What follows belongs to an exercise in optimizing a design on an open flow for small area and a short achievable clock period; a production flow would make more cautious choices.
RTL that was checked went through simulation tests only; none was proved equivalent to the original.
The series may have gaps, and a smaller design here may also do less where the tests do not look.
No functional check of the RTL was part of runs 2 to 10.

===== flow/design.v =====
module display_comb(
	input wire [3:0] digit,
	output reg [7:0] segCode
);
always @(*) begin
	case (digit)
		4'h0: segCode = 8'b11000000;
		4'h1: segCode = 8'b11111001;
		4'h2: segCode = 8'b10100100;
		4'h3: segCode = 8'b10110000;
		4'h4: segCode = 8'b10011001;
		4'h5: segCode = 8'b10010010;
		4'h6: segCode = 8'b10000010;
		4'h7: segCode = 8'b11111000;
		4'h8: segCode = 8'b10000000;
		4'h9: segCode = 8'b10010000;
		default: segCode = 8'b11111111;
	endcase
end
endmodule
module scoreConverter(
	input wire [13:0] score,
	output wire [3:0] ones,
	output wire [3:0] tens,
	output wire [3:0] hundreds,
	output wire [3:0] thousands
);
function [3:0] add3;
	input [3:0] d;
	case (d)
		4'd5: add3 = 4'd8;
		4'd6: add3 = 4'd9;
		4'd7: add3 = 4'd10;
		4'd8: add3 = 4'd11;
		4'd9: add3 = 4'd12;
		4'd10: add3 = 4'd13;
		4'd11: add3 = 4'd14;
		4'd12: add3 = 4'd15;
		4'd13: add3 = 4'd0;
		4'd14: add3 = 4'd1;
		4'd15: add3 = 4'd2;
		default: add3 = d;
	endcase
endfunction
reg [17:0] bcd;
integer i;
always @(*) begin
	bcd = 18'd0;
	for (i = 13; i >= 0; i = i - 1) begin
		bcd[3:0] = add3(bcd[3:0]);
		bcd[7:4] = add3(bcd[7:4]);
		bcd[11:8] = add3(bcd[11:8]);
		bcd[15:12] = add3(bcd[15:12]);
		bcd = {bcd[16:0], score[i]};
	end
end
assign ones = bcd[3:0];
assign tens = bcd[7:4];
assign hundreds = bcd[11:8];
reg [3:0] th10;
always @(*) begin
	case (bcd[15:12])
		4'd0: th10 = 4'd10;
		4'd1: th10 = 4'd11;
		4'd2: th10 = 4'd12;
		4'd3: th10 = 4'd13;
		4'd4: th10 = 4'd14;
		4'd5: th10 = 4'd15;
		4'd6: th10 = 4'd0;
		4'd7: th10 = 4'd1;
		4'd8: th10 = 4'd2;
		default: th10 = 4'd3;
	endcase
end
assign thousands = bcd[16] ? th10 : bcd[15:12];
endmodule
module vga640x480(
	input wire clk,
	input wire reset,
	input wire [3:0] CatX,
	input wire [3:0] CatY,
	input wire [3:0] MouseX,
	input wire [3:0] MouseY,
	input wire [3:0] GoalX,
	input wire [3:0] GoalY,
	input wire GameOver,
	output reg hsync,
	output reg vsync,
	output wire [2:0] red,
	output wire [2:0] green,
	output wire [1:0] blue
);
reg [4:0] hcol;
reg [5:0] hsub;
reg [3:0] vrow;
reg [5:0] vsub;
function [15:0] map_row;
	input [3:0] r;
	case (r)
		4'd0:  map_row = 16'b1111111111111111;
		4'd1:  map_row = 16'b1000000110000011;
		4'd2:  map_row = 16'b1100110000110001;
		4'd3:  map_row = 16'b1001100000011101;
		4'd4:  map_row = 16'b1000001011000001;
		4'd5:  map_row = 16'b1010100000010101;
		4'd6:  map_row = 16'b1000101001010001;
		4'd7:  map_row = 16'b1010100000010101;
		4'd8:  map_row = 16'b1000001101000001;
		4'd9:  map_row = 16'b1011100000011101;
		4'd10: map_row = 16'b1000100000110001;
		4'd11: map_row = 16'b1100000110000011;
		default: map_row = 16'b1111111111111111;
	endcase
endfunction
function [5:0] inc6;
	input [5:0] a;
	inc6 = a ^ {&a[4:0], &a[3:0], &a[2:0], &a[1:0], a[0], 1'b1};
endfunction
wire hsub_end = (hsub == 6'd39);
wire line_end = (hcol == 5'd16) & (hsub == 6'd15);    
wire vsub_end = (vsub == 6'd39);
wire frame_end = (vrow == 4'd13);                       
wire [5:0] nhsub = hsub_end ? 6'd0 : inc6(hsub);
wire [4:0] nhcol = ~hsub_end ? hcol : (hcol == 5'd19) ? 5'd0 : hcol ^ {&hcol[3:0], &hcol[2:0], &hcol[1:0], hcol[0], 1'b1};
wire [5:0] nvsub = ~line_end ? vsub : (frame_end | vsub_end) ? 6'd0 : inc6(vsub);
wire [3:0] nvrow = ~line_end ? vrow : frame_end ? 4'd0 : vsub_end ? vrow ^ {&vrow[2:0], &vrow[1:0], vrow[0], 1'b1} : vrow;
wire nhsync = ~(((nhcol == 5'd16) & (nhsub[5] | nhsub[4])) | (nhcol == 5'd17) |
                ((nhcol == 5'd18) & ~nhsub[5]));
wire nvsync = ~((nvrow == 4'd0) & (nvsub[5:1] == 5'd0));
wire nvsub_ge31 = nvsub[5] | (&nvsub[4:0]);
wire nvact = ~((nvrow == 4'd0) & ~nvsub_ge31) & ~((nvrow == 4'd12) & nvsub_ge31) & (nvrow != 4'd13);
wire nhact = ~nhcol[4];
wire [3:0] ncol = nhcol[3:0];
wire [15:0] nmrow = map_row(nvrow);
wire nwallpix = nmrow[ncol];
reg r, g, b;
always @(*) begin
	r = 1'b0;
	g = 1'b0;
	b = 1'b0;
	if (nvact & nhact) begin
		if (ncol == MouseX && nvrow == MouseY) begin
			g = 1'b1;
		end else if (ncol == CatX && nvrow == CatY) begin
			r = 1'b1;
		end else if (ncol == GoalX && nvrow == GoalY) begin
			r = 1'b1;
			g = 1'b1;
		end else if (!nwallpix) begin
			r = 1'b1;
			g = ~GameOver;
			b = ~GameOver;
		end else begin
			b = 1'b1;
		end
	end
end
reg red1, green1, blue1;
always @(posedge clk or posedge reset) begin
	if (reset) begin
		hcol <= 5'd16;
		hsub <= 6'd16;
		vrow <= 4'd0;
		vsub <= 6'd0;
		hsync <= 1'b0;
		vsync <= 1'b0;
		red1 <= 1'b0;
		green1 <= 1'b0;
		blue1 <= 1'b0;
	end else begin
		hcol <= nhcol;
		hsub <= nhsub;
		vrow <= nvrow;
		vsub <= nvsub;
		hsync <= nhsync;
		vsync <= nvsync;
		red1 <= r;
		green1 <= g;
		blue1 <= b;
	end
end
assign red = {3{red1}};
assign green = {3{green1}};
assign blue = {2{blue1}};
endmodule
module step_slots(
	input wire clk,
	input wire reset,
	input wire [5:0] cc,
	output wire mslot,
	output wire cslot,
	output reg [3:0] r15,
	output reg [3:0] r12
);
reg [6:0] b2;
reg [1:0] d3_0;
reg [1:0] d3_1;
reg [1:0] d3_2;
reg [1:0] d3_3;
reg [2:0] d5_0;
reg [2:0] d5_1;
reg [2:0] d5_2;
reg [2:0] d7_0;
reg [2:0] d7_1;
reg [3:0] d11_0;
reg [3:0] d11_1;
reg [3:0] q13;
wire q13_fb = ~(q13[3] ^ q13[2]) ^ (q13 == 4'd2);
reg [4:0] q17;
wire q17_fb = ~(q17[4] ^ q17[2]) ^ (q17 == 5'd14);
reg [4:0] q19;
wire q19_fb = ~(q19[4] ^ q19[2]) ^ (q19 == 5'd9);
reg [4:0] q23;
wire q23_fb = ~(q23[4] ^ q23[2]) ^ (q23 == 5'd12);
reg [4:0] q29;
wire q29_fb = ~(q29[4] ^ q29[2]) ^ (q29 == 5'd5);
reg [4:0] q31;
wire q31_fb = ~(q31[4] ^ q31[2]);
reg [5:0] q37;
wire q37_fb = ~(q37[5] ^ q37[4]) ^ (q37 == 6'd16);
reg [5:0] q41;
wire q41_fb = ~(q41[5] ^ q41[0]) ^ (q41 == 6'd11);
reg [5:0] q43;
wire q43_fb = ~(q43[5] ^ q43[0]) ^ (q43 == 6'd29);
reg [5:0] q47;
wire q47_fb = ~(q47[5] ^ q47[4]) ^ (q47 == 6'd6);
reg [5:0] q53;
wire q53_fb = ~(q53[5] ^ q53[0]) ^ (q53 == 6'd23);
reg [5:0] q59;
wire q59_fb = ~(q59[5] ^ q59[4]) ^ (q59 == 6'd36);
reg [5:0] q61;
wire q61_fb = ~(q61[5] ^ q61[4]) ^ (q61 == 6'd10);
reg [6:0] q67;
wire q67_fb = ~(q67[6] ^ q67[4]) ^ (q67 == 7'd102);
reg [6:0] q71;
wire q71_fb = ~(q71[6] ^ q71[5]) ^ (q71 == 7'd32);
reg [6:0] q73;
wire q73_fb = ~(q73[6] ^ q73[5]) ^ (q73 == 7'd1);
reg [6:0] q79;
wire q79_fb = ~(q79[6] ^ q79[4]) ^ (q79 == 7'd43);
reg [6:0] q83;
wire q83_fb = ~(q83[6] ^ q83[3]) ^ (q83 == 7'd38);
reg [6:0] q89;
wire q89_fb = ~(q89[6] ^ q89[4]) ^ (q89 == 7'd98);
reg [6:0] q97;
wire q97_fb = ~(q97[6] ^ q97[0]) ^ (q97 == 7'd45);
reg [6:0] q101;
wire q101_fb = ~(q101[6] ^ q101[3]) ^ (q101 == 7'd65);
reg [6:0] q103;
wire q103_fb = ~(q103[6] ^ q103[3]) ^ (q103 == 7'd32);
reg [6:0] q107;
wire q107_fb = ~(q107[6] ^ q107[3]) ^ (q107 == 7'd66);
reg [6:0] q109;
wire q109_fb = ~(q109[6] ^ q109[5]) ^ (q109 == 7'd37);
reg [6:0] q113;
wire q113_fb = ~(q113[6] ^ q113[5]) ^ (q113 == 7'd15);
reg [6:0] q127;
wire q127_fb = ~(q127[6] ^ q127[5]);
function [1:0] next3;
	input [1:0] d;
	case (d)
		2'd0: next3 = 2'd1;
		2'd1: next3 = 2'd2;
		2'd2: next3 = 2'd0;
		default: next3 = 2'd0;
	endcase
endfunction
function [2:0] next5;
	input [2:0] d;
	case (d)
		3'd0: next5 = 3'd1;
		3'd1: next5 = 3'd2;
		3'd2: next5 = 3'd3;
		3'd3: next5 = 3'd4;
		3'd4: next5 = 3'd0;
		default: next5 = 3'd0;
	endcase
endfunction
function [2:0] next7;
	input [2:0] d;
	case (d)
		3'd0: next7 = 3'd1;
		3'd1: next7 = 3'd2;
		3'd2: next7 = 3'd3;
		3'd3: next7 = 3'd4;
		3'd4: next7 = 3'd5;
		3'd5: next7 = 3'd6;
		3'd6: next7 = 3'd0;
		default: next7 = 3'd0;
	endcase
endfunction
function [3:0] next11;
	input [3:0] d;
	case (d)
		4'd0: next11 = 4'd1;
		4'd1: next11 = 4'd2;
		4'd2: next11 = 4'd3;
		4'd3: next11 = 4'd4;
		4'd4: next11 = 4'd5;
		4'd5: next11 = 4'd6;
		4'd6: next11 = 4'd7;
		4'd7: next11 = 4'd8;
		4'd8: next11 = 4'd9;
		4'd9: next11 = 4'd10;
		4'd10: next11 = 4'd0;
		default: next11 = 4'd0;
	endcase
endfunction
wire wrap = (b2 == 7'd127) & (d3_0 == 2'd1) & (d3_1 == 2'd2) & (d3_2 == 2'd1) & (d3_3 == 2'd0) & (d5_0 == 3'd1) & (d5_1 == 3'd3) & (d5_2 == 3'd3) & (d7_0 == 3'd0) & (d7_1 == 3'd4) & (d11_0 == 4'd7) & (d11_1 == 4'd10) & (q13 == 4'd1);
always @(posedge clk or posedge reset) begin
	if (reset) begin
		b2 <= 7'd0;
		d3_0 <= 2'd0;
		d3_1 <= 2'd0;
		d3_2 <= 2'd0;
		d3_3 <= 2'd0;
		d5_0 <= 3'd0;
		d5_1 <= 3'd0;
		d5_2 <= 3'd0;
		d7_0 <= 3'd0;
		d7_1 <= 3'd0;
		d11_0 <= 4'd0;
		d11_1 <= 4'd0;
		q13 <= 4'd2;
		q17 <= 5'd14;
		q19 <= 5'd9;
		q23 <= 5'd12;
		q29 <= 5'd5;
		q31 <= 5'd0;
		q37 <= 6'd16;
		q41 <= 6'd11;
		q43 <= 6'd29;
		q47 <= 6'd6;
		q53 <= 6'd23;
		q59 <= 6'd36;
		q61 <= 6'd10;
		q67 <= 7'd102;
		q71 <= 7'd32;
		q73 <= 7'd1;
		q79 <= 7'd43;
		q83 <= 7'd38;
		q89 <= 7'd98;
		q97 <= 7'd45;
		q101 <= 7'd65;
		q103 <= 7'd32;
		q107 <= 7'd66;
		q109 <= 7'd37;
		q113 <= 7'd15;
		q127 <= 7'd0;
	end else if (wrap) begin
		b2 <= 7'd0;
		d3_0 <= 2'd0;
		d3_1 <= 2'd0;
		d3_2 <= 2'd0;
		d3_3 <= 2'd0;
		d5_0 <= 3'd0;
		d5_1 <= 3'd0;
		d5_2 <= 3'd0;
		d7_0 <= 3'd0;
		d7_1 <= 3'd0;
		d11_0 <= 4'd0;
		d11_1 <= 4'd0;
		q13 <= 4'd2;
		q17 <= 5'd14;
		q19 <= 5'd9;
		q23 <= 5'd12;
		q29 <= 5'd5;
		q31 <= 5'd0;
		q37 <= 6'd16;
		q41 <= 6'd11;
		q43 <= 6'd29;
		q47 <= 6'd6;
		q53 <= 6'd23;
		q59 <= 6'd36;
		q61 <= 6'd10;
		q67 <= 7'd102;
		q71 <= 7'd32;
		q73 <= 7'd1;
		q79 <= 7'd43;
		q83 <= 7'd38;
		q89 <= 7'd98;
		q97 <= 7'd45;
		q101 <= 7'd65;
		q103 <= 7'd32;
		q107 <= 7'd66;
		q109 <= 7'd37;
		q113 <= 7'd15;
		q127 <= 7'd0;
	end else begin
		b2 <= b2 ^ {&b2[5:0], &b2[4:0], &b2[3:0], &b2[2:0], &b2[1:0], b2[0], 1'b1};
		d3_0 <= next3(d3_0);
		if ((d3_0 == 2'd2)) d3_1 <= next3(d3_1);
		if ((d3_0 == 2'd2) & (d3_1 == 2'd2)) d3_2 <= next3(d3_2);
		if ((d3_0 == 2'd2) & (d3_1 == 2'd2) & (d3_2 == 2'd2)) d3_3 <= next3(d3_3);
		d5_0 <= next5(d5_0);
		if ((d5_0 == 3'd4)) d5_1 <= next5(d5_1);
		if ((d5_0 == 3'd4) & (d5_1 == 3'd4)) d5_2 <= next5(d5_2);
		d7_0 <= next7(d7_0);
		if ((d7_0 == 3'd6)) d7_1 <= next7(d7_1);
		d11_0 <= next11(d11_0);
		if ((d11_0 == 4'd10)) d11_1 <= next11(d11_1);
		q13 <= {q13[2:0], q13_fb};
		q17 <= {q17[3:0], q17_fb};
		q19 <= {q19[3:0], q19_fb};
		q23 <= {q23[3:0], q23_fb};
		q29 <= {q29[3:0], q29_fb};
		q31 <= {q31[3:0], q31_fb};
		q37 <= {q37[4:0], q37_fb};
		q41 <= {q41[4:0], q41_fb};
		q43 <= {q43[4:0], q43_fb};
		q47 <= {q47[4:0], q47_fb};
		q53 <= {q53[4:0], q53_fb};
		q59 <= {q59[4:0], q59_fb};
		q61 <= {q61[4:0], q61_fb};
		q67 <= {q67[5:0], q67_fb};
		q71 <= {q71[5:0], q71_fb};
		q73 <= {q73[5:0], q73_fb};
		q79 <= {q79[5:0], q79_fb};
		q83 <= {q83[5:0], q83_fb};
		q89 <= {q89[5:0], q89_fb};
		q97 <= {q97[5:0], q97_fb};
		q101 <= {q101[5:0], q101_fb};
		q103 <= {q103[5:0], q103_fb};
		q107 <= {q107[5:0], q107_fb};
		q109 <= {q109[5:0], q109_fb};
		q113 <= {q113[5:0], q113_fb};
		q127 <= {q127[5:0], q127_fb};
	end
end
reg ms, cs;
always @(*) begin
	case (cc)
		6'd0: begin ms = ((d5_0 == 3'd0)) & (q13 == 4'd2); cs = ((d5_0 == 3'd0)) & (q13 == 4'd2); end
		6'd1: begin ms = (b2[0:0] == 1'd0) & ((d3_0 == 2'd0)) & ((d11_0 == 4'd0)); cs = (b2[5:0] == 6'd0); end
		6'd2: begin ms = (q67 == 7'd102); cs = ((d3_0 == 2'd0) & (d3_1 == 2'd0)) & ((d7_0 == 3'd0)); end
		6'd3: begin ms = (b2[1:0] == 2'd0) & (q17 == 5'd14); cs = (b2[0:0] == 1'd0) & (q31 == 5'd0); end
		6'd4: begin ms = ((d3_0 == 2'd0)) & (q23 == 5'd12); cs = (q61 == 6'd10); end
		6'd5: begin ms = (b2[0:0] == 1'd0) & ((d5_0 == 3'd0)) & ((d7_0 == 3'd0)); cs = (b2[1:0] == 2'd0) & ((d3_0 == 2'd0)) & ((d5_0 == 3'd0)); end
		6'd6: begin ms = (q71 == 7'd32); cs = (q59 == 6'd36); end
		6'd7: begin ms = (b2[2:0] == 3'd0) & ((d3_0 == 2'd0) & (d3_1 == 2'd0)); cs = (b2[0:0] == 1'd0) & (q29 == 5'd5); end
		6'd8: begin ms = (q73 == 7'd1); cs = ((d3_0 == 2'd0)) & (q19 == 5'd9); end
		6'd9: begin ms = (b2[0:0] == 1'd0) & (q37 == 6'd16); cs = (b2[2:0] == 3'd0) & ((d7_0 == 3'd0)); end
		6'd10: begin ms = ((d3_0 == 2'd0)) & ((d5_0 == 3'd0) & (d5_1 == 3'd0)); cs = ((d5_0 == 3'd0)) & ((d11_0 == 4'd0)); end
		6'd11: begin ms = (b2[1:0] == 2'd0) & (q19 == 5'd9); cs = (b2[0:0] == 1'd0) & ((d3_0 == 2'd0) & (d3_1 == 2'd0) & (d3_2 == 2'd0)); end
		6'd12: begin ms = ((d7_0 == 3'd0)) & ((d11_0 == 4'd0)); cs = (q53 == 6'd23); end
		6'd13: begin ms = (b2[0:0] == 1'd0) & ((d3_0 == 2'd0)) & (q13 == 4'd2); cs = (b2[1:0] == 2'd0) & (q13 == 4'd2); end
		6'd14: begin ms = (q79 == 7'd43); cs = ((d3_0 == 2'd0)) & (q17 == 5'd14); end
		6'd15: begin ms = (b2[3:0] == 4'd0) & ((d5_0 == 3'd0)); cs = (b2[0:0] == 1'd0) & ((d5_0 == 3'd0) & (d5_1 == 3'd0)); end
		6'd16: begin ms = ((d3_0 == 2'd0) & (d3_1 == 2'd0) & (d3_2 == 2'd0) & (d3_3 == 2'd0)); cs = ((d7_0 == 3'd0) & (d7_1 == 3'd0)); end
		6'd17: begin ms = (b2[0:0] == 1'd0) & (q41 == 6'd11); cs = (b2[3:0] == 4'd0) & ((d3_0 == 2'd0)); end
		6'd18: begin ms = (q83 == 7'd38); cs = (q47 == 6'd6); end
		6'd19: begin ms = (b2[1:0] == 2'd0) & ((d3_0 == 2'd0)) & ((d7_0 == 3'd0)); cs = (b2[0:0] == 1'd0) & (q23 == 5'd12); end
		6'd20: begin ms = ((d5_0 == 3'd0)) & (q17 == 5'd14); cs = ((d3_0 == 2'd0) & (d3_1 == 2'd0)) & ((d5_0 == 3'd0)); end
		6'd21: begin ms = (b2[0:0] == 1'd0) & (q43 == 6'd29); cs = (b2[1:0] == 2'd0) & ((d11_0 == 4'd0)); end
		6'd22: begin ms = ((d3_0 == 2'd0)) & (q29 == 5'd5); cs = (q43 == 6'd29); end
		6'd23: begin ms = (b2[2:0] == 3'd0) & ((d11_0 == 4'd0)); cs = (b2[0:0] == 1'd0) & ((d3_0 == 2'd0)) & ((d7_0 == 3'd0)); end
		6'd24: begin ms = (q89 == 7'd98); cs = (q41 == 6'd11); end
		6'd25: begin ms = (b2[0:0] == 1'd0) & ((d3_0 == 2'd0) & (d3_1 == 2'd0)) & ((d5_0 == 3'd0)); cs = (b2[2:0] == 3'd0) & ((d5_0 == 3'd0)); end
		6'd26: begin ms = ((d7_0 == 3'd0)) & (q13 == 4'd2); cs = ((d3_0 == 2'd0)) & (q13 == 4'd2); end
		6'd27: begin ms = (b2[1:0] == 2'd0) & (q23 == 5'd12); cs = (b2[0:0] == 1'd0) & (q19 == 5'd9); end
		6'd28: begin ms = ((d3_0 == 2'd0)) & (q31 == 5'd0); cs = (q37 == 6'd16); end
		6'd29: begin ms = (b2[0:0] == 1'd0) & (q47 == 6'd6); cs = (b2[1:0] == 2'd0) & ((d3_0 == 2'd0) & (d3_1 == 2'd0)); end
		6'd30: begin ms = ((d5_0 == 3'd0)) & (q19 == 5'd9); cs = ((d5_0 == 3'd0)) & ((d7_0 == 3'd0)); end
		6'd31: begin ms = (b2[4:0] == 5'd0) & ((d3_0 == 2'd0)); cs = (b2[0:0] == 1'd0) & (q17 == 5'd14); end
		6'd32: begin ms = (q97 == 7'd45); cs = ((d3_0 == 2'd0)) & ((d11_0 == 4'd0)); end
		6'd33: begin ms = (b2[0:0] == 1'd0) & ((d7_0 == 3'd0) & (d7_1 == 3'd0)); cs = (b2[4:0] == 5'd0); end
		6'd34: begin ms = ((d3_0 == 2'd0) & (d3_1 == 2'd0)) & ((d11_0 == 4'd0)); cs = (q31 == 5'd0); end
		6'd35: begin ms = (b2[1:0] == 2'd0) & ((d5_0 == 3'd0) & (d5_1 == 3'd0)); cs = (b2[0:0] == 1'd0) & ((d3_0 == 2'd0)) & ((d5_0 == 3'd0)); end
		6'd36: begin ms = (q101 == 7'd65); cs = (q29 == 5'd5); end
		6'd37: begin ms = (b2[0:0] == 1'd0) & ((d3_0 == 2'd0)) & (q17 == 5'd14); cs = (b2[1:0] == 2'd0) & ((d7_0 == 3'd0)); end
		6'd38: begin ms = (q103 == 7'd32); cs = ((d3_0 == 2'd0) & (d3_1 == 2'd0) & (d3_2 == 2'd0)); end
		6'd39: begin ms = (b2[2:0] == 3'd0) & (q13 == 4'd2); cs = (b2[0:0] == 1'd0) & (q13 == 4'd2); end
		6'd40: begin ms = ((d3_0 == 2'd0)) & ((d5_0 == 3'd0)) & ((d7_0 == 3'd0)); cs = ((d5_0 == 3'd0) & (d5_1 == 3'd0)); end
		6'd41: begin ms = (b2[0:0] == 1'd0) & (q53 == 6'd23); cs = (b2[2:0] == 3'd0) & ((d3_0 == 2'd0)); end
		6'd42: begin ms = (q107 == 7'd66); cs = (q23 == 5'd12); end
		6'd43: begin ms = (b2[1:0] == 2'd0) & ((d3_0 == 2'd0) & (d3_1 == 2'd0) & (d3_2 == 2'd0)); cs = (b2[0:0] == 1'd0) & ((d11_0 == 4'd0)); end
		6'd44: begin ms = (q109 == 7'd37); cs = ((d3_0 == 2'd0)) & ((d7_0 == 3'd0)); end
		6'd45: begin ms = (b2[0:0] == 1'd0) & ((d5_0 == 3'd0)) & ((d11_0 == 4'd0)); cs = (b2[1:0] == 2'd0) & ((d5_0 == 3'd0)); end
		6'd46: begin ms = ((d3_0 == 2'd0)) & (q37 == 6'd16); cs = (q19 == 5'd9); end
		6'd47: begin ms = (b2[3:0] == 4'd0) & ((d7_0 == 3'd0)); cs = (b2[0:0] == 1'd0) & ((d3_0 == 2'd0) & (d3_1 == 2'd0)); end
		6'd48: begin ms = (q113 == 7'd15); cs = (q17 == 5'd14); end
		6'd49: begin ms = (b2[0:0] == 1'd0) & ((d3_0 == 2'd0)) & (q19 == 5'd9); cs = (b2[3:0] == 4'd0); end
		6'd50: begin ms = ((d5_0 == 3'd0)) & (q23 == 5'd12); cs = ((d3_0 == 2'd0)) & ((d5_0 == 3'd0)); end
		6'd51: begin ms = (b2[1:0] == 2'd0) & (q29 == 5'd5); cs = (b2[0:0] == 1'd0) & ((d7_0 == 3'd0)); end
		6'd52: begin ms = ((d3_0 == 2'd0) & (d3_1 == 2'd0)) & (q13 == 4'd2); cs = (q13 == 4'd2); end
		6'd53: begin ms = (b2[0:0] == 1'd0) & (q59 == 6'd36); cs = (b2[1:0] == 2'd0) & ((d3_0 == 2'd0)); end
		6'd54: begin ms = ((d7_0 == 3'd0)) & (q17 == 5'd14); cs = ((d11_0 == 4'd0)); end
		6'd55: begin ms = (b2[2:0] == 3'd0) & ((d3_0 == 2'd0)) & ((d5_0 == 3'd0)); cs = (b2[0:0] == 1'd0) & ((d5_0 == 3'd0)); end
		6'd56: begin ms = ((d11_0 == 4'd0) & (d11_1 == 4'd0)); cs = ((d3_0 == 2'd0) & (d3_1 == 2'd0)); end
		6'd57: begin ms = (b2[0:0] == 1'd0) & (q61 == 6'd10); cs = (b2[2:0] == 3'd0); end
		6'd58: begin ms = ((d3_0 == 2'd0)) & (q41 == 6'd11); cs = ((d7_0 == 3'd0)); end
		6'd59: begin ms = (b2[1:0] == 2'd0) & (q31 == 5'd0); cs = (b2[0:0] == 1'd0) & ((d3_0 == 2'd0)); end
		6'd60: begin ms = ((d5_0 == 3'd0) & (d5_1 == 3'd0) & (d5_2 == 3'd0)); cs = ((d5_0 == 3'd0)); end
		6'd61: begin ms = (b2[0:0] == 1'd0) & ((d3_0 == 2'd0) & (d3_1 == 2'd0)) & ((d7_0 == 3'd0)); cs = (b2[1:0] == 2'd0); end
		6'd62: begin ms = (q127 == 7'd0); cs = ((d3_0 == 2'd0)); end
		6'd63: begin ms = (b2[6:0] == 7'd0); cs = (b2[0:0] == 1'd0); end
		default: begin ms = 1'b0; cs = 1'b0; end
	endcase
end
assign mslot = ms;
assign cslot = cs;
always @(*) begin
	case ({d3_0, d5_0})
		{2'd0, 3'd0}: r15 = 4'd0;
		{2'd0, 3'd1}: r15 = 4'd6;
		{2'd0, 3'd2}: r15 = 4'd12;
		{2'd0, 3'd3}: r15 = 4'd3;
		{2'd0, 3'd4}: r15 = 4'd9;
		{2'd1, 3'd0}: r15 = 4'd10;
		{2'd1, 3'd1}: r15 = 4'd1;
		{2'd1, 3'd2}: r15 = 4'd7;
		{2'd1, 3'd3}: r15 = 4'd13;
		{2'd1, 3'd4}: r15 = 4'd4;
		{2'd2, 3'd0}: r15 = 4'd5;
		{2'd2, 3'd1}: r15 = 4'd11;
		{2'd2, 3'd2}: r15 = 4'd2;
		{2'd2, 3'd3}: r15 = 4'd8;
		{2'd2, 3'd4}: r15 = 4'd14;
		default: r15 = 4'd0;
	endcase
	case ({d3_0, b2[1:0]})
		{2'd0, 2'd0}: r12 = 4'd0;
		{2'd0, 2'd1}: r12 = 4'd9;
		{2'd0, 2'd2}: r12 = 4'd6;
		{2'd0, 2'd3}: r12 = 4'd3;
		{2'd1, 2'd0}: r12 = 4'd4;
		{2'd1, 2'd1}: r12 = 4'd1;
		{2'd1, 2'd2}: r12 = 4'd10;
		{2'd1, 2'd3}: r12 = 4'd7;
		{2'd2, 2'd0}: r12 = 4'd8;
		{2'd2, 2'd1}: r12 = 4'd5;
		{2'd2, 2'd2}: r12 = 4'd2;
		{2'd2, 2'd3}: r12 = 4'd11;
		default: r12 = 4'd0;
	endcase
end
endmodule
module walls4(
	input wire [3:0] x,
	input wire [3:0] y,
	output wire wU,
	output wire wR,
	output wire wD,
	output wire wL
);
assign wU = ~((x[0] & ~x[1] & ~x[3] & y[2]) | (~x[0] & x[3] & y[0] & y[2]) | (~x[0] & x[1] & x[3] & ~y[0]) | (x[0] & ~x[3] & ~y[1] & y[3]) | (~x[1] & x[3] & y[0] & y[1] & ~y[2]) | (x[1] & ~x[3] & y[0] & y[1] & ~y[2]) | (x[0] & ~x[3] & y[1] & y[2]) | (~x[0] & x[1] & x[3] & y[3]) | (~x[1] & ~x[2] & y[1] & y[3]) | (~x[0] & x[2] & ~y[0] & y[1] & ~y[3]) | (~x[1] & ~x[2] & ~y[0] & y[2]) | (x[1] & x[2] & y[1] & y[3]) | (x[1] & ~x[2] & ~y[0] & ~y[2] & ~y[3]) | (x[0] & x[3] & ~y[0] & ~y[2] & ~y[3]) | (~x[2] & ~x[3] & y[0] & y[1]) | (~x[2] & ~x[3] & y[0] & y[2]) | (x[0] & x[2] & ~y[0] & ~y[1] & ~y[3]) | (~x[0] & x[2] & x[3] & ~y[1] & y[3]));
assign wR = ~((~x[0] & ~x[1] & ~y[2]) | (x[0] & x[2] & ~x[3] & y[0]) | (x[0] & x[3] & ~y[1]) | (~x[0] & ~x[3] & ~y[0]) | (~x[1] & ~x[2] & x[3] & y[0]) | (~x[1] & ~x[2] & ~x[3] & ~y[0]) | (~x[2] & y[0] & y[1] & y[3]) | (x[1] & ~x[2] & ~y[0] & ~y[1]) | (x[1] & x[2] & ~x[3] & y[1] & ~y[3]) | (~x[2] & ~y[1] & ~y[2] & ~y[3]) | (~x[1] & x[2] & x[3] & ~y[0] & y[2]) | (x[0] & x[3] & ~y[0] & y[3]) | (~x[0] & ~x[3] & y[2]) | (x[0] & x[1] & x[2] & y[1]) | (~x[0] & ~x[3] & ~y[1] & y[3]) | (x[0] & x[2] & y[0] & ~y[3]));
assign wD = (y[0] & y[1] & y[3]) | (x[0] & x[3] & y[2]) | (~x[0] & ~x[3] & y[2]) | (x[1] & x[3] & ~y[1] & ~y[2] & ~y[3]) | (~x[1] & x[2] & ~x[3] & y[0] & ~y[1] & ~y[2]) | (x[0] & x[3] & ~y[0] & ~y[1]) | (~x[0] & ~x[3] & ~y[0] & ~y[1]) | (x[1] & ~x[2] & ~y[0] & ~y[2] & ~y[3]) | (x[1] & ~x[3] & y[0] & y[1] & ~y[2]) | (~x[1] & ~x[3] & y[1] & y[3]) | (x[0] & x[1] & x[2] & y[1] & y[3]) | (~x[0] & ~x[1] & x[2] & ~y[1] & y[3]) | (x[1] & x[2] & x[3] & y[1] & y[3]) | (~x[0] & ~x[1] & ~x[2] & y[1] & y[3]) | (x[0] & ~x[2] & x[3] & y[0] & y[1]) | (x[1] & ~x[2] & ~x[3] & ~y[1] & y[3]) | (~x[1] & ~x[2] & x[3] & y[0] & y[1] & y[2]) | (~x[0] & x[2] & x[3] & ~y[0] & ~y[2] & ~y[3]);
assign wL = ~((x[1] & ~x[2] & ~x[3] & ~y[0]) | (~x[0] & ~x[2] & x[3] & y[0]) | (x[1] & x[2] & ~x[3] & y[0]) | (x[0] & x[3] & ~y[0]) | (~x[1] & x[2] & ~y[0] & ~y[1]) | (x[2] & ~y[1] & ~y[2] & ~y[3]) | (x[0] & x[1] & ~x[2] & ~y[2]) | (x[2] & y[0] & y[1] & y[3]) | (x[1] & x[2] & x[3] & ~y[0]) | (~x[1] & ~x[2] & x[3] & y[1] & ~y[3]) | (x[0] & x[1] & y[1] & ~y[2]) | (x[1] & x[3] & y[1] & ~y[2]) | (x[0] & x[3] & y[2]) | (~x[1] & x[3] & ~y[1] & y[3]) | (~x[0] & ~x[1] & ~x[2] & y[3]));
endmodule
module wallg(
	input wire [3:0] x,
	input wire [3:0] y,
	output wire w
);
assign w = ~((~x[0] & x[3] & y[2]) | (x[0] & ~x[1] & ~x[3] & y[2]) | (x[0] & ~x[1] & x[3] & y[1] & ~y[2]) | (x[1] & ~x[3] & ~y[0] & y[1] & ~y[2]) | (~x[0] & x[1] & x[2] & ~x[3] & y[0]) | (x[2] & x[3] & ~y[0] & y[3]) | (x[0] & ~x[3] & y[0] & y[2]) | (x[0] & ~x[1] & ~x[2] & x[3] & y[0]) | (~x[0] & x[1] & x[3] & y[0] & ~y[3]) | (~x[0] & x[1] & ~x[2] & x[3] & y[3]) | (x[0] & ~x[1] & ~x[3] & ~y[1] & y[3]) | (x[1] & ~x[2] & ~x[3] & ~y[0] & y[2]) | (~x[1] & x[2] & y[0] & ~y[1] & ~y[2] & ~y[3]) | (~x[1] & x[2] & y[0] & y[1] & y[3]) | (~x[0] & ~x[1] & x[3] & ~y[0] & y[1]) | (x[0] & x[1] & ~y[0] & ~y[1] & y[3]) | (x[1] & ~x[2] & y[0] & y[1] & y[3]) | (x[1] & ~x[2] & y[0] & ~y[1] & ~y[2] & ~y[3]) | (x[2] & x[3] & ~y[0] & y[2]) | (x[0] & x[1] & x[2] & y[1] & ~y[3]) | (x[0] & ~x[2] & ~x[3] & ~y[0] & y[1]) | (x[1] & x[2] & y[0] & ~y[1] & y[3]) | (x[0] & ~x[1] & ~x[3] & y[0] & y[1] & ~y[3]) | (x[1] & ~x[2] & ~x[3] & ~y[0] & y[3]) | (x[1] & ~x[2] & ~y[0] & ~y[1] & y[2]) | (~x[1] & x[2] & ~y[0] & ~y[1] & y[3]) | (~x[1] & x[2] & ~y[0] & ~y[1] & y[2]) | (~x[1] & ~x[2] & x[3] & y[1] & ~y[2] & ~y[3]) | (~x[1] & ~x[2] & x[3] & y[0] & ~y[1] & y[3]));
endmodule
module Location(
	input wire rightBtn,
	input wire leftBtn,
	input wire upBtn,
	input wire downBtn,
	input wire crightBtn,
	input wire cleftBtn,
	input wire cupBtn,
	input wire cdownBtn,
	input wire clock,
	input wire reset,
	output wire [3:0] CatX,
	output wire [3:0] CatY,
	output wire [3:0] MouseX,
	output wire [3:0] MouseY,
	output wire [3:0] GoalX,
	output wire [3:0] GoalY,
	output wire [13:0] Score,
	output wire GameOver,
	output wire [3:0] nCatX,
	output wire [3:0] nCatY,
	output wire [3:0] nMouseX,
	output wire [3:0] nMouseY,
	output wire [3:0] nGoalX,
	output wire [3:0] nGoalY,
	output wire nGameOver
);
reg [3:0] mx, my, cx, cy, gx, gy;
reg [13:0] sc;
reg go;
reg [5:0] cc;
wire mslot, cslot;
wire [3:0] r15, r12;
step_slots steps(
	.clk(clock),
	.reset(reset),
	.cc(cc),
	.mslot(mslot),
	.cslot(cslot),
	.r15(r15),
	.r12(r12)
);
function [3:0] inc4;
	input [3:0] a;
	inc4 = a ^ {&a[2:0], &a[1:0], a[0], 1'b1};
endfunction
function [3:0] dec4;
	input [3:0] a;
	dec4 = a ^ {~|a[2:0], ~|a[1:0], ~a[0], 1'b1};
endfunction
function [13:0] add14;
	input [13:0] a;
	input [13:0] b;
	integer i;
	reg c;
	begin
		c = 1'b0;
		for (i = 0; i < 14; i = i + 1) begin
			add14[i] = a[i] ^ b[i] ^ c;
			c = (a[i] & b[i]) | (c & (a[i] ^ b[i]));
		end
	end
endfunction
function [13:0] dec14;
	input [13:0] a;
	integer i;
	reg b;
	begin
		b = 1'b1;
		for (i = 0; i < 14; i = i + 1) begin
			dec14[i] = a[i] ^ b;
			b = b & ~a[i];
		end
	end
endfunction
function [13:0] bonus;
	input [3:0] x;
	input [3:0] y;
	bonus = add14(add14(14'd50, {10'd0, x}), {10'd0, y});
endfunction
wire mact = mslot & ~go;
wire [3:0] myU = dec4(my), myD = inc4(my), mxR = inc4(mx), mxL = dec4(mx);
wire mwU, mwR, mwD, mwL;
walls4 mwalls(.x(mx), .y(my), .wU(mwU), .wR(mwR), .wD(mwD), .wL(mwL));
wire mokU = ~mwU, mokR = ~mwR, mokD = ~mwD, mokL = ~mwL;
wire mbtn = upBtn | rightBtn | downBtn | leftBtn;
wire mgoU = mact & upBtn & mokU;
wire mgoR = mact & ~upBtn & rightBtn & mokR;
wire mgoD = mact & ~upBtn & ~rightBtn & downBtn & mokD;
wire mgoL = mact & ~upBtn & ~rightBtn & ~downBtn & leftBtn & mokL;
wire mstx = ~(mgoR | mgoL);
wire msty = ~(mgoU | mgoD);
wire [3:0] mxn = mgoR ? mxR : (mgoL ? mxL : mx);
wire [3:0] myn = mgoU ? myU : (mgoD ? myD : my);
wire cact = cslot & ~go;
wire [3:0] cyU = dec4(cy), cyD = inc4(cy), cxR = inc4(cx), cxL = dec4(cx);
wire cwU, cwR, cwD, cwL;
walls4 cwalls(.x(cx), .y(cy), .wU(cwU), .wR(cwR), .wD(cwD), .wL(cwL));
wire cokU = ~cwU, cokR = ~cwR, cokD = ~cwD, cokL = ~cwL;
wire cgoU = cact & cupBtn & cokU;
wire cgoR = cact & ~cupBtn & crightBtn & cokR;
wire cgoD = cact & ~cupBtn & ~crightBtn & cdownBtn & cokD;
wire cgoL = cact & ~cupBtn & ~crightBtn & ~cdownBtn & cleftBtn & cokL;
wire cstx = ~(cgoR | cgoL);
wire csty = ~(cgoU | cgoD);
wire [3:0] cxn = cgoR ? cxR : (cgoL ? cxL : cx);
wire [3:0] cyn = cgoU ? cyU : (cgoD ? cyD : cy);
wire eqx = ((mstx & cstx | mgoR & cgoR | mgoL & cgoL) & (mx == cx)) |
           (mstx & cgoR & (mx == cxR)) | (mgoL & cstx & (mxL == cx)) | (mgoL & cgoR & (mxL == cxR)) |
           (mstx & cgoL & (mx == cxL)) | (mgoR & cstx & (mxR == cx)) | (mgoR & cgoL & (mxR == cxL));
wire eqy = ((msty & csty | mgoD & cgoD | mgoU & cgoU) & (my == cy)) |
           (msty & cgoD & (my == cyD)) | (mgoU & csty & (myU == cy)) | (mgoU & cgoD & (myU == cyD)) |
           (msty & cgoU & (my == cyU)) | (mgoD & csty & (myD == cy)) | (mgoD & cgoU & (myD == cyU));
wire caught = cact & eqx & eqy;
function within1;
	input [3:0] a;
	input [3:0] b;
	within1 = (a == b) | ((a == inc4(b)) & (b != 4'd15)) | ((inc4(a) == b) & (a != 4'd15));
endfunction
wire nearx = (cstx & within1(cx, gx)) | (cgoR & within1(cxR, gx)) | (cgoL & within1(cxL, gx));
wire neary = (csty & within1(cy, gy)) | (cgoU & within1(cyU, gy)) | (cgoD & within1(cyD, gy));
wire near = nearx & neary;
wire eatgx = (mstx & (mx == gx)) | (mgoR & (mxR == gx)) | (mgoL & (mxL == gx));
wire eatgy = (msty & (my == gy)) | (mgoU & (myU == gy)) | (mgoD & (myD == gy));
wire eatrx = (mstx & (mx == r15)) | (mgoR & (mxR == r15)) | (mgoL & (mxL == r15));
wire eatry = (msty & (my == r12)) | (mgoU & (myU == r12)) | (mgoD & (myD == r12));
wire eat = near ? (eatrx & eatry) : (eatgx & eatgy);
wire dec = mact & (|sc) & (mbtn | (sc == 14'd1));
wire [13:0] scm1 = dec14(sc);
wire [13:0] addg = add14(sc, bonus(gx, gy));
wire [13:0] addr = add14(sc, bonus(r15, r12));
wire [13:0] addg1 = dec14(addg);
wire [13:0] addr1 = dec14(addr);
wire [13:0] sc2 = eat ? (near ? (dec ? addr1 : addr) : (dec ? addg1 : addg)) : (dec ? scm1 : sc);
wire gwall;
wallg gwalls(.x(gx), .y(gy), .w(gwall));
wire gmove = near | eat | gwall;
always @(posedge clock or posedge reset) begin
	if (reset) begin
		mx <= 4'd5;
		my <= 4'd3;
		cx <= 4'd9;
		cy <= 4'd11;
		gx <= 4'd14;
		gy <= 4'd10;
		sc <= 14'd0;
		go <= 1'b0;
		cc <= 6'd0;
	end else begin
		mx <= mxn;
		my <= myn;
		cx <= cxn;
		cy <= cyn;
		if (gmove) begin
			gx <= r15;
			gy <= r12;
		end
		sc <= sc2;
		go <= go | caught;
		if (eat) cc <= cc ^ {&cc[4:0], &cc[3:0], &cc[2:0], &cc[1:0], cc[0], 1'b1};
	end
end
assign CatX = cx;
assign CatY = cy;
assign MouseX = mx;
assign MouseY = my;
assign GoalX = gx;
assign GoalY = gy;
assign Score = sc;
assign GameOver = go;
assign nCatX = cxn;
assign nCatY = cyn;
assign nMouseX = mxn;
assign nMouseY = myn;
assign nGoalX = gmove ? r15 : gx;
assign nGoalY = gmove ? r12 : gy;
assign nGameOver = go | caught;
endmodule
module top_fsm(
	input clk,
	input reset,
	input rightBtn,
	input leftBtn,
	input upBtn,
	input downBtn,
	input crightBtn,
	input cleftBtn,
	input cupBtn,
	input cdownBtn,
	output reg [7:0] segCode,
	output wire [3:0] an,
	output wire [2:0] red,
	output wire [2:0] green,
	output wire [1:0] blue,
	output wire hsync,
	output wire vsync,
	output wire [3:0] catX,
	output wire [3:0] catY,
	output wire [3:0] mouseX,
	output wire [3:0] mouseY,
	output wire [3:0] goalX,
	output wire [3:0] goalY,
	output wire [13:0] score,
	output wire gameOver
);
wire [3:0] nCatX, nCatY, nMouseX, nMouseY, nGoalX, nGoalY;
wire nGameOver;
Location locate(
	.rightBtn(rightBtn),
	.leftBtn(leftBtn),
	.upBtn(upBtn),
	.downBtn(downBtn),
	.crightBtn(crightBtn),
	.cleftBtn(cleftBtn),
	.cupBtn(cupBtn),
	.cdownBtn(cdownBtn),
	.clock(clk),
	.reset(reset),
	.CatX(catX),
	.CatY(catY),
	.MouseX(mouseX),
	.MouseY(mouseY),
	.GoalX(goalX),
	.GoalY(goalY),
	.Score(score),
	.GameOver(gameOver),
	.nCatX(nCatX),
	.nCatY(nCatY),
	.nMouseX(nMouseX),
	.nMouseY(nMouseY),
	.nGoalX(nGoalX),
	.nGoalY(nGoalY),
	.nGameOver(nGameOver)
);
wire [3:0] ones, tens, hundreds, thousands;
scoreConverter converter(
	.score(score),
	.ones(ones),
	.tens(tens),
	.hundreds(hundreds),
	.thousands(thousands)
);
vga640x480 drawScreen(
	.clk(clk),
	.reset(reset),
	.CatX(nCatX),
	.CatY(nCatY),
	.MouseX(nMouseX),
	.MouseY(nMouseY),
	.GoalX(nGoalX),
	.GoalY(nGoalY),
	.GameOver(nGameOver),
	.hsync(hsync),
	.vsync(vsync),
	.red(red),
	.green(green),
	.blue(blue)
);
reg [1:0] count;
always @(posedge clk or posedge reset) begin
	if (reset)
		count <= 2'b00;
	else
		count <= {count[1] ^ count[0], ~count[0]};
end
reg [3:0] digit;
always @(*) begin
	case (count)
		2'd0: digit = ones;
		2'd1: digit = tens;
		2'd2: digit = hundreds;
		default: digit = thousands;
	endcase
end
wire [7:0] seg;
display_comb decode(
	.digit(digit),
	.segCode(seg)
);
reg [1:0] shown;
always @(posedge clk) begin
	segCode <= seg;
	shown <= count;
end
assign an = (shown == 2'd0) ? 4'b1110 :
            (shown == 2'd1) ? 4'b1101 :
            (shown == 2'd2) ? 4'b1011 : 4'b0111;
endmodule

===== flow/run.sh =====
#!/bin/bash
# synth_recipe.tcl (not shown) runs the flow's synth.tcl, then flattens the netlist and writes it again
# the make line also repeats each setting of config.mk as NAME=value (left out here)
make -C /OpenROAD-flow-scripts/flow DESIGN_CONFIG=/design/flow/config.mk WORK_HOME=/design/flow/orfs CLKGATE_MAP_FILE= SYNTH_SCRIPT=/design/flow/synth_recipe.tcl finish

===== flow/config.mk =====
export PLATFORM = sky130hd
export DESIGN_NAME = top_fsm
export DESIGN_NICKNAME = top_fsm
export VERILOG_FILES = /design/flow/design.v
export SDC_FILE = /design/flow/constraint.sdc
export NUM_CORES = 4
export LEC_CHECK = 0
export ABC_AREA = 1
export CAP_MARGIN = 20
export CORE_MARGIN = 2
export CORE_UTILIZATION = 40
export SLEW_MARGIN = 20

===== flow/constraint.sdc =====
create_clock -name core_clock -period 90.0 [get_ports {clk}]
set_input_delay 18.0000 -clock core_clock [delete_from_list [all_inputs] [get_ports {clk}]]
set_output_delay 18.0000 -clock core_clock [all_outputs]
set_load 0.01 [all_outputs]

==> run_1/cell_density.png <==
The die is cut into 24 by 24 equal tiles; dark blue is low, red is high, 0 to 100% covered.
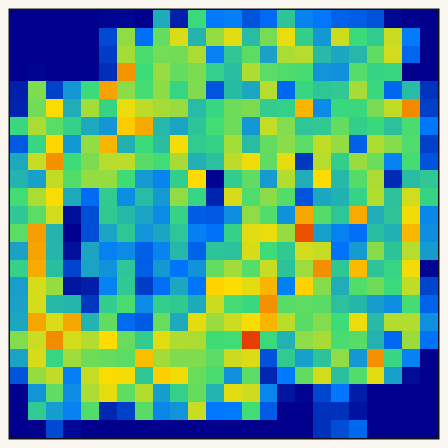
- nearly empty tiles: 12%
- mean over tiles: 42%
- tiles over 75% full: 5.4%
- fullest tile: 93%
core region area: 54,030 um2
starting density of the core: 40.59%
post-layout util: 45.43%

==> run_1/chip.png <==
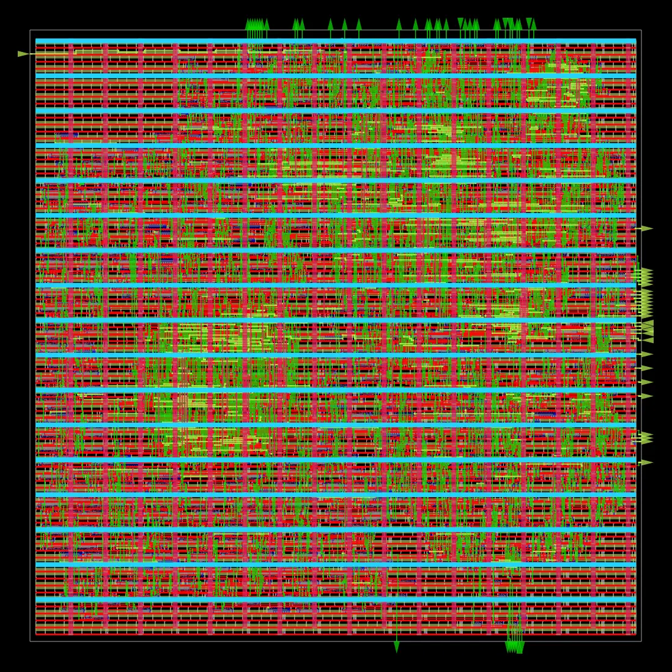
final instance area: 24,540 um2
number of placement rows: 85
Die X: 238.1 um

==> run_1/layer_met1.png <==
The bar under the picture is 50 um long. Supply wires on this layer in grey. Cells faint in the background.
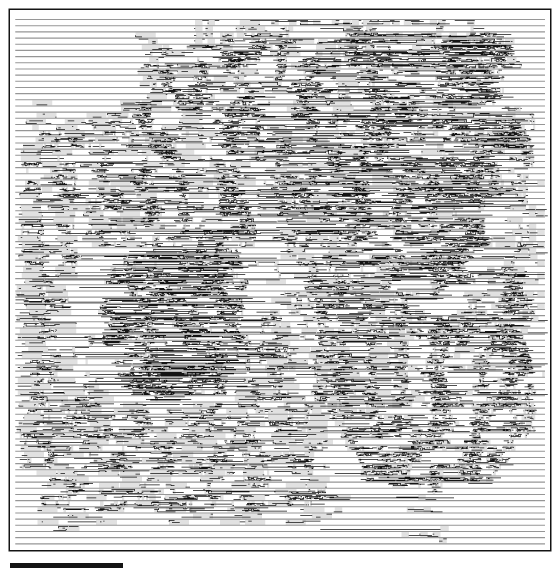
- share of all routed wire: 45%
- longest straight run: 64.9 um
Global Route met1 Usage: 31.43%
Post-Route WL: 64,820 um
Via Count: 20.44k

==> impl_metrics.yaml, run 1 <==
setup_path:
  crit_family: "simple AND/OR/NAND/NOR gates"
  cp.buffers_inverters: 2
  critPathMaxStageDelay_ps: 450
  r2r.worst_path.cells: 24
  timing.rr.end: "locate.sc[13]"
  arrival_ps: 21750
  r2r_slack_ps: 83050
  crit_chain: "clkdlybuf4s50_1 -> or2_2 -> nor3b_1 -> o2111ai_1 -> a2111oi_0 -> nand2_1 -> inv_2 -> nor2_2 -> nand2_1 -> nand3_1 -> o21ai_0 -> nand3_2 -> o21ai_2 -> xor2_1 -> nand2_1 -> nor2_1 -> nand2_1 -> and3_1"
  crit_slowest_cell: "clkdlybuf4s50_1"
  path_class: "in -> reg"
clock_network:
  clkTransAtPathRegs_ps: 60
  postCtsHoldBufs: 0
  htree_levels: 2
  post_cts_buffers: 0
  ctsResizeCount: 0
  clock_latency_ps: 570
hold_path:
  hold_path_end: "locate.steps.q13[2]"
  whs_path_depth: 0
  hold_start: "locate.steps.q13[1]"
logic_synthesis:
  synth_cells: 3036
  synthFlopType: "dfrtp_1"
  syn_avg_cell_area_um2: 7.223
  syn-cell-area_um2: 21930
  netlist_top_cells_area: "dfrtp_1 (22%), nand2_1 (10%), ha_1 (9.1%), dfstp_2 (9.1%), inv_1 (7.3%)"
  ys_types: 72
  yosysTopAreaCell: "dfrtp_1"
placed_design:
  place.gp.congestion: 0.9938
  dp_slack_ps: 68320
  hpwlAfterDp_um: 48660
  io_buffers: 69
global_route:
  grt_use_total_pct: 23.13
  antenna_found_initial: 0
  grt_pass1_vias: 20098
flow_run:
  cap_violations: 0
timing:
  setup-tns-final_ps: 0
  holdWs_ps: 408.2
  slew_headroom_pct: 34.95
  fin_crit_sh_pct: 23.67
  timing.final.ws_setup_ps: 68700
  fin_worst_skew_ps: 30.19
  slew_violations: 0
  period_minus_slack_ps: 21300
  max_slew.worst_pin.slew_ps: 975.8
detailed_routing:
  drt_pre_antenna_iters: 6
  remaining_drc_errors: 0
  drtAntennaViolNets: 0
  wire_per_inst_um: 17.10
  viasPerCell: 5.393
layout:
  antenna_cells: 0
  drive_gt1_share_pct: 10.02
  area_growth_pct: 11.92
run_status:
  status: "finished clean"
floorplanning:
  ios: 71
==> run 1: stage by stage <==
step	cells	util (%)
2_1_floorplan	3036	-
3_3_place_gp	3723	42.97
3_5_place_dp	3723	42.98
4_1_cts	3791	45.43
5_1_grt	3791	45.43
6_report	3791	45.43
==> run 1: cell families (layout without fill, tap and decap cells) <==
logic type | count (synthesis) | after routing | share of synthesized area (%)
other cells | 1 | 1 | 0.01710
fa+ha+maj | 180 | 180 | 10.95
compound gates | 410 | 410 | 11.55
flops | 282 | 282 | 32.41
simple gates | 1453 | 1453 | 29.28
buf+inv | 564 | 623 | 9.962
xor+xnor | 146 | 146 | 5.831
==> run 1: per-layer routing <==
metal | part of all wire [%] | vias to the layer above | GRT usage, % | wire length [um]
li1 | - | 9943 | - | -
met1 | 45 | 9716 | 31.43 | 29090
met2 | 46 | 648 | 37.89 | 29830
met3 | 6.0 | 137 | 3.124 | 3890
met4 | 3.1 | 0 | 7.879 | 2006
met5 | 0 | - | 0 | 0
==> run 1: how the worst max path moves through the flow <==
stage | from | endpoint | slack, ps | cells past startpoint
after floorplan | reset | count[0] | 64600 | 1
after global placement | upBtn | drawScreen.green1 | 68390 | 20
after detailed placement | upBtn | drawScreen.green1 | 68320 | 20
after CTS | upBtn | drawScreen.blue1 | 68890 | 18
after global routing | upBtn | drawScreen.green1 | 68450 | 23
final | upBtn | drawScreen.blue1 | 68700 | 18
==> run 1: layout make-up <==
cell class | count | area, um2
Tap cell | 696 | 870.8
Timing Repair Buffer | 85 | 810.8
Clock buffer | 51 | 1070
Fill cell | 5432 | 29480
Clock inverter | 17 | 255.2
Inverter | 470 | 1777
Multi-Input combinational cell | 2190 | 12650
Sequential cell | 282 | 7107
==> run 1: cells in the final DEF (no fill, tap or decap), types with 9 or more instances in the layout <==
master / count
a211oi_1: 16
a21oi_1: 72
a221oi_1: 9
a31oi_1: 20
buf_4: 16
clkbuf_16: 38
clkdlybuf4s50_1: 69
clkinv_1: 11
dfrtp_1: 197
dfstp_2: 76
dfxtp_1: 9
fa_1: 20
ha_1: 160
inv_1: 427
inv_2: 29
nand2_1: 585
nand2_2: 30
nand3_1: 199
nand3_2: 9
nand4_1: 72
nor2_1: 381
nor2_2: 14
nor3_1: 58
nor4_1: 37
o211ai_1: 25
o21ai_0: 165
o21ai_1: 10
o22ai_1: 14
or2_2: 47
xnor2_1: 48
xor2_1: 98
==> run_1/clk_routes.png <==
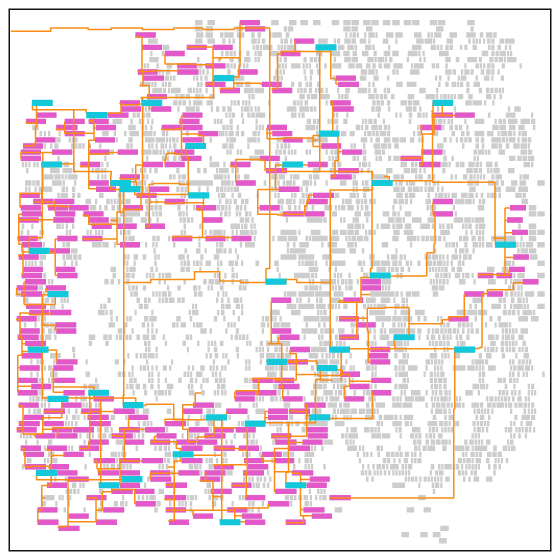

## Run 2: what changed since run 1
--- a/flow/design.v
+++ b/flow/design.v
@@ -662,26 +662,14 @@
 wire csty = ~(cgoU | cgoD);
 wire [3:0] cxn = cgoR ? cxR : (cgoL ? cxL : cx);
 wire [3:0] cyn = cgoU ? cyU : (cgoD ? cyD : cy);
-wire eqx = ((mstx & cstx | mgoR & cgoR | mgoL & cgoL) & (mx == cx)) |
-           (mstx & cgoR & (mx == cxR)) | (mgoL & cstx & (mxL == cx)) | (mgoL & cgoR & (mxL == cxR)) |
-           (mstx & cgoL & (mx == cxL)) | (mgoR & cstx & (mxR == cx)) | (mgoR & cgoL & (mxR == cxL));
-wire eqy = ((msty & csty | mgoD & cgoD | mgoU & cgoU) & (my == cy)) |
-           (msty & cgoD & (my == cyD)) | (mgoU & csty & (myU == cy)) | (mgoU & cgoD & (myU == cyD)) |
-           (msty & cgoU & (my == cyU)) | (mgoD & csty & (myD == cy)) | (mgoD & cgoU & (myD == cyU));
-wire caught = cact & eqx & eqy;
+wire caught = cact & (cxn == mxn) & (cyn == myn);
 function within1;
 	input [3:0] a;
 	input [3:0] b;
 	within1 = (a == b) | ((a == inc4(b)) & (b != 4'd15)) | ((inc4(a) == b) & (a != 4'd15));
 endfunction
-wire nearx = (cstx & within1(cx, gx)) | (cgoR & within1(cxR, gx)) | (cgoL & within1(cxL, gx));
-wire neary = (csty & within1(cy, gy)) | (cgoU & within1(cyU, gy)) | (cgoD & within1(cyD, gy));
-wire near = nearx & neary;
-wire eatgx = (mstx & (mx == gx)) | (mgoR & (mxR == gx)) | (mgoL & (mxL == gx));
-wire eatgy = (msty & (my == gy)) | (mgoU & (myU == gy)) | (mgoD & (myD == gy));
-wire eatrx = (mstx & (mx == r15)) | (mgoR & (mxR == r15)) | (mgoL & (mxL == r15));
-wire eatry = (msty & (my == r12)) | (mgoU & (myU == r12)) | (mgoD & (myD == r12));
-wire eat = near ? (eatrx & eatry) : (eatgx & eatgy);
+wire near = within1(cxn, gx) & within1(cyn, gy);
+wire eat = near ? ((mxn == r15) & (myn == r12)) : ((mxn == gx) & (myn == gy));
 wire dec = mact & (|sc) & (mbtn | (sc == 14'd1));
 wire [13:0] scm1 = dec14(sc);
 wire [13:0] addg = add14(sc, bonus(gx, gy));
==> run_2/clk_routes.png <==
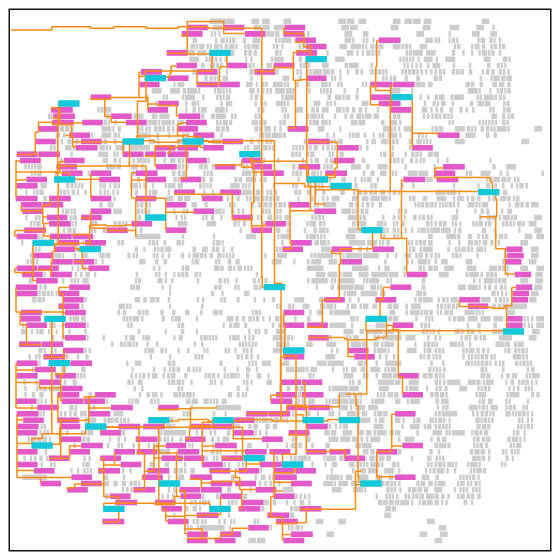
- magenta: flip-flops (count 282)
- cyan: clock drivers (count 34)
- orange: clock wires (length 4,320 um)
- flops lie: widely spread
- routed clock nets: 35
Final Skew: 14.30 ps

==> run_2/placement_by_type.png <==
The bar under the picture is 50 um long. Fill, decap, tap and diode cells in grey.
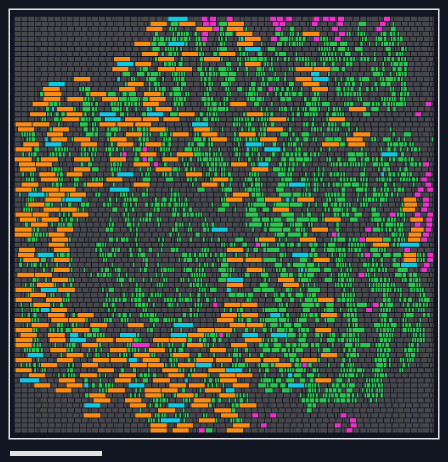
- magenta: remaining buffers and delay cells (cells 80; share of their area 3.5%)
- green: combinational and other logic (cells 2,501; share of their area 59%)
- orange: sequential cells (cells 282; share of their area 32%)
- cyan: clock drivers and dummy loads (cells 62; share of their area 5.5%)
number of placement rows: 83
sequential cell area share: 30.48%
final instance area: 23,310 um2
core region area: 51,300 um2

==> impl_metrics.yaml, run 2 <==
timing:
  max_slew.worst_pin.slew_ps: 1091
  fin_crit_sh_pct: 24.59
  slew_headroom_pct: 26.57
  period_minus_slack_ps: 22140
setup_path:
  r2r_slack_ps: 82900
layout:
  utilization_pct: 45.45
  area_growth_pct: 12.19
  drive_gt1_share_pct: 9.915
  final_cell_mix: "nand2_1 (587), inv_1 (434), nor2_1 (355), nand3_1 (222), dfrtp_1 (197)"
  nFillCells: 5204
  layout_commonest_cell: "nand2_1"
global_route:
  antenna_found_initial: 0
  grt_use_total_pct: 21.92
logic_synthesis:
  yosysTopAreaCell: "dfrtp_1"
  synth_cells: 2860
  syn_avg_cell_area_um2: 7.266
  synthFlopType: "dfrtp_1"
  netlist_top_cells_area: "dfrtp_1 (24%), nand2_1 (11%), dfstp_2 (9.6%), ha_1 (9.4%), inv_1 (7.9%)"
clock_network:
  post_cts_buffers: 0
  postCtsHoldBufs: 0
  htree_levels: 2
  clkTransAtPathRegs_ps: 60
  clock_latency_ps: 540
floorplanning:
  ios: 71
  die_w_um: 231.9
detailed_routing:
  wire_per_inst_um: 16.22
  remaining_drc_errors: 0
  drtAntennaViolNets: 0
  drt_pre_antenna_iters: 6
placed_design:
  place.gp.congestion: 0.9729
run_status:
  status: "finished clean"
flow_run:
  cap_violations: 0
run 2: cell count changes after synthesis, sizes merged, moves of 28 or more:
cell,change
o21ai,-72
xor2,-61
xnor2,-32
nand3,+28
nor2,-28
run 2: metrics by stage:
step	hold WS, ps	setup slack (ps)	cells	area [um2]
6_report	412.2	67860	3605	23310
5_1_grt	421.7	67420	3605	23310
3_5_place_dp	392.1	67330	3542	22060
4_1_cts	412.1	67880	3604	23290
3_3_place_gp	388.4	67430	3542	22060
2_1_floorplan	394.6	64600	2860	20780
run 2: metal layers:
metal / global-route usage, % / share of wire [%] / vias to the layer above
met3: 2.640 / 4.7 / 125
li1: - / - / 9415
met5: 0 / 0 / -
met4: 7.532 / 3.1 / 0
met1: 29.28 / 45 / 9156
met2: 36.66 / 47 / 503
run 2: layout make-up:
type                            instances  share of cell area [%]
Multi-Input combinational cell       2032                   49.61
Sequential cell                       282                   30.48
Inverter                              469                   7.583
Clock buffer                           44                   4.116
Tap cell                              680                   3.649
Timing Repair Buffer                   80                   3.402
Clock inverter                         18                   1.159
run 2: worst paths after layout:
kind                                     start                    to  cells after the start
setup / recovery                      cdownBtn          locate.cc[4]                     25
hold / removal             locate.steps.q13[1]   locate.steps.q13[2]                      0
setup reg to reg            locate.steps.b2[0]          locate.cc[4]                     35
hold reg to reg            locate.steps.q13[1]   locate.steps.q13[2]                      0
max in group asynchronous                reset             locate.go                      4
min in group asynchronous                reset  locate.steps.q113[4]                      2
run 2: worst max-delay path, cell delays in order:
cell and delay [ps]:
clkdlybuf4s50_1 490, o21ai_0 100, a211oi_1 170, nand2_1 90, nor3_1 240, inv_1 120
nor2_4 160, o21ai_1 90, nand2_1 140, inv_1 110, ha_1 220, ha_1 290
xnor2_1 130, nand2_1 70, nor2_1 100, nand2_1 60, inv_1 50, nand2_1 50
nand3_1 100, nand2_2 350, inv_2 400, nand4_1 160, o21ai_2 80, buf_4 380
mux2_2 380
run 2: cells by family after synthesis:
| kind of cell | share of synthesized area (%) |
|---|---|
| buf+inv | 10.19 |
| simple gates | 30.95 |
| other cells | 0.01805 |
| xor+xnor | 2.234 |
| mux | 0.1084 |
| flops | 34.20 |
| fa+ha+maj | 11.32 |
| compound gates | 10.99 |
==> run_2/layer_met1.png <==
The bar under the picture is 50 um long. Supply wires on this layer in grey. Cells faint in the background.
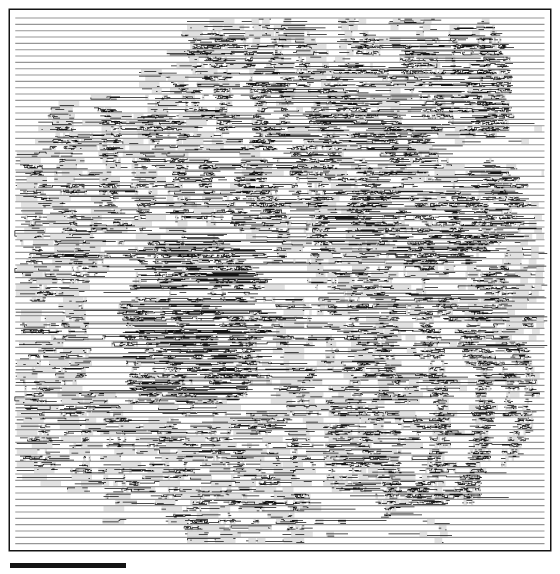

## Run 3: files that changed since run 2, shown whole
==> flow/design.v <==
module display_comb(
	input wire [3:0] digit,
	output reg [7:0] segCode
);
always @(*) begin
	case (digit)
		4'h0: segCode = 8'b11000000;
		4'h1: segCode = 8'b11111001;
		4'h2: segCode = 8'b10100100;
		4'h3: segCode = 8'b10110000;
		4'h4: segCode = 8'b10011001;
		4'h5: segCode = 8'b10010010;
		4'h6: segCode = 8'b10000010;
		4'h7: segCode = 8'b11111000;
		4'h8: segCode = 8'b10000000;
		4'h9: segCode = 8'b10010000;
		default: segCode = 8'b11111111;
	endcase
end
endmodule
module scoreConverter(
	input wire [13:0] score,
	output wire [3:0] ones,
	output wire [3:0] tens,
	output wire [3:0] hundreds,
	output wire [3:0] thousands
);
function [3:0] add3;
	input [3:0] d;
	case (d)
		4'd5: add3 = 4'd8;
		4'd6: add3 = 4'd9;
		4'd7: add3 = 4'd10;
		4'd8: add3 = 4'd11;
		4'd9: add3 = 4'd12;
		4'd10: add3 = 4'd13;
		4'd11: add3 = 4'd14;
		4'd12: add3 = 4'd15;
		4'd13: add3 = 4'd0;
		4'd14: add3 = 4'd1;
		4'd15: add3 = 4'd2;
		default: add3 = d;
	endcase
endfunction
reg [17:0] bcd;
integer i;
always @(*) begin
	bcd = 18'd0;
	for (i = 13; i >= 0; i = i - 1) begin
		bcd[3:0] = add3(bcd[3:0]);
		bcd[7:4] = add3(bcd[7:4]);
		bcd[11:8] = add3(bcd[11:8]);
		bcd[15:12] = add3(bcd[15:12]);
		bcd = {bcd[16:0], score[i]};
	end
end
assign ones = bcd[3:0];
assign tens = bcd[7:4];
assign hundreds = bcd[11:8];
reg [3:0] th10;
always @(*) begin
	case (bcd[15:12])
		4'd0: th10 = 4'd10;
		4'd1: th10 = 4'd11;
		4'd2: th10 = 4'd12;
		4'd3: th10 = 4'd13;
		4'd4: th10 = 4'd14;
		4'd5: th10 = 4'd15;
		4'd6: th10 = 4'd0;
		4'd7: th10 = 4'd1;
		4'd8: th10 = 4'd2;
		default: th10 = 4'd3;
	endcase
end
assign thousands = bcd[16] ? th10 : bcd[15:12];
endmodule
module vga640x480(
	input wire clk,
	input wire reset,
	input wire [3:0] CatX,
	input wire [3:0] CatY,
	input wire [3:0] MouseX,
	input wire [3:0] MouseY,
	input wire [3:0] GoalX,
	input wire [3:0] GoalY,
	input wire GameOver,
	output reg hsync,
	output reg vsync,
	output wire [2:0] red,
	output wire [2:0] green,
	output wire [1:0] blue
);
reg [4:0] hcol;
reg [5:0] hsub;
reg [3:0] vrow;
reg [5:0] vsub;
function [15:0] map_row;
	input [3:0] r;
	case (r)
		4'd0:  map_row = 16'b1111111111111111;
		4'd1:  map_row = 16'b1000000110000011;
		4'd2:  map_row = 16'b1100110000110001;
		4'd3:  map_row = 16'b1001100000011101;
		4'd4:  map_row = 16'b1000001011000001;
		4'd5:  map_row = 16'b1010100000010101;
		4'd6:  map_row = 16'b1000101001010001;
		4'd7:  map_row = 16'b1010100000010101;
		4'd8:  map_row = 16'b1000001101000001;
		4'd9:  map_row = 16'b1011100000011101;
		4'd10: map_row = 16'b1000100000110001;
		4'd11: map_row = 16'b1100000110000011;
		default: map_row = 16'b1111111111111111;
	endcase
endfunction
function [5:0] inc6;
	input [5:0] a;
	inc6 = a ^ {&a[4:0], &a[3:0], &a[2:0], &a[1:0], a[0], 1'b1};
endfunction
wire hsub_end = (hsub == 6'd39);
wire line_end = (hcol == 5'd16) & (hsub == 6'd15);    
wire vsub_end = (vsub == 6'd39);
wire frame_end = (vrow == 4'd13);                       
wire [5:0] nhsub = hsub_end ? 6'd0 : inc6(hsub);
wire [4:0] nhcol = ~hsub_end ? hcol : (hcol == 5'd19) ? 5'd0 : hcol ^ {&hcol[3:0], &hcol[2:0], &hcol[1:0], hcol[0], 1'b1};
wire [5:0] nvsub = ~line_end ? vsub : (frame_end | vsub_end) ? 6'd0 : inc6(vsub);
wire [3:0] nvrow = ~line_end ? vrow : frame_end ? 4'd0 : vsub_end ? vrow ^ {&vrow[2:0], &vrow[1:0], vrow[0], 1'b1} : vrow;
wire nhsync = ~(((nhcol == 5'd16) & (nhsub[5] | nhsub[4])) | (nhcol == 5'd17) |
                ((nhcol == 5'd18) & ~nhsub[5]));
wire nvsync = ~((nvrow == 4'd0) & (nvsub[5:1] == 5'd0));
wire nvsub_ge31 = nvsub[5] | (&nvsub[4:0]);
wire nvact = ~((nvrow == 4'd0) & ~nvsub_ge31) & ~((nvrow == 4'd12) & nvsub_ge31) & (nvrow != 4'd13);
wire nhact = ~nhcol[4];
wire [3:0] ncol = nhcol[3:0];
wire [15:0] nmrow = map_row(nvrow);
wire nwallpix = nmrow[ncol];
reg r, g, b;
always @(*) begin
	r = 1'b0;
	g = 1'b0;
	b = 1'b0;
	if (nvact & nhact) begin
		if (ncol == MouseX && nvrow == MouseY) begin
			g = 1'b1;
		end else if (ncol == CatX && nvrow == CatY) begin
			r = 1'b1;
		end else if (ncol == GoalX && nvrow == GoalY) begin
			r = 1'b1;
			g = 1'b1;
		end else if (!nwallpix) begin
			r = 1'b1;
			g = ~GameOver;
			b = ~GameOver;
		end else begin
			b = 1'b1;
		end
	end
end
reg red1, green1, blue1;
always @(posedge clk or posedge reset) begin
	if (reset) begin
		hcol <= 5'd16;
		hsub <= 6'd16;
		vrow <= 4'd0;
		vsub <= 6'd0;
		hsync <= 1'b0;
		vsync <= 1'b0;
		red1 <= 1'b0;
		green1 <= 1'b0;
		blue1 <= 1'b0;
	end else begin
		hcol <= nhcol;
		hsub <= nhsub;
		vrow <= nvrow;
		vsub <= nvsub;
		hsync <= nhsync;
		vsync <= nvsync;
		red1 <= r;
		green1 <= g;
		blue1 <= b;
	end
end
assign red = {3{red1}};
assign green = {3{green1}};
assign blue = {2{blue1}};
endmodule
module step_slots(
	input wire clk,
	input wire reset,
	input wire [5:0] cc,
	output wire mslot,
	output wire cslot,
	output reg [3:0] r15,
	output reg [3:0] r12
);
reg [6:0] b2;
reg [1:0] d3_0;
reg [1:0] d3_1;
reg [1:0] d3_2;
reg [1:0] d3_3;
reg [2:0] d5_0;
reg [2:0] d5_1;
reg [2:0] d5_2;
reg [2:0] d7_0;
reg [2:0] d7_1;
reg [3:0] d11_0;
reg [3:0] d11_1;
reg [3:0] q13;
wire q13_fb = ~(q13[3] ^ q13[2]) ^ (q13 == 4'd2);
reg [4:0] q17;
wire q17_fb = ~(q17[4] ^ q17[0]) ^ (q17 == 5'd7);
reg [4:0] q19;
wire q19_fb = ~(q19[4] ^ q19[1]) ^ (q19 == 5'd9);
reg [4:0] q23;
wire q23_fb = ~(q23[4] ^ q23[2]) ^ (q23 == 5'd12);
reg [4:0] q29;
wire q29_fb = ~(q29[4] ^ q29[2]) ^ (q29 == 5'd5);
reg [4:0] q31;
wire q31_fb = ~(q31[4] ^ q31[2]);
reg [5:0] q37;
wire q37_fb = ~(q37[5] ^ q37[4]) ^ (q37 == 6'd16);
reg [5:0] q41;
wire q41_fb = ~(q41[5] ^ q41[4]) ^ (q41 == 6'd58);
reg [5:0] q43;
wire q43_fb = ~(q43[5] ^ q43[0]) ^ (q43 == 6'd29);
reg [5:0] q47;
wire q47_fb = ~(q47[5] ^ q47[4]) ^ (q47 == 6'd6);
reg [5:0] q53;
wire q53_fb = ~(q53[5] ^ q53[0]) ^ (q53 == 6'd23);
reg [5:0] q59;
wire q59_fb = ~(q59[5] ^ q59[0]) ^ (q59 == 6'd36);
reg [5:0] q61;
wire q61_fb = ~(q61[5] ^ q61[0]) ^ (q61 == 6'd10);
reg [6:0] q67;
wire q67_fb = ~(q67[6] ^ q67[5]) ^ (q67 == 7'd123);
reg [6:0] q71;
wire q71_fb = ~(q71[6] ^ q71[4]) ^ (q71 == 7'd71);
reg [6:0] q73;
wire q73_fb = ~(q73[6] ^ q73[1]) ^ (q73 == 7'd23);
reg [6:0] q79;
wire q79_fb = ~(q79[6] ^ q79[3]) ^ (q79 == 7'd58);
reg [6:0] q83;
wire q83_fb = ~(q83[6] ^ q83[3]) ^ (q83 == 7'd38);
reg [6:0] q89;
wire q89_fb = ~(q89[6] ^ q89[5]) ^ (q89 == 7'd89);
reg [6:0] q97;
wire q97_fb = ~(q97[6] ^ q97[3]) ^ (q97 == 7'd126);
reg [6:0] q101;
wire q101_fb = ~(q101[6] ^ q101[2]) ^ (q101 == 7'd96);
reg [6:0] q103;
wire q103_fb = ~(q103[6] ^ q103[0]) ^ (q103 == 7'd59);
reg [6:0] q107;
wire q107_fb = ~(q107[6] ^ q107[0]) ^ (q107 == 7'd99);
reg [6:0] q109;
wire q109_fb = ~(q109[6] ^ q109[2]) ^ (q109 == 7'd105);
reg [6:0] q113;
wire q113_fb = ~(q113[6] ^ q113[0]) ^ (q113 == 7'd60);
reg [6:0] q127;
wire q127_fb = ~(q127[6] ^ q127[2]);
function [1:0] next3;
	input [1:0] d;
	case (d)
		2'd0: next3 = 2'd1;
		2'd1: next3 = 2'd2;
		2'd2: next3 = 2'd0;
		default: next3 = 2'd0;
	endcase
endfunction
function [2:0] next5;
	input [2:0] d;
	case (d)
		3'd0: next5 = 3'd1;
		3'd1: next5 = 3'd2;
		3'd2: next5 = 3'd3;
		3'd3: next5 = 3'd4;
		3'd4: next5 = 3'd0;
		default: next5 = 3'd0;
	endcase
endfunction
function [2:0] next7;
	input [2:0] d;
	case (d)
		3'd0: next7 = 3'd1;
		3'd1: next7 = 3'd2;
		3'd2: next7 = 3'd3;
		3'd3: next7 = 3'd4;
		3'd4: next7 = 3'd5;
		3'd5: next7 = 3'd6;
		3'd6: next7 = 3'd0;
		default: next7 = 3'd0;
	endcase
endfunction
function [3:0] next11;
	input [3:0] d;
	case (d)
		4'd0: next11 = 4'd1;
		4'd1: next11 = 4'd2;
		4'd2: next11 = 4'd3;
		4'd3: next11 = 4'd4;
		4'd4: next11 = 4'd5;
		4'd5: next11 = 4'd6;
		4'd6: next11 = 4'd7;
		4'd7: next11 = 4'd8;
		4'd8: next11 = 4'd9;
		4'd9: next11 = 4'd10;
		4'd10: next11 = 4'd0;
		default: next11 = 4'd0;
	endcase
endfunction
wire wrap = (b2 == 7'd127) & (d3_0 == 2'd1) & (d3_1 == 2'd2) & (d3_2 == 2'd1) & (d3_3 == 2'd0) & (d5_0 == 3'd1) & (d5_1 == 3'd3) & (d5_2 == 3'd3) & (d7_0 == 3'd0) & (d7_1 == 3'd4) & (d11_0 == 4'd7) & (d11_1 == 4'd10) & (q13 == 4'd1);
always @(posedge clk or posedge reset) begin
	if (reset) begin
		b2 <= 7'd0;
		d3_0 <= 2'd0;
		d3_1 <= 2'd0;
		d3_2 <= 2'd0;
		d3_3 <= 2'd0;
		d5_0 <= 3'd0;
		d5_1 <= 3'd0;
		d5_2 <= 3'd0;
		d7_0 <= 3'd0;
		d7_1 <= 3'd0;
		d11_0 <= 4'd0;
		d11_1 <= 4'd0;
		q13 <= 4'd2;
		q17 <= 5'd0;
		q19 <= 5'd9;
		q23 <= 5'd12;
		q29 <= 5'd5;
		q31 <= 5'd0;
		q37 <= 6'd16;
		q41 <= 6'd58;
		q43 <= 6'd8;
		q47 <= 6'd22;
		q53 <= 6'd23;
		q59 <= 6'd36;
		q61 <= 6'd33;
		q67 <= 7'd0;
		q71 <= 7'd71;
		q73 <= 7'd23;
		q79 <= 7'd58;
		q83 <= 7'd38;
		q89 <= 7'd0;
		q97 <= 7'd0;
		q101 <= 7'd49;
		q103 <= 7'd59;
		q107 <= 7'd99;
		q109 <= 7'd105;
		q113 <= 7'd60;
		q127 <= 7'd16;
	end else begin
		b2 <= b2 ^ {&b2[5:0], &b2[4:0], &b2[3:0], &b2[2:0], &b2[1:0], b2[0], 1'b1};
		d3_0 <= next3(d3_0) ^ ({2{wrap}} & 2'd2);
		d3_1 <= (((d3_0 == 2'd2)) ? next3(d3_1) : d3_1) ^ ({2{wrap}} & 2'd2);
		d3_2 <= (((d3_0 == 2'd2) & (d3_1 == 2'd2)) ? next3(d3_2) : d3_2) ^ ({2{wrap}} & 2'd1);
		d3_3 <= (((d3_0 == 2'd2) & (d3_1 == 2'd2) & (d3_2 == 2'd2)) ? next3(d3_3) : d3_3);
		d5_0 <= next5(d5_0) ^ ({3{wrap}} & 3'd2);
		d5_1 <= (((d5_0 == 3'd4)) ? next5(d5_1) : d5_1) ^ ({3{wrap}} & 3'd3);
		d5_2 <= (((d5_0 == 3'd4) & (d5_1 == 3'd4)) ? next5(d5_2) : d5_2) ^ ({3{wrap}} & 3'd3);
		d7_0 <= next7(d7_0) ^ ({3{wrap}} & 3'd1);
		d7_1 <= (((d7_0 == 3'd6)) ? next7(d7_1) : d7_1) ^ ({3{wrap}} & 3'd4);
		d11_0 <= next11(d11_0) ^ ({4{wrap}} & 4'd8);
		d11_1 <= (((d11_0 == 4'd10)) ? next11(d11_1) : d11_1) ^ ({4{wrap}} & 4'd10);
		q13 <= {q13[2:0], q13_fb} ^ ({4{wrap}} & 4'd1);
		q17 <= {q17[3:0], q17_fb} ^ ({5{wrap}} & 5'd2);
		q19 <= {q19[3:0], q19_fb} ^ ({5{wrap}} & 5'd28);
		q23 <= {q23[3:0], q23_fb} ^ ({5{wrap}} & 5'd21);
		q29 <= {q29[3:0], q29_fb} ^ ({5{wrap}} & 5'd10);
		q31 <= {q31[3:0], q31_fb} ^ ({5{wrap}} & 5'd4);
		q37 <= {q37[4:0], q37_fb} ^ ({6{wrap}} & 6'd38);
		q41 <= {q41[4:0], q41_fb} ^ ({6{wrap}} & 6'd21);
		q43 <= {q43[4:0], q43_fb} ^ ({6{wrap}} & 6'd2);
		q47 <= {q47[4:0], q47_fb} ^ ({6{wrap}} & 6'd8);
		q53 <= {q53[4:0], q53_fb} ^ ({6{wrap}} & 6'd1);
		q59 <= {q59[4:0], q59_fb} ^ ({6{wrap}} & 6'd20);
		q61 <= {q61[4:0], q61_fb} ^ ({6{wrap}} & 6'd2);
		q67 <= {q67[5:0], q67_fb} ^ ({7{wrap}} & 7'd64);
		q71 <= {q71[5:0], q71_fb} ^ ({7{wrap}} & 7'd10);
		q73 <= {q73[5:0], q73_fb} ^ ({7{wrap}} & 7'd36);
		q79 <= {q79[5:0], q79_fb} ^ ({7{wrap}} & 7'd3);
		q83 <= {q83[5:0], q83_fb} ^ ({7{wrap}} & 7'd68);
		q89 <= {q89[5:0], q89_fb} ^ ({7{wrap}} & 7'd1);
		q97 <= {q97[5:0], q97_fb} ^ ({7{wrap}} & 7'd80);
		q101 <= {q101[5:0], q101_fb} ^ ({7{wrap}} & 7'd8);
		q103 <= {q103[5:0], q103_fb} ^ ({7{wrap}} & 7'd8);
		q107 <= {q107[5:0], q107_fb} ^ ({7{wrap}} & 7'd5);
		q109 <= {q109[5:0], q109_fb} ^ ({7{wrap}} & 7'd20);
		q113 <= {q113[5:0], q113_fb} ^ ({7{wrap}} & 7'd8);
		q127 <= {q127[5:0], q127_fb} ^ ({7{wrap}} & 7'd4);
	end
end
reg ms, cs;
always @(*) begin
	case (cc)
		6'd0: begin ms = ((d5_0 == 3'd0)) & (q13 == 4'd2); cs = ((d5_0 == 3'd0)) & (q13 == 4'd2); end
		6'd1: begin ms = (b2[0:0] == 1'd0) & ((d3_0 == 2'd0)) & ((d11_0 == 4'd0)); cs = (b2[5:0] == 6'd0); end
		6'd2: begin ms = (q67 == 7'd0); cs = ((d3_0 == 2'd0) & (d3_1 == 2'd0)) & ((d7_0 == 3'd0)); end
		6'd3: begin ms = (b2[1:0] == 2'd0) & (q17 == 5'd0); cs = (b2[0:0] == 1'd0) & (q31 == 5'd0); end
		6'd4: begin ms = ((d3_0 == 2'd0)) & (q23 == 5'd12); cs = (q61 == 6'd33); end
		6'd5: begin ms = (b2[0:0] == 1'd0) & ((d5_0 == 3'd0)) & ((d7_0 == 3'd0)); cs = (b2[1:0] == 2'd0) & ((d3_0 == 2'd0)) & ((d5_0 == 3'd0)); end
		6'd6: begin ms = (q71 == 7'd71); cs = (q59 == 6'd36); end
		6'd7: begin ms = (b2[2:0] == 3'd0) & ((d3_0 == 2'd0) & (d3_1 == 2'd0)); cs = (b2[0:0] == 1'd0) & (q29 == 5'd5); end
		6'd8: begin ms = (q73 == 7'd23); cs = ((d3_0 == 2'd0)) & (q19 == 5'd9); end
		6'd9: begin ms = (b2[0:0] == 1'd0) & (q37 == 6'd16); cs = (b2[2:0] == 3'd0) & ((d7_0 == 3'd0)); end
		6'd10: begin ms = ((d3_0 == 2'd0)) & ((d5_0 == 3'd0) & (d5_1 == 3'd0)); cs = ((d5_0 == 3'd0)) & ((d11_0 == 4'd0)); end
		6'd11: begin ms = (b2[1:0] == 2'd0) & (q19 == 5'd9); cs = (b2[0:0] == 1'd0) & ((d3_0 == 2'd0) & (d3_1 == 2'd0) & (d3_2 == 2'd0)); end
		6'd12: begin ms = ((d7_0 == 3'd0)) & ((d11_0 == 4'd0)); cs = (q53 == 6'd23); end
		6'd13: begin ms = (b2[0:0] == 1'd0) & ((d3_0 == 2'd0)) & (q13 == 4'd2); cs = (b2[1:0] == 2'd0) & (q13 == 4'd2); end
		6'd14: begin ms = (q79 == 7'd58); cs = ((d3_0 == 2'd0)) & (q17 == 5'd0); end
		6'd15: begin ms = (b2[3:0] == 4'd0) & ((d5_0 == 3'd0)); cs = (b2[0:0] == 1'd0) & ((d5_0 == 3'd0) & (d5_1 == 3'd0)); end
		6'd16: begin ms = ((d3_0 == 2'd0) & (d3_1 == 2'd0) & (d3_2 == 2'd0) & (d3_3 == 2'd0)); cs = ((d7_0 == 3'd0) & (d7_1 == 3'd0)); end
		6'd17: begin ms = (b2[0:0] == 1'd0) & (q41 == 6'd58); cs = (b2[3:0] == 4'd0) & ((d3_0 == 2'd0)); end
		6'd18: begin ms = (q83 == 7'd38); cs = (q47 == 6'd22); end
		6'd19: begin ms = (b2[1:0] == 2'd0) & ((d3_0 == 2'd0)) & ((d7_0 == 3'd0)); cs = (b2[0:0] == 1'd0) & (q23 == 5'd12); end
		6'd20: begin ms = ((d5_0 == 3'd0)) & (q17 == 5'd0); cs = ((d3_0 == 2'd0) & (d3_1 == 2'd0)) & ((d5_0 == 3'd0)); end
		6'd21: begin ms = (b2[0:0] == 1'd0) & (q43 == 6'd8); cs = (b2[1:0] == 2'd0) & ((d11_0 == 4'd0)); end
		6'd22: begin ms = ((d3_0 == 2'd0)) & (q29 == 5'd5); cs = (q43 == 6'd8); end
		6'd23: begin ms = (b2[2:0] == 3'd0) & ((d11_0 == 4'd0)); cs = (b2[0:0] == 1'd0) & ((d3_0 == 2'd0)) & ((d7_0 == 3'd0)); end
		6'd24: begin ms = (q89 == 7'd0); cs = (q41 == 6'd58); end
		6'd25: begin ms = (b2[0:0] == 1'd0) & ((d3_0 == 2'd0) & (d3_1 == 2'd0)) & ((d5_0 == 3'd0)); cs = (b2[2:0] == 3'd0) & ((d5_0 == 3'd0)); end
		6'd26: begin ms = ((d7_0 == 3'd0)) & (q13 == 4'd2); cs = ((d3_0 == 2'd0)) & (q13 == 4'd2); end
		6'd27: begin ms = (b2[1:0] == 2'd0) & (q23 == 5'd12); cs = (b2[0:0] == 1'd0) & (q19 == 5'd9); end
		6'd28: begin ms = ((d3_0 == 2'd0)) & (q31 == 5'd0); cs = (q37 == 6'd16); end
		6'd29: begin ms = (b2[0:0] == 1'd0) & (q47 == 6'd22); cs = (b2[1:0] == 2'd0) & ((d3_0 == 2'd0) & (d3_1 == 2'd0)); end
		6'd30: begin ms = ((d5_0 == 3'd0)) & (q19 == 5'd9); cs = ((d5_0 == 3'd0)) & ((d7_0 == 3'd0)); end
		6'd31: begin ms = (b2[4:0] == 5'd0) & ((d3_0 == 2'd0)); cs = (b2[0:0] == 1'd0) & (q17 == 5'd0); end
		6'd32: begin ms = (q97 == 7'd0); cs = ((d3_0 == 2'd0)) & ((d11_0 == 4'd0)); end
		6'd33: begin ms = (b2[0:0] == 1'd0) & ((d7_0 == 3'd0) & (d7_1 == 3'd0)); cs = (b2[4:0] == 5'd0); end
		6'd34: begin ms = ((d3_0 == 2'd0) & (d3_1 == 2'd0)) & ((d11_0 == 4'd0)); cs = (q31 == 5'd0); end
		6'd35: begin ms = (b2[1:0] == 2'd0) & ((d5_0 == 3'd0) & (d5_1 == 3'd0)); cs = (b2[0:0] == 1'd0) & ((d3_0 == 2'd0)) & ((d5_0 == 3'd0)); end
		6'd36: begin ms = (q101 == 7'd49); cs = (q29 == 5'd5); end
		6'd37: begin ms = (b2[0:0] == 1'd0) & ((d3_0 == 2'd0)) & (q17 == 5'd0); cs = (b2[1:0] == 2'd0) & ((d7_0 == 3'd0)); end
		6'd38: begin ms = (q103 == 7'd59); cs = ((d3_0 == 2'd0) & (d3_1 == 2'd0) & (d3_2 == 2'd0)); end
		6'd39: begin ms = (b2[2:0] == 3'd0) & (q13 == 4'd2); cs = (b2[0:0] == 1'd0) & (q13 == 4'd2); end
		6'd40: begin ms = ((d3_0 == 2'd0)) & ((d5_0 == 3'd0)) & ((d7_0 == 3'd0)); cs = ((d5_0 == 3'd0) & (d5_1 == 3'd0)); end
		6'd41: begin ms = (b2[0:0] == 1'd0) & (q53 == 6'd23); cs = (b2[2:0] == 3'd0) & ((d3_0 == 2'd0)); end
		6'd42: begin ms = (q107 == 7'd99); cs = (q23 == 5'd12); end
		6'd43: begin ms = (b2[1:0] == 2'd0) & ((d3_0 == 2'd0) & (d3_1 == 2'd0) & (d3_2 == 2'd0)); cs = (b2[0:0] == 1'd0) & ((d11_0 == 4'd0)); end
		6'd44: begin ms = (q109 == 7'd105); cs = ((d3_0 == 2'd0)) & ((d7_0 == 3'd0)); end
		6'd45: begin ms = (b2[0:0] == 1'd0) & ((d5_0 == 3'd0)) & ((d11_0 == 4'd0)); cs = (b2[1:0] == 2'd0) & ((d5_0 == 3'd0)); end
		6'd46: begin ms = ((d3_0 == 2'd0)) & (q37 == 6'd16); cs = (q19 == 5'd9); end
		6'd47: begin ms = (b2[3:0] == 4'd0) & ((d7_0 == 3'd0)); cs = (b2[0:0] == 1'd0) & ((d3_0 == 2'd0) & (d3_1 == 2'd0)); end
		6'd48: begin ms = (q113 == 7'd60); cs = (q17 == 5'd0); end
		6'd49: begin ms = (b2[0:0] == 1'd0) & ((d3_0 == 2'd0)) & (q19 == 5'd9); cs = (b2[3:0] == 4'd0); end
		6'd50: begin ms = ((d5_0 == 3'd0)) & (q23 == 5'd12); cs = ((d3_0 == 2'd0)) & ((d5_0 == 3'd0)); end
		6'd51: begin ms = (b2[1:0] == 2'd0) & (q29 == 5'd5); cs = (b2[0:0] == 1'd0) & ((d7_0 == 3'd0)); end
		6'd52: begin ms = ((d3_0 == 2'd0) & (d3_1 == 2'd0)) & (q13 == 4'd2); cs = (q13 == 4'd2); end
		6'd53: begin ms = (b2[0:0] == 1'd0) & (q59 == 6'd36); cs = (b2[1:0] == 2'd0) & ((d3_0 == 2'd0)); end
		6'd54: begin ms = ((d7_0 == 3'd0)) & (q17 == 5'd0); cs = ((d11_0 == 4'd0)); end
		6'd55: begin ms = (b2[2:0] == 3'd0) & ((d3_0 == 2'd0)) & ((d5_0 == 3'd0)); cs = (b2[0:0] == 1'd0) & ((d5_0 == 3'd0)); end
		6'd56: begin ms = ((d11_0 == 4'd0) & (d11_1 == 4'd0)); cs = ((d3_0 == 2'd0) & (d3_1 == 2'd0)); end
		6'd57: begin ms = (b2[0:0] == 1'd0) & (q61 == 6'd33); cs = (b2[2:0] == 3'd0); end
		6'd58: begin ms = ((d3_0 == 2'd0)) & (q41 == 6'd58); cs = ((d7_0 == 3'd0)); end
		6'd59: begin ms = (b2[1:0] == 2'd0) & (q31 == 5'd0); cs = (b2[0:0] == 1'd0) & ((d3_0 == 2'd0)); end
		6'd60: begin ms = ((d5_0 == 3'd0) & (d5_1 == 3'd0) & (d5_2 == 3'd0)); cs = ((d5_0 == 3'd0)); end
		6'd61: begin ms = (b2[0:0] == 1'd0) & ((d3_0 == 2'd0) & (d3_1 == 2'd0)) & ((d7_0 == 3'd0)); cs = (b2[1:0] == 2'd0); end
		6'd62: begin ms = (q127 == 7'd16); cs = ((d3_0 == 2'd0)); end
		6'd63: begin ms = (b2[6:0] == 7'd0); cs = (b2[0:0] == 1'd0); end
		default: begin ms = 1'b0; cs = 1'b0; end
	endcase
end
assign mslot = ms;
assign cslot = cs;
always @(*) begin
	case ({d3_0, d5_0})
		{2'd0, 3'd0}: r15 = 4'd0;
		{2'd0, 3'd1}: r15 = 4'd6;
		{2'd0, 3'd2}: r15 = 4'd12;
		{2'd0, 3'd3}: r15 = 4'd3;
		{2'd0, 3'd4}: r15 = 4'd9;
		{2'd1, 3'd0}: r15 = 4'd10;
		{2'd1, 3'd1}: r15 = 4'd1;
		{2'd1, 3'd2}: r15 = 4'd7;
		{2'd1, 3'd3}: r15 = 4'd13;
		{2'd1, 3'd4}: r15 = 4'd4;
		{2'd2, 3'd0}: r15 = 4'd5;
		{2'd2, 3'd1}: r15 = 4'd11;
		{2'd2, 3'd2}: r15 = 4'd2;
		{2'd2, 3'd3}: r15 = 4'd8;
		{2'd2, 3'd4}: r15 = 4'd14;
		default: r15 = 4'd0;
	endcase
	case ({d3_0, b2[1:0]})
		{2'd0, 2'd0}: r12 = 4'd0;
		{2'd0, 2'd1}: r12 = 4'd9;
		{2'd0, 2'd2}: r12 = 4'd6;
		{2'd0, 2'd3}: r12 = 4'd3;
		{2'd1, 2'd0}: r12 = 4'd4;
		{2'd1, 2'd1}: r12 = 4'd1;
		{2'd1, 2'd2}: r12 = 4'd10;
		{2'd1, 2'd3}: r12 = 4'd7;
		{2'd2, 2'd0}: r12 = 4'd8;
		{2'd2, 2'd1}: r12 = 4'd5;
		{2'd2, 2'd2}: r12 = 4'd2;
		{2'd2, 2'd3}: r12 = 4'd11;
		default: r12 = 4'd0;
	endcase
end
endmodule
module walls4(
	input wire [3:0] x,
	input wire [3:0] y,
	output wire wU,
	output wire wR,
	output wire wD,
	output wire wL
);
assign wU = ~((x[0] & ~x[1] & ~x[3] & y[2]) | (~x[0] & x[3] & y[0] & y[2]) | (~x[0] & x[1] & x[3] & ~y[0]) | (x[0] & ~x[3] & ~y[1] & y[3]) | (~x[1] & x[3] & y[0] & y[1] & ~y[2]) | (x[1] & ~x[3] & y[0] & y[1] & ~y[2]) | (x[0] & ~x[3] & y[1] & y[2]) | (~x[0] & x[1] & x[3] & y[3]) | (~x[1] & ~x[2] & y[1] & y[3]) | (~x[0] & x[2] & ~y[0] & y[1] & ~y[3]) | (~x[1] & ~x[2] & ~y[0] & y[2]) | (x[1] & x[2] & y[1] & y[3]) | (x[1] & ~x[2] & ~y[0] & ~y[2] & ~y[3]) | (x[0] & x[3] & ~y[0] & ~y[2] & ~y[3]) | (~x[2] & ~x[3] & y[0] & y[1]) | (~x[2] & ~x[3] & y[0] & y[2]) | (x[0] & x[2] & ~y[0] & ~y[1] & ~y[3]) | (~x[0] & x[2] & x[3] & ~y[1] & y[3]));
assign wR = ~((~x[0] & ~x[1] & ~y[2]) | (x[0] & x[2] & ~x[3] & y[0]) | (x[0] & x[3] & ~y[1]) | (~x[0] & ~x[3] & ~y[0]) | (~x[1] & ~x[2] & x[3] & y[0]) | (~x[1] & ~x[2] & ~x[3] & ~y[0]) | (~x[2] & y[0] & y[1] & y[3]) | (x[1] & ~x[2] & ~y[0] & ~y[1]) | (x[1] & x[2] & ~x[3] & y[1] & ~y[3]) | (~x[2] & ~y[1] & ~y[2] & ~y[3]) | (~x[1] & x[2] & x[3] & ~y[0] & y[2]) | (x[0] & x[3] & ~y[0] & y[3]) | (~x[0] & ~x[3] & y[2]) | (x[0] & x[1] & x[2] & y[1]) | (~x[0] & ~x[3] & ~y[1] & y[3]) | (x[0] & x[2] & y[0] & ~y[3]));
assign wD = (y[0] & y[1] & y[3]) | (x[0] & x[3] & y[2]) | (~x[0] & ~x[3] & y[2]) | (x[1] & x[3] & ~y[1] & ~y[2] & ~y[3]) | (~x[1] & x[2] & ~x[3] & y[0] & ~y[1] & ~y[2]) | (x[0] & x[3] & ~y[0] & ~y[1]) | (~x[0] & ~x[3] & ~y[0] & ~y[1]) | (x[1] & ~x[2] & ~y[0] & ~y[2] & ~y[3]) | (x[1] & ~x[3] & y[0] & y[1] & ~y[2]) | (~x[1] & ~x[3] & y[1] & y[3]) | (x[0] & x[1] & x[2] & y[1] & y[3]) | (~x[0] & ~x[1] & x[2] & ~y[1] & y[3]) | (x[1] & x[2] & x[3] & y[1] & y[3]) | (~x[0] & ~x[1] & ~x[2] & y[1] & y[3]) | (x[0] & ~x[2] & x[3] & y[0] & y[1]) | (x[1] & ~x[2] & ~x[3] & ~y[1] & y[3]) | (~x[1] & ~x[2] & x[3] & y[0] & y[1] & y[2]) | (~x[0] & x[2] & x[3] & ~y[0] & ~y[2] & ~y[3]);
assign wL = ~((x[1] & ~x[2] & ~x[3] & ~y[0]) | (~x[0] & ~x[2] & x[3] & y[0]) | (x[1] & x[2] & ~x[3] & y[0]) | (x[0] & x[3] & ~y[0]) | (~x[1] & x[2] & ~y[0] & ~y[1]) | (x[2] & ~y[1] & ~y[2] & ~y[3]) | (x[0] & x[1] & ~x[2] & ~y[2]) | (x[2] & y[0] & y[1] & y[3]) | (x[1] & x[2] & x[3] & ~y[0]) | (~x[1] & ~x[2] & x[3] & y[1] & ~y[3]) | (x[0] & x[1] & y[1] & ~y[2]) | (x[1] & x[3] & y[1] & ~y[2]) | (x[0] & x[3] & y[2]) | (~x[1] & x[3] & ~y[1] & y[3]) | (~x[0] & ~x[1] & ~x[2] & y[3]));
endmodule
module wallg(
	input wire [3:0] x,
	input wire [3:0] y,
	output wire w
);
assign w = ~((~x[0] & x[3] & y[2]) | (x[0] & ~x[1] & ~x[3] & y[2]) | (x[0] & ~x[1] & x[3] & y[1] & ~y[2]) | (x[1] & ~x[3] & ~y[0] & y[1] & ~y[2]) | (~x[0] & x[1] & x[2] & ~x[3] & y[0]) | (x[2] & x[3] & ~y[0] & y[3]) | (x[0] & ~x[3] & y[0] & y[2]) | (x[0] & ~x[1] & ~x[2] & x[3] & y[0]) | (~x[0] & x[1] & x[3] & y[0] & ~y[3]) | (~x[0] & x[1] & ~x[2] & x[3] & y[3]) | (x[0] & ~x[1] & ~x[3] & ~y[1] & y[3]) | (x[1] & ~x[2] & ~x[3] & ~y[0] & y[2]) | (~x[1] & x[2] & y[0] & ~y[1] & ~y[2] & ~y[3]) | (~x[1] & x[2] & y[0] & y[1] & y[3]) | (~x[0] & ~x[1] & x[3] & ~y[0] & y[1]) | (x[0] & x[1] & ~y[0] & ~y[1] & y[3]) | (x[1] & ~x[2] & y[0] & y[1] & y[3]) | (x[1] & ~x[2] & y[0] & ~y[1] & ~y[2] & ~y[3]) | (x[2] & x[3] & ~y[0] & y[2]) | (x[0] & x[1] & x[2] & y[1] & ~y[3]) | (x[0] & ~x[2] & ~x[3] & ~y[0] & y[1]) | (x[1] & x[2] & y[0] & ~y[1] & y[3]) | (x[0] & ~x[1] & ~x[3] & y[0] & y[1] & ~y[3]) | (x[1] & ~x[2] & ~x[3] & ~y[0] & y[3]) | (x[1] & ~x[2] & ~y[0] & ~y[1] & y[2]) | (~x[1] & x[2] & ~y[0] & ~y[1] & y[3]) | (~x[1] & x[2] & ~y[0] & ~y[1] & y[2]) | (~x[1] & ~x[2] & x[3] & y[1] & ~y[2] & ~y[3]) | (~x[1] & ~x[2] & x[3] & y[0] & ~y[1] & y[3]));
endmodule
module Location(
	input wire rightBtn,
	input wire leftBtn,
	input wire upBtn,
	input wire downBtn,
	input wire crightBtn,
	input wire cleftBtn,
	input wire cupBtn,
	input wire cdownBtn,
	input wire clock,
	input wire reset,
	output wire [3:0] CatX,
	output wire [3:0] CatY,
	output wire [3:0] MouseX,
	output wire [3:0] MouseY,
	output wire [3:0] GoalX,
	output wire [3:0] GoalY,
	output wire [13:0] Score,
	output wire GameOver,
	output wire [3:0] nCatX,
	output wire [3:0] nCatY,
	output wire [3:0] nMouseX,
	output wire [3:0] nMouseY,
	output wire [3:0] nGoalX,
	output wire [3:0] nGoalY,
	output wire nGameOver
);
reg [3:0] mx, my, cx, cy, gx, gy;
reg [13:0] sc;
reg go;
reg [5:0] cc;
wire mslot, cslot;
wire [3:0] r15, r12;
step_slots steps(
	.clk(clock),
	.reset(reset),
	.cc(cc),
	.mslot(mslot),
	.cslot(cslot),
	.r15(r15),
	.r12(r12)
);
function [3:0] inc4;
	input [3:0] a;
	inc4 = a ^ {&a[2:0], &a[1:0], a[0], 1'b1};
endfunction
function [3:0] dec4;
	input [3:0] a;
	dec4 = a ^ {~|a[2:0], ~|a[1:0], ~a[0], 1'b1};
endfunction
function [13:0] add14;
	input [13:0] a;
	input [13:0] b;
	integer i;
	reg c;
	begin
		c = 1'b0;
		for (i = 0; i < 14; i = i + 1) begin
			add14[i] = a[i] ^ b[i] ^ c;
			c = (a[i] & b[i]) | (c & (a[i] ^ b[i]));
		end
	end
endfunction
function [13:0] dec14;
	input [13:0] a;
	integer i;
	reg b;
	begin
		b = 1'b1;
		for (i = 0; i < 14; i = i + 1) begin
			dec14[i] = a[i] ^ b;
			b = b & ~a[i];
		end
	end
endfunction
function [13:0] bonus;
	input [3:0] x;
	input [3:0] y;
	bonus = add14(add14(14'd50, {10'd0, x}), {10'd0, y});
endfunction
wire mact = mslot & ~go;
wire [3:0] myU = dec4(my), myD = inc4(my), mxR = inc4(mx), mxL = dec4(mx);
wire mwU, mwR, mwD, mwL;
walls4 mwalls(.x(mx), .y(my), .wU(mwU), .wR(mwR), .wD(mwD), .wL(mwL));
wire mokU = ~mwU, mokR = ~mwR, mokD = ~mwD, mokL = ~mwL;
wire mbtn = upBtn | rightBtn | downBtn | leftBtn;
wire mgoU = mact & upBtn & mokU;
wire mgoR = mact & ~upBtn & rightBtn & mokR;
wire mgoD = mact & ~upBtn & ~rightBtn & downBtn & mokD;
wire mgoL = mact & ~upBtn & ~rightBtn & ~downBtn & leftBtn & mokL;
wire mstx = ~(mgoR | mgoL);
wire msty = ~(mgoU | mgoD);
wire [3:0] mxn = mgoR ? mxR : (mgoL ? mxL : mx);
wire [3:0] myn = mgoU ? myU : (mgoD ? myD : my);
wire cact = cslot & ~go;
wire [3:0] cyU = dec4(cy), cyD = inc4(cy), cxR = inc4(cx), cxL = dec4(cx);
wire cwU, cwR, cwD, cwL;
walls4 cwalls(.x(cx), .y(cy), .wU(cwU), .wR(cwR), .wD(cwD), .wL(cwL));
wire cokU = ~cwU, cokR = ~cwR, cokD = ~cwD, cokL = ~cwL;
wire cgoU = cact & cupBtn & cokU;
wire cgoR = cact & ~cupBtn & crightBtn & cokR;
wire cgoD = cact & ~cupBtn & ~crightBtn & cdownBtn & cokD;
wire cgoL = cact & ~cupBtn & ~crightBtn & ~cdownBtn & cleftBtn & cokL;
wire cstx = ~(cgoR | cgoL);
wire csty = ~(cgoU | cgoD);
wire [3:0] cxn = cgoR ? cxR : (cgoL ? cxL : cx);
wire [3:0] cyn = cgoU ? cyU : (cgoD ? cyD : cy);
function [4:0] diff;
	input [3:0] a;
	input [3:0] b;
	integer i;
	reg c;
	begin
		c = 1'b1;
		for (i = 0; i < 4; i = i + 1) begin
			diff[i] = a[i] ^ ~b[i] ^ c;
			c = (a[i] & ~b[i]) | (c & (a[i] ^ ~b[i]));
		end
		diff[4] = ~c;
	end
endfunction
wire [4:0] dmcx = diff(mx, cx), dmcy = diff(my, cy);
wire eqx = (((mstx & cstx) | (mgoR & cgoR) | (mgoL & cgoL)) & (dmcx == 5'd0)) |
           (((mstx & cgoR) | (mgoL & cstx)) & (dmcx == 5'd1)) |
           (((mstx & cgoL) | (mgoR & cstx)) & (dmcx == 5'd31)) |
           (mgoL & cgoR & (dmcx == 5'd2)) | (mgoR & cgoL & (dmcx == 5'd30));
wire eqy = (((msty & csty) | (mgoD & cgoD) | (mgoU & cgoU)) & (dmcy == 5'd0)) |
           (((msty & cgoD) | (mgoU & csty)) & (dmcy == 5'd1)) |
           (((msty & cgoU) | (mgoD & csty)) & (dmcy == 5'd31)) |
           (mgoU & cgoD & (dmcy == 5'd2)) | (mgoD & cgoU & (dmcy == 5'd30));
wire caught = cact & eqx & eqy;
wire [4:0] dcgx = diff(cx, gx), dcgy = diff(cy, gy);
wire cg0x = (dcgx == 5'd0), cgpx = (dcgx == 5'd1), cgmx = (dcgx == 5'd31);
wire cg0y = (dcgy == 5'd0), cgpy = (dcgy == 5'd1), cgmy = (dcgy == 5'd31);
wire nearx = (cstx & (cg0x | cgpx | cgmx)) | (cgoR & (cg0x | cgmx | (dcgx == 5'd30))) |
             (cgoL & (cg0x | cgpx | (dcgx == 5'd2)));
wire neary = (csty & (cg0y | cgpy | cgmy)) | (cgoD & (cg0y | cgmy | (dcgy == 5'd30))) |
             (cgoU & (cg0y | cgpy | (dcgy == 5'd2)));
wire near = nearx & neary;
wire [4:0] dmgx = diff(mx, gx), dmgy = diff(my, gy), dmrx = diff(mx, r15), dmry = diff(my, r12);
wire eatgx = (mstx & (dmgx == 5'd0)) | (mgoR & (dmgx == 5'd31)) | (mgoL & (dmgx == 5'd1));
wire eatgy = (msty & (dmgy == 5'd0)) | (mgoD & (dmgy == 5'd31)) | (mgoU & (dmgy == 5'd1));
wire eatrx = (mstx & (dmrx == 5'd0)) | (mgoR & (dmrx == 5'd31)) | (mgoL & (dmrx == 5'd1));
wire eatry = (msty & (dmry == 5'd0)) | (mgoD & (dmry == 5'd31)) | (mgoU & (dmry == 5'd1));
wire eat = near ? (eatrx & eatry) : (eatgx & eatgy);
wire dec = mact & (|sc) & (mbtn | (sc == 14'd1));
wire [13:0] scm1 = dec14(sc);
wire [13:0] addg = add14(sc, bonus(gx, gy));
wire [13:0] addr = add14(sc, bonus(r15, r12));
wire [13:0] addg1 = dec14(addg);
wire [13:0] addr1 = dec14(addr);
wire [13:0] sc2 = eat ? (near ? (dec ? addr1 : addr) : (dec ? addg1 : addg)) : (dec ? scm1 : sc);
wire gwall;
wallg gwalls(.x(gx), .y(gy), .w(gwall));
wire gmove = near | eat | gwall;
always @(posedge clock or posedge reset) begin
	if (reset) begin
		mx <= 4'd5;
		my <= 4'd3;
		cx <= 4'd9;
		cy <= 4'd11;
		gx <= 4'd14;
		gy <= 4'd10;
		sc <= 14'd0;
		go <= 1'b0;
		cc <= 6'd0;
	end else begin
		mx <= mxn;
		my <= myn;
		cx <= cxn;
		cy <= cyn;
		if (gmove) begin
			gx <= r15;
			gy <= r12;
		end
		sc <= sc2;
		go <= go | caught;
		if (eat) cc <= cc ^ {&cc[4:0], &cc[3:0], &cc[2:0], &cc[1:0], cc[0], 1'b1};
	end
end
assign CatX = cx;
assign CatY = cy;
assign MouseX = mx;
assign MouseY = my;
assign GoalX = gx;
assign GoalY = gy;
assign Score = sc;
assign GameOver = go;
assign nCatX = cxn;
assign nCatY = cyn;
assign nMouseX = mxn;
assign nMouseY = myn;
assign nGoalX = gmove ? r15 : gx;
assign nGoalY = gmove ? r12 : gy;
assign nGameOver = go | caught;
endmodule
module top_fsm(
	input clk,
	input reset,
	input rightBtn,
	input leftBtn,
	input upBtn,
	input downBtn,
	input crightBtn,
	input cleftBtn,
	input cupBtn,
	input cdownBtn,
	output reg [7:0] segCode,
	output wire [3:0] an,
	output wire [2:0] red,
	output wire [2:0] green,
	output wire [1:0] blue,
	output wire hsync,
	output wire vsync,
	output wire [3:0] catX,
	output wire [3:0] catY,
	output wire [3:0] mouseX,
	output wire [3:0] mouseY,
	output wire [3:0] goalX,
	output wire [3:0] goalY,
	output wire [13:0] score,
	output wire gameOver
);
wire [3:0] nCatX, nCatY, nMouseX, nMouseY, nGoalX, nGoalY;
wire nGameOver;
Location locate(
	.rightBtn(rightBtn),
	.leftBtn(leftBtn),
	.upBtn(upBtn),
	.downBtn(downBtn),
	.crightBtn(crightBtn),
	.cleftBtn(cleftBtn),
	.cupBtn(cupBtn),
	.cdownBtn(cdownBtn),
	.clock(clk),
	.reset(reset),
	.CatX(catX),
	.CatY(catY),
	.MouseX(mouseX),
	.MouseY(mouseY),
	.GoalX(goalX),
	.GoalY(goalY),
	.Score(score),
	.GameOver(gameOver),
	.nCatX(nCatX),
	.nCatY(nCatY),
	.nMouseX(nMouseX),
	.nMouseY(nMouseY),
	.nGoalX(nGoalX),
	.nGoalY(nGoalY),
	.nGameOver(nGameOver)
);
wire [3:0] ones, tens, hundreds, thousands;
scoreConverter converter(
	.score(score),
	.ones(ones),
	.tens(tens),
	.hundreds(hundreds),
	.thousands(thousands)
);
vga640x480 drawScreen(
	.clk(clk),
	.reset(reset),
	.CatX(nCatX),
	.CatY(nCatY),
	.MouseX(nMouseX),
	.MouseY(nMouseY),
	.GoalX(nGoalX),
	.GoalY(nGoalY),
	.GameOver(nGameOver),
	.hsync(hsync),
	.vsync(vsync),
	.red(red),
	.green(green),
	.blue(blue)
);
reg [1:0] count;
always @(posedge clk or posedge reset) begin
	if (reset)
		count <= 2'b00;
	else
		count <= {count[1] ^ count[0], ~count[0]};
end
reg [3:0] digit;
always @(*) begin
	case (count)
		2'd0: digit = ones;
		2'd1: digit = tens;
		2'd2: digit = hundreds;
		default: digit = thousands;
	endcase
end
wire [7:0] seg;
display_comb decode(
	.digit(digit),
	.segCode(seg)
);
reg [1:0] shown;
always @(posedge clk) begin
	segCode <= seg;
	shown <= count;
end
assign an = (shown == 2'd0) ? 4'b1110 :
            (shown == 2'd1) ? 4'b1101 :
            (shown == 2'd2) ? 4'b1011 : 4'b0111;
endmodule
==> run_3/layer_met1.png <==
The bar under the picture is 50 um long. Supply wires on this layer in grey. Cells faint in the background.
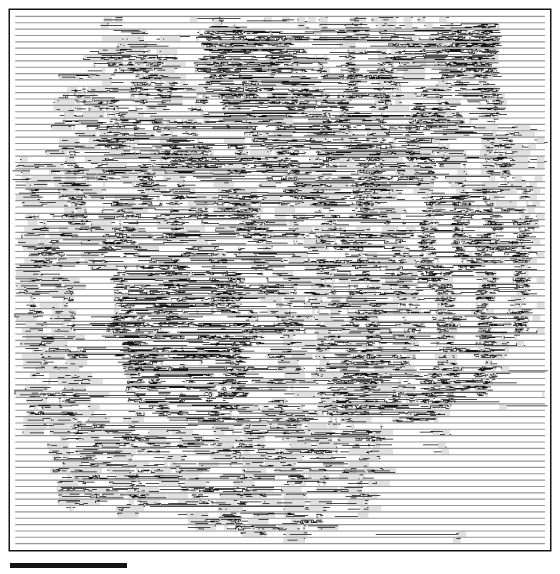
- main direction: horizontal
- longest straight run: 65.8 um
- nets with wire on the layer: 2,743
Global Route met1 Usage: 30.44%
Via Count: 18.49k
Post-Route WL: 58,600 um

==> impl_metrics.yaml, run 3 <==
setup_path:
  crit_family: "buffers and inverters"
  r2r-start: "locate.steps.d5_0[0]"
  critPathMaxStageDelay_ps: 560
  cp_num_cells: 16
  cp_common_cell: "nand2_1"
  critPathCapture: "locate.sc[13]"
  cp-startpoint: "cdownBtn"
  cp.buffers_inverters: 4
clock_network:
  clock_latency_ps: 560
  clkTransAtPathRegs_ps: 60
detailed_routing:
  m1WireLength_um: 26570
  dr.max_layer_used: "met4"
  viasPerCell: 5.407
placed_design:
  io_buffers: 69
  place.gp.congestion: 1.029
  dp_slack_ps: 68080
  place_inst: 3355
global_route:
  grt_pass1_vias: 17894
  antenna_found_initial: 0
timing:
  period_minus_slack_ps: 21370
  holdWs_ps: 364.5
  timing.final.ws_setup_ps: 68630
hold_path:
  hold_start: "locate.steps.q53[1]"
logic_synthesis:
  syn_avg_cell_area_um2: 7.799
  yosysTopAreaCell: "dfrtp_1"
run_status:
  status: "finished clean"
flow_run:
  cap_violations: 0
floorplanning:
  die_w_um: 231.2
layout:
  layout_commonest_cell: "nand2_1"
  fin_area_um2: 23200
==> run_3/placement_by_type.png <==
The bar under the picture is 50 um long. Fill, decap, tap and diode cells in grey.
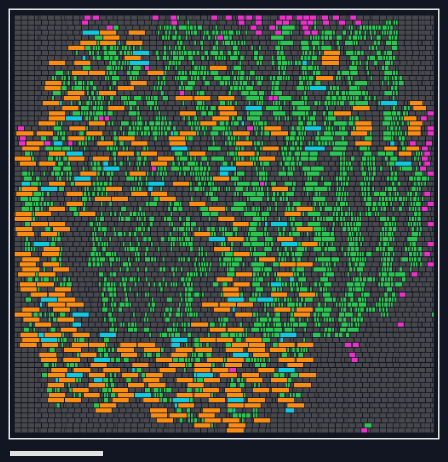
- cyan: clock drivers and dummy loads (cells 64; share of their area 5.2%)
- magenta: remaining buffers and delay cells (cells 79; share of their area 3.4%)
- green: combinational and other logic (cells 2,314; share of their area 60%)
- orange: sequential cells (cells 282; share of their area 32%)
core region area: 51,200 um2
post-layout util: 45.31%
sequential cell area share: 30.64%

==> run 3: logic make-up (layout without fill, tap and decap cells) <==
group	count (synthesis)	in the layout	synth area share, %
AO/OA/AOI/OAI	384	384	11.92
AND/OR/NAND/NOR	1211	1211	26.99
adder cells (fa/ha/maj)	199	199	13.66
XOR/XNOR	95	95	4.029
buffers and inverters	474	565	8.876
flip-flops	282	282	34.41
multiplexers	2	2	0.09694
other	1	1	0.01816
==> run 3: layer usage <==
layer,vias up,global-route usage (%)
li1,8937,-
met1,8760,30.44
met2,640,34.96
met3,149,3.162
met4,0,8.065
met5,-,0
==> run 3: area by class of cell <==
| class | instances | share of cell area [%] |
|---|---|---|
| Clock buffer | 49 | 4.304 |
| Clock inverter | 15 | 0.6634 |
| Inverter | 422 | 6.872 |
| Multi-Input combinational cell | 1892 | 50.54 |
| Sequential cell | 282 | 30.64 |
| Tap cell | 680 | 3.668 |
| Timing Repair Buffer | 79 | 3.317 |
==> run 3: worst min-delay path by stage <==
stage	endpoint	depth (start not counted)
3_5_place_dp	locate.steps.q109[6]	0
6_report	locate.steps.q53[2]	0
5_1_grt	locate.steps.q53[2]	0
2_1_floorplan	locate.steps.q29[4]	0
4_1_cts	locate.steps.q109[6]	0
3_3_place_gp	locate.steps.q29[2]	0
==> run 3: through the flow <==
step	util [%]
2_1_floorplan	-
3_3_place_gp	43.05
3_5_place_dp	43.05
4_1_cts	45.30
5_1_grt	45.31
6_report	45.31
==> run_3/cell_density.png <==
The die is cut into 23 by 23 equal tiles; dark blue is low, red is high, 0 to 100% covered.
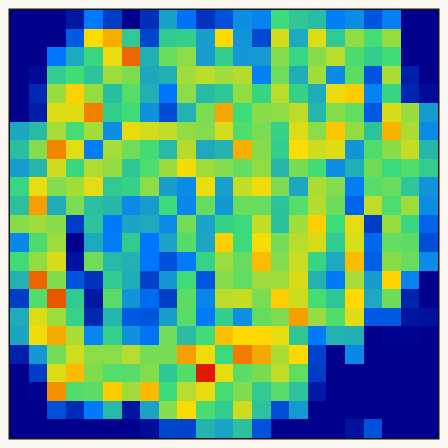

## Run 4: what changed since run 3
==> flow/flow/run.sh (new file) <==
#!/bin/bash
# The standard layout (standard.sh, all steps), except that the
# ports are buffered with a plain buffer instead of ORFS's default pick, a
# delay cell. Every port still gets its own buffer.
set -euo pipefail
export BUFFER_PORTS_ARGS="-buffer_cell sky130_fd_sc_hd__buf_2"
bash standard.sh > standard.log 2>&1
==> flow/standard.sh (new file) <==
#!/bin/bash
# synth_recipe.tcl (not shown) runs the flow's synth.tcl, then flattens the netlist and writes it again
# the make line also repeats each setting of config.mk as NAME=value (left out here)
make -C /OpenROAD-flow-scripts/flow DESIGN_CONFIG=/design/flow/config.mk WORK_HOME=/design/flow/orfs CLKGATE_MAP_FILE= SYNTH_SCRIPT=/design/flow/synth_recipe.tcl "${@:-finish}"
removed: flow/run.sh
==> run_4/cell_density.png <==
The die is cut into 23 by 23 equal tiles; dark blue is low, red is high, 0 to 100% covered.
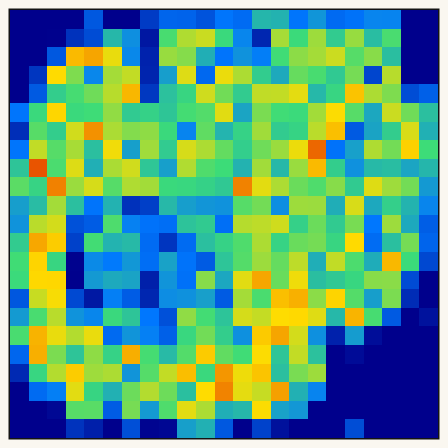
- tiles over 75% full: 7.4%
- fullest tile: 91%
- emptiest ninth of the die: south-east
- mean over tiles: 41%
- nearly empty tiles: 13%
starting density of the core: 40.34%
post-layout util: 44.75%

==> impl_metrics.yaml, run 4 <==
clock_network:
  ctsResizeCount: 0
  clock_latency_ps: 550
  post_cts_buffers: 0
  htree_levels: 2
  clkTransAtPathRegs_ps: 50
  postCtsHoldBufs: 0
setup_path:
  cp.buffers_inverters: 4
  crit_chain: "buf_2 -> nand4_1 -> a21oi_1 -> o2111ai_1 -> nor2_2 -> nor2_1 -> nand2_1 -> nand3_1 -> nand2_2 -> clkinv_1 -> nand2_1 -> nand2_1 -> inv_1 -> o21ai_0 -> o211ai_1 -> inv_1"
  cp_common_cell: "nand2_1"
  arrival_ps: 21350
  critPathMaxStageDelay_ps: 550
  crit_family: "simple AND/OR/NAND/NOR gates"
placed_design:
  io_buffers: 69
  place.gp.congestion: 0.9688
layout:
  final_cell_mix: "nand2_1 (473), inv_1 (371), nor2_1 (260), nand3_1 (198), dfrtp_1 (197)"
  drive_gt1_share_pct: 12.85
  multi_input_area_um2: 11720
  nFillCells: 5061
logic_synthesis:
  syn-cell-area_um2: 20650
  yosysTopAreaCell: "dfrtp_1"
  synthFlopType: "dfrtp_1"
  synth_cells: 2648
  ys_types: 71
detailed_routing:
  drtAntennaViolNets: 0
  remaining_drc_errors: 0
  viasPerCell: 5.413
floorplanning:
  coreArea_um2: 51200
  num_rows: 83
  ios: 71
timing:
  slew_violations: 0
  slew_headroom_pct: 22.14
  max_slew.worst_pin.slew_ps: 1156
  timing.final.ws_setup_ps: 69070
run_status:
  status: "finished clean"
hold_path:
  hold_start: "locate.steps.q103[3]"
==> run_4/chip.png <==
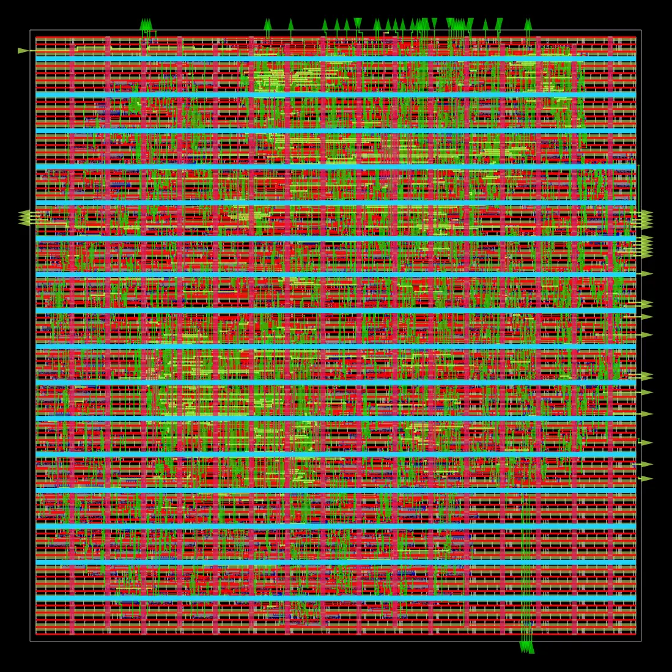
final instance area: 22,910 um2
Die Y: 231.2 um
die area: 53,470 um2
Die X: 231.2 um

run 4: worst paths after layout:
path                       depth (start not counted)              endpoint  slack [ps]
hold reg to reg                                    0  locate.steps.q103[4]         360
setup / recovery                                  16         locate.sc[13]       69070
min in group asynchronous                          2   locate.steps.q89[0]       17690
setup reg to reg                                  33         locate.sc[13]       82750
max in group asynchronous                          3    drawScreen.vsub[3]       70860
hold / removal                                     0  locate.steps.q103[4]         360
run 4: through the flow:
step	cell area (um2)	utilization [%]	hold slack (ps)	std cells
after floorplan	20650	-	347.1	2648
after global placement	21720	42.42	351.9	3358
after detailed placement	21720	42.42	357.6	3358
after CTS	22910	44.75	365.9	3420
after global routing	22910	44.75	368.0	3420
final	22910	44.75	364.8	3420
run 4: kinds of logic after synthesis:
| logic type | count (synthesis) | synth area share [%] |
|---|---|---|
| other cells | 1 | 0.01816 |
| buf+inv | 474 | 8.876 |
| simple gates | 1211 | 26.99 |
| flops | 282 | 34.41 |
| xor+xnor | 95 | 4.029 |
| fa+ha+maj | 199 | 13.66 |
| mux | 2 | 0.09694 |
| compound gates | 384 | 11.92 |
run 4: cell type report:
type                       count  share of cell area (%)
timing repair buffer          82                   1.933
sequential                   282                   31.02
inverter                     422                   6.957
multi-input combinational   1892                   51.17
tap                          680                   3.713
clock inverter                 9                  0.8355
clock buffer                  53                   4.379
run 4: worst reg2reg max path, delay by kind of cell, from the launching register on:
kind | cells | cell delay (ps)
adders and majority gates | 15 | 4400
xor gates and xnor gates | 1 | 160
buffers and inverters | 10 | 760
DFF | 1 | 380
AOI/OAI and AO/OA | 3 | 1000
and+or+nand+nor | 4 | 470
run 4: metal layers:
metal	up-vias	routed length, um	GRT usage, %
met5	-	0	0
met4	0	2163	8.347
met3	146	3601	3.482
met2	654	26140	34.88
met1	8768	27610	31.75
li1	8943	-	-
==> run_4/layer_met1.png <==
The bar under the picture is 50 um long. Supply wires on this layer in grey. Cells faint in the background.
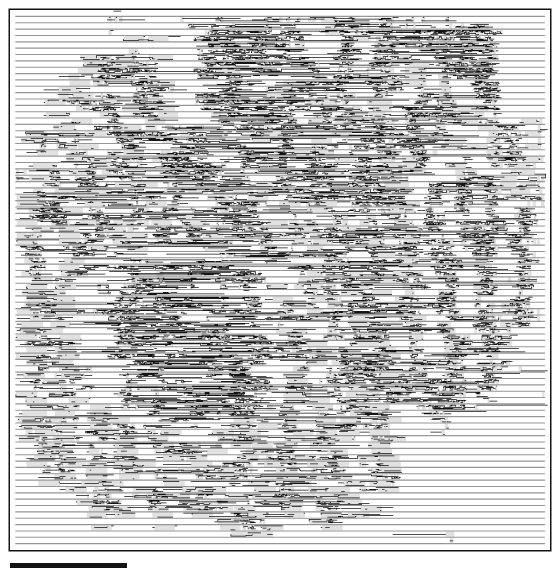

## Run 5: what changed since run 4
==> flow/flow/run.sh (replaced) <==
#!/bin/bash
# The standard layout (standard.sh, all steps), with two changes in
# how it is made, not in what it is held to:
# - the ports are buffered with a plain buffer instead of ORFS's default
#   pick, a delay cell (every port still gets its own buffer);
# - ORFS's timing repair aims for 69.5 ns of setup slack at the design's
#   90 ns clock, so that it speeds up the paths that set the achieved period.
set -euo pipefail
export BUFFER_PORTS_ARGS="-buffer_cell sky130_fd_sc_hd__buf_2"
export SETUP_SLACK_MARGIN=69.5
bash standard.sh > standard.log 2>&1
==> run_5/layer_met1.png <==
The bar under the picture is 50 um long. Supply wires on this layer in grey. Cells faint in the background.
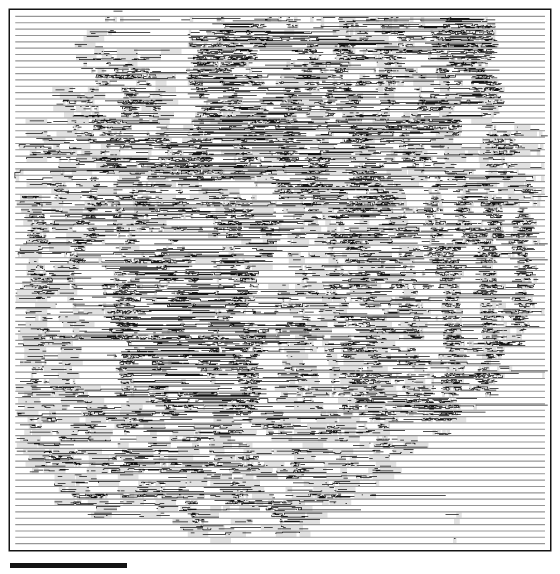
- longest straight run: 56.1 um
- wire length on this layer: 27.6 mm
- main direction: horizontal
- share of all routed wire: 46%
- nets with wire on the layer: 2,754
Via Count: 18.58k
Global Route met1 Usage: 31.78%
Post-Route WL: 59,750 um

==> impl_metrics.yaml, run 5 <==
global_route:
  grt_pass1_vias: 18095
  grt_use_total_pct: 22.52
floorplanning:
  dieArea_um2: 53470
  coreArea_um2: 51200
  start_util_pct: 40.34
  dieHeight_um: 231.2
  ios: 71
  die_w_um: 231.2
logic_synthesis:
  synth-adder-area-share_pct: 13.66
  synthSimpleGateAreaFrac_pct: 26.99
  synthFlopType: "dfrtp_1"
  yosysTopAreaCell: "dfrtp_1"
  syn_avg_cell_area_um2: 7.799
  muxShareOfSynthArea_pct: 0.09693
  netlist_top_cells_area: "dfrtp_1 (24%), dfstp_2 (9.7%), ha_1 (9.4%), nand2_1 (8.6%), inv_1 (6.8%)"
  synthXorXnorAreaFrac_pct: 4.029
  synth_compound_area_share_pct: 11.92
timing:
  slew_violations: 0
  fin_worst_skew_ps: 25.23
  period_minus_slack_ps: 20260
  holdWs_ps: 358.2
  max_slew.worst_pin.slew_ps: 1092
  setup-tns-final_ps: 0
  slew_headroom_pct: 26.63
detailed_routing:
  drt_pre_antenna_iters: 6
  viasPerCell: 5.430
  wire_per_inst_um: 17.46
  drtAntennaViolNets: 0
clock_network:
  clkTransAtPathRegs_ps: 60
  htree_levels: 2
  clock_latency_ps: 560
layout:
  final_cell_mix: "nand2_1 (472), inv_1 (370), nor2_1 (260), nand3_1 (198), dfrtp_1 (197)"
  multi_input_area_um2: 11750
  nFillCells: 5041
  drive_gt1_share_pct: 13.38
  layout_commonest_cell: "nand2_1"
  antenna_cells: 0
setup_path:
  arrival_ps: 20740
  cp-startpoint: "cdownBtn"
  path_class: "in -> reg"
hold_path:
  hold_start: "locate.steps.q103[3]"
placed_design:
  place_inst: 3356
  io_buffers: 69
  place.gp.congestion: 0.9615
run_status:
  status: "finished clean"
==> run_5/cell_density.png <==
The die is cut into 23 by 23 equal tiles; dark blue is low, red is high, 0 to 100% covered.
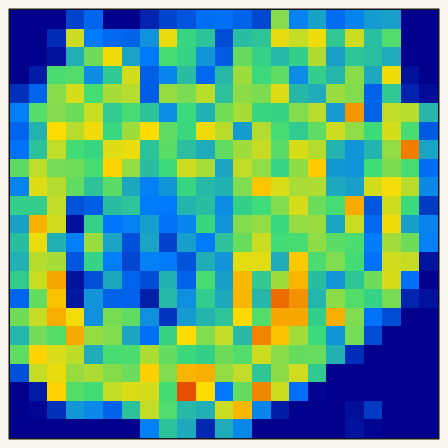
- tiles over 75% full: 6.0%
- nearly empty tiles: 12%
- emptiest ninth of the die: south-east
post-layout util: 44.79%

[run 5: cell types whose count changed in the layout (fill, tap and decap cells not counted), moves of 3 or more]
cell / change
clkbuf_1: -7
clkinv_2: +7
clkinvlp_4: +4
buf_4: -3
bufinv_16: -3
[run 5: path summary, 6_finish.rpt]
path	endpoint	slack (ps)	depth (start not counted)
worst max-delay path	drawScreen.green1	69740	18
worst min-delay path	locate.steps.q103[4]	360	0
worst max register to register	locate.sc[13]	82670	33
worst min register to register	locate.steps.q103[4]	360	0
max in group asynchronous	locate.steps.b2[5]	70320	5
min in group asynchronous	locate.steps.q37[1]	17660	3
[run 5: per-layer routing]
metal  global-route usage (%)  vias up  part of all wire (%)
met5                        0        -                     0
met3                    3.002      134                   6.1
li1                         -     8928                     -
met2                    35.39      639                    44
met1                    31.78     8882                    46
met4                    7.923        0                   3.1
[run 5: logic make-up (layout without fill, tap and decap cells)]
| family | Yosys count | count (layout) |
|---|---|---|
| adder cells (fa/ha/maj) | 199 | 199 |
| AND/OR/NAND/NOR | 1211 | 1211 |
| buffers and inverters | 474 | 568 |
| AO/OA/AOI/OAI | 384 | 384 |
| multiplexers | 2 | 2 |
| other | 1 | 1 |
| flip-flops | 282 | 282 |
| XOR/XNOR | 95 | 95 |
[run 5: critical path, stage by stage]
cell and delay (ps):
buf_2 90, nand4_1 80, a21oi_1 120, o2111ai_1 160, nor2_2 300, nor2_1 130, nand2_1 80, nand3_1 130
nand2_4 240, nand3_2 250, o21ai_0 350, xor2_1 180, nand2_1 70, nor2_1 180, nand2_1 100, nand2_1 70
a21oi_1 60, nor2_1 130
[run 5: per-stage QoR]
step / setup WS [ps] / util [%]
CTS: 69510 / 44.70
detailed placement: 68560 / 42.41
floorplan: 68450 / -
global route: 69550 / 44.79
finish: 69740 / 44.79
global placement: 68690 / 42.41
[run 5: final cells by class]
type	instances	share of cell area, %
Sequential cell	282	30.99
Multi-Input combinational cell	1892	51.22
Clock buffer	48	4.381
Inverter	422	6.956
Tap cell	680	3.710
Clock inverter	16	0.7147
Timing Repair Buffer	82	2.030
[run 5: timing repair]
| action | CTS | global route |
|---|---|---|
| hold buffers | 0 | 0 |
| cloned | 0 | 0 |
| buffers inserted | 0 | 1 |
| endpoints found under the setup margin | 16 | 18 |
| resized for setup | 2 | 6 |
==> run_5/placement_by_type.png <==
The bar under the picture is 50 um long. Fill, decap, tap and diode cells in grey.
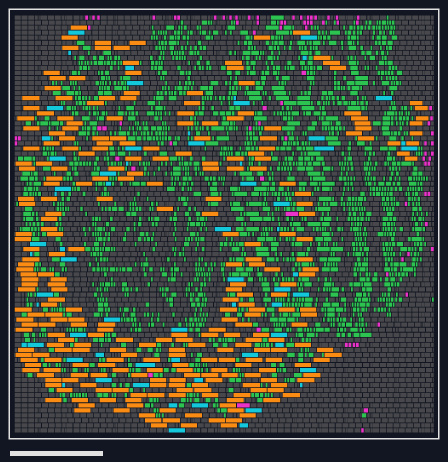

## Run 6: what changed since run 5
--- a/flow/design.v
+++ b/flow/design.v
@@ -77,12 +77,11 @@
 module vga640x480(
 	input wire clk,
 	input wire reset,
-	input wire [3:0] CatX,
-	input wire [3:0] CatY,
-	input wire [3:0] MouseX,
-	input wire [3:0] MouseY,
-	input wire [3:0] GoalX,
-	input wire [3:0] GoalY,
+	output wire [3:0] pcol,
+	output wire [3:0] prow,
+	input wire pMouse,
+	input wire pCat,
+	input wire pGoal,
 	input wire GameOver,
 	output reg hsync,
 	output reg vsync,
@@ -131,6 +130,8 @@
 wire nvact = ~((nvrow == 4'd0) & ~nvsub_ge31) & ~((nvrow == 4'd12) & nvsub_ge31) & (nvrow != 4'd13);
 wire nhact = ~nhcol[4];
 wire [3:0] ncol = nhcol[3:0];
+assign pcol = ncol;
+assign prow = nvrow;
 wire [15:0] nmrow = map_row(nvrow);
 wire nwallpix = nmrow[ncol];
 reg r, g, b;
@@ -139,11 +140,11 @@
 	g = 1'b0;
 	b = 1'b0;
 	if (nvact & nhact) begin
-		if (ncol == MouseX && nvrow == MouseY) begin
+		if (pMouse) begin
 			g = 1'b1;
-		end else if (ncol == CatX && nvrow == CatY) begin
+		end else if (pCat) begin
 			r = 1'b1;
-		end else if (ncol == GoalX && nvrow == GoalY) begin
+		end else if (pGoal) begin
 			r = 1'b1;
 			g = 1'b1;
 		end else if (!nwallpix) begin
@@ -535,12 +536,11 @@
 	output wire [3:0] GoalY,
 	output wire [13:0] Score,
 	output wire GameOver,
-	output wire [3:0] nCatX,
-	output wire [3:0] nCatY,
-	output wire [3:0] nMouseX,
-	output wire [3:0] nMouseY,
-	output wire [3:0] nGoalX,
-	output wire [3:0] nGoalY,
+	input wire [3:0] pcol,
+	input wire [3:0] prow,
+	output wire pMouse,
+	output wire pCat,
+	output wire pGoal,
 	output wire nGameOver
 );
 reg [3:0] mx, my, cx, cy, gx, gy;
@@ -660,17 +660,19 @@
 wire eatgy = (msty & (dmgy == 5'd0)) | (mgoD & (dmgy == 5'd31)) | (mgoU & (dmgy == 5'd1));
 wire eatrx = (mstx & (dmrx == 5'd0)) | (mgoR & (dmrx == 5'd31)) | (mgoL & (dmrx == 5'd1));
 wire eatry = (msty & (dmry == 5'd0)) | (mgoD & (dmry == 5'd31)) | (mgoU & (dmry == 5'd1));
-wire eat = near ? (eatrx & eatry) : (eatgx & eatgy);
+wire eatg = eatgx & eatgy, eatr = eatrx & eatry;
+wire eat = near ? eatr : eatg;
 wire dec = mact & (|sc) & (mbtn | (sc == 14'd1));
 wire [13:0] scm1 = dec14(sc);
 wire [13:0] addg = add14(sc, bonus(gx, gy));
 wire [13:0] addr = add14(sc, bonus(r15, r12));
 wire [13:0] addg1 = dec14(addg);
 wire [13:0] addr1 = dec14(addr);
-wire [13:0] sc2 = eat ? (near ? (dec ? addr1 : addr) : (dec ? addg1 : addg)) : (dec ? scm1 : sc);
+wire [13:0] scd = dec ? scm1 : sc;
+wire [13:0] sc2 = near ? (eatr ? (dec ? addr1 : addr) : scd) : (eatg ? (dec ? addg1 : addg) : scd);
 wire gwall;
 wallg gwalls(.x(gx), .y(gy), .w(gwall));
-wire gmove = near | eat | gwall;
+wire gmove = near | eatg | gwall;
 always @(posedge clock or posedge reset) begin
 	if (reset) begin
 		mx <= 4'd5;
@@ -704,12 +706,12 @@
 assign GoalY = gy;
 assign Score = sc;
 assign GameOver = go;
-assign nCatX = cxn;
-assign nCatY = cyn;
-assign nMouseX = mxn;
-assign nMouseY = myn;
-assign nGoalX = gmove ? r15 : gx;
-assign nGoalY = gmove ? r12 : gy;
+wire [4:0] dpmx = diff(pcol, mx), dpmy = diff(prow, my), dpcx = diff(pcol, cx), dpcy = diff(prow, cy);
+assign pMouse = ((mstx & (dpmx == 5'd0)) | (mgoR & (dpmx == 5'd1)) | (mgoL & (dpmx == 5'd31))) &
+                ((msty & (dpmy == 5'd0)) | (mgoD & (dpmy == 5'd1)) | (mgoU & (dpmy == 5'd31)));
+assign pCat = ((cstx & (dpcx == 5'd0)) | (cgoR & (dpcx == 5'd1)) | (cgoL & (dpcx == 5'd31))) &
+              ((csty & (dpcy == 5'd0)) | (cgoD & (dpcy == 5'd1)) | (cgoU & (dpcy == 5'd31)));
+assign pGoal = gmove ? ((pcol == r15) & (prow == r12)) : ((pcol == gx) & (prow == gy));
 assign nGameOver = go | caught;
 endmodule
 module top_fsm(
@@ -739,8 +741,8 @@
 	output wire [13:0] score,
 	output wire gameOver
 );
-wire [3:0] nCatX, nCatY, nMouseX, nMouseY, nGoalX, nGoalY;
-wire nGameOver;
+wire [3:0] pcol, prow;
+wire pMouse, pCat, pGoal, nGameOver;
 Location locate(
 	.rightBtn(rightBtn),
 	.leftBtn(leftBtn),
@@ -760,12 +762,11 @@
 	.GoalY(goalY),
 	.Score(score),
 	.GameOver(gameOver),
-	.nCatX(nCatX),
-	.nCatY(nCatY),
-	.nMouseX(nMouseX),
-	.nMouseY(nMouseY),
-	.nGoalX(nGoalX),
-	.nGoalY(nGoalY),
+	.pcol(pcol),
+	.prow(prow),
+	.pMouse(pMouse),
+	.pCat(pCat),
+	.pGoal(pGoal),
 	.nGameOver(nGameOver)
 );
 wire [3:0] ones, tens, hundreds, thousands;
@@ -779,12 +780,11 @@
 vga640x480 drawScreen(
 	.clk(clk),
 	.reset(reset),
-	.CatX(nCatX),
-	.CatY(nCatY),
-	.MouseX(nMouseX),
-	.MouseY(nMouseY),
-	.GoalX(nGoalX),
-	.GoalY(nGoalY),
+	.pcol(pcol),
+	.prow(prow),
+	.pMouse(pMouse),
+	.pCat(pCat),
+	.pGoal(pGoal),
 	.GameOver(nGameOver),
 	.hsync(hsync),
 	.vsync(vsync),
==> flow/flow/run.sh (replaced) <==
#!/bin/bash
# The standard layout (standard.sh, all steps), with two changes in
# how it is made, not in what it is held to:
# - the ports are buffered with a plain buffer instead of ORFS's default
#   pick, a delay cell (every port still gets its own buffer);
# - ORFS's timing repair aims for 70.2 ns of setup slack at the design's
#   90 ns clock, so that it speeds up the paths that set the achieved period.
set -euo pipefail
export BUFFER_PORTS_ARGS="-buffer_cell sky130_fd_sc_hd__buf_2"
export SETUP_SLACK_MARGIN=70.2
bash standard.sh > standard.log 2>&1
==> run_6/placement_by_type.png <==
The bar under the picture is 50 um long. Fill, decap, tap and diode cells in grey.
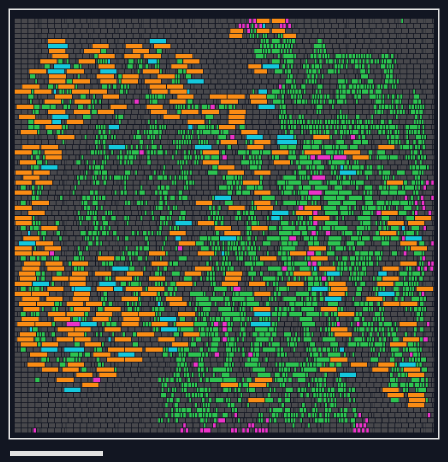
- cyan: clock drivers and dummy loads (cells 66; share of their area 5.5%)
- magenta: remaining buffers and delay cells (cells 105; share of their area 3.1%)
- orange: sequential cells (cells 282; share of their area 32%)
- green: combinational and other logic (cells 2,292; share of their area 60%)
post-layout util: 46.26%
number of placement rows: 82
core region area: 50,380 um2
sequential cell area share: 30.50%
final instance area: 23,300 um2

==> impl_metrics.yaml, run 6 <==
run_status:
  status: "finished clean"
layout:
  layout_commonest_cell: "nand2_1"
  drive_gt1_share_pct: 13.92
  antenna_cells: 0
  area_growth_pct: 13.84
  final_cell_mix: "nand2_1 (433), inv_1 (372), nor2_1 (296), nand3_1 (204), dfrtp_1 (197)"
placed_design:
  hpwlAfterDp_um: 44160
  place.gp.congestion: 0.9771
floorplanning:
  ios: 71
  dieArea_um2: 53000
clock_network:
  postCtsHoldBufs: 0
  clkTransAtPathRegs_ps: 60
  clock_latency_ps: 570
setup_path:
  arrival_ps: 20190
  critPathMaxStageDelay_ps: 300
  r2r_slack_ps: 82790
  crit_slowest_cell: "mux2_4"
  crit_chain: "buf_6 -> or2_4 -> nor3b_2 -> nand3_1 -> a211o_1 -> nor2_4 -> buf_4 -> nand2_1 -> nand3_1 -> nand2_1 -> inv_2 -> nand2_8 -> nand2_8 -> mux2_4"
timing:
  slew_headroom_pct: 23.73
  fin_crit_sh_pct: 21.95
  slew_violations: 0
  setup-tns-final_ps: 0
  holdWs_ps: 361.4
  max_slew.worst_pin.slew_ps: 1132
logic_synthesis:
  netlist_top_cells_area: "dfrtp_1 (24%), dfstp_2 (9.8%), ha_1 (8.2%), nand2_1 (8.2%), inv_1 (7.0%)"
  synth_cells: 2629
  syn-cell-area_um2: 20470
  ys_types: 70
  syn_avg_cell_area_um2: 7.786
  synthFlopType: "dfrtp_1"
detailed_routing:
  viasPerCell: 5.447
  vias: 18614
  wire_per_inst_um: 17.41
  drt_pre_antenna_iters: 6
  drtAntennaViolNets: 0
  wl_um: 59480
global_route:
  grt_use_total_pct: 22.42
  antenna_found_initial: 0
==> run_6/cell_density.png <==
The die is cut into 23 by 23 equal tiles; dark blue is low, red is high, 0 to 100% covered.
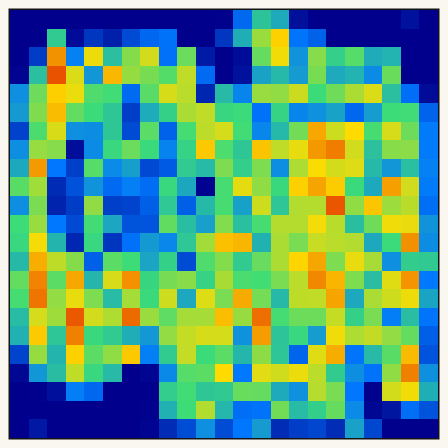
- mean over tiles: 42%
- fullest tile: 91%
- densest ninth of the die: east
- nearly empty tiles: 12%
- tiles over 75% full: 8.9%
starting density of the core: 40.63%

-- run 6: critical path, delay by kind of cell --
| family | cells | cell delay (ps) |
|---|---|---|
| AOI/OAI and AO/OA | 1 | 280 |
| muxes | 1 | 300 |
| buffers and inverters | 3 | 380 |
| and+or+nand+nor | 9 | 1220 |
-- run 6: repair_timing --
item | 4_1_cts | 5_1_grt
gates cloned | 2 | 2
pin swaps | 9 | 10
resized for setup | 15 | 24
endpoints found under the setup margin | 99 | 30
buffers inserted | 8 | 15
-- run 6: cell families after synthesis --
| logic type | Yosys count | share of synthesized area [%] |
|---|---|---|
| xor gates and xnor gates | 104 | 4.450 |
| AOI/OAI and AO/OA | 358 | 11.17 |
| DFF | 282 | 34.72 |
| other | 1 | 0.01832 |
| and+or+nand+nor | 1216 | 26.92 |
| muxes | 2 | 0.1100 |
| buffers and inverters | 476 | 8.949 |
| adders and majority gates | 190 | 13.67 |
-- run 6: final cells by class --
class | instances | area (um2)
clock buffers | 52 | 1031
clock inverters | 14 | 205.2
fillers | 4933 | 27070
inverters | 418 | 1582
multi-input cells | 1874 | 11830
flip-flops and latches | 282 | 7107
well taps | 672 | 840.8
repair buffers | 105 | 703.2
-- run 6: per-layer routing --
| layer | GRT usage [%] | vias to the layer above | routed length [um] |
|---|---|---|---|
| li1 | - | 8968 | - |
| met1 | 31.74 | 8916 | 26870 |
| met2 | 35.75 | 613 | 27210 |
| met3 | 2.790 | 117 | 3763 |
| met4 | 6.855 | 0 | 1630 |
| met5 | 0 | - | 0 |
-- run 6: stage by stage --
stage	instances	setup slack [ps]	area [um2]
floorplan	2629	68450	20620
global placement	3323	69110	21610
detailed placement	3323	69020	21620
CTS	3399	70160	23040
global route	3417	70110	23300
finish	3417	70240	23300
-- run 6: path summary, 6_finish.rpt --
check	from	endpoint	depth (start not counted)
min	locate.steps.q109[5]	locate.steps.q109[6]	0
max reg2reg	locate.steps.d5_0[1]	locate.sc[13]	26
max	rightBtn	locate.cc[4]	14
max in group asynchronous	reset	locate.sc[9]	4
min in group asynchronous	reset	locate.steps.q97[1]	2
min reg2reg	locate.steps.q109[5]	locate.steps.q109[6]	0
==> run_6/chip.png <==
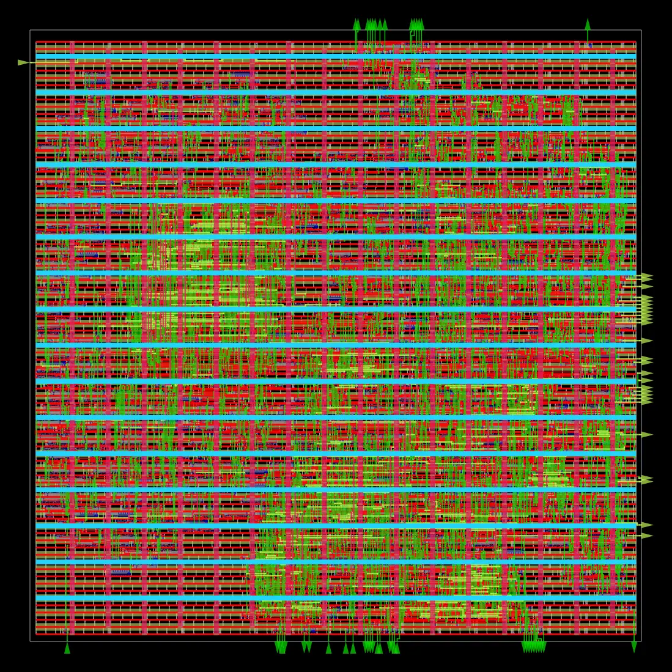

## Run 7: what changed since run 6
==> flow/flow/run.sh (replaced) <==
#!/bin/bash
# The standard layout (standard.sh, all steps), with two changes in
# how it is made, not in what it is held to:
# - the ports are buffered with a plain buffer instead of ORFS's default
#   pick, a delay cell (every port still gets its own buffer);
# - ORFS's timing repair aims for 69.8 ns of setup slack at the design's
#   90 ns clock, so that it speeds up the paths that set the achieved period.
set -euo pipefail
export BUFFER_PORTS_ARGS="-buffer_cell sky130_fd_sc_hd__buf_2"
export SETUP_SLACK_MARGIN=69.8
bash standard.sh > standard.log 2>&1
==> run_7/chip.png <==
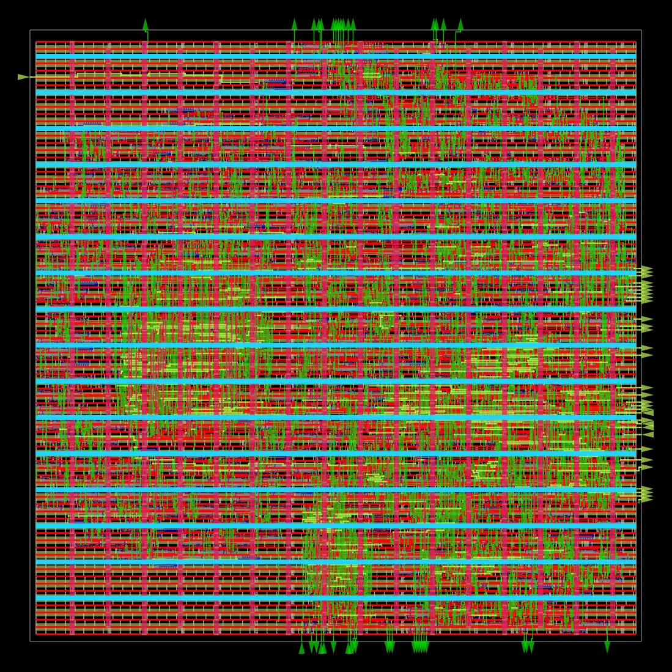
final non-filler cell total: 3,389
final instance area: 22,870 um2
Die X: 230.2 um
die area: 53,000 um2
IO Pins: 71

==> run_7/clk_routes.png <==
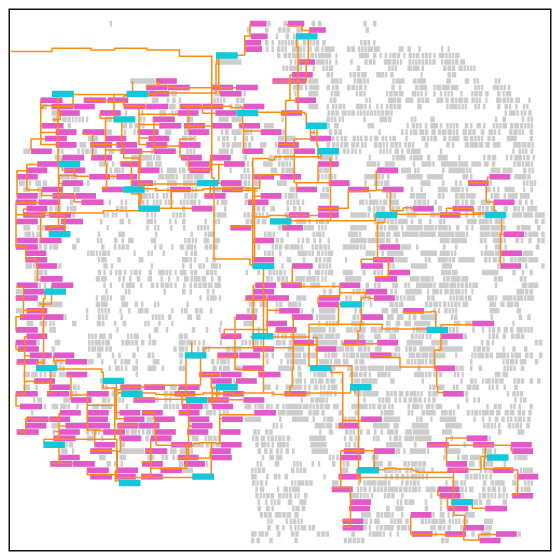
- cyan: clock drivers (count 35)
- orange: clock wires (length 4,320 um)
- magenta: flip-flops (count 282)
- routed clock nets: 36
- flops lie: widely spread
clock latency (worst-skew pair): 540 ps
Final Skew: 15.93 ps

==> impl_metrics.yaml, run 7 <==
layout:
  layout_commonest_cell: "nand2_1"
  drive_gt1_share_pct: 12.00
  antenna_cells: 0
  nFillCells: 4922
  area_growth_pct: 11.71
run_status:
  status: "finished clean"
detailed_routing:
  drtIter0Drc: 1380
  vias: 18409
  wl_um: 57120
  wire_per_inst_um: 16.85
  drtAntennaViolNets: 0
setup_path:
  crit_chain: "buf_2 -> or2_4 -> nor3b_2 -> nand3_1 -> a211o_1 -> nor2_4 -> inv_4 -> o41ai_4 -> nand2_2 -> inv_4 -> nand2_8 -> nand2_8 -> mux2_1"
  worst_ep_required_time_ps: 90420
  timing.rr.end: "locate.sc[13]"
  critPathMaxStageDelay_ps: 360
  r2r.worst_path.cells: 24
  arrival_ps: 20510
  crit_slowest_cell: "o41ai_4"
  r2r_slack_ps: 82540
  path_class: "in -> reg"
logic_synthesis:
  netlist_top_cells_area: "dfrtp_1 (24%), dfstp_2 (9.8%), ha_1 (8.2%), nand2_1 (8.2%), inv_1 (7.0%)"
  ys_types: 70
  syn-cell-area_um2: 20470
  yosysTopAreaCell: "dfrtp_1"
  synth_cells: 2629
  synthFlopType: "dfrtp_1"
  synth_top_area_share_pct: 24.08
  syn_avg_cell_area_um2: 7.786
flow_run:
  cap_violations: 0
hold_path:
  whs_path_depth: 0
  hold_start: "locate.steps.q113[4]"
global_route:
  antenna_found_initial: 0
  grt_use_total_pct: 21.49
  grt_pass1_vias: 18113
timing:
  slew_headroom_pct: 23.88
  slew_violations: 0
  setup-tns-final_ps: 0
clock_network:
  postCtsHoldBufs: 0
  clkTransAtPathRegs_ps: 60
  htree_levels: 2
floorplanning:
  coreArea_um2: 50380
  num_rows: 82
placed_design:
  place.gp.congestion: 0.9809
==> run 7: critical path, delay by kind of cell <==
family,cells,cell delay [ps]
and+or+nand+nor,7,1140
muxes,1,330
AOI/OAI and AO/OA,2,710
buffers and inverters,3,320
==> run 7: how the worst max path moves through the flow <==
stage	startpoint	to	slack [ps]	cells after the start
final	rightBtn	locate.cc[4]	69910	13
after global routing	rightBtn	locate.cc[4]	69790	13
after CTS	rightBtn	drawScreen.blue1	69800	16
after detailed placement	rightBtn	drawScreen.red1	68520	17
after global placement	rightBtn	drawScreen.red1	68590	17
after floorplan	reset	count[0]	68450	1
==> run 7: repair_timing <==
item,4_1_cts,5_1_grt
gates cloned,1,0
gates resized for setup,11,19
setup endpoints to repair,29,30
setup buffers,1,3
pin swaps,3,8
==> run 7: area by class of cell <==
cell class | count | area [um2] | area share, %
multi-input cells | 1872 | 11670 | 51.04
inverters | 418 | 1578 | 6.900
repair buffers | 81 | 447.9 | 1.959
flip-flops and latches | 282 | 7107 | 31.08
clock buffers | 50 | 993.5 | 4.345
well taps | 672 | 840.8 | 3.677
clock inverters | 14 | 229.0 | 1.001
==> run 7: per-layer routing <==
metal	track usage (%)	wire length [um]	vias up
li1	-	-	8882
met1	29.16	25910	8749
met2	34.34	25700	646
met3	3.708	3618	132
met4	7.964	1891	0
met5	0	0	-
==> run 7: kinds of logic after synthesis <==
kind of cell,count (synthesis),share of synthesized area [%]
AO/OA/AOI/OAI,358,11.17
XOR/XNOR,104,4.450
adder cells (fa/ha/maj),190,13.67
buffers and inverters,476,8.949
flip-flops,282,34.72
multiplexers,2,0.1100
other,1,0.01832
AND/OR/NAND/NOR,1216,26.92
==> run 7: per-stage QoR <==
stage | hold slack, ps | std cells | setup slack [ps] | instance area [um2] | util (%)
after detailed placement | 357.7 | 3320 | 68520 | 21480 | 42.64
final | 363.1 | 3389 | 69910 | 22870 | 45.39
after floorplan | 346.5 | 2629 | 68450 | 20480 | -
after global placement | 355.6 | 3320 | 68590 | 21480 | 42.64
after CTS | 367.0 | 3386 | 69800 | 22780 | 45.22
after global routing | 369.8 | 3389 | 69790 | 22870 | 45.39
==> run_7/cell_density.png <==
The die is cut into 23 by 23 equal tiles; dark blue is low, red is high, 0 to 100% covered.
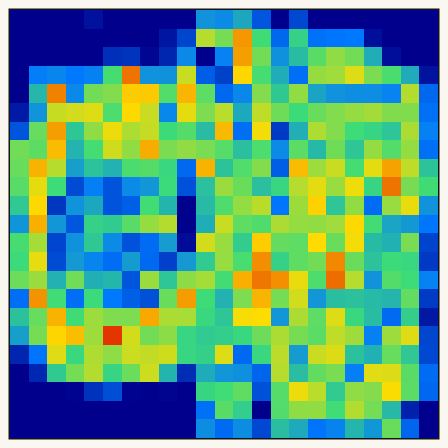

## Run 8: what changed since run 7
==> flow/flow/run.sh (replaced) <==
#!/bin/bash
# The standard layout (standard.sh, all steps), with two changes in
# how it is made, not in what it is held to:
# - the ports are buffered with a plain buffer instead of ORFS's default
#   pick, a delay cell (every port still gets its own buffer);
# - ORFS's timing repair aims for 69.9 ns of setup slack at the design's
#   90 ns clock, so that it speeds up the paths that set the achieved period.
set -euo pipefail
export BUFFER_PORTS_ARGS="-buffer_cell sky130_fd_sc_hd__buf_2"
export SETUP_SLACK_MARGIN=69.9
bash standard.sh > standard.log 2>&1
--- a/flow/config.mk
+++ b/flow/config.mk
@@ -8,5 +8,5 @@
 export ABC_AREA = 1
 export CAP_MARGIN = 20
 export CORE_MARGIN = 2
-export CORE_UTILIZATION = 40
+export CORE_UTILIZATION = 65
 export SLEW_MARGIN = 20
==> run_8/cell_density.png <==
The die is cut into 18 by 18 equal tiles; dark blue is low, red is high, 0 to 100% covered.
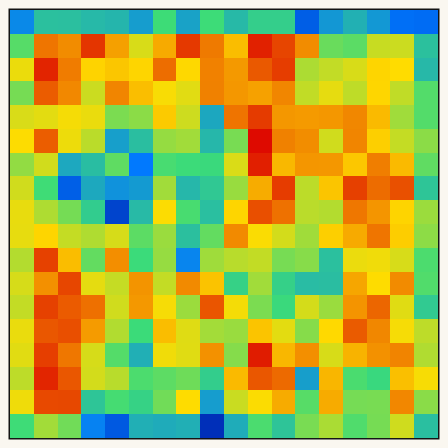
- tiles over 75% full: 36%
- mean over tiles: 66%
- fullest tile: 99%
post-layout util: 72.48%
core region area: 30,830 um2
starting density of the core: 66.40%

==> impl_metrics.yaml, run 8 <==
layout:
  multi_input_area_um2: 11660
  nFillCells: 2407
  antenna_cells: 0
  drive_gt1_share_pct: 12.05
  regArea_um2: 7107
  area_growth_pct: 9.156
  final_cell_mix: "nand2_1 (439), inv_1 (376), nor2_1 (297), nand3_1 (204), dfrtp_1 (197)"
detailed_routing:
  remaining_drc_errors: 0
  wire_per_inst_um: 18.49
  wl_um: 57480
  drtAntennaViolNets: 0
  drt_pre_antenna_iters: 7
  drtIter0Drc: 1719
floorplanning:
  dieHeight_um: 181.5
placed_design:
  hpwlAfterDp_um: 42840
  dpl_cell_area_um2: 21190
  dp_slack_ps: 68520
  place.gp.congestion: 1.075
  io_buffers: 69
setup_path:
  timing.rr.end: "locate.sc[13]"
  r2r.worst_path.cells: 24
  path_class: "in -> reg"
  critPathCapture: "locate.cc[4]"
  worst_ep_required_time_ps: 90460
  cp-startpoint: "rightBtn"
  crit_chain: "buf_2 -> or2_4 -> nor3b_4 -> nand3_1 -> a211o_1 -> nor2_4 -> inv_2 -> o41ai_4 -> nand2_2 -> inv_4 -> nand2_8 -> nand2_8 -> mux2_1"
  crit_slowest_cell: "mux2_1"
  r2r-start: "locate.steps.d3_0[0]"
  arrival_ps: 20440
timing:
  max_slew.worst_pin.slew_ps: 1096
  period_minus_slack_ps: 19980
  holdWs_ps: 363.9
  fin_worst_skew_ps: 16.22
  slew_violations: 0
  setup-tns-final_ps: 0
logic_synthesis:
  syn-cell-area_um2: 20470
  synthSimpleGateAreaFrac_pct: 26.92
  yosysTopAreaCell: "dfrtp_1"
  synth_top_family_by_area: "simple AND/OR/NAND/NOR gates"
  ys_types: 70
  netlist_top_cells_area: "dfrtp_1 (24%), dfstp_2 (9.8%), ha_1 (8.2%), nand2_1 (8.2%), inv_1 (7.0%)"
  synth_compound_area_share_pct: 11.17
  synthXorXnorAreaFrac_pct: 4.450
  synthFlopType: "dfrtp_1"
  synth_top_area_share_pct: 24.08
  muxShareOfSynthArea_pct: 0.1100
  synth_cells: 2629
  synth-adder-area-share_pct: 13.67
clock_network:
  htree_levels: 1
  clock_latency_ps: 590
hold_path:
  hold_start: "locate.steps.q103[3]"
flow_run:
  cap_violations: 0
global_route:
  grt_use_total_pct: 35.13
  antenna_found_initial: 0
run_status:
  status: "finished clean"
==> run_8/placement_by_type.png <==
The bar under the picture is 50 um long. Fill, decap, tap and diode cells in grey.
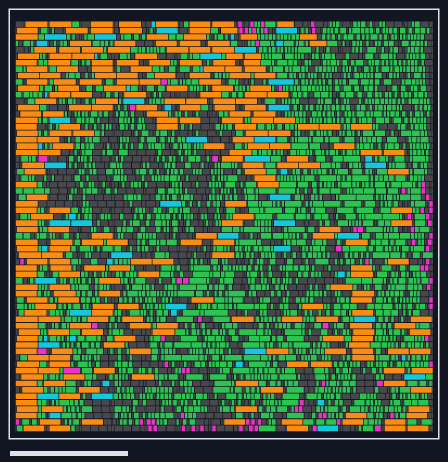
- green: combinational and other logic (cells 2,290; share of their area 61%)
- cyan: clock drivers and dummy loads (cells 58; share of their area 4.7%)
- magenta: remaining buffers and delay cells (cells 83; share of their area 2.2%)
- orange: sequential cells (cells 282; share of their area 33%)
final instance area: 22,340 um2
number of placement rows: 64

## run 8: cell counts after synthesis
Identical to the previous run, type by type.
## run 8: cell type report
type,count,area share (%)
inverter,418,7.050
clock inverter,22,0.9800
clock buffer,36,3.645
multi-input combinational,1872,52.20
tap,396,2.217
timing repair buffer,83,2.106
sequential,282,31.81
## run 8: per-layer routing
| metal | GRT usage (%) | wire [um] | vias to the layer above |
|---|---|---|---|
| met5 | 0 | 0 | - |
| met4 | 12.36 | 2179 | 0 |
| met3 | 5.977 | 4902 | 199 |
| met2 | 58.94 | 26950 | 906 |
| met1 | 46.27 | 23450 | 9048 |
| li1 | - | - | 8884 |
## run 8: cell families after synthesis
| family | after synthesis |
|---|---|
| buffers and inverters | 476 |
| AO/OA/AOI/OAI | 358 |
| multiplexers | 2 |
| adder cells (fa/ha/maj) | 190 |
| AND/OR/NAND/NOR | 1216 |
| XOR/XNOR | 104 |
| flip-flops | 282 |
| other | 1 |
## run 8: how the worst min path moves through the flow
| stage | endpoint | slack, ps | depth (start not counted) |
|---|---|---|---|
| after floorplan | locate.steps.q59[5] | 350 | 0 |
| after global placement | locate.steps.q43[2] | 350 | 0 |
| after detailed placement | locate.steps.q43[2] | 360 | 0 |
| after CTS | locate.steps.q103[4] | 360 | 0 |
| after global routing | locate.steps.q101[5] | 370 | 0 |
| final | locate.steps.q103[4] | 360 | 0 |
## run 8: worst max-delay path, delay by kind of cell
family | cells | cell delay [ps]
AOI/OAI and AO/OA | 2 | 550
muxes | 1 | 330
and+or+nand+nor | 7 | 1180
buffers and inverters | 3 | 360
## run 8: per-stage QoR
step	instances
6_report	3109
5_1_grt	3109
4_1_cts	3108
3_5_place_dp	3048
3_3_place_gp	3048
2_1_floorplan	2629
## run 8: what timing repair did
item / CTS / global route
pin swaps: 2 / 2
cloned: 1 / 0
setup endpoints to repair: 119 / 22
setup buffers: 1 / 0
hold buffers: 0 / 0
gates resized for setup: 6 / 10
==> run_8/chip.png <==
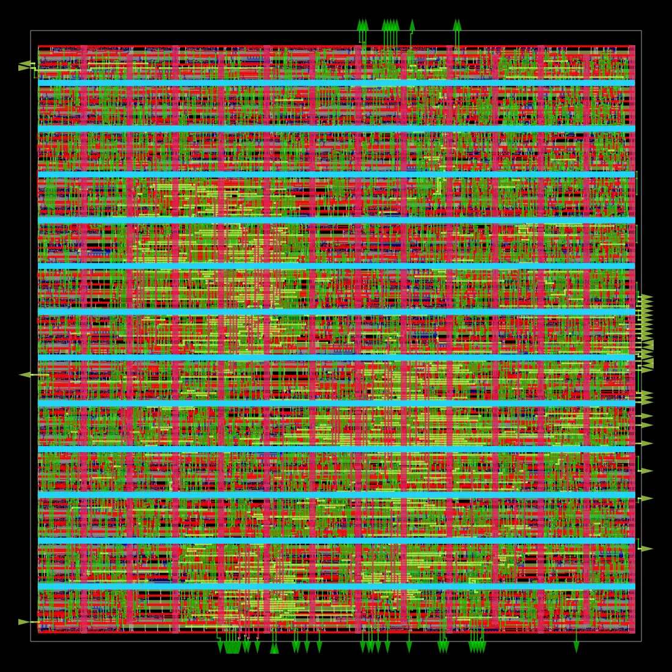

## Run 9: what changed since run 8
--- a/flow/config.mk
+++ b/flow/config.mk
@@ -9,4 +9,5 @@
 export CAP_MARGIN = 20
 export CORE_MARGIN = 2
 export CORE_UTILIZATION = 65
+export CTS_BUF_LIST = sky130_fd_sc_hd__clkbuf_4 sky130_fd_sc_hd__clkbuf_8
 export SLEW_MARGIN = 20
==> run_9/chip.png <==
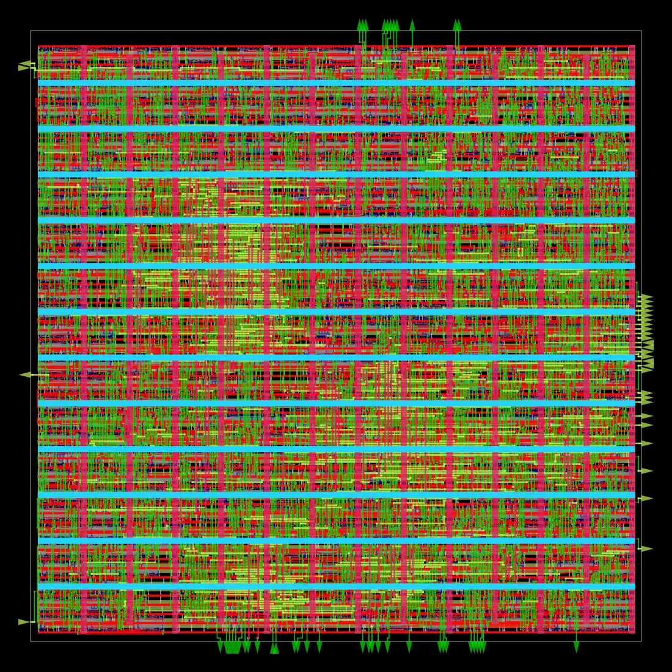
final instance area: 22,400 um2
Die Y: 181.5 um

==> impl_metrics.yaml, run 9 <==
logic_synthesis:
  synth_top_family_by_area: "simple AND/OR/NAND/NOR gates"
  synthFlopType: "dfrtp_1"
  synth_compound_area_share_pct: 11.17
  syn_avg_cell_area_um2: 7.786
  yosysTopAreaCell: "dfrtp_1"
run_status:
  status: "finished clean"
floorplanning:
  num_rows: 64
  die_w_um: 181.5
  dieArea_um2: 32930
detailed_routing:
  viasPerCell: 6.074
  remaining_drc_errors: 0
  vias: 19067
  drtIter0Drc: 1962
clock_network:
  clkTransAtPathRegs_ps: 60
layout:
  final_cell_mix: "nand2_1 (439), inv_1 (376), nor2_1 (297), nand3_1 (204), dfrtp_1 (197)"
  area_growth_pct: 9.407
global_route:
  grt_pass1_vias: 18802
timing:
  slew_headroom_pct: 26.82
  setup-tns-final_ps: 0
setup_path:
  crit_family: "simple AND/OR/NAND/NOR gates"
  path_class: "in -> reg"
  crit_chain: "buf_2 -> or2_4 -> nor3b_4 -> nand3_1 -> a211o_1 -> nor2_4 -> inv_2 -> o41ai_4 -> nand2_2 -> inv_4 -> nand2_8 -> nand2_8 -> mux2_1"
  cp.buffers_inverters: 3
placed_design:
  hpwlAfterDp_um: 42840
flow_run:
  cap_violations: 0
==> run_9/clk_routes.png <==
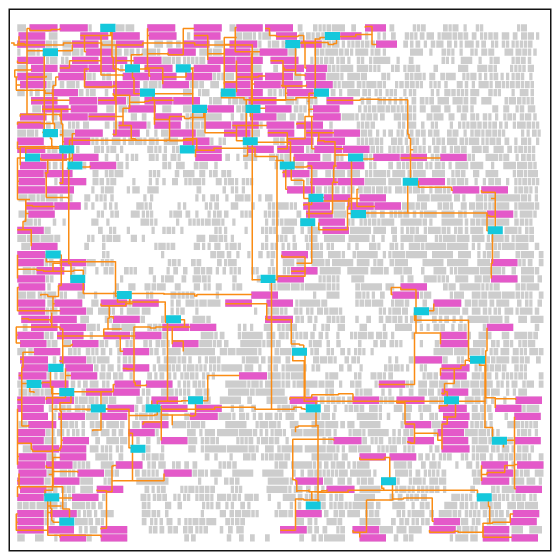
- orange: clock wires (length 3,970 um)
- cyan: clock drivers (count 47)
- magenta: flip-flops (count 282)
- flops lie: widely spread
clock latency (worst-skew pair): 590 ps
Final Skew: 34.35 ps

==> run 9: cell count changes in the layout (fill, tap and decap cells not counted) <==
| cell | previous run | this run |
|---|---|---|
| clkbuf_8 | 2 | 56 |
| clkbuf_16 | 31 | 0 |
| clkbuf_4 | 0 | 18 |
| clkinv_4 | 7 | 0 |
| clkbuf_1 | 3 | 0 |
| clkinvlp_4 | 5 | 2 |
| bufinv_16 | 2 | 4 |
| clkinv_2 | 6 | 8 |
| inv_6 | 2 | 0 |
| inv_16 | 1 | 0 |
| inv_8 | 0 | 1 |
==> run 9: path summary, 6_finish.rpt <==
kind / to / slack, ps / depth (start not counted) / start
max in group asynchronous: locate.sc[12] / 70770 / 4 / reset
hold reg to reg: locate.steps.q23[3] / 370 / 0 / locate.steps.q23[2]
min in group asynchronous: locate.steps.q67[6] / 17410 / 2 / reset
setup reg to reg: locate.sc[13] / 82420 / 24 / locate.steps.d3_0[0]
hold / removal: locate.steps.q23[3] / 370 / 0 / locate.steps.q23[2]
setup / recovery: locate.cc[4] / 69990 / 13 / rightBtn
==> run 9: layout make-up <==
cell class | instances | area, um2
flip-flops and latches | 282 | 7107
well taps | 396 | 495.5
multi-input cells | 1872 | 11660
repair buffers | 83 | 470.5
inverters | 418 | 1575
clock buffers | 74 | 905.9
fillers | 2409 | 8434
clock inverters | 14 | 178.9
==> run 9: timing repair <==
| item | 4_1_cts | 5_1_grt |
|---|---|---|
| buffers inserted | 1 | 0 |
| hold buffers | 0 | 0 |
| pin swaps | 2 | 3 |
| gates resized for setup | 8 | 8 |
| setup endpoints to repair | 119 | 21 |
| gates cloned | 1 | 0 |
==> run 9: cell families (layout without fill, tap and decap cells) <==
| kind of cell | count (synthesis) | in the layout |
|---|---|---|
| AOI/OAI and AO/OA | 358 | 358 |
| xor gates and xnor gates | 104 | 104 |
| adders and majority gates | 190 | 190 |
| buffers and inverters | 476 | 589 |
| DFF | 282 | 282 |
| muxes | 2 | 2 |
| other | 1 | 1 |
| and+or+nand+nor | 1216 | 1217 |
==> run 9: layer usage <==
layer / GRT usage, % / up-vias / part of all wire, %
met5: 0 / - / 0
met2: 58.53 / 902 / 47
met3: 6.318 / 165 / 8.6
met1: 46.83 / 9083 / 41
li1: - / 8917 / -
met4: 12.33 / 0 / 3.3
==> run 9: worst reg2reg max path, stage by stage, from the launching register on <==
cell and delay [ps]:
dfrtp_1 470, nor2_1 870, inv_1 330, o211ai_1 460, ha_1 200, inv_1 60
fa_1 410, fa_1 510, inv_1 50, fa_1 420, fa_1 430, fa_1 420
fa_1 410, fa_1 510, inv_1 50, ha_1 190, ha_1 210, ha_1 200
ha_1 210, ha_1 200, ha_1 200, nand4_1 100, xor2_1 260, o21ai_0 130
o22ai_1 190
==> run_9/cell_density.png <==
The die is cut into 18 by 18 equal tiles; dark blue is low, red is high, 0 to 100% covered.
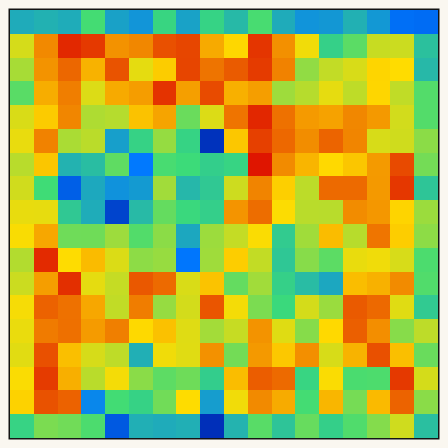

## Run 10: what changed since run 9
--- a/flow/config.mk
+++ b/flow/config.mk
@@ -9,5 +9,6 @@
 export CAP_MARGIN = 20
 export CORE_MARGIN = 2
 export CORE_UTILIZATION = 65
-export CTS_BUF_LIST = sky130_fd_sc_hd__clkbuf_4 sky130_fd_sc_hd__clkbuf_8
+export CTS_CLUSTER_DIAMETER = 80
+export CTS_CLUSTER_SIZE = 25
 export SLEW_MARGIN = 20
==> run_10/cell_density.png <==
The die is cut into 18 by 18 equal tiles; dark blue is low, red is high, 0 to 100% covered.
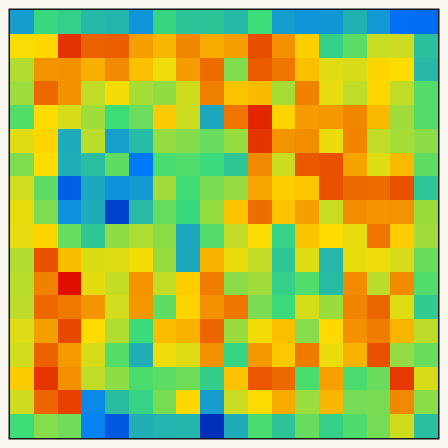
- mean over tiles: 66%
- fullest tile: 98%
- tiles over 75% full: 36%
post-layout util: 71.62%

==> run_10/placement_by_type.png <==
The bar under the picture is 50 um long. Fill, decap, tap and diode cells in grey.
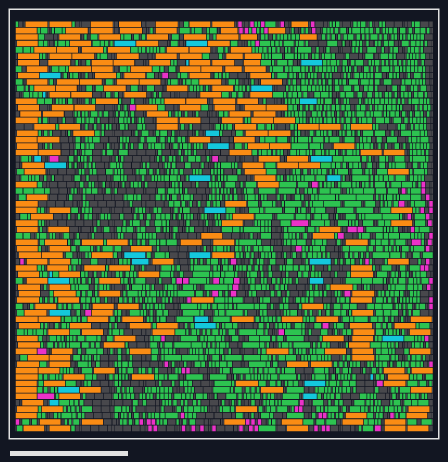
- orange: sequential cells (cells 282; share of their area 33%)
- cyan: clock drivers and dummy loads (cells 32; share of their area 2.9%)
- green: combinational and other logic (cells 2,290; share of their area 61%)
- magenta: remaining buffers and delay cells (cells 95; share of their area 2.7%)
final instance area: 22,080 um2
sequential cell area share: 32.19%

==> impl_metrics.yaml, run 10 <==
floorplanning:
  dieArea_um2: 32930
  dieHeight_um: 181.5
  ios: 71
  coreArea_um2: 30830
  die_w_um: 181.5
logic_synthesis:
  synthFlopType: "dfrtp_1"
  syn_avg_cell_area_um2: 7.786
  synth_top_area_share_pct: 24.08
  synth_cells: 2629
  netlist_top_cells_area: "dfrtp_1 (24%), dfstp_2 (9.8%), ha_1 (8.2%), nand2_1 (8.2%), inv_1 (7.0%)"
  syn-cell-area_um2: 20470
  yosysTopAreaCell: "dfrtp_1"
placed_design:
  hpwlAfterDp_um: 42840
  place_inst: 3048
  place.gp.congestion: 1.075
timing:
  setup-tns-final_ps: 0
  period_minus_slack_ps: 19980
  slew_headroom_pct: 28.76
  fin_crit_sh_pct: 22.20
  max_slew.worst_pin.slew_ps: 1065
  slew_violations: 0
  fin_worst_skew_ps: 25.71
layout:
  layout.cells.non_filler: 3095
  layout_commonest_cell: "nand2_1"
  area_growth_pct: 7.867
  final_cell_mix: "nand2_1 (438), inv_1 (376), nor2_1 (297), nand3_1 (203), dfrtp_1 (197)"
setup_path:
  path_class: "in -> reg"
  arrival_ps: 20390
detailed_routing:
  drtAntennaViolNets: 0
  drtIter0Drc: 1861
  drt_pre_antenna_iters: 7
  remaining_drc_errors: 0
  vias: 18920
  wl_um: 56790
  viasPerCell: 6.113
clock_network:
  htree_levels: 1
  clkTransAtPathRegs_ps: 90
flow_run:
  cap_violations: 0
global_route:
  grt_use_total_pct: 34.48
  grt_pass1_vias: 18462
run_status:
  status: "finished clean"
[run 10: cell types whose count changed in the layout (fill, tap and decap cells not counted), sizes merged]
| cell | previous run | this run |
|---|---|---|
| buf | 83 | 95 |
| bufinv | 4 | 0 |
| clkinv | 17 | 11 |
| clkbuf | 74 | 23 |
| inv | 409 | 415 |
| clkinvlp | 2 | 1 |
[run 10: cell families (layout without fill, tap and decap cells)]
logic type / Yosys count / after routing / synth area share [%]
other: 1 / 1 / 0.01832
AND/OR/NAND/NOR: 1216 / 1217 / 26.92
multiplexers: 2 / 2 / 0.1100
AO/OA/AOI/OAI: 358 / 358 / 11.17
flip-flops: 282 / 282 / 34.72
XOR/XNOR: 104 / 104 / 4.450
buffers and inverters: 476 / 545 / 8.949
adder cells (fa/ha/maj): 190 / 190 / 13.67
[run 10: final timing paths]
check                      slack, ps              endpoint  cells after the start                  from
max                            70020     drawScreen.green1                     17                 upBtn
min                              360   locate.steps.q79[5]                      0   locate.steps.q79[4]
max reg2reg                    82340         locate.sc[13]                     24  locate.steps.d3_0[0]
min reg2reg                      360   locate.steps.q79[5]                      0   locate.steps.q79[4]
max in group asynchronous      70730   locate.steps.q43[5]                      4                 reset
min in group asynchronous      17440  locate.steps.d7_0[0]                      2                 reset
[run 10: per-layer routing]
layer | track usage (%) | part of all wire [%] | vias up
met5 | 0 | 0.041 | -
met4 | 11.38 | 3.6 | 2
met3 | 5.215 | 8.5 | 172
met2 | 57.52 | 47 | 888
met1 | 46.41 | 41 | 8996
li1 | - | - | 8862
[run 10: metrics by stage]
stage | worst slack [ps] | hold slack (ps) | utilization (%) | area, um2
after floorplan | 68450 | 346.5 | - | 20520
after global placement | 68700 | 348.6 | 68.74 | 21190
after global routing | 69890 | 372.6 | 71.62 | 22080
after detailed placement | 68520 | 356.1 | 68.74 | 21190
after CTS | 69900 | 369.8 | 71.03 | 21900
final | 70020 | 364.4 | 71.62 | 22080
[run 10: cell type report]
class / instances / area, um2 / share of cell area, %
Clock inverter: 9 / 141.4 / 0.6403
Tap cell: 396 / 495.5 / 2.244
Inverter: 418 / 1578 / 7.146
Sequential cell: 282 / 7107 / 32.19
Multi-Input combinational cell: 1872 / 11680 / 52.91
Clock buffer: 23 / 490.5 / 2.221
Timing Repair Buffer: 95 / 585.6 / 2.652
[run 10: repair_timing]
action	CTS	global route
gates resized for setup	11	14
setup buffers	1	12
hold endpoints to repair	0	0
pin swaps	3	14
hold buffers	0	0
gates cloned	1	0
endpoints found under the setup margin	127	26
[run 10: worst max-delay path, cell delays in order]
cell and delay, ps:
buf_6 100, or2_4 270, nor3b_4 220, nand3_1 100, a211o_1 270, nor2_4 190, inv_4 60, o41ai_4 330
nand2_2 150, inv_4 130, nor3_4 50, inv_2 170, nand2_2 90, o21ai_4 80, nand2_1 70, nand2_1 60
nand2_1 50
==> run_10/clk_routes.png <==
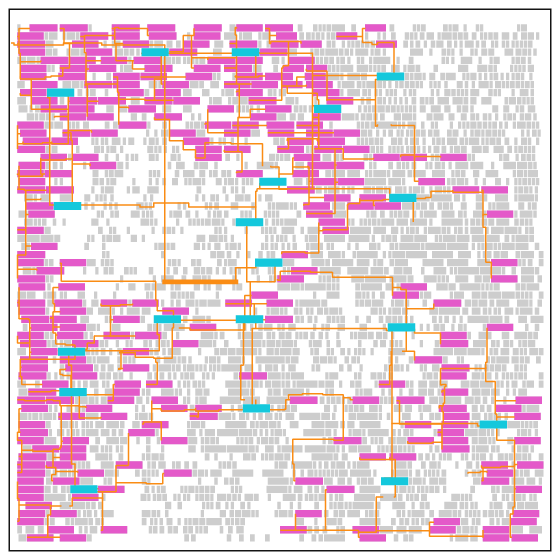

## Run 11: what changed since run 10
--- a/flow/design.v
+++ b/flow/design.v
@@ -191,7 +191,8 @@
 	output wire mslot,
 	output wire cslot,
 	output reg [3:0] r15,
-	output reg [3:0] r12
+	output reg [3:0] r12,
+	output wire rwall
 );
 reg [6:0] b2;
 reg [1:0] d3_0;
@@ -496,6 +497,7 @@
 		default: r12 = 4'd0;
 	endcase
 end
+wallr rwalls(.d3(d3_0), .d5(d5_0), .b4(b2[1:0]), .w(rwall));
 endmodule
 module walls4(
 	input wire [3:0] x,
@@ -510,12 +512,13 @@
 assign wD = (y[0] & y[1] & y[3]) | (x[0] & x[3] & y[2]) | (~x[0] & ~x[3] & y[2]) | (x[1] & x[3] & ~y[1] & ~y[2] & ~y[3]) | (~x[1] & x[2] & ~x[3] & y[0] & ~y[1] & ~y[2]) | (x[0] & x[3] & ~y[0] & ~y[1]) | (~x[0] & ~x[3] & ~y[0] & ~y[1]) | (x[1] & ~x[2] & ~y[0] & ~y[2] & ~y[3]) | (x[1] & ~x[3] & y[0] & y[1] & ~y[2]) | (~x[1] & ~x[3] & y[1] & y[3]) | (x[0] & x[1] & x[2] & y[1] & y[3]) | (~x[0] & ~x[1] & x[2] & ~y[1] & y[3]) | (x[1] & x[2] & x[3] & y[1] & y[3]) | (~x[0] & ~x[1] & ~x[2] & y[1] & y[3]) | (x[0] & ~x[2] & x[3] & y[0] & y[1]) | (x[1] & ~x[2] & ~x[3] & ~y[1] & y[3]) | (~x[1] & ~x[2] & x[3] & y[0] & y[1] & y[2]) | (~x[0] & x[2] & x[3] & ~y[0] & ~y[2] & ~y[3]);
 assign wL = ~((x[1] & ~x[2] & ~x[3] & ~y[0]) | (~x[0] & ~x[2] & x[3] & y[0]) | (x[1] & x[2] & ~x[3] & y[0]) | (x[0] & x[3] & ~y[0]) | (~x[1] & x[2] & ~y[0] & ~y[1]) | (x[2] & ~y[1] & ~y[2] & ~y[3]) | (x[0] & x[1] & ~x[2] & ~y[2]) | (x[2] & y[0] & y[1] & y[3]) | (x[1] & x[2] & x[3] & ~y[0]) | (~x[1] & ~x[2] & x[3] & y[1] & ~y[3]) | (x[0] & x[1] & y[1] & ~y[2]) | (x[1] & x[3] & y[1] & ~y[2]) | (x[0] & x[3] & y[2]) | (~x[1] & x[3] & ~y[1] & y[3]) | (~x[0] & ~x[1] & ~x[2] & y[3]));
 endmodule
-module wallg(
-	input wire [3:0] x,
-	input wire [3:0] y,
+module wallr(
+	input wire [1:0] d3,
+	input wire [2:0] d5,
+	input wire [1:0] b4,
 	output wire w
 );
-assign w = ~((~x[0] & x[3] & y[2]) | (x[0] & ~x[1] & ~x[3] & y[2]) | (x[0] & ~x[1] & x[3] & y[1] & ~y[2]) | (x[1] & ~x[3] & ~y[0] & y[1] & ~y[2]) | (~x[0] & x[1] & x[2] & ~x[3] & y[0]) | (x[2] & x[3] & ~y[0] & y[3]) | (x[0] & ~x[3] & y[0] & y[2]) | (x[0] & ~x[1] & ~x[2] & x[3] & y[0]) | (~x[0] & x[1] & x[3] & y[0] & ~y[3]) | (~x[0] & x[1] & ~x[2] & x[3] & y[3]) | (x[0] & ~x[1] & ~x[3] & ~y[1] & y[3]) | (x[1] & ~x[2] & ~x[3] & ~y[0] & y[2]) | (~x[1] & x[2] & y[0] & ~y[1] & ~y[2] & ~y[3]) | (~x[1] & x[2] & y[0] & y[1] & y[3]) | (~x[0] & ~x[1] & x[3] & ~y[0] & y[1]) | (x[0] & x[1] & ~y[0] & ~y[1] & y[3]) | (x[1] & ~x[2] & y[0] & y[1] & y[3]) | (x[1] & ~x[2] & y[0] & ~y[1] & ~y[2] & ~y[3]) | (x[2] & x[3] & ~y[0] & y[2]) | (x[0] & x[1] & x[2] & y[1] & ~y[3]) | (x[0] & ~x[2] & ~x[3] & ~y[0] & y[1]) | (x[1] & x[2] & y[0] & ~y[1] & y[3]) | (x[0] & ~x[1] & ~x[3] & y[0] & y[1] & ~y[3]) | (x[1] & ~x[2] & ~x[3] & ~y[0] & y[3]) | (x[1] & ~x[2] & ~y[0] & ~y[1] & y[2]) | (~x[1] & x[2] & ~y[0] & ~y[1] & y[3]) | (~x[1] & x[2] & ~y[0] & ~y[1] & y[2]) | (~x[1] & ~x[2] & x[3] & y[1] & ~y[2] & ~y[3]) | (~x[1] & ~x[2] & x[3] & y[0] & ~y[1] & y[3]));
+assign w = (~d3[0] & ~d3[1] & ~d5[1] & ~b4[0]) | (~d3[1] & ~d5[0] & d5[1] & ~b4[1]) | (d5[0] & d5[1] & b4[0] & b4[1]) | (d3[1] & ~d5[1] & ~b4[0] & b4[1]) | (~d3[0] & ~d3[1] & ~d5[0] & ~d5[2] & b4[0]) | (d3[0] & d5[2] & b4[1]) | (~d3[0] & ~d3[1] & d5[1] & ~b4[1]) | (d3[1] & d5[2] & b4[1]) | (~d5[0] & d5[1] & b4[0] & ~b4[1]) | (d3[0] & d5[0] & ~d5[1] & b4[0] & ~b4[1]) | (d3[1] & d5[0] & d5[1] & ~b4[0] & ~b4[1]) | (d3[1] & d5[0] & ~d5[1] & b4[0] & ~b4[1]);
 endmodule
 module Location(
 	input wire rightBtn,
@@ -549,6 +552,7 @@
 reg [5:0] cc;
 wire mslot, cslot;
 wire [3:0] r15, r12;
+wire rwall;
 step_slots steps(
 	.clk(clock),
 	.reset(reset),
@@ -556,7 +560,8 @@
 	.mslot(mslot),
 	.cslot(cslot),
 	.r15(r15),
-	.r12(r12)
+	.r12(r12),
+	.rwall(rwall)
 );
 function [3:0] inc4;
 	input [3:0] a;
@@ -670,8 +675,8 @@
 wire [13:0] addr1 = dec14(addr);
 wire [13:0] scd = dec ? scm1 : sc;
 wire [13:0] sc2 = near ? (eatr ? (dec ? addr1 : addr) : scd) : (eatg ? (dec ? addg1 : addg) : scd);
-wire gwall;
-wallg gwalls(.x(gx), .y(gy), .w(gwall));
+reg gw;
+wire gwall = gw;
 wire gmove = near | eatg | gwall;
 always @(posedge clock or posedge reset) begin
 	if (reset) begin
@@ -683,6 +688,7 @@
 		gy <= 4'd10;
 		sc <= 14'd0;
 		go <= 1'b0;
+		gw <= 1'b0;
 		cc <= 6'd0;
 	end else begin
 		mx <= mxn;
@@ -691,6 +697,7 @@
 		cy <= cyn;
 		if (gmove) begin
 			gx <= r15;
+			gw <= rwall;
 			gy <= r12;
 		end
 		sc <= sc2;
--- a/flow/config.mk
+++ b/flow/config.mk
@@ -9,6 +9,4 @@
 export CAP_MARGIN = 20
 export CORE_MARGIN = 2
 export CORE_UTILIZATION = 65
-export CTS_CLUSTER_DIAMETER = 80
-export CTS_CLUSTER_SIZE = 25
 export SLEW_MARGIN = 20
==> run_11/clk_routes.png <==
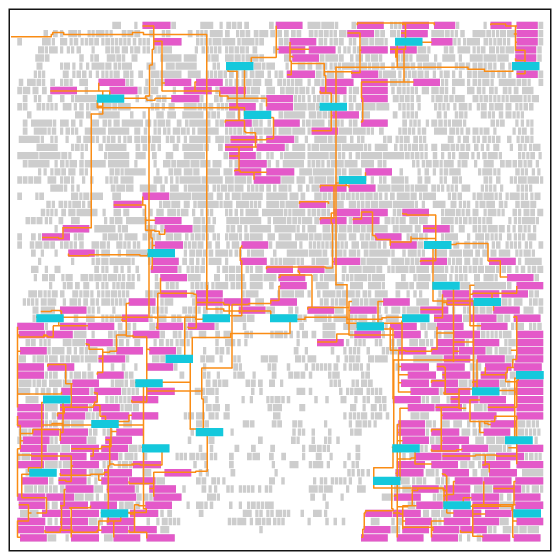
- magenta: flip-flops (count 283)
- orange: clock wires (length 3,650 um)
- cyan: clock drivers (count 31)
- routed clock nets: 32
- flops lie: widely spread
Final Skew: 22.21 ps
clock latency (worst-skew pair): 580 ps

==> impl_metrics.yaml, run 11 <==
layout:
  layout_commonest_cell: "nand2_1"
  nFillCells: 2261
  antenna_cells: 0
  area_growth_pct: 9.541
  layout.cells.non_filler: 3082
  drive_gt1_share_pct: 13.18
  final_cell_mix: "nand2_1 (473), inv_1 (362), nor2_1 (259), dfrtp_1 (198), nand3_1 (188)"
logic_synthesis:
  synth_cells: 2582
  netlist_top_cells_area: "dfrtp_1 (24%), dfstp_2 (9.8%), nand2_1 (8.8%), ha_1 (8.1%), inv_1 (6.7%)"
  synthFlopType: "dfrtp_1"
  syn-cell-area_um2: 20270
  synth_top_area_share_pct: 24.44
  yosysTopAreaCell: "dfrtp_1"
  syn_avg_cell_area_um2: 7.852
  synth_warnings: 6
  synth_edf_count: 0
global_route:
  grt_pass1_vias: 18791
  antenna_found_initial: 0
  grt_use_total_pct: 35.79
clock_network:
  postCtsHoldBufs: 0
  clkTransAtPathRegs_ps: 60
  htree_levels: 1
run_status:
  status: "finished clean"
setup_path:
  critPathMaxStageDelay_ps: 250
  path_class: "in -> reg"
  cp_common_cell: "nand2_1"
  crit_family: "simple AND/OR/NAND/NOR gates"
  cp_max_fo: 18
  arrival_ps: 20390
  cp.buffers_inverters: 4
  crit_chain: "buf_2 -> nand2_1 -> nor4_1 -> o221ai_1 -> a21oi_1 -> nand2_1 -> inv_1 -> nor2_1 -> nand2_1 -> nand3_1 -> nand2_2 -> clkinvlp_4 -> nor2_4 -> inv_2 -> nand2_8 -> nand2_1 -> xor2_1"
  worst_ep_required_time_ps: 90460
  crit_slowest_cell: "nor4_1"
timing:
  max_slew.worst_pin.slew_ps: 1132
  fmax_mhz: 50.19
  slew_headroom_pct: 23.83
  fin_crit_sh_pct: 22.14
  slew_violations: 0
  period_minus_slack_ps: 19930
  holdWs_ps: 363.3
  setup-tns-final_ps: 0
floorplanning:
  dieHeight_um: 180.6
  die_w_um: 180.6
  ios: 71
  dieArea_um2: 32620
  start_util_pct: 66.11
  coreArea_um2: 30670
detailed_routing:
  viasPerCell: 6.165
  wire_per_inst_um: 19.14
  drtAntennaViolNets: 0
  remaining_drc_errors: 0
  drt_pre_antenna_iters: 7
  drtIter0Drc: 1715
placed_design:
  place.gp.congestion: 1.034
  hpwlAfterDp_um: 42910
  io_buffers: 69
flow_run:
  cap_violations: 0
==> run_11/layer_met1.png <==
The bar under the picture is 50 um long. Supply wires on this layer in grey. Cells faint in the background.
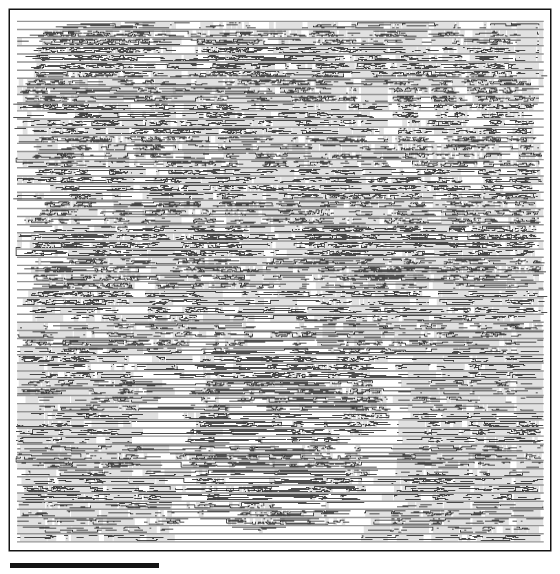
- wire length on this layer: 24.2 mm
- nets with wire on the layer: 2,697
- longest straight run: 68.5 um
Via Count: 19.00k
Global Route met1 Usage: 48.63%
Post-Route WL: 59,000 um

## run 11: cell types whose count changed in the layout (fill, tap and decap cells not counted), moves of 12 or more
cell       previous run  this run
clkbuf_16            19        31
nand2_1             438       473
nor3_1               74        45
nor2_1              297       259
xnor2_1              32        11
nand3_1             203       188
inv_1               376       362
xor2_1               72        86
## run 11: repair_timing
item | 4_1_cts | 5_1_grt
endpoints found under the setup margin | 18 | 22
pin swaps | 1 | 2
buffers inserted | 0 | 16
resized for setup | 5 | 8
## run 11: cell type report
type | instances | area, um2 | share of cell area, %
Clock buffer | 39 | 825.8 | 3.718
Clock inverter | 19 | 183.9 | 0.8282
Inverter | 411 | 1551 | 6.986
Multi-Input combinational cell | 1832 | 11390 | 51.30
Sequential cell | 283 | 7132 | 32.11
Tap cell | 396 | 495.5 | 2.231
Timing Repair Buffer | 102 | 626.9 | 2.823
## run 11: kinds of logic after synthesis
logic type	after synthesis	synth area share (%)
other	1	0.01850
flip-flops	283	35.18
AO/OA/AOI/OAI	382	12.08
multiplexers	2	0.1049
adder cells (fa/ha/maj)	187	13.61
buffers and inverters	467	8.887
AND/OR/NAND/NOR	1163	25.93
XOR/XNOR	97	4.190
## run 11: worst paths after layout
kind | startpoint | endpoint | slack (ps) | depth (start not counted)
setup / recovery | cdownBtn | locate.cc[5] | 70070 | 17
hold / removal | locate.steps.q47[1] | locate.steps.q47[2] | 360 | 0
setup reg to reg | locate.steps.d5_0[0] | locate.sc[13] | 82800 | 26
hold reg to reg | locate.steps.q47[1] | locate.steps.q47[2] | 360 | 0
max in group asynchronous | reset | locate.gy[0] | 70910 | 5
min in group asynchronous | reset | locate.steps.q71[5] | 17630 | 3
## run 11: worst register-to-register path: cells and delay by family, from the launching register on
family                   cells  cell delay [ps]
buffers and inverters        3              300
AO/OA/AOI/OAI                3              690
adder cells (fa/ha/maj)     16             5190
XOR/XNOR                     1              180
flip-flops                   1              450
AND/OR/NAND/NOR              3              310
## run 11: through the flow
step           setup WS (ps)  util [%]  instance area [um2]
4_1_cts                69910     71.83                22030
6_report               70070     72.41                22210
2_1_floorplan          68440         -                20280
3_5_place_dp           68590     68.47                21000
3_3_place_gp           68700     68.47                21000
5_1_grt                69860     72.41                22210
## run 11: layer usage
| layer | share of wire [%] | routed length, um | up-vias | track usage (%) |
|---|---|---|---|---|
| li1 | - | - | 8781 | - |
| met1 | 41 | 24170 | 9018 | 48.63 |
| met2 | 46 | 27210 | 1001 | 57.77 |
| met3 | 9.3 | 5513 | 201 | 6.710 |
| met4 | 3.6 | 2101 | 0 | 12.52 |
| met5 | 0 | 0 | - | 0 |
==> run_11/chip.png <==
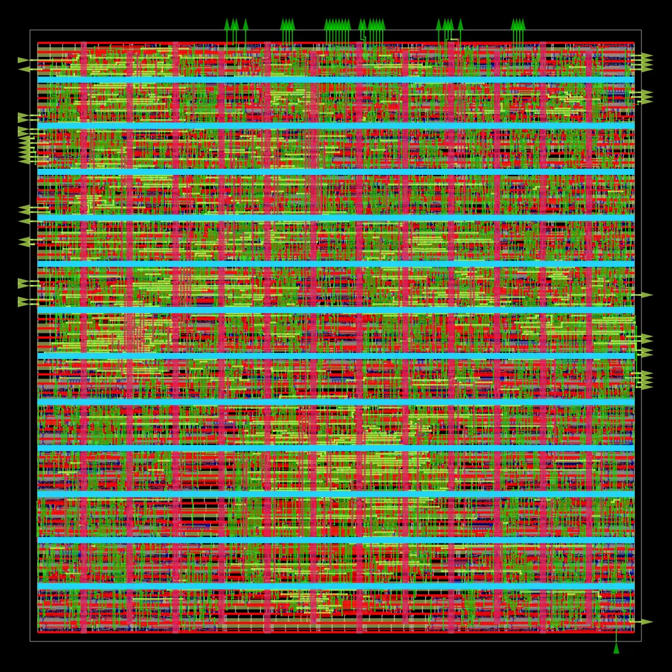

## Run 12: what changed since run 11
==> flow/flow/run.sh (replaced) <==
#!/bin/bash
# The standard layout (standard.sh), with these changes in how it is
# made, not in what it is held to:
# - synthesis maps the logic with flow/abc_area.script, an area-oriented ABC
#   script (registers are mapped before ABC, so they are as in the standard
#   synthesis); the rest of the flow uses ORFS's own scripts unchanged;
# - the ports are buffered with a plain buffer instead of ORFS's default
#   pick, a delay cell (every port still gets its own buffer);
# - ORFS's timing repair aims for 69.9 ns of setup slack at the design's
#   90 ns clock, so that it speeds up the paths that set the achieved period.
set -euo pipefail
export BUFFER_PORTS_ARGS="-buffer_cell sky130_fd_sc_hd__buf_2"
export SETUP_SLACK_MARGIN=69.9
rm -rf synth_scripts
cp -r "$FLOW_HOME/scripts" synth_scripts
cp flow/abc_area.script synth_scripts/abc_area.script
SCRIPTS_DIR="$PWD/synth_scripts" bash standard.sh synth > synth.log 2>&1
bash standard.sh > standard.log 2>&1
==> flow/flow/abc_area.script (new file) <==
strash
dc2
strash
dch -f
amap
mfs2 -W 4 -M 5000
strash
dch -f
amap
topo
stime -c
--- a/flow/config.mk
+++ b/flow/config.mk
@@ -8,5 +8,7 @@
 export ABC_AREA = 1
 export CAP_MARGIN = 20
 export CORE_MARGIN = 2
-export CORE_UTILIZATION = 65
+export CORE_UTILIZATION = 72
+export CTS_CLUSTER_DIAMETER = 80
+export CTS_CLUSTER_SIZE = 25
 export SLEW_MARGIN = 20
==> run_12/chip.png <==
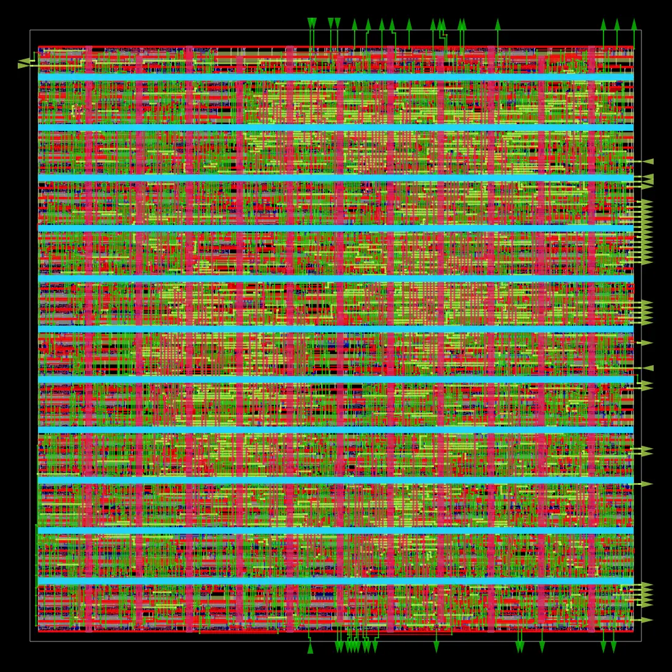
Die X: 165.0 um
post-layout util: 81.11%
die area: 27,240 um2
Die Y: 165.0 um
number of placement rows: 58

==> run_12/placement_by_type.png <==
The bar under the picture is 50 um long. Fill, decap, tap and diode cells in grey.
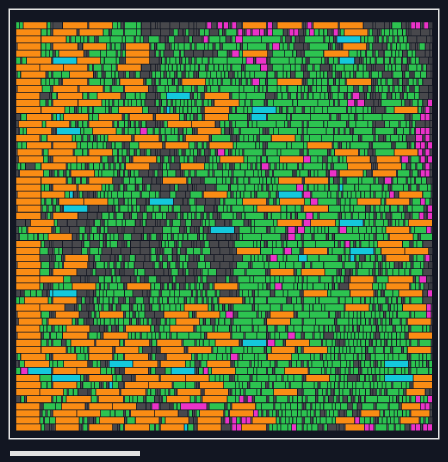
- magenta: remaining buffers and delay cells (cells 108; share of their area 3.3%)
- orange: sequential cells (cells 283; share of their area 35%)
- green: combinational and other logic (cells 1,928; share of their area 59%)
- cyan: clock drivers and dummy loads (cells 30; share of their area 2.8%)
sequential cell area share: 34.72%
core region area: 25,330 um2
final instance area: 20,540 um2

==> impl_metrics.yaml, run 12 <==
logic_synthesis:
  syn_avg_cell_area_um2: 8.414
  synth_top_area_share_pct: 26.54
  synth_edf_count: 0
  synth_warnings: 6
  synth_cells: 2219
  synthSimpleGateAreaFrac_pct: 20.51
  synth_top_family_by_area: "simple AND/OR/NAND/NOR gates"
  synthXorXnorAreaFrac_pct: 0.04691
  synth_compound_area_share_pct: 19.67
  ys_types: 65
setup_path:
  crit_slowest_cell: "or4_4"
  critPathMaxStageDelay_ps: 480
  worst_ep_required_time_ps: 90450
  cp_max_fo: 13
  path_class: "in -> reg"
run_status:
  status: "finished clean"
clock_network:
  postCtsHoldBufs: 0
  clock_latency_ps: 540
  clkTransAtPathRegs_ps: 100
  htree_levels: 1
placed_design:
  hpwlAfterDp_um: 40290
  place.gp.congestion: 1.075
  io_buffers: 69
  dp_slack_ps: 68800
detailed_routing:
  viasPerCell: 7.078
  drtAntennaViolNets: 0
  wl_um: 59350
  vias: 18962
timing:
  max_slew.worst_pin.slew_ps: 1226
  setup-tns-final_ps: 0
  fin_worst_skew_ps: 18.91
  fmax_mhz: 49.70
  timing.final.ws_setup_ps: 69880
  fin_crit_sh_pct: 22.35
  slew_headroom_pct: 17.51
  holdWs_ps: 366.3
global_route:
  grt_use_total_pct: 42.44
  use_met3_pct: 7.383
  antenna_found_initial: 1
layout:
  multi_input_area_um2: 10530
  area_growth_pct: 10.02
  drive_gt1_share_pct: 11.03
floorplanning:
  ios: 71
  start_util_pct: 73.72
-- run 12: final timing paths --
kind / depth (start not counted) / endpoint / slack [ps] / startpoint
max: 13 / locate.sc[11] / 69880 / cupBtn
min: 0 / locate.steps.q73[1] / 370 / locate.steps.q73[0]
max reg2reg: 42 / segCode[5] / 79910 / locate.sc[13]
min reg2reg: 0 / locate.steps.q73[1] / 370 / locate.steps.q73[0]
max in group asynchronous: 3 / locate.steps.q113[1] / 71290 / reset
min in group asynchronous: 2 / locate.steps.q43[2] / 17430 / reset
-- run 12: layer usage --
metal	up-vias	wire length, um
li1	8153	-
met1	8853	20790
met2	1450	27790
met3	506	6104
met4	0	4670
met5	-	0
-- run 12: worst register-to-register path: cells and delay by family (launching register included) --
kind | cells | cell delay [ps]
compound gates | 18 | 5630
buf+inv | 9 | 1500
flops | 1 | 460
simple gates | 15 | 2360
-- run 12: cell families (layout without fill, tap and decap cells) --
kind of cell               Yosys count  count (layout)
and+or+nand+nor                    850             851
AOI/OAI and AO/OA                  569             569
adders and majority gates          187             187
buffers and inverters              328             457
xor gates and xnor gates             1               1
other                                1               1
DFF                                283             283
-- run 12: final cells by class --
type	instances	share of cell area, %
Multi-Input combinational cell	1609	51.24
Sequential cell	283	34.72
Inverter	319	6.091
Timing Repair Buffer	108	3.222
Clock buffer	24	2.199
Tap cell	330	2.010
Clock inverter	6	0.5177
-- run 12: repair_timing --
action | in CTS | in global routing
endpoints found under the setup margin | 22 | 21
buffers inserted | 12 | 15
pin swaps | 6 | 8
gates resized for setup | 16 | 27
endpoints found under the hold margin | 0 | 0
cloned | 1 | 0
-- run 12: through the flow --
step           utilization (%)  instances
6_report                 81.11       2679
5_1_grt                  81.11       2679
4_1_cts                  80.16       2663
3_5_place_dp             77.30       2620
3_3_place_gp             77.30       2620
2_1_floorplan                -       2219
==> run_12/layer_met1.png <==
The bar under the picture is 50 um long. Supply wires on this layer in grey. Cells faint in the background.
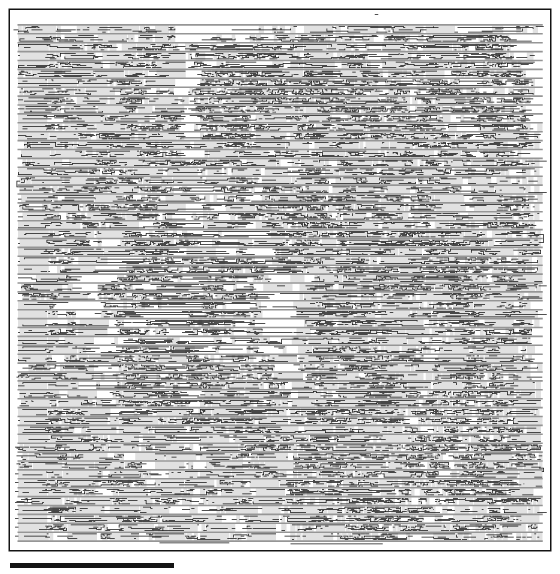

## Run 13: what changed since run 12
==> flow/flow/abc_area.script (replaced) <==
strash
dc2
strash
dch -f
amap
mfs2
strash
dch -f
amap
topo
stime -c
--- a/flow/config.mk
+++ b/flow/config.mk
@@ -8,7 +8,7 @@
 export ABC_AREA = 1
 export CAP_MARGIN = 20
 export CORE_MARGIN = 2
-export CORE_UTILIZATION = 72
+export CORE_UTILIZATION = 65
 export CTS_CLUSTER_DIAMETER = 80
 export CTS_CLUSTER_SIZE = 25
 export SLEW_MARGIN = 20
==> run_13/layer_met1.png <==
The bar under the picture is 50 um long. Supply wires on this layer in grey. Cells faint in the background.
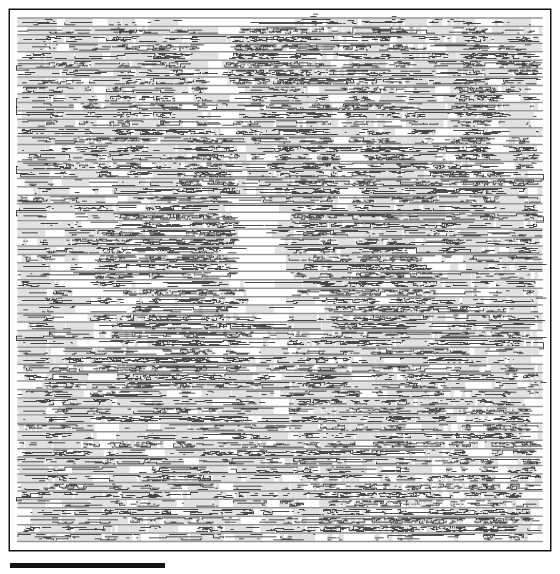
- nets with wire on the layer: 2,406
- longest straight run: 52.9 um
- wire length on this layer: 20.6 mm
- main direction: horizontal
- share of all routed wire: 39%
Via Count: 17.65k
Post-Route WL: 52,380 um
Global Route met1 Usage: 44.80%

==> run_13/placement_by_type.png <==
The bar under the picture is 50 um long. Fill, decap, tap and diode cells in grey.
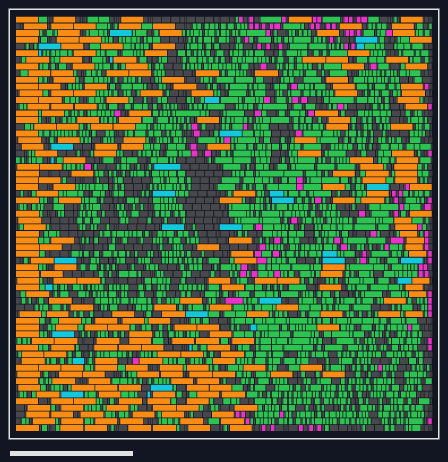
- green: combinational and other logic (cells 1,960; share of their area 59%)
- orange: sequential cells (cells 283; share of their area 35%)
- cyan: clock drivers and dummy loads (cells 32; share of their area 3.0%)
- magenta: remaining buffers and delay cells (cells 112; share of their area 3.4%)
core region area: 28,550 um2
final instance area: 20,850 um2

==> impl_metrics.yaml, run 13 <==
run_status:
  status: "finished clean"
setup_path:
  timing.rr.end: "segCode[0]"
  cp.buffers_inverters: 3
  arrival_ps: 20490
  crit_family: "compound AO/OA/AOI/OAI gates"
  critPathMaxStageDelay_ps: 440
  path_class: "in -> reg"
  r2r-start: "locate.sc[13]"
  r2r.worst_path.cells: 44
  cp_max_fo: 2
detailed_routing:
  remaining_drc_errors: 0
  drtIter0Drc: 1597
  drt_pre_antenna_iters: 7
  wire_per_inst_um: 18.90
  drtAntennaViolNets: 0
  viasPerCell: 6.371
floorplanning:
  dieArea_um2: 30250
  dieHeight_um: 173.9
  num_rows: 62
  ios: 71
logic_synthesis:
  yosysTopAreaCell: "dfrtp_1"
  syn_avg_cell_area_um2: 8.333
  synth_cells: 2252
  synth_warnings: 6
hold_path:
  hold_path_end: "locate.steps.q109[6]"
  hold_start: "locate.steps.q109[5]"
layout:
  antenna_cells: 0
  drive_gt1_share_pct: 10.98
  area_growth_pct: 11.07
  final_cell_mix: "nor2_1 (372), clkinv_1 (323), dfrtp_1 (198), nand2_1 (165), o21ai_0 (151)"
timing:
  slew_headroom_pct: 32.36
  max_slew.worst_pin.slew_ps: 1002
  fin_crit_sh_pct: 22.30
  setup-tns-final_ps: 0
placed_design:
  hpwlAfterDp_um: 39000
  dpl_cell_area_um2: 19840
  place_inst: 2711
flow_run:
  cap_violations: 0
global_route:
  antenna_found_initial: 0
  use_met3_pct: 5.577
  grt_use_total_pct: 34.86
clock_network:
  postCtsHoldBufs: 0
  clkTransAtPathRegs_ps: 90
-- run 13: metal layers --
metal	routed length, um	vias to the layer above	share of wire (%)
li1	-	8216	-
met2	24930	904	48
met3	4361	214	8.3
met5	0	-	0
met1	20590	8320	39
met4	2499	0	4.8
-- run 13: cell families after synthesis --
kind of cell	count (synthesis)	synth area share (%)
AO/OA/AOI/OAI	569	19.33
XOR/XNOR	1	0.04668
adder cells (fa/ha/maj)	187	14.71
buffers and inverters	347	7.120
flip-flops	283	38.00
other	1	0.01998
AND/OR/NAND/NOR	864	20.77
-- run 13: worst max path at each step --
stage / from / endpoint / cells after the start
2_1_floorplan: crightBtn / drawScreen.blue1 / 12
3_3_place_gp: rightBtn / drawScreen.blue1 / 11
3_5_place_dp: rightBtn / drawScreen.blue1 / 11
4_1_cts: downBtn / drawScreen.blue1 / 12
5_1_grt: downBtn / drawScreen.blue1 / 12
6_report: downBtn / drawScreen.blue1 / 12
-- run 13: cell type report --
cell class | instances | area (um2)
clock buffers | 24 | 483.0
clock inverters | 8 | 120.1
fillers | 2163 | 7702
inverters | 338 | 1310
multi-input cells | 1622 | 10630
flip-flops and latches | 283 | 7132
well taps | 384 | 480.5
repair buffers | 112 | 694.4
-- run 13: what timing repair did --
item | 4_1_cts | 5_1_grt
endpoints found under the setup margin | 22 | 22
buffers inserted | 13 | 15
resized for setup | 19 | 15
pin swaps | 14 | 18
-- run 13: through the flow --
step           setup slack [ps]  util [%]
5_1_grt                   69800     73.02
3_5_place_dp              68970     69.51
6_report                  69930     73.02
2_1_floorplan             69660         -
3_3_place_gp              69010     69.51
4_1_cts                   69750     72.35
==> run_13/clk_routes.png <==
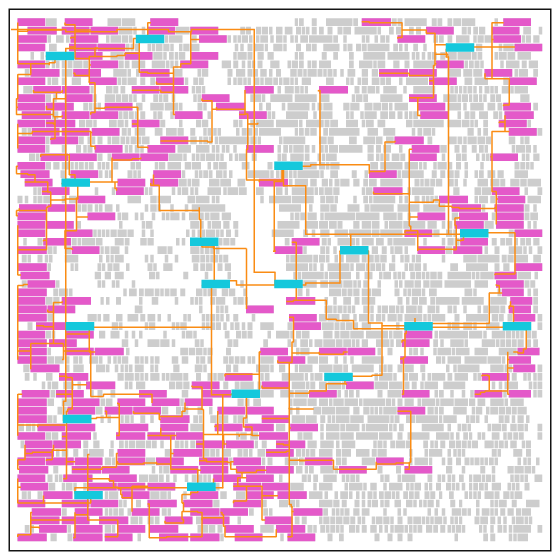

## Run 14: what changed since run 13
==> flow/flow/run.sh (replaced) <==
#!/bin/bash
# The standard layout (standard.sh), with these changes in how it is
# made, not in what it is held to:
# - synthesis leaves adders as plain gates for ABC (no full/half-adder cell
#   extraction) and maps the logic with flow/abc_area.script, an
#   area-oriented ABC script; registers are mapped before ABC, so they are as
#   in the standard synthesis; the rest of the flow uses ORFS's own scripts;
# - the ports are buffered with a plain buffer instead of ORFS's default
#   pick, a delay cell (every port still gets its own buffer);
# - ORFS's timing repair aims for 69.9 ns of setup slack at the design's
#   90 ns clock, so that it speeds up the paths that set the achieved period.
set -euo pipefail
export BUFFER_PORTS_ARGS="-buffer_cell sky130_fd_sc_hd__buf_2"
export SETUP_SLACK_MARGIN=69.9
rm -rf synth_scripts
cp -r "$FLOW_HOME/scripts" synth_scripts
cp flow/abc_area.script synth_scripts/abc_area.script
ADDER_MAP_FILE= SCRIPTS_DIR="$PWD/synth_scripts" bash standard.sh synth > synth.log 2>&1
bash standard.sh > standard.log 2>&1
==> flow/flow/abc_area.script (replaced) <==
strash
dc2
strash
dch -f
amap
mfs2 -W 4 -M 5000
strash
dch -f
amap
topo
stime -c
--- a/flow/config.mk
+++ b/flow/config.mk
@@ -8,7 +8,7 @@
 export ABC_AREA = 1
 export CAP_MARGIN = 20
 export CORE_MARGIN = 2
-export CORE_UTILIZATION = 65
+export CORE_UTILIZATION = 72
 export CTS_CLUSTER_DIAMETER = 80
 export CTS_CLUSTER_SIZE = 25
 export SLEW_MARGIN = 20
==> run_14/clk_routes.png <==
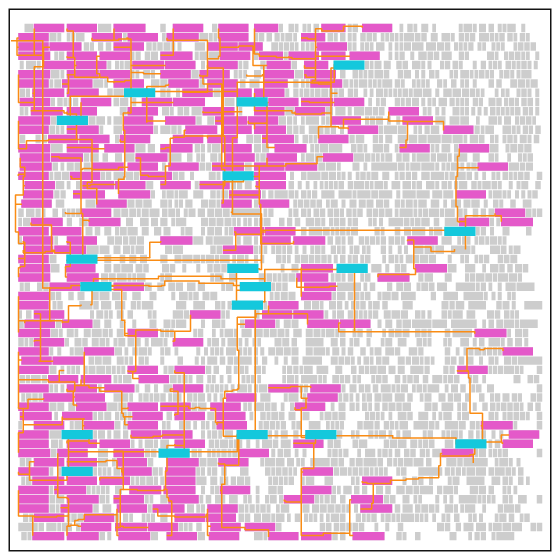
- magenta: flip-flops (count 283)
- cyan: clock drivers (count 18)
- orange: clock wires (length 3,050 um)
- routed clock nets: 19
Final Skew: 20.96 ps
clock latency (worst-skew pair): 520 ps

==> impl_metrics.yaml, run 14 <==
run_status:
  status: "finished clean"
global_route:
  grt_use_total_pct: 42.14
  grt_pass1_vias: 18232
  grt-busiest-layer: "met2"
  use_met1_pct: 53.98
  use_met3_pct: 7.736
  grtUsageMet2_pct: 68.70
detailed_routing:
  wire_per_inst_um: 19.90
  wl_um: 55360
  drt_pre_antenna_iters: 6
  viasPerCell: 6.897
  remaining_drc_errors: 0
  drtIter0Drc: 2831
logic_synthesis:
  syn-cell-area_um2: 17300
  synth_edf_count: 0
  synth_top_family_by_area: "simple AND/OR/NAND/NOR gates"
  ys_types: 55
  netlist_top_cells_area: "dfrtp_1 (29%), dfstp_2 (12%), nor2_1 (10%), o21ai_0 (7.1%), clkinv_1 (5.9%)"
  synth-adder-area-share_pct: 0
  muxShareOfSynthArea_pct: 0
  synthSimpleGateAreaFrac_pct: 27.43
  synth_warnings: 6
  yosysTopAreaCell: "dfrtp_1"
  synthXorXnorAreaFrac_pct: 0
  syn_avg_cell_area_um2: 7.447
  synth_cells: 2323
placed_design:
  io_buffers: 69
  dpl_cell_area_um2: 18330
  place.gp.congestion: 1.015
timing:
  fmax_mhz: 49.55
  max_slew.worst_pin.slew_ps: 1179
  setup-tns-final_ps: 0
  slew_headroom_pct: 19.38
  slew_violations: 0
  fin_crit_sh_pct: 22.42
  period_minus_slack_ps: 20180
hold_path:
  whs_path_depth: 0
setup_path:
  r2r.worst_path.cells: 52
  cp_max_fo: 7
  worst_ep_required_time_ps: 90450
  arrival_ps: 20630
floorplanning:
  die_w_um: 159.0
  dieHeight_um: 159.0
  start_util_pct: 73.48
  dieArea_um2: 25280
  ios: 71
layout:
  layout_commonest_cell: "nor2_1"
  antenna_cells: 0
  drive_gt1_share_pct: 11.90
flow_run:
  cap_violations: 0
clock_network:
  clkTransAtPathRegs_ps: 100
  htree_levels: 1
==> run_14/placement_by_type.png <==
The bar under the picture is 50 um long. Fill, decap, tap and diode cells in grey.
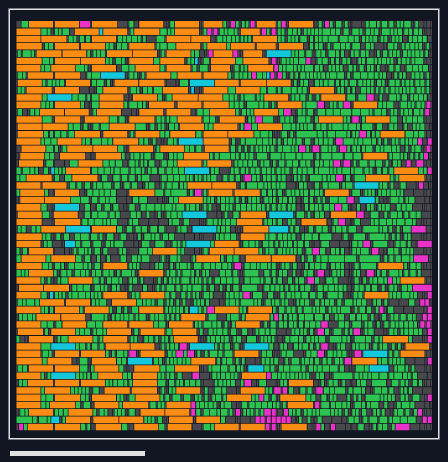
- orange: sequential cells (cells 283; share of their area 38%)
- green: combinational and other logic (cells 2,031; share of their area 55%)
- magenta: remaining buffers and delay cells (cells 117; share of their area 4.0%)
- cyan: clock drivers and dummy loads (cells 32; share of their area 3.2%)
final instance area: 19,410 um2
core region area: 23,540 um2
number of placement rows: 56

-- run 14: cell count changes after synthesis, moves of 32 or more --
cell / delta
or2_0: +32
o21ai_0: +91
fa_1: -56
nor2_1: +80
ha_1: -131
clkinv_1: -65
nand2_1: +58
-- run 14: cells by family after synthesis --
group                  after synthesis
AND/OR/NAND/NOR                   1054
other                                1
buffers and inverters              282
flip-flops                         283
AO/OA/AOI/OAI                      703
-- run 14: cell type report --
type,instances,area (um2)
fill,1496,4133
inverter,273,1090
sequential,283,7132
clock buffer,25,498.0
multi-input combinational,1758,9425
timing repair buffer,117,764.5
tap,319,399.1
clock inverter,7,101.3
-- run 14: stage by stage --
step           std cells  hold WS, ps  utilization, %
6_report            2782        374.7           82.45
5_1_grt             2782        375.4           82.45
4_1_cts             2766        371.0           81.50
3_5_place_dp        2714        358.4           77.85
3_3_place_gp        2714        349.7           77.85
2_1_floorplan       2323        347.1               -
-- run 14: per-layer routing --
metal	wire length, um	vias up
li1	-	8632
met1	20380	8803
met2	25580	1393
met3	6129	360
met4	3268	0
met5	0	-
-- run 14: final timing paths --
| path | slack, ps | start | end |
|---|---|---|---|
| max | 69820 | crightBtn | locate.sc[0] |
| min | 370 | locate.steps.q53[1] | locate.steps.q53[2] |
| max reg2reg | 81230 | locate.sc[13] | segCode[3] |
| min reg2reg | 370 | locate.steps.q53[1] | locate.steps.q53[2] |
| max in group asynchronous | 70940 | reset | locate.steps.q109[4] |
| min in group asynchronous | 17630 | reset | locate.steps.q37[5] |
-- run 14: timing repair --
action / CTS / global route
endpoints found under the setup margin: 22 / 22
pin swaps: 15 / 29
resized for setup: 30 / 31
buffers inserted: 20 / 16
-- run 14: critical path, stage by stage --
cell	delay, ps
buf_2	110
or3_4	420
a211oi_4	350
o21ai_1	140
a31oi_2	360
clkinv_2	160
buf_4	180
nor2_4	140
buf_4	180
clkinvlp_4	160
o22ai_2	200
nor2_1	80
a21oi_1	140
==> run_14/layer_met1.png <==
The bar under the picture is 50 um long. Supply wires on this layer in grey. Cells faint in the background.
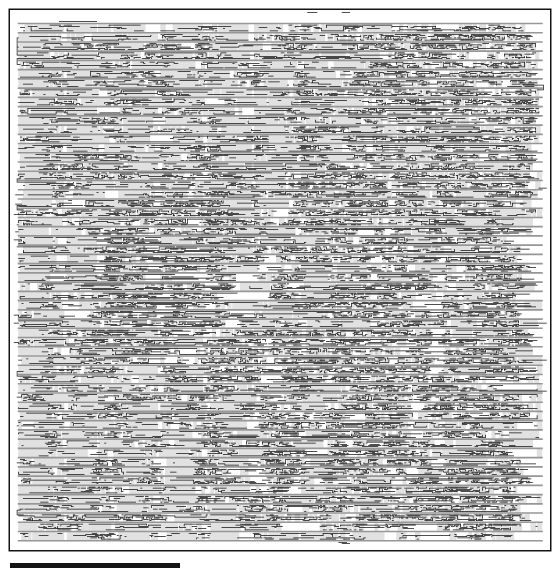

## Run 15: what changed since run 14
--- a/flow/config.mk
+++ b/flow/config.mk
@@ -8,7 +8,7 @@
 export ABC_AREA = 1
 export CAP_MARGIN = 20
 export CORE_MARGIN = 2
-export CORE_UTILIZATION = 72
+export CORE_UTILIZATION = 65
 export CTS_CLUSTER_DIAMETER = 80
 export CTS_CLUSTER_SIZE = 25
 export SLEW_MARGIN = 20
==> run_15/layer_met1.png <==
The bar under the picture is 50 um long. Supply wires on this layer in grey. Cells faint in the background.
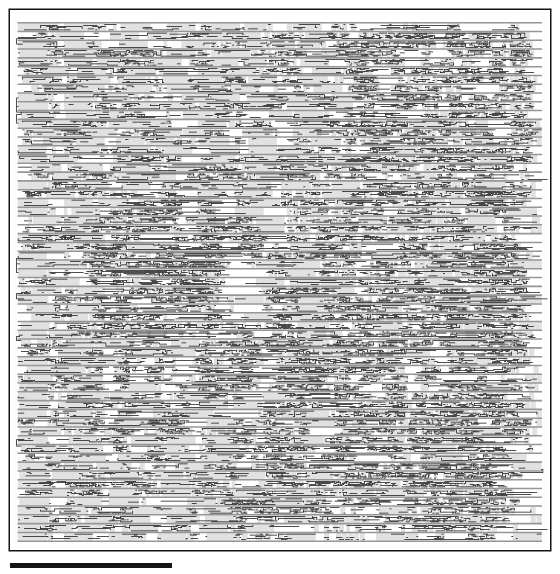
- wire length on this layer: 20.2 mm
- longest straight run: 40.0 um
- main direction: horizontal
Global Route met1 Usage: 49.04%
Post-Route WL: 51,990 um
Via Count: 18.52k

==> impl_metrics.yaml, run 15 <==
detailed_routing:
  drtAntennaViolNets: 0
  drt_pre_antenna_iters: 9
  drtIter0Drc: 2325
  viasPerCell: 6.583
  wire_per_inst_um: 18.48
  remaining_drc_errors: 0
logic_synthesis:
  synth_warnings: 6
  yosysTopAreaCell: "dfrtp_1"
  ys_types: 55
  synth_edf_count: 0
  synth_cells: 2323
layout:
  area_growth_pct: 13.33
timing:
  fin_crit_sh_pct: 22.42
  fin_worst_skew_ps: 15.49
  fmax_mhz: 49.56
  slew_headroom_pct: 19.39
  setup-tns-final_ps: 0
  period_minus_slack_ps: 20180
  max_slew.worst_pin.slew_ps: 1209
clock_network:
  clkTransAtPathRegs_ps: 100
  postCtsHoldBufs: 0
  clock_latency_ps: 510
setup_path:
  worst_ep_required_time_ps: 90430
  path_class: "in -> reg"
  r2r_slack_ps: 81490
global_route:
  grt_pass1_vias: 17375
  grt_use_total_pct: 36.35
  grt-busiest-layer: "met2"
placed_design:
  dp_slack_ps: 68790
floorplanning:
  die_w_um: 167.1
run_status:
  status: "finished clean"
==> run_15/placement_by_type.png <==
The bar under the picture is 50 um long. Fill, decap, tap and diode cells in grey.
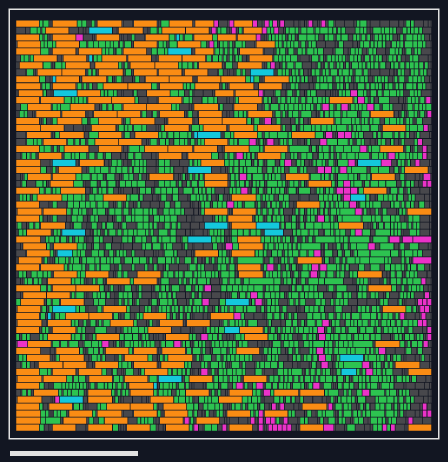
- orange: sequential cells (cells 283; share of their area 37%)
- green: combinational and other logic (cells 2,031; share of their area 55%)
- magenta: remaining buffers and delay cells (cells 135; share of their area 4.7%)
- cyan: clock drivers and dummy loads (cells 29; share of their area 2.8%)
sequential cell area share: 36.38%
post-layout util: 75.23%

==> run 15: cell counts after synthesis <==
Identical to the previous run, type by type.
==> run 15: worst max-delay path, stage by stage <==
cell and delay, ps:
buf_6 100, or3_4 410, nor2_2 220, o21ai_1 120
a22oi_2 250, a31oi_4 90, inv_4 130, nand2_8 60
nor2_4 200, o2111ai_4 140, o41ai_4 430, nand2b_1 230
a21oi_2 70, nor2_1 160
==> run 15: area by class of cell <==
type,instances,area (um2)
Clock buffer,24,451.7
Clock inverter,5,85.08
Fill cell,1940,6454
Inverter,273,1090
Multi-Input combinational cell,1758,9530
Sequential cell,283,7132
Tap cell,335,419.2
Timing Repair Buffer,135,897.1
==> run 15: cell families after synthesis <==
logic type / after synthesis / share of synthesized area, %
flip-flops: 283 / 41.23
AO/OA/AOI/OAI: 703 / 25.01
other: 1 / 0.02168
AND/OR/NAND/NOR: 1054 / 27.43
buffers and inverters: 282 / 6.314
==> run 15: timing repair <==
item,CTS,global route
setup buffers,33,21
gates cloned,0,0
pin swaps,22,32
resized for setup,30,40
setup endpoints to repair,22,22
==> run 15: final timing paths <==
kind / startpoint / to / cells past startpoint
setup / recovery: cupBtn / drawScreen.green1 / 14
hold / removal: locate.steps.q103[4] / locate.steps.q103[5] / 0
setup reg to reg: locate.sc[13] / segCode[3] / 52
hold reg to reg: locate.steps.q103[4] / locate.steps.q103[5] / 0
max in group asynchronous: reset / locate.steps.q17[3] / 4
min in group asynchronous: reset / locate.steps.q53[3] / 2
==> run 15: per-layer routing <==
layer  vias up  part of all wire, %
met2      1078                   46
met5         -                    0
met4         0                  5.1
met1      8499                   39
met3       277                  9.8
li1       8663                    -
==> run 15: metrics by stage <==
step / area [um2] / util (%) / hold slack, ps
6_report: 19610 / 75.23 / 364.9
4_1_cts: 19250 / 73.86 / 363.8
3_3_place_gp: 18350 / 70.41 / 349.2
2_1_floorplan: 17550 / - / 347.1
5_1_grt: 19610 / 75.23 / 376.1
3_5_place_dp: 18350 / 70.41 / 354.5
==> run_15/cell_density.png <==
The die is cut into 17 by 17 equal tiles; dark blue is low, red is high, 0 to 100% covered.
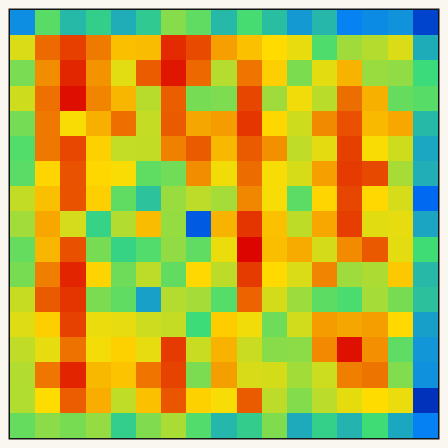

==> run 16: too many edits to list; what changed since run 15 <==
flow/design.v: 831 -> 830 lines; modules unchanged: 7
  step_slots: edited, 315 -> 314 lines
==> run_16/cell_density.png <==
The die is cut into 17 by 17 equal tiles; dark blue is low, red is high, 0 to 100% covered.
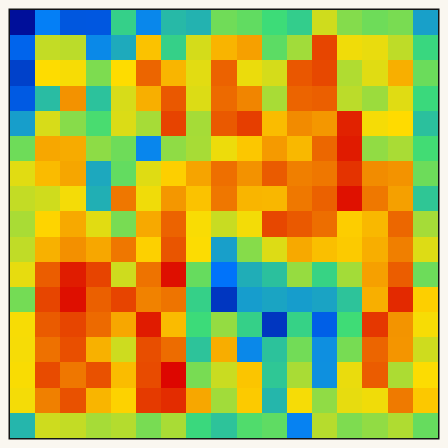
- fullest tile: 99%
- tiles over 75% full: 44%
- mean over tiles: 69%
- emptiest ninth of the die: north-west
starting density of the core: 65.77%
core region area: 25,910 um2
post-layout util: 74.35%

==> run_16/clk_routes.png <==
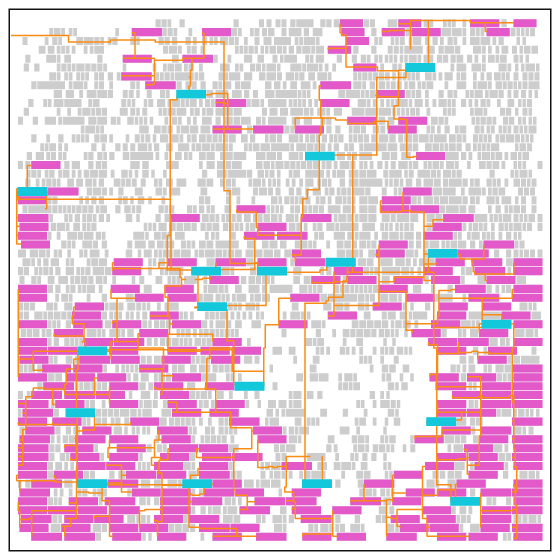
- magenta: flip-flops (count 283)
- cyan: clock drivers (count 18)
- orange: clock wires (length 2,990 um)
- flops lie: widely spread
- routed clock nets: 19
Final Skew: 23.29 ps

==> impl_metrics.yaml, run 16 <==
run_status:
  status: "finished clean"
detailed_routing:
  viasPerCell: 6.668
  wl_um: 53750
  remaining_drc_errors: 0
  drt_pre_antenna_iters: 8
  drtIter0Drc: 2452
floorplanning:
  ios: 71
  dieHeight_um: 165.9
  dieArea_um2: 27530
logic_synthesis:
  synth_edf_count: 0
  synthSimpleGateAreaFrac_pct: 26.73
  synthXorXnorAreaFrac_pct: 0.1028
  synthFlopType: "dfrtp_1"
  synth_compound_area_share_pct: 25.37
  ys_types: 57
setup_path:
  crit_family: "simple AND/OR/NAND/NOR gates"
  cp.buffers_inverters: 3
  cp-startpoint: "rightBtn"
  cp_max_fo: 5
  crit_chain: "buf_6 -> or3_4 -> nor3_4 -> buf_6 -> nor2_4 -> a32oi_1 -> nand4b_1 -> o41ai_2 -> o211ai_1 -> nand2_2 -> nor2_4 -> buf_12 -> o22ai_4 -> or2_1 -> a211oi_2"
  timing.rr.end: "segCode[3]"
  arrival_ps: 20650
  path_class: "in -> reg"
timing:
  fin_crit_sh_pct: 22.47
  setup-tns-final_ps: 0
  fmax_mhz: 49.46
  slew_headroom_pct: 27.71
  holdWs_ps: 366.4
global_route:
  grt_pass1_vias: 17183
flow_run:
  cap_violations: 0
placed_design:
  dp_slack_ps: 69010
  io_buffers: 69
  place.gp.congestion: 1.009
-- run 16: cell families after synthesis --
kind of cell | after synthesis
AO/OA/AOI/OAI | 694
other | 1
AND/OR/NAND/NOR | 1042
XOR/XNOR | 2
buffers and inverters | 260
flip-flops | 283
-- run 16: how the worst min path moves through the flow --
stage                             start                  end  depth (start not counted)
floorplan           locate.steps.q61[2]  locate.steps.q61[3]                          0
global placement    locate.steps.q61[2]  locate.steps.q61[3]                          0
detailed placement  locate.steps.q61[2]  locate.steps.q61[3]                          0
CTS                 locate.steps.q79[4]  locate.steps.q79[5]                          0
global route        locate.steps.q47[1]  locate.steps.q47[2]                          0
finish              locate.steps.q47[1]  locate.steps.q47[2]                          0
-- run 16: per-stage QoR --
step / cells
floorplan: 2282
global placement: 2689
detailed placement: 2689
CTS: 2732
global route: 2764
finish: 2764
-- run 16: timing repair --
| item | in CTS | in global routing |
|---|---|---|
| setup buffers | 13 | 31 |
| resized for setup | 14 | 39 |
| setup endpoints to repair | 21 | 22 |
| gates cloned | 0 | 0 |
| pin swaps | 10 | 28 |
-- run 16: per-layer routing --
layer	wire [um]	vias up	track usage, %	share of wire (%)
li1	-	8510	-	-
met3	5538	234	6.387	10
met2	24740	1148	61.12	46
met4	2068	2	12.59	3.8
met1	21370	8535	50.71	40
met5	32	-	0.8696	0.060
-- run 16: cell type report --
type	count	area (um2)
Inverter	251	978.4
Clock inverter	7	105.1
Timing Repair Buffer	126	838.3
Sequential cell	283	7132
Multi-Input combinational cell	1739	9301
Clock buffer	23	490.5
Fill cell	1888	6646
Tap cell	335	419.2
-- run 16: worst register-to-register path, delay by kind of cell (launching register included) --
| kind | cells | cell delay (ps) |
|---|---|---|
| flip-flops | 1 | 480 |
| AO/OA/AOI/OAI | 22 | 5020 |
| AND/OR/NAND/NOR | 19 | 2770 |
| buffers and inverters | 11 | 1760 |
==> run_16/chip.png <==
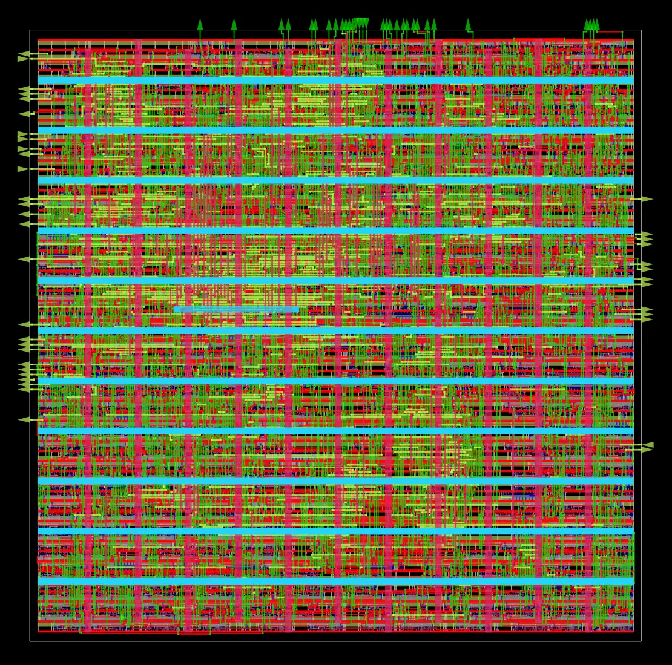

## Run 17: what changed since run 16
--- a/flow/config.mk
+++ b/flow/config.mk
@@ -8,7 +8,7 @@
 export ABC_AREA = 1
 export CAP_MARGIN = 20
 export CORE_MARGIN = 2
-export CORE_UTILIZATION = 65
+export CORE_UTILIZATION = 72
 export CTS_CLUSTER_DIAMETER = 80
 export CTS_CLUSTER_SIZE = 25
 export SLEW_MARGIN = 20
==> run_17/chip.png <==
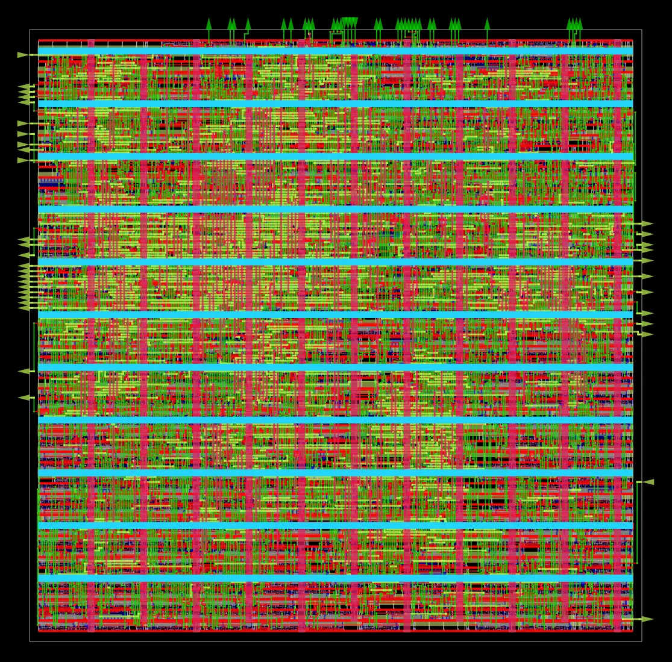
final instance area: 19,220 um2
final non-filler cell total: 2,746
die area: 24,920 um2
Post-Route WL: 55,710 um
Die X: 157.8 um

==> run_17/placement_by_type.png <==
The bar under the picture is 50 um long. Fill, decap, tap and diode cells in grey.
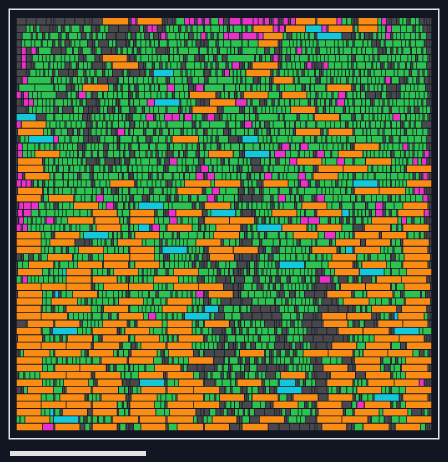
- green: combinational and other logic (cells 1,990; share of their area 55%)
- magenta: remaining buffers and delay cells (cells 121; share of their area 4.2%)
- cyan: clock drivers and dummy loads (cells 32; share of their area 3.3%)
- orange: sequential cells (cells 283; share of their area 38%)
core region area: 23,330 um2
post-layout util: 82.38%
sequential cell area share: 37.10%

==> impl_metrics.yaml, run 17 <==
run_status:
  status: "finished clean"
logic_synthesis:
  ys_types: 57
  synth_edf_count: 0
  synth_top_area_share_pct: 29.07
  yosysTopAreaCell: "dfrtp_1"
clock_network:
  clkTransAtPathRegs_ps: 100
  htree_levels: 1
  clock_latency_ps: 530
placed_design:
  dp_slack_ps: 69060
  io_buffers: 69
  hpwlAfterDp_um: 37500
  dpl_cell_area_um2: 18060
layout:
  final_cell_mix: "nor2_1 (491), clkinv_1 (239), nand2_1 (217), o21ai_0 (213), dfrtp_1 (198)"
  drive_gt1_share_pct: 12.28
  nFillCells: 1448
detailed_routing:
  drtAntennaViolNets: 0
  drtIter0Drc: 3278
  viasPerCell: 7.033
  remaining_drc_errors: 0
  wire_per_inst_um: 20.29
setup_path:
  critPathMaxStageDelay_ps: 400
  crit_chain: "buf_8 -> or3_4 -> nor3_4 -> clkinv_2 -> nor2_1 -> a32oi_1 -> nand4b_1 -> o41ai_2 -> o211ai_1 -> buf_4 -> nand2_4 -> nor2_4 -> clkinv_4 -> o22ai_4 -> or2_1 -> a211oi_1"
  timing.rr.end: "segCode[5]"
  r2r.worst_path.cells: 50
  crit_family: "simple AND/OR/NAND/NOR gates"
  crit_slowest_cell: "or3_4"
  r2r_slack_ps: 79530
  cp_max_fo: 7
  r2r-start: "locate.sc[13]"
  path_class: "in -> reg"
timing:
  timing.final.ws_setup_ps: 69790
  max_slew.worst_pin.slew_ps: 1115
  fmax_mhz: 49.49
  fin_worst_skew_ps: 16.49
hold_path:
  hold_start: "locate.steps.q103[3]"
floorplanning:
  num_rows: 56
  start_util_pct: 73.04
global_route:
  grt_pass1_vias: 17711
  grt_use_total_pct: 43.14
  antenna_found_initial: 1
## run 17: how the worst max path moves through the flow
| stage | cells past startpoint | to | from |
|---|---|---|---|
| 2_1_floorplan | 15 | locate.cc[5] | rightBtn |
| 3_3_place_gp | 16 | drawScreen.green1 | rightBtn |
| 3_5_place_dp | 14 | drawScreen.red1 | downBtn |
| 4_1_cts | 18 | drawScreen.red1 | cdownBtn |
| 5_1_grt | 16 | drawScreen.red1 | upBtn |
| 6_report | 16 | drawScreen.blue1 | upBtn |
## run 17: through the flow
step / std cells / hold WS, ps
after global routing: 2745 / 366.9
after CTS: 2718 / 370.2
final: 2746 / 365.2
after global placement: 2674 / 354.5
after detailed placement: 2674 / 357.3
after floorplan: 2282 / 347.1
## run 17: cells by family after synthesis
group           count (synthesis)  share of synthesized area (%)
flops                         283                          41.85
compound gates                694                          25.37
buf+inv                       260                          5.925
other cells                     1                        0.02201
xor+xnor                        2                         0.1028
simple gates                 1042                          26.73
## run 17: area by class of cell
type	instances	area, um2	area share [%]
Sequential cell	283	7132	37.10
Antenna cell	1	2.502	0.01302
Clock buffer	24	504.2	2.623
Timing Repair Buffer	121	787.0	4.095
Multi-Input combinational cell	1739	9305	48.41
Clock inverter	8	115.1	0.5989
Tap cell	319	399.1	2.077
Inverter	251	975.9	5.077
## run 17: worst reg2reg max path: cells and delay by family, from the launching register on
family,cells,cell delay (ps)
flops,1,520
compound gates,22,5370
buf+inv,11,1890
simple gates,17,2550
## run 17: repair_timing
item                       CTS  global route
setup endpoints to repair   19            31
setup buffers               12            27
pin swaps                    9            33
gates resized for setup      6            53
## run 17: routing by layer
metal	GRT usage (%)	wire length, um	share of wire (%)
met1	55.90	20320	36
met2	69.32	25070	45
met3	9.280	6825	12
met4	20.35	3500	6.3
met5	0.8282	0	0
==> run_17/cell_density.png <==
The die is cut into 16 by 16 equal tiles; dark blue is low, red is high, 0 to 100% covered.
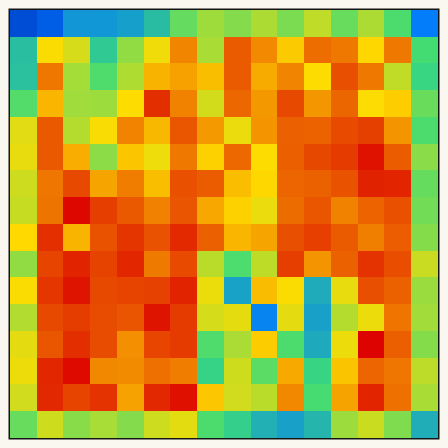

## Run 18: what changed since run 17
--- a/flow/config.mk
+++ b/flow/config.mk
@@ -9,6 +9,6 @@
 export CAP_MARGIN = 20
 export CORE_MARGIN = 2
 export CORE_UTILIZATION = 72
-export CTS_CLUSTER_DIAMETER = 80
-export CTS_CLUSTER_SIZE = 25
+export CTS_CLUSTER_DIAMETER = 100
+export CTS_CLUSTER_SIZE = 30
 export SLEW_MARGIN = 20
==> run_18/cell_density.png <==
The die is cut into 16 by 16 equal tiles; dark blue is low, red is high, 0 to 100% covered.
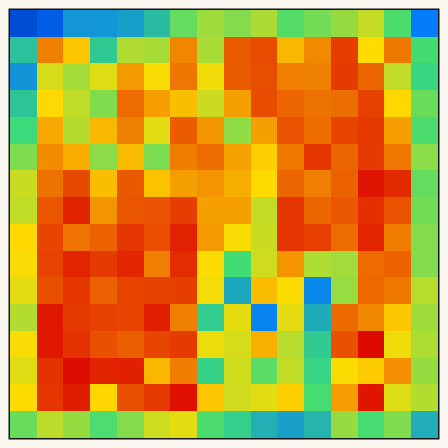
- emptiest ninth of the die: north-west
- mean over tiles: 75%
- fullest tile: 99%
- tiles over 75% full: 57%
post-layout util: 81.84%
starting density of the core: 73.04%

==> run_18/placement_by_type.png <==
The bar under the picture is 50 um long. Fill, decap, tap and diode cells in grey.
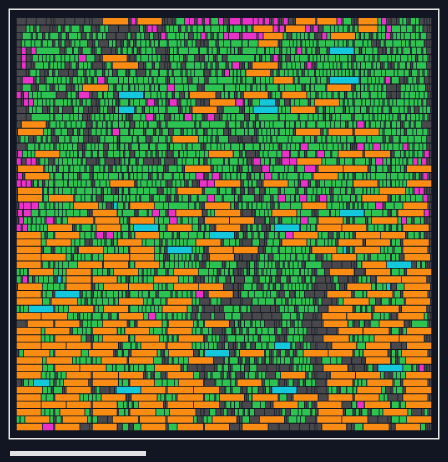
- green: combinational and other logic (cells 1,991; share of their area 55%)
- cyan: clock drivers and dummy loads (cells 24; share of their area 2.6%)
- orange: sequential cells (cells 283; share of their area 38%)
- magenta: remaining buffers and delay cells (cells 119; share of their area 4.1%)
final instance area: 19,090 um2
sequential cell area share: 37.35%

==> impl_metrics.yaml, run 18 <==
setup_path:
  worst_ep_required_time_ps: 90420
  r2r-start: "locate.sc[13]"
  crit_family: "simple AND/OR/NAND/NOR gates"
  cp.buffers_inverters: 4
  crit_chain: "buf_8 -> or3_4 -> nor3_4 -> clkinv_2 -> nor2_1 -> a32oi_1 -> nand4b_1 -> o41ai_2 -> o211ai_1 -> buf_4 -> nand2_4 -> nor2_4 -> clkinv_4 -> o22ai_4 -> or2_1 -> nor2_1 -> nor2_1"
  path_class: "in -> reg"
  cp-startpoint: "upBtn"
  cp_max_fo: 7
  crit_slowest_cell: "or3_4"
timing:
  fmax_mhz: 49.37
  max_slew.worst_pin.slew_ps: 1088
  period_minus_slack_ps: 20250
  fin_crit_sh_pct: 22.50
  slew_headroom_pct: 26.94
  fin_worst_skew_ps: 28.72
global_route:
  antenna_found_initial: 1
  grt_use_total_pct: 43.07
hold_path:
  hold_start: "locate.steps.q71[1]"
floorplanning:
  die_w_um: 157.8
  dieArea_um2: 24920
  coreArea_um2: 23330
run_status:
  status: "finished clean"
layout:
  drive_gt1_share_pct: 12.00
  regArea_um2: 7132
  nFillCells: 1472
logic_synthesis:
  yosysTopAreaCell: "dfrtp_1"
  synth_cells: 2282
  synth_edf_count: 0
  syn_avg_cell_area_um2: 7.468
  synth_top_family_by_area: "simple AND/OR/NAND/NOR gates"
  syn-cell-area_um2: 17040
  synth_warnings: 6
  synth_top_area_share_pct: 29.07
  synthXorXnorAreaFrac_pct: 0.1028
flow_run:
  cap_violations: 0
placed_design:
  io_buffers: 69
  hpwlAfterDp_um: 37500
  place.gp.congestion: 1.035
detailed_routing:
  vias: 19305
  drt_pre_antenna_iters: 9
  viasPerCell: 7.053
  wire_per_inst_um: 20.56
[run 18: kinds of logic after synthesis]
group	Yosys count
other cells	1
compound gates	694
flops	283
buf+inv	260
xor+xnor	2
simple gates	1042
[run 18: area by class of cell]
class / count / share of cell area (%)
Clock buffer: 19 / 2.044
Multi-Input combinational cell: 1739 / 48.81
Timing Repair Buffer: 119 / 4.017
Sequential cell: 283 / 37.35
Inverter: 251 / 5.150
Clock inverter: 5 / 0.4980
Tap cell: 319 / 2.090
Antenna cell: 1 / 0.01311
Timing Repair inverter: 1 / 0.02621
[run 18: stage by stage]
step                setup slack [ps]  cell area, um2  hold slack [ps]  cells
CTS                            69850           18650            371.7   2709
floorplan                      69670           17270            347.1   2282
global route                   69660           19090            379.3   2736
detailed placement             69060           18060            357.3   2674
finish                         69750           19090            367.5   2737
global placement               69170           18060            354.5   2674
[run 18: path summary, 6_finish.rpt]
kind                                             end  slack, ps  depth (start not counted)
worst min-delay path             locate.steps.q71[2]        370                          0
min in group asynchronous       locate.steps.q127[6]      17690                          2
worst max register to register            segCode[5]      79600                         50
max in group asynchronous        locate.steps.q73[5]      70960                          3
worst min register to register   locate.steps.q71[2]        370                          0
worst max-delay path                 drawScreen.red1      69750                         17
[run 18: repair_timing]
| item | CTS | global route |
|---|---|---|
| endpoints found under the setup margin | 20 | 31 |
| gates cloned | 0 | 1 |
| setup buffers | 11 | 26 |
| pin swaps | 9 | 32 |
| gates resized for setup | 7 | 54 |
| hold buffers | 0 | 0 |
[run 18: routing by layer]
metal / GRT usage, % / vias up
met5: 0.8282 / -
met2: 69.23 / 1642
met3: 8.103 / 448
li1: - / 8463
met4: 21.30 / 0
met1: 56.13 / 8752
==> run_18/layer_met1.png <==
The bar under the picture is 50 um long. Supply wires on this layer in grey. Cells faint in the background.
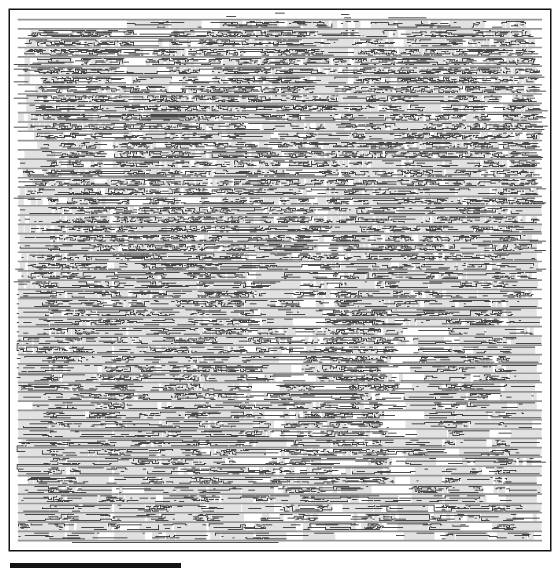

## Run 19: what changed since run 18
--- a/flow/flow/run.sh
+++ b/flow/flow/run.sh
@@ -7,11 +7,11 @@
 #   in the standard synthesis; the rest of the flow uses ORFS's own scripts;
 # - the ports are buffered with a plain buffer instead of ORFS's default
 #   pick, a delay cell (every port still gets its own buffer);
-# - ORFS's timing repair aims for 69.9 ns of setup slack at the design's
+# - ORFS's timing repair aims for 69.3 ns of setup slack at the design's
 #   90 ns clock, so that it speeds up the paths that set the achieved period.
 set -euo pipefail
 export BUFFER_PORTS_ARGS="-buffer_cell sky130_fd_sc_hd__buf_2"
-export SETUP_SLACK_MARGIN=69.9
+export SETUP_SLACK_MARGIN=69.3
 rm -rf synth_scripts
 cp -r "$FLOW_HOME/scripts" synth_scripts
 cp flow/abc_area.script synth_scripts/abc_area.script
--- a/flow/config.mk
+++ b/flow/config.mk
@@ -9,6 +9,6 @@
 export CAP_MARGIN = 20
 export CORE_MARGIN = 2
 export CORE_UTILIZATION = 72
-export CTS_CLUSTER_DIAMETER = 100
-export CTS_CLUSTER_SIZE = 30
+export CTS_CLUSTER_DIAMETER = 80
+export CTS_CLUSTER_SIZE = 25
 export SLEW_MARGIN = 20
==> run_19/layer_met1.png <==
The bar under the picture is 50 um long. Supply wires on this layer in grey. Cells faint in the background.
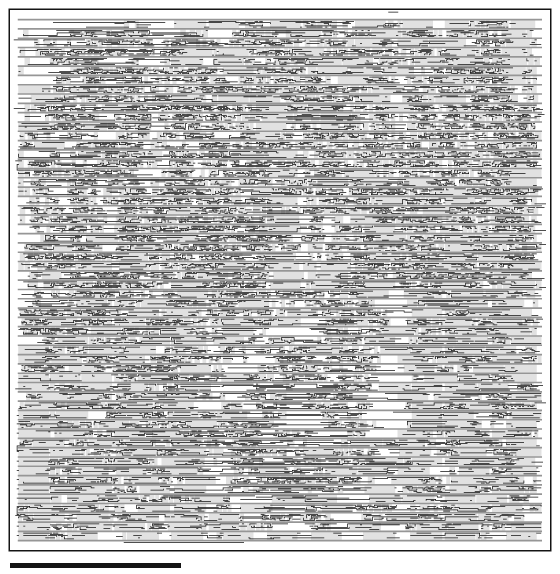
- longest straight run: 35.0 um
- share of all routed wire: 36%
- main direction: horizontal
Via Count: 18.73k
Post-Route WL: 55,350 um
Global Route met1 Usage: 57.25%

==> impl_metrics.yaml, run 19 <==
logic_synthesis:
  synthFlopType: "dfrtp_1"
  synth_top_area_share_pct: 29.07
  synth_edf_count: 0
  synth_warnings: 6
  syn_avg_cell_area_um2: 7.468
  synth_cells: 2282
placed_design:
  hpwlAfterDp_um: 37820
  io_buffers: 69
detailed_routing:
  viasPerCell: 6.903
  remaining_drc_errors: 0
  drt_pre_antenna_iters: 13
  drtAntennaViolNets: 0
  wire_per_inst_um: 20.39
global_route:
  grt_use_total_pct: 43.59
setup_path:
  crit_chain: "buf_2 -> clkinv_1 -> a2111oi_1 -> o221ai_1 -> nor3_4 -> buf_4 -> nand3_1 -> o21ai_0 -> o211ai_1 -> buf_4 -> nor2_2 -> nor2_4 -> clkinv_2 -> nand2_1 -> nor3_2 -> nand2_1 -> a22oi_1"
  arrival_ps: 20960
  crit_slowest_cell: "a2111oi_1"
  cp-startpoint: "downBtn"
  path_class: "in -> reg"
  critPathMaxStageDelay_ps: 370
  cp_max_fo: 8
layout:
  area_growth_pct: 9.354
  antenna_cells: 0
timing:
  fin_worst_skew_ps: 34.10
  setup-tns-final_ps: 0
  fmax_mhz: 48.71
  timing.final.ws_setup_ps: 69470
hold_path:
  hold_start: "locate.steps.q109[5]"
clock_network:
  htree_levels: 1
floorplanning:
  dieArea_um2: 24920
  start_util_pct: 73.04
  coreArea_um2: 23330
run_status:
  status: "finished clean"
==> run_19/chip.png <==
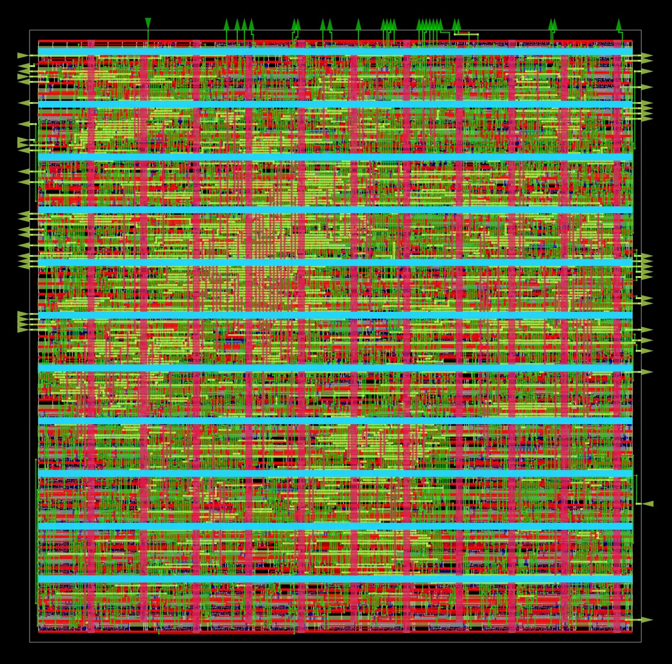
final non-filler cell total: 2,714
final instance area: 18,640 um2
Die Y: 157.8 um
post-layout util: 79.87%

[run 19: repair_timing]
item / in CTS / in global routing
pin swaps: 1 / 7
buffers inserted: 2 / 11
endpoints found under the setup margin: 18 / 18
gates resized for setup: 10 / 18
[run 19: cell families after synthesis]
kind of cell | count (synthesis) | share of synthesized area [%]
and+or+nand+nor | 1042 | 26.73
AOI/OAI and AO/OA | 694 | 25.37
DFF | 283 | 41.85
buffers and inverters | 260 | 5.925
xor gates and xnor gates | 2 | 0.1028
other | 1 | 0.02201
[run 19: final timing paths]
kind | to | slack [ps] | depth (start not counted)
worst max-delay path | locate.cc[5] | 69470 | 17
worst min-delay path | locate.steps.q109[6] | 360 | 0
worst max register to register | segCode[3] | 78700 | 52
worst min register to register | locate.steps.q109[6] | 360 | 0
max in group asynchronous | locate.steps.q79[2] | 70570 | 4
min in group asynchronous | locate.steps.q89[5] | 17460 | 2
[run 19: through the flow]
step | hold WS (ps) | instance area [um2]
3_5_place_dp | 357.1 | 17830
5_1_grt | 362.5 | 18640
6_report | 355.9 | 18640
4_1_cts | 360.1 | 18460
2_1_floorplan | 347.1 | 17070
3_3_place_gp | 349.2 | 17830
[run 19: layout make-up]
cell class	instances	area [um2]	share of cell area, %
clock inverters	8	131.4	0.7050
inverters	251	962.2	5.163
clock buffers	21	440.4	2.363
repair buffers	93	545.5	2.927
multi-input cells	1739	9025	48.43
flip-flops and latches	283	7132	38.27
well taps	319	399.1	2.142
[run 19: worst max-delay path: cells and delay by family]
family | cells | cell delay [ps]
simple gates | 7 | 1170
buf+inv | 5 | 660
compound gates | 5 | 1130
[run 19: layer usage]
layer	up-vias	wire, um	track usage (%)
met1	8563	20120	57.25
met5	-	0	0
met2	1400	25200	68.78
li1	8422	-	-
met4	0	2751	17.71
met3	349	7273	11.88
==> run_19/cell_density.png <==
The die is cut into 16 by 16 equal tiles; dark blue is low, red is high, 0 to 100% covered.
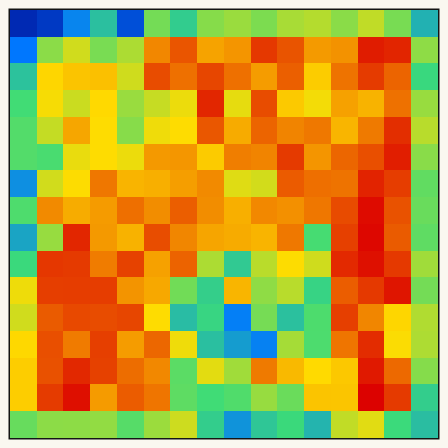

## Run 20: what changed since run 19
--- a/flow/flow/run.sh
+++ b/flow/flow/run.sh
@@ -7,11 +7,11 @@
 #   in the standard synthesis; the rest of the flow uses ORFS's own scripts;
 # - the ports are buffered with a plain buffer instead of ORFS's default
 #   pick, a delay cell (every port still gets its own buffer);
-# - ORFS's timing repair aims for 69.3 ns of setup slack at the design's
+# - ORFS's timing repair aims for 69.0 ns of setup slack at the design's
 #   90 ns clock, so that it speeds up the paths that set the achieved period.
 set -euo pipefail
 export BUFFER_PORTS_ARGS="-buffer_cell sky130_fd_sc_hd__buf_2"
-export SETUP_SLACK_MARGIN=69.3
+export SETUP_SLACK_MARGIN=69.0
 rm -rf synth_scripts
 cp -r "$FLOW_HOME/scripts" synth_scripts
 cp flow/abc_area.script synth_scripts/abc_area.script
==> run_20/cell_density.png <==
The die is cut into 16 by 16 equal tiles; dark blue is low, red is high, 0 to 100% covered.
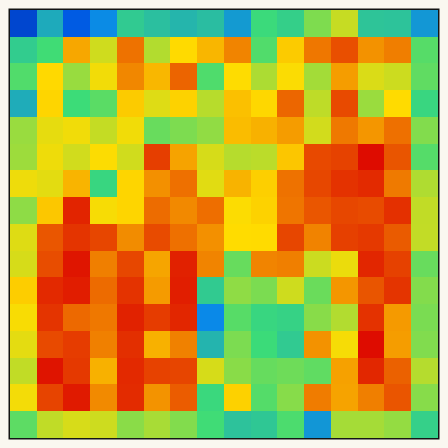
- mean over tiles: 73%
- tiles over 75% full: 51%
- fullest tile: 99%
post-layout util: 79.57%

==> impl_metrics.yaml, run 20 <==
detailed_routing:
  wire_per_inst_um: 20.08
  drtIter0Drc: 2912
  drtAntennaViolNets: 0
  wl_um: 54430
  vias: 18798
logic_synthesis:
  synth_edf_count: 0
  synth_cells: 2282
  muxShareOfSynthArea_pct: 0
  synthXorXnorAreaFrac_pct: 0.1028
  synth_top_area_share_pct: 29.07
  synth_compound_area_share_pct: 25.37
  synth-adder-area-share_pct: 0
  yosysTopAreaCell: "dfrtp_1"
clock_network:
  clock_latency_ps: 540
  clkTransAtPathRegs_ps: 110
  postCtsHoldBufs: 0
  htree_levels: 1
global_route:
  antenna_found_initial: 0
  grt_use_total_pct: 42.88
floorplanning:
  start_util_pct: 73.04
  ios: 71
  die_w_um: 157.8
  coreArea_um2: 23330
  dieArea_um2: 24920
  num_rows: 56
setup_path:
  worst_ep_required_time_ps: 90450
  crit_slowest_cell: "or3_1"
  r2r_slack_ps: 79820
timing:
  slew_headroom_pct: 30.37
  holdWs_ps: 364.0
  period_minus_slack_ps: 20760
  fin_crit_sh_pct: 23.07
  fmax_mhz: 48.16
placed_design:
  io_buffers: 69
  place_inst: 2673
  hpwlAfterDp_um: 37990
run_status:
  status: "finished clean"
flow_run:
  cap_violations: 0
layout:
  drive_gt1_share_pct: 8.654
  area_growth_pct: 8.950
  antenna_cells: 0
  fin_area_um2: 18570
  final_cell_mix: "nor2_1 (504), clkinv_1 (245), nand2_1 (223), o21ai_0 (214), dfrtp_1 (198)"
==> run_20/clk_routes.png <==
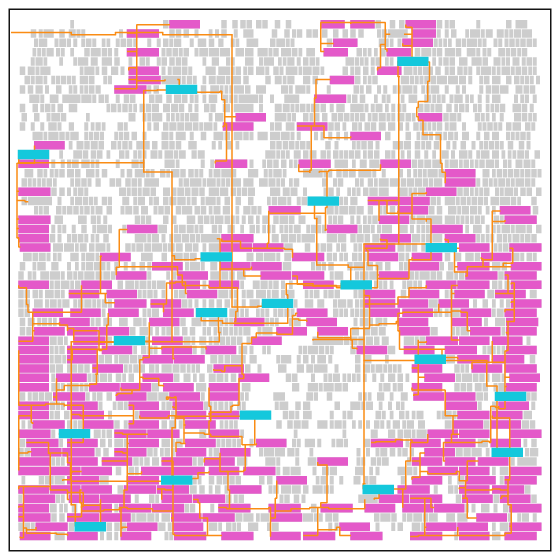
- cyan: clock drivers (count 18)
- orange: clock wires (length 3,060 um)
- magenta: flip-flops (count 283)
- routed clock nets: 19
Final Skew: 30.90 ps

run 20: per-layer routing:
metal  routed length [um]  vias up  global-route usage [%]
li1                     -     8422                       -
met1                20240     8598                   54.86
met2                24640     1431                   68.55
met3                 6565      347                   10.05
met4                 2979        0                   21.60
met5                    0        -                       0
run 20: kinds of logic (layout without fill, tap and decap cells):
family          after synthesis  after routing
simple gates               1042           1042
compound gates              694            694
flops                       283            283
buf+inv                     260            370
xor+xnor                      2              2
other cells                   1              1
run 20: final cells by class:
cell class / instances / area (um2) / share of cell area (%)
sequential: 283 / 7132 / 38.41
timing repair buffer: 87 / 484.2 / 2.608
tap: 319 / 399.1 / 2.150
inverter: 251 / 960.9 / 5.176
multi-input combinational: 1739 / 8972 / 48.33
clock buffer: 25 / 508.0 / 2.736
clock inverter: 7 / 110.1 / 0.5930
run 20: critical path: cells and delay by family:
family / cells / cell delay (ps)
AOI/OAI and AO/OA: 4 / 910
buffers and inverters: 4 / 740
and+or+nand+nor: 7 / 1540
run 20: final timing paths:
check                               startpoint                  end  cells after the start
max                                   rightBtn         locate.cc[5]                     15
min                        locate.steps.q71[1]  locate.steps.q71[2]                      0
max reg2reg                      locate.sc[13]           segCode[5]                     50
min reg2reg                locate.steps.q71[1]  locate.steps.q71[2]                      0
max in group asynchronous                reset         locate.cx[1]                      3
min in group asynchronous                reset  locate.steps.q97[6]                      2
run 20: timing repair:
action | in CTS | in global routing
gates resized for setup | 9 | 9
endpoints found under the setup margin | 8 | 22
pin swaps | 0 | 4
setup buffers | 0 | 6
run 20: stage by stage:
stage / worst slack [ps] / utilization [%]
after detailed placement: 68110 / 76.43
after global placement: 68260 / 76.43
final: 69240 / 79.57
after global routing: 68970 / 79.57
after floorplan: 69100 / -
after CTS: 69020 / 79.23

==> layout pictures side by side <==
Signal wires on met1.
The bar under the picture is 50 um long. Supply wires on this layer in grey. Cells faint in the background.
Plate I
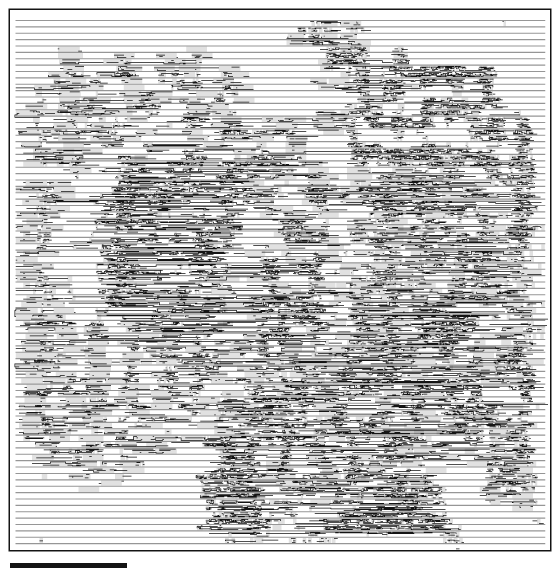
Plate II
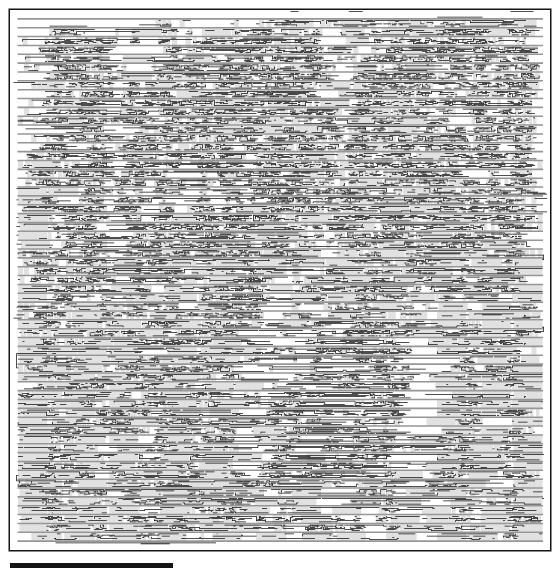
- largest die: Plate I
Plate I -> run 6
Plate II -> run 16

Key to Plate II:
- main direction: horizontal
- wire length on this layer: 21.4 mm
- share of all routed wire: 40%
- nets with wire on the layer: 2,311
- longest straight run: 50.1 um


==> gallery <==
Signal wires on met1.
The bar under the picture is 50 um long. Supply wires on this layer in grey. Cells faint in the background.
panel A
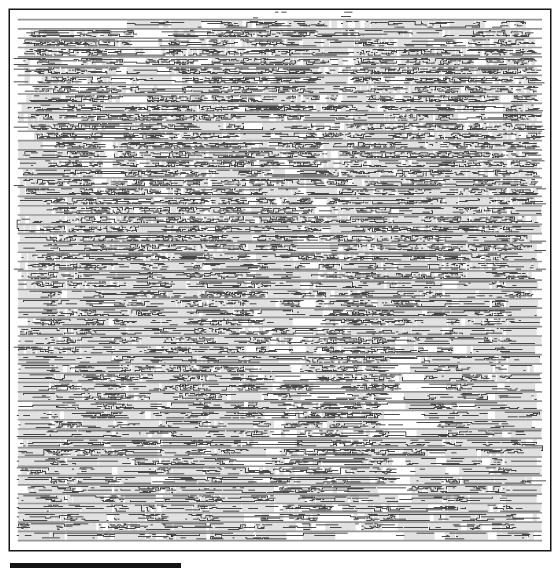
panel B
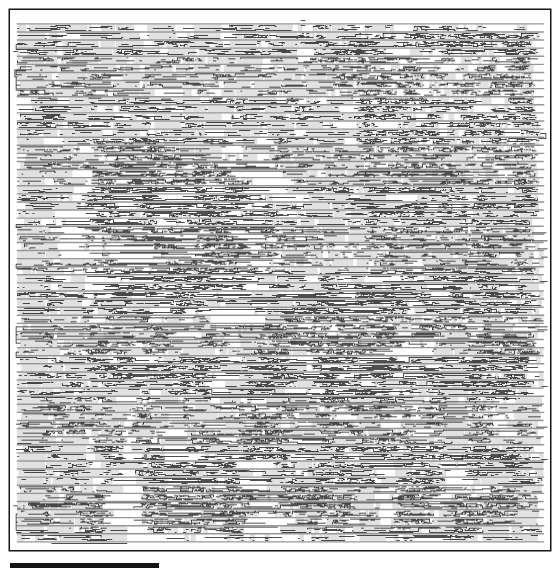
panel A: run 17
panel B: run 9
Of these, largest die: panel B

-- re-timing with driven ports --
The results above use ideal ports. As a check the final layouts listed here were re-extracted and re-timed, cells and wires unchanged. Step 1, drivers: a clkbuf_16 drives clk and a buf_2 each remaining input, both assumed. Step 2 also shifts input and output timing later by t, the mid clock arrival at the registers, as if the neighbouring blocks saw the same clock. Slacks: no drivers / after step 1 / after step 2; pairs: no drivers / after step 1.
| run | t, ns | setup slack, ns | latest minus earliest clock arrival (ns) | worst register clock-pin slew, ns | worst data-port slew with drivers (ns) |
|---|---|---|---|---|---|
| run 1 | 0.607 | 68.696 / 68.718 / 68.111 | 0.030 / 0.030 | 0.06 / 0.06 | 0.04 |
| run 2 | 0.591 | 67.865 / 67.897 / 67.306 | 0.017 / 0.017 | 0.06 / 0.06 | 0.05 |
| run 3 | 0.606 | 68.631 / 68.668 / 68.062 | 0.021 / 0.022 | 0.06 / 0.06 | 0.04 |
| run 4 | 0.599 | 69.068 / 69.100 / 68.502 | 0.023 / 0.023 | 0.06 / 0.06 | 0.03 |
| run 5 | 0.609 | 69.736 / 69.773 / 69.164 | 0.025 / 0.026 | 0.06 / 0.06 | 0.05 |
| run 6 | 0.599 | 70.244 / 70.250 / 69.665 | 0.040 / 0.040 | 0.06 / 0.06 | 0.04 |
| run 7 | 0.587 | 69.907 / 69.936 / 69.349 | 0.018 / 0.018 | 0.07 / 0.07 | 0.03 |
| run 8 | 0.636 | 70.022 / 70.050 / 69.414 | 0.016 / 0.016 | 0.07 / 0.07 | 0.05 |
| run 9 | 0.621 | 69.987 / 70.008 / 69.387 | 0.034 / 0.034 | 0.07 / 0.07 | 0.05 |
| run 10 | 0.568 | 70.020 / 70.021 / 69.453 | 0.026 / 0.025 | 0.10 / 0.10 | 0.07 |
| run 11 | 0.626 | 70.074 / 70.112 / 69.486 | 0.022 / 0.022 | 0.07 / 0.07 | 0.03 |
| run 12 | 0.579 | 69.881 / 69.914 / 69.335 | 0.018 / 0.018 | 0.10 / 0.10 | 0.07 |
| run 13 | 0.569 | 69.926 / 69.918 / 69.349 | 0.040 / 0.040 | 0.10 / 0.10 | 0.06 |
| run 14 | 0.560 | 69.820 / 69.846 / 69.285 | 0.021 / 0.021 | 0.10 / 0.10 | 0.07 |
| run 15 | 0.555 | 69.821 / 69.842 / 69.286 | 0.015 / 0.015 | 0.10 / 0.10 | 0.06 |
| run 16 | 0.562 | 69.780 / 69.792 / 69.230 | 0.023 / 0.024 | 0.10 / 0.10 | 0.05 |
| run 17 | 0.573 | 69.793 / 69.801 / 69.228 | 0.019 / 0.020 | 0.10 / 0.10 | 0.06 |
| run 18 | 0.555 | 69.747 / 69.755 / 69.200 | 0.030 / 0.029 | 0.12 / 0.12 | 0.06 |
| run 19 | 0.565 | 69.469 / 69.503 / 68.938 | 0.034 / 0.035 | 0.11 / 0.11 | 0.04 |
| run 20 | 0.573 | 69.236 / 69.271 / 68.698 | 0.031 / 0.031 | 0.11 / 0.11 | 0.03 |
After both steps every run listed still meets setup and hold. For run 8, which loses most, drivers alone change the setup slack by +0.028 ns; drivers and shift together by -0.608 ns.
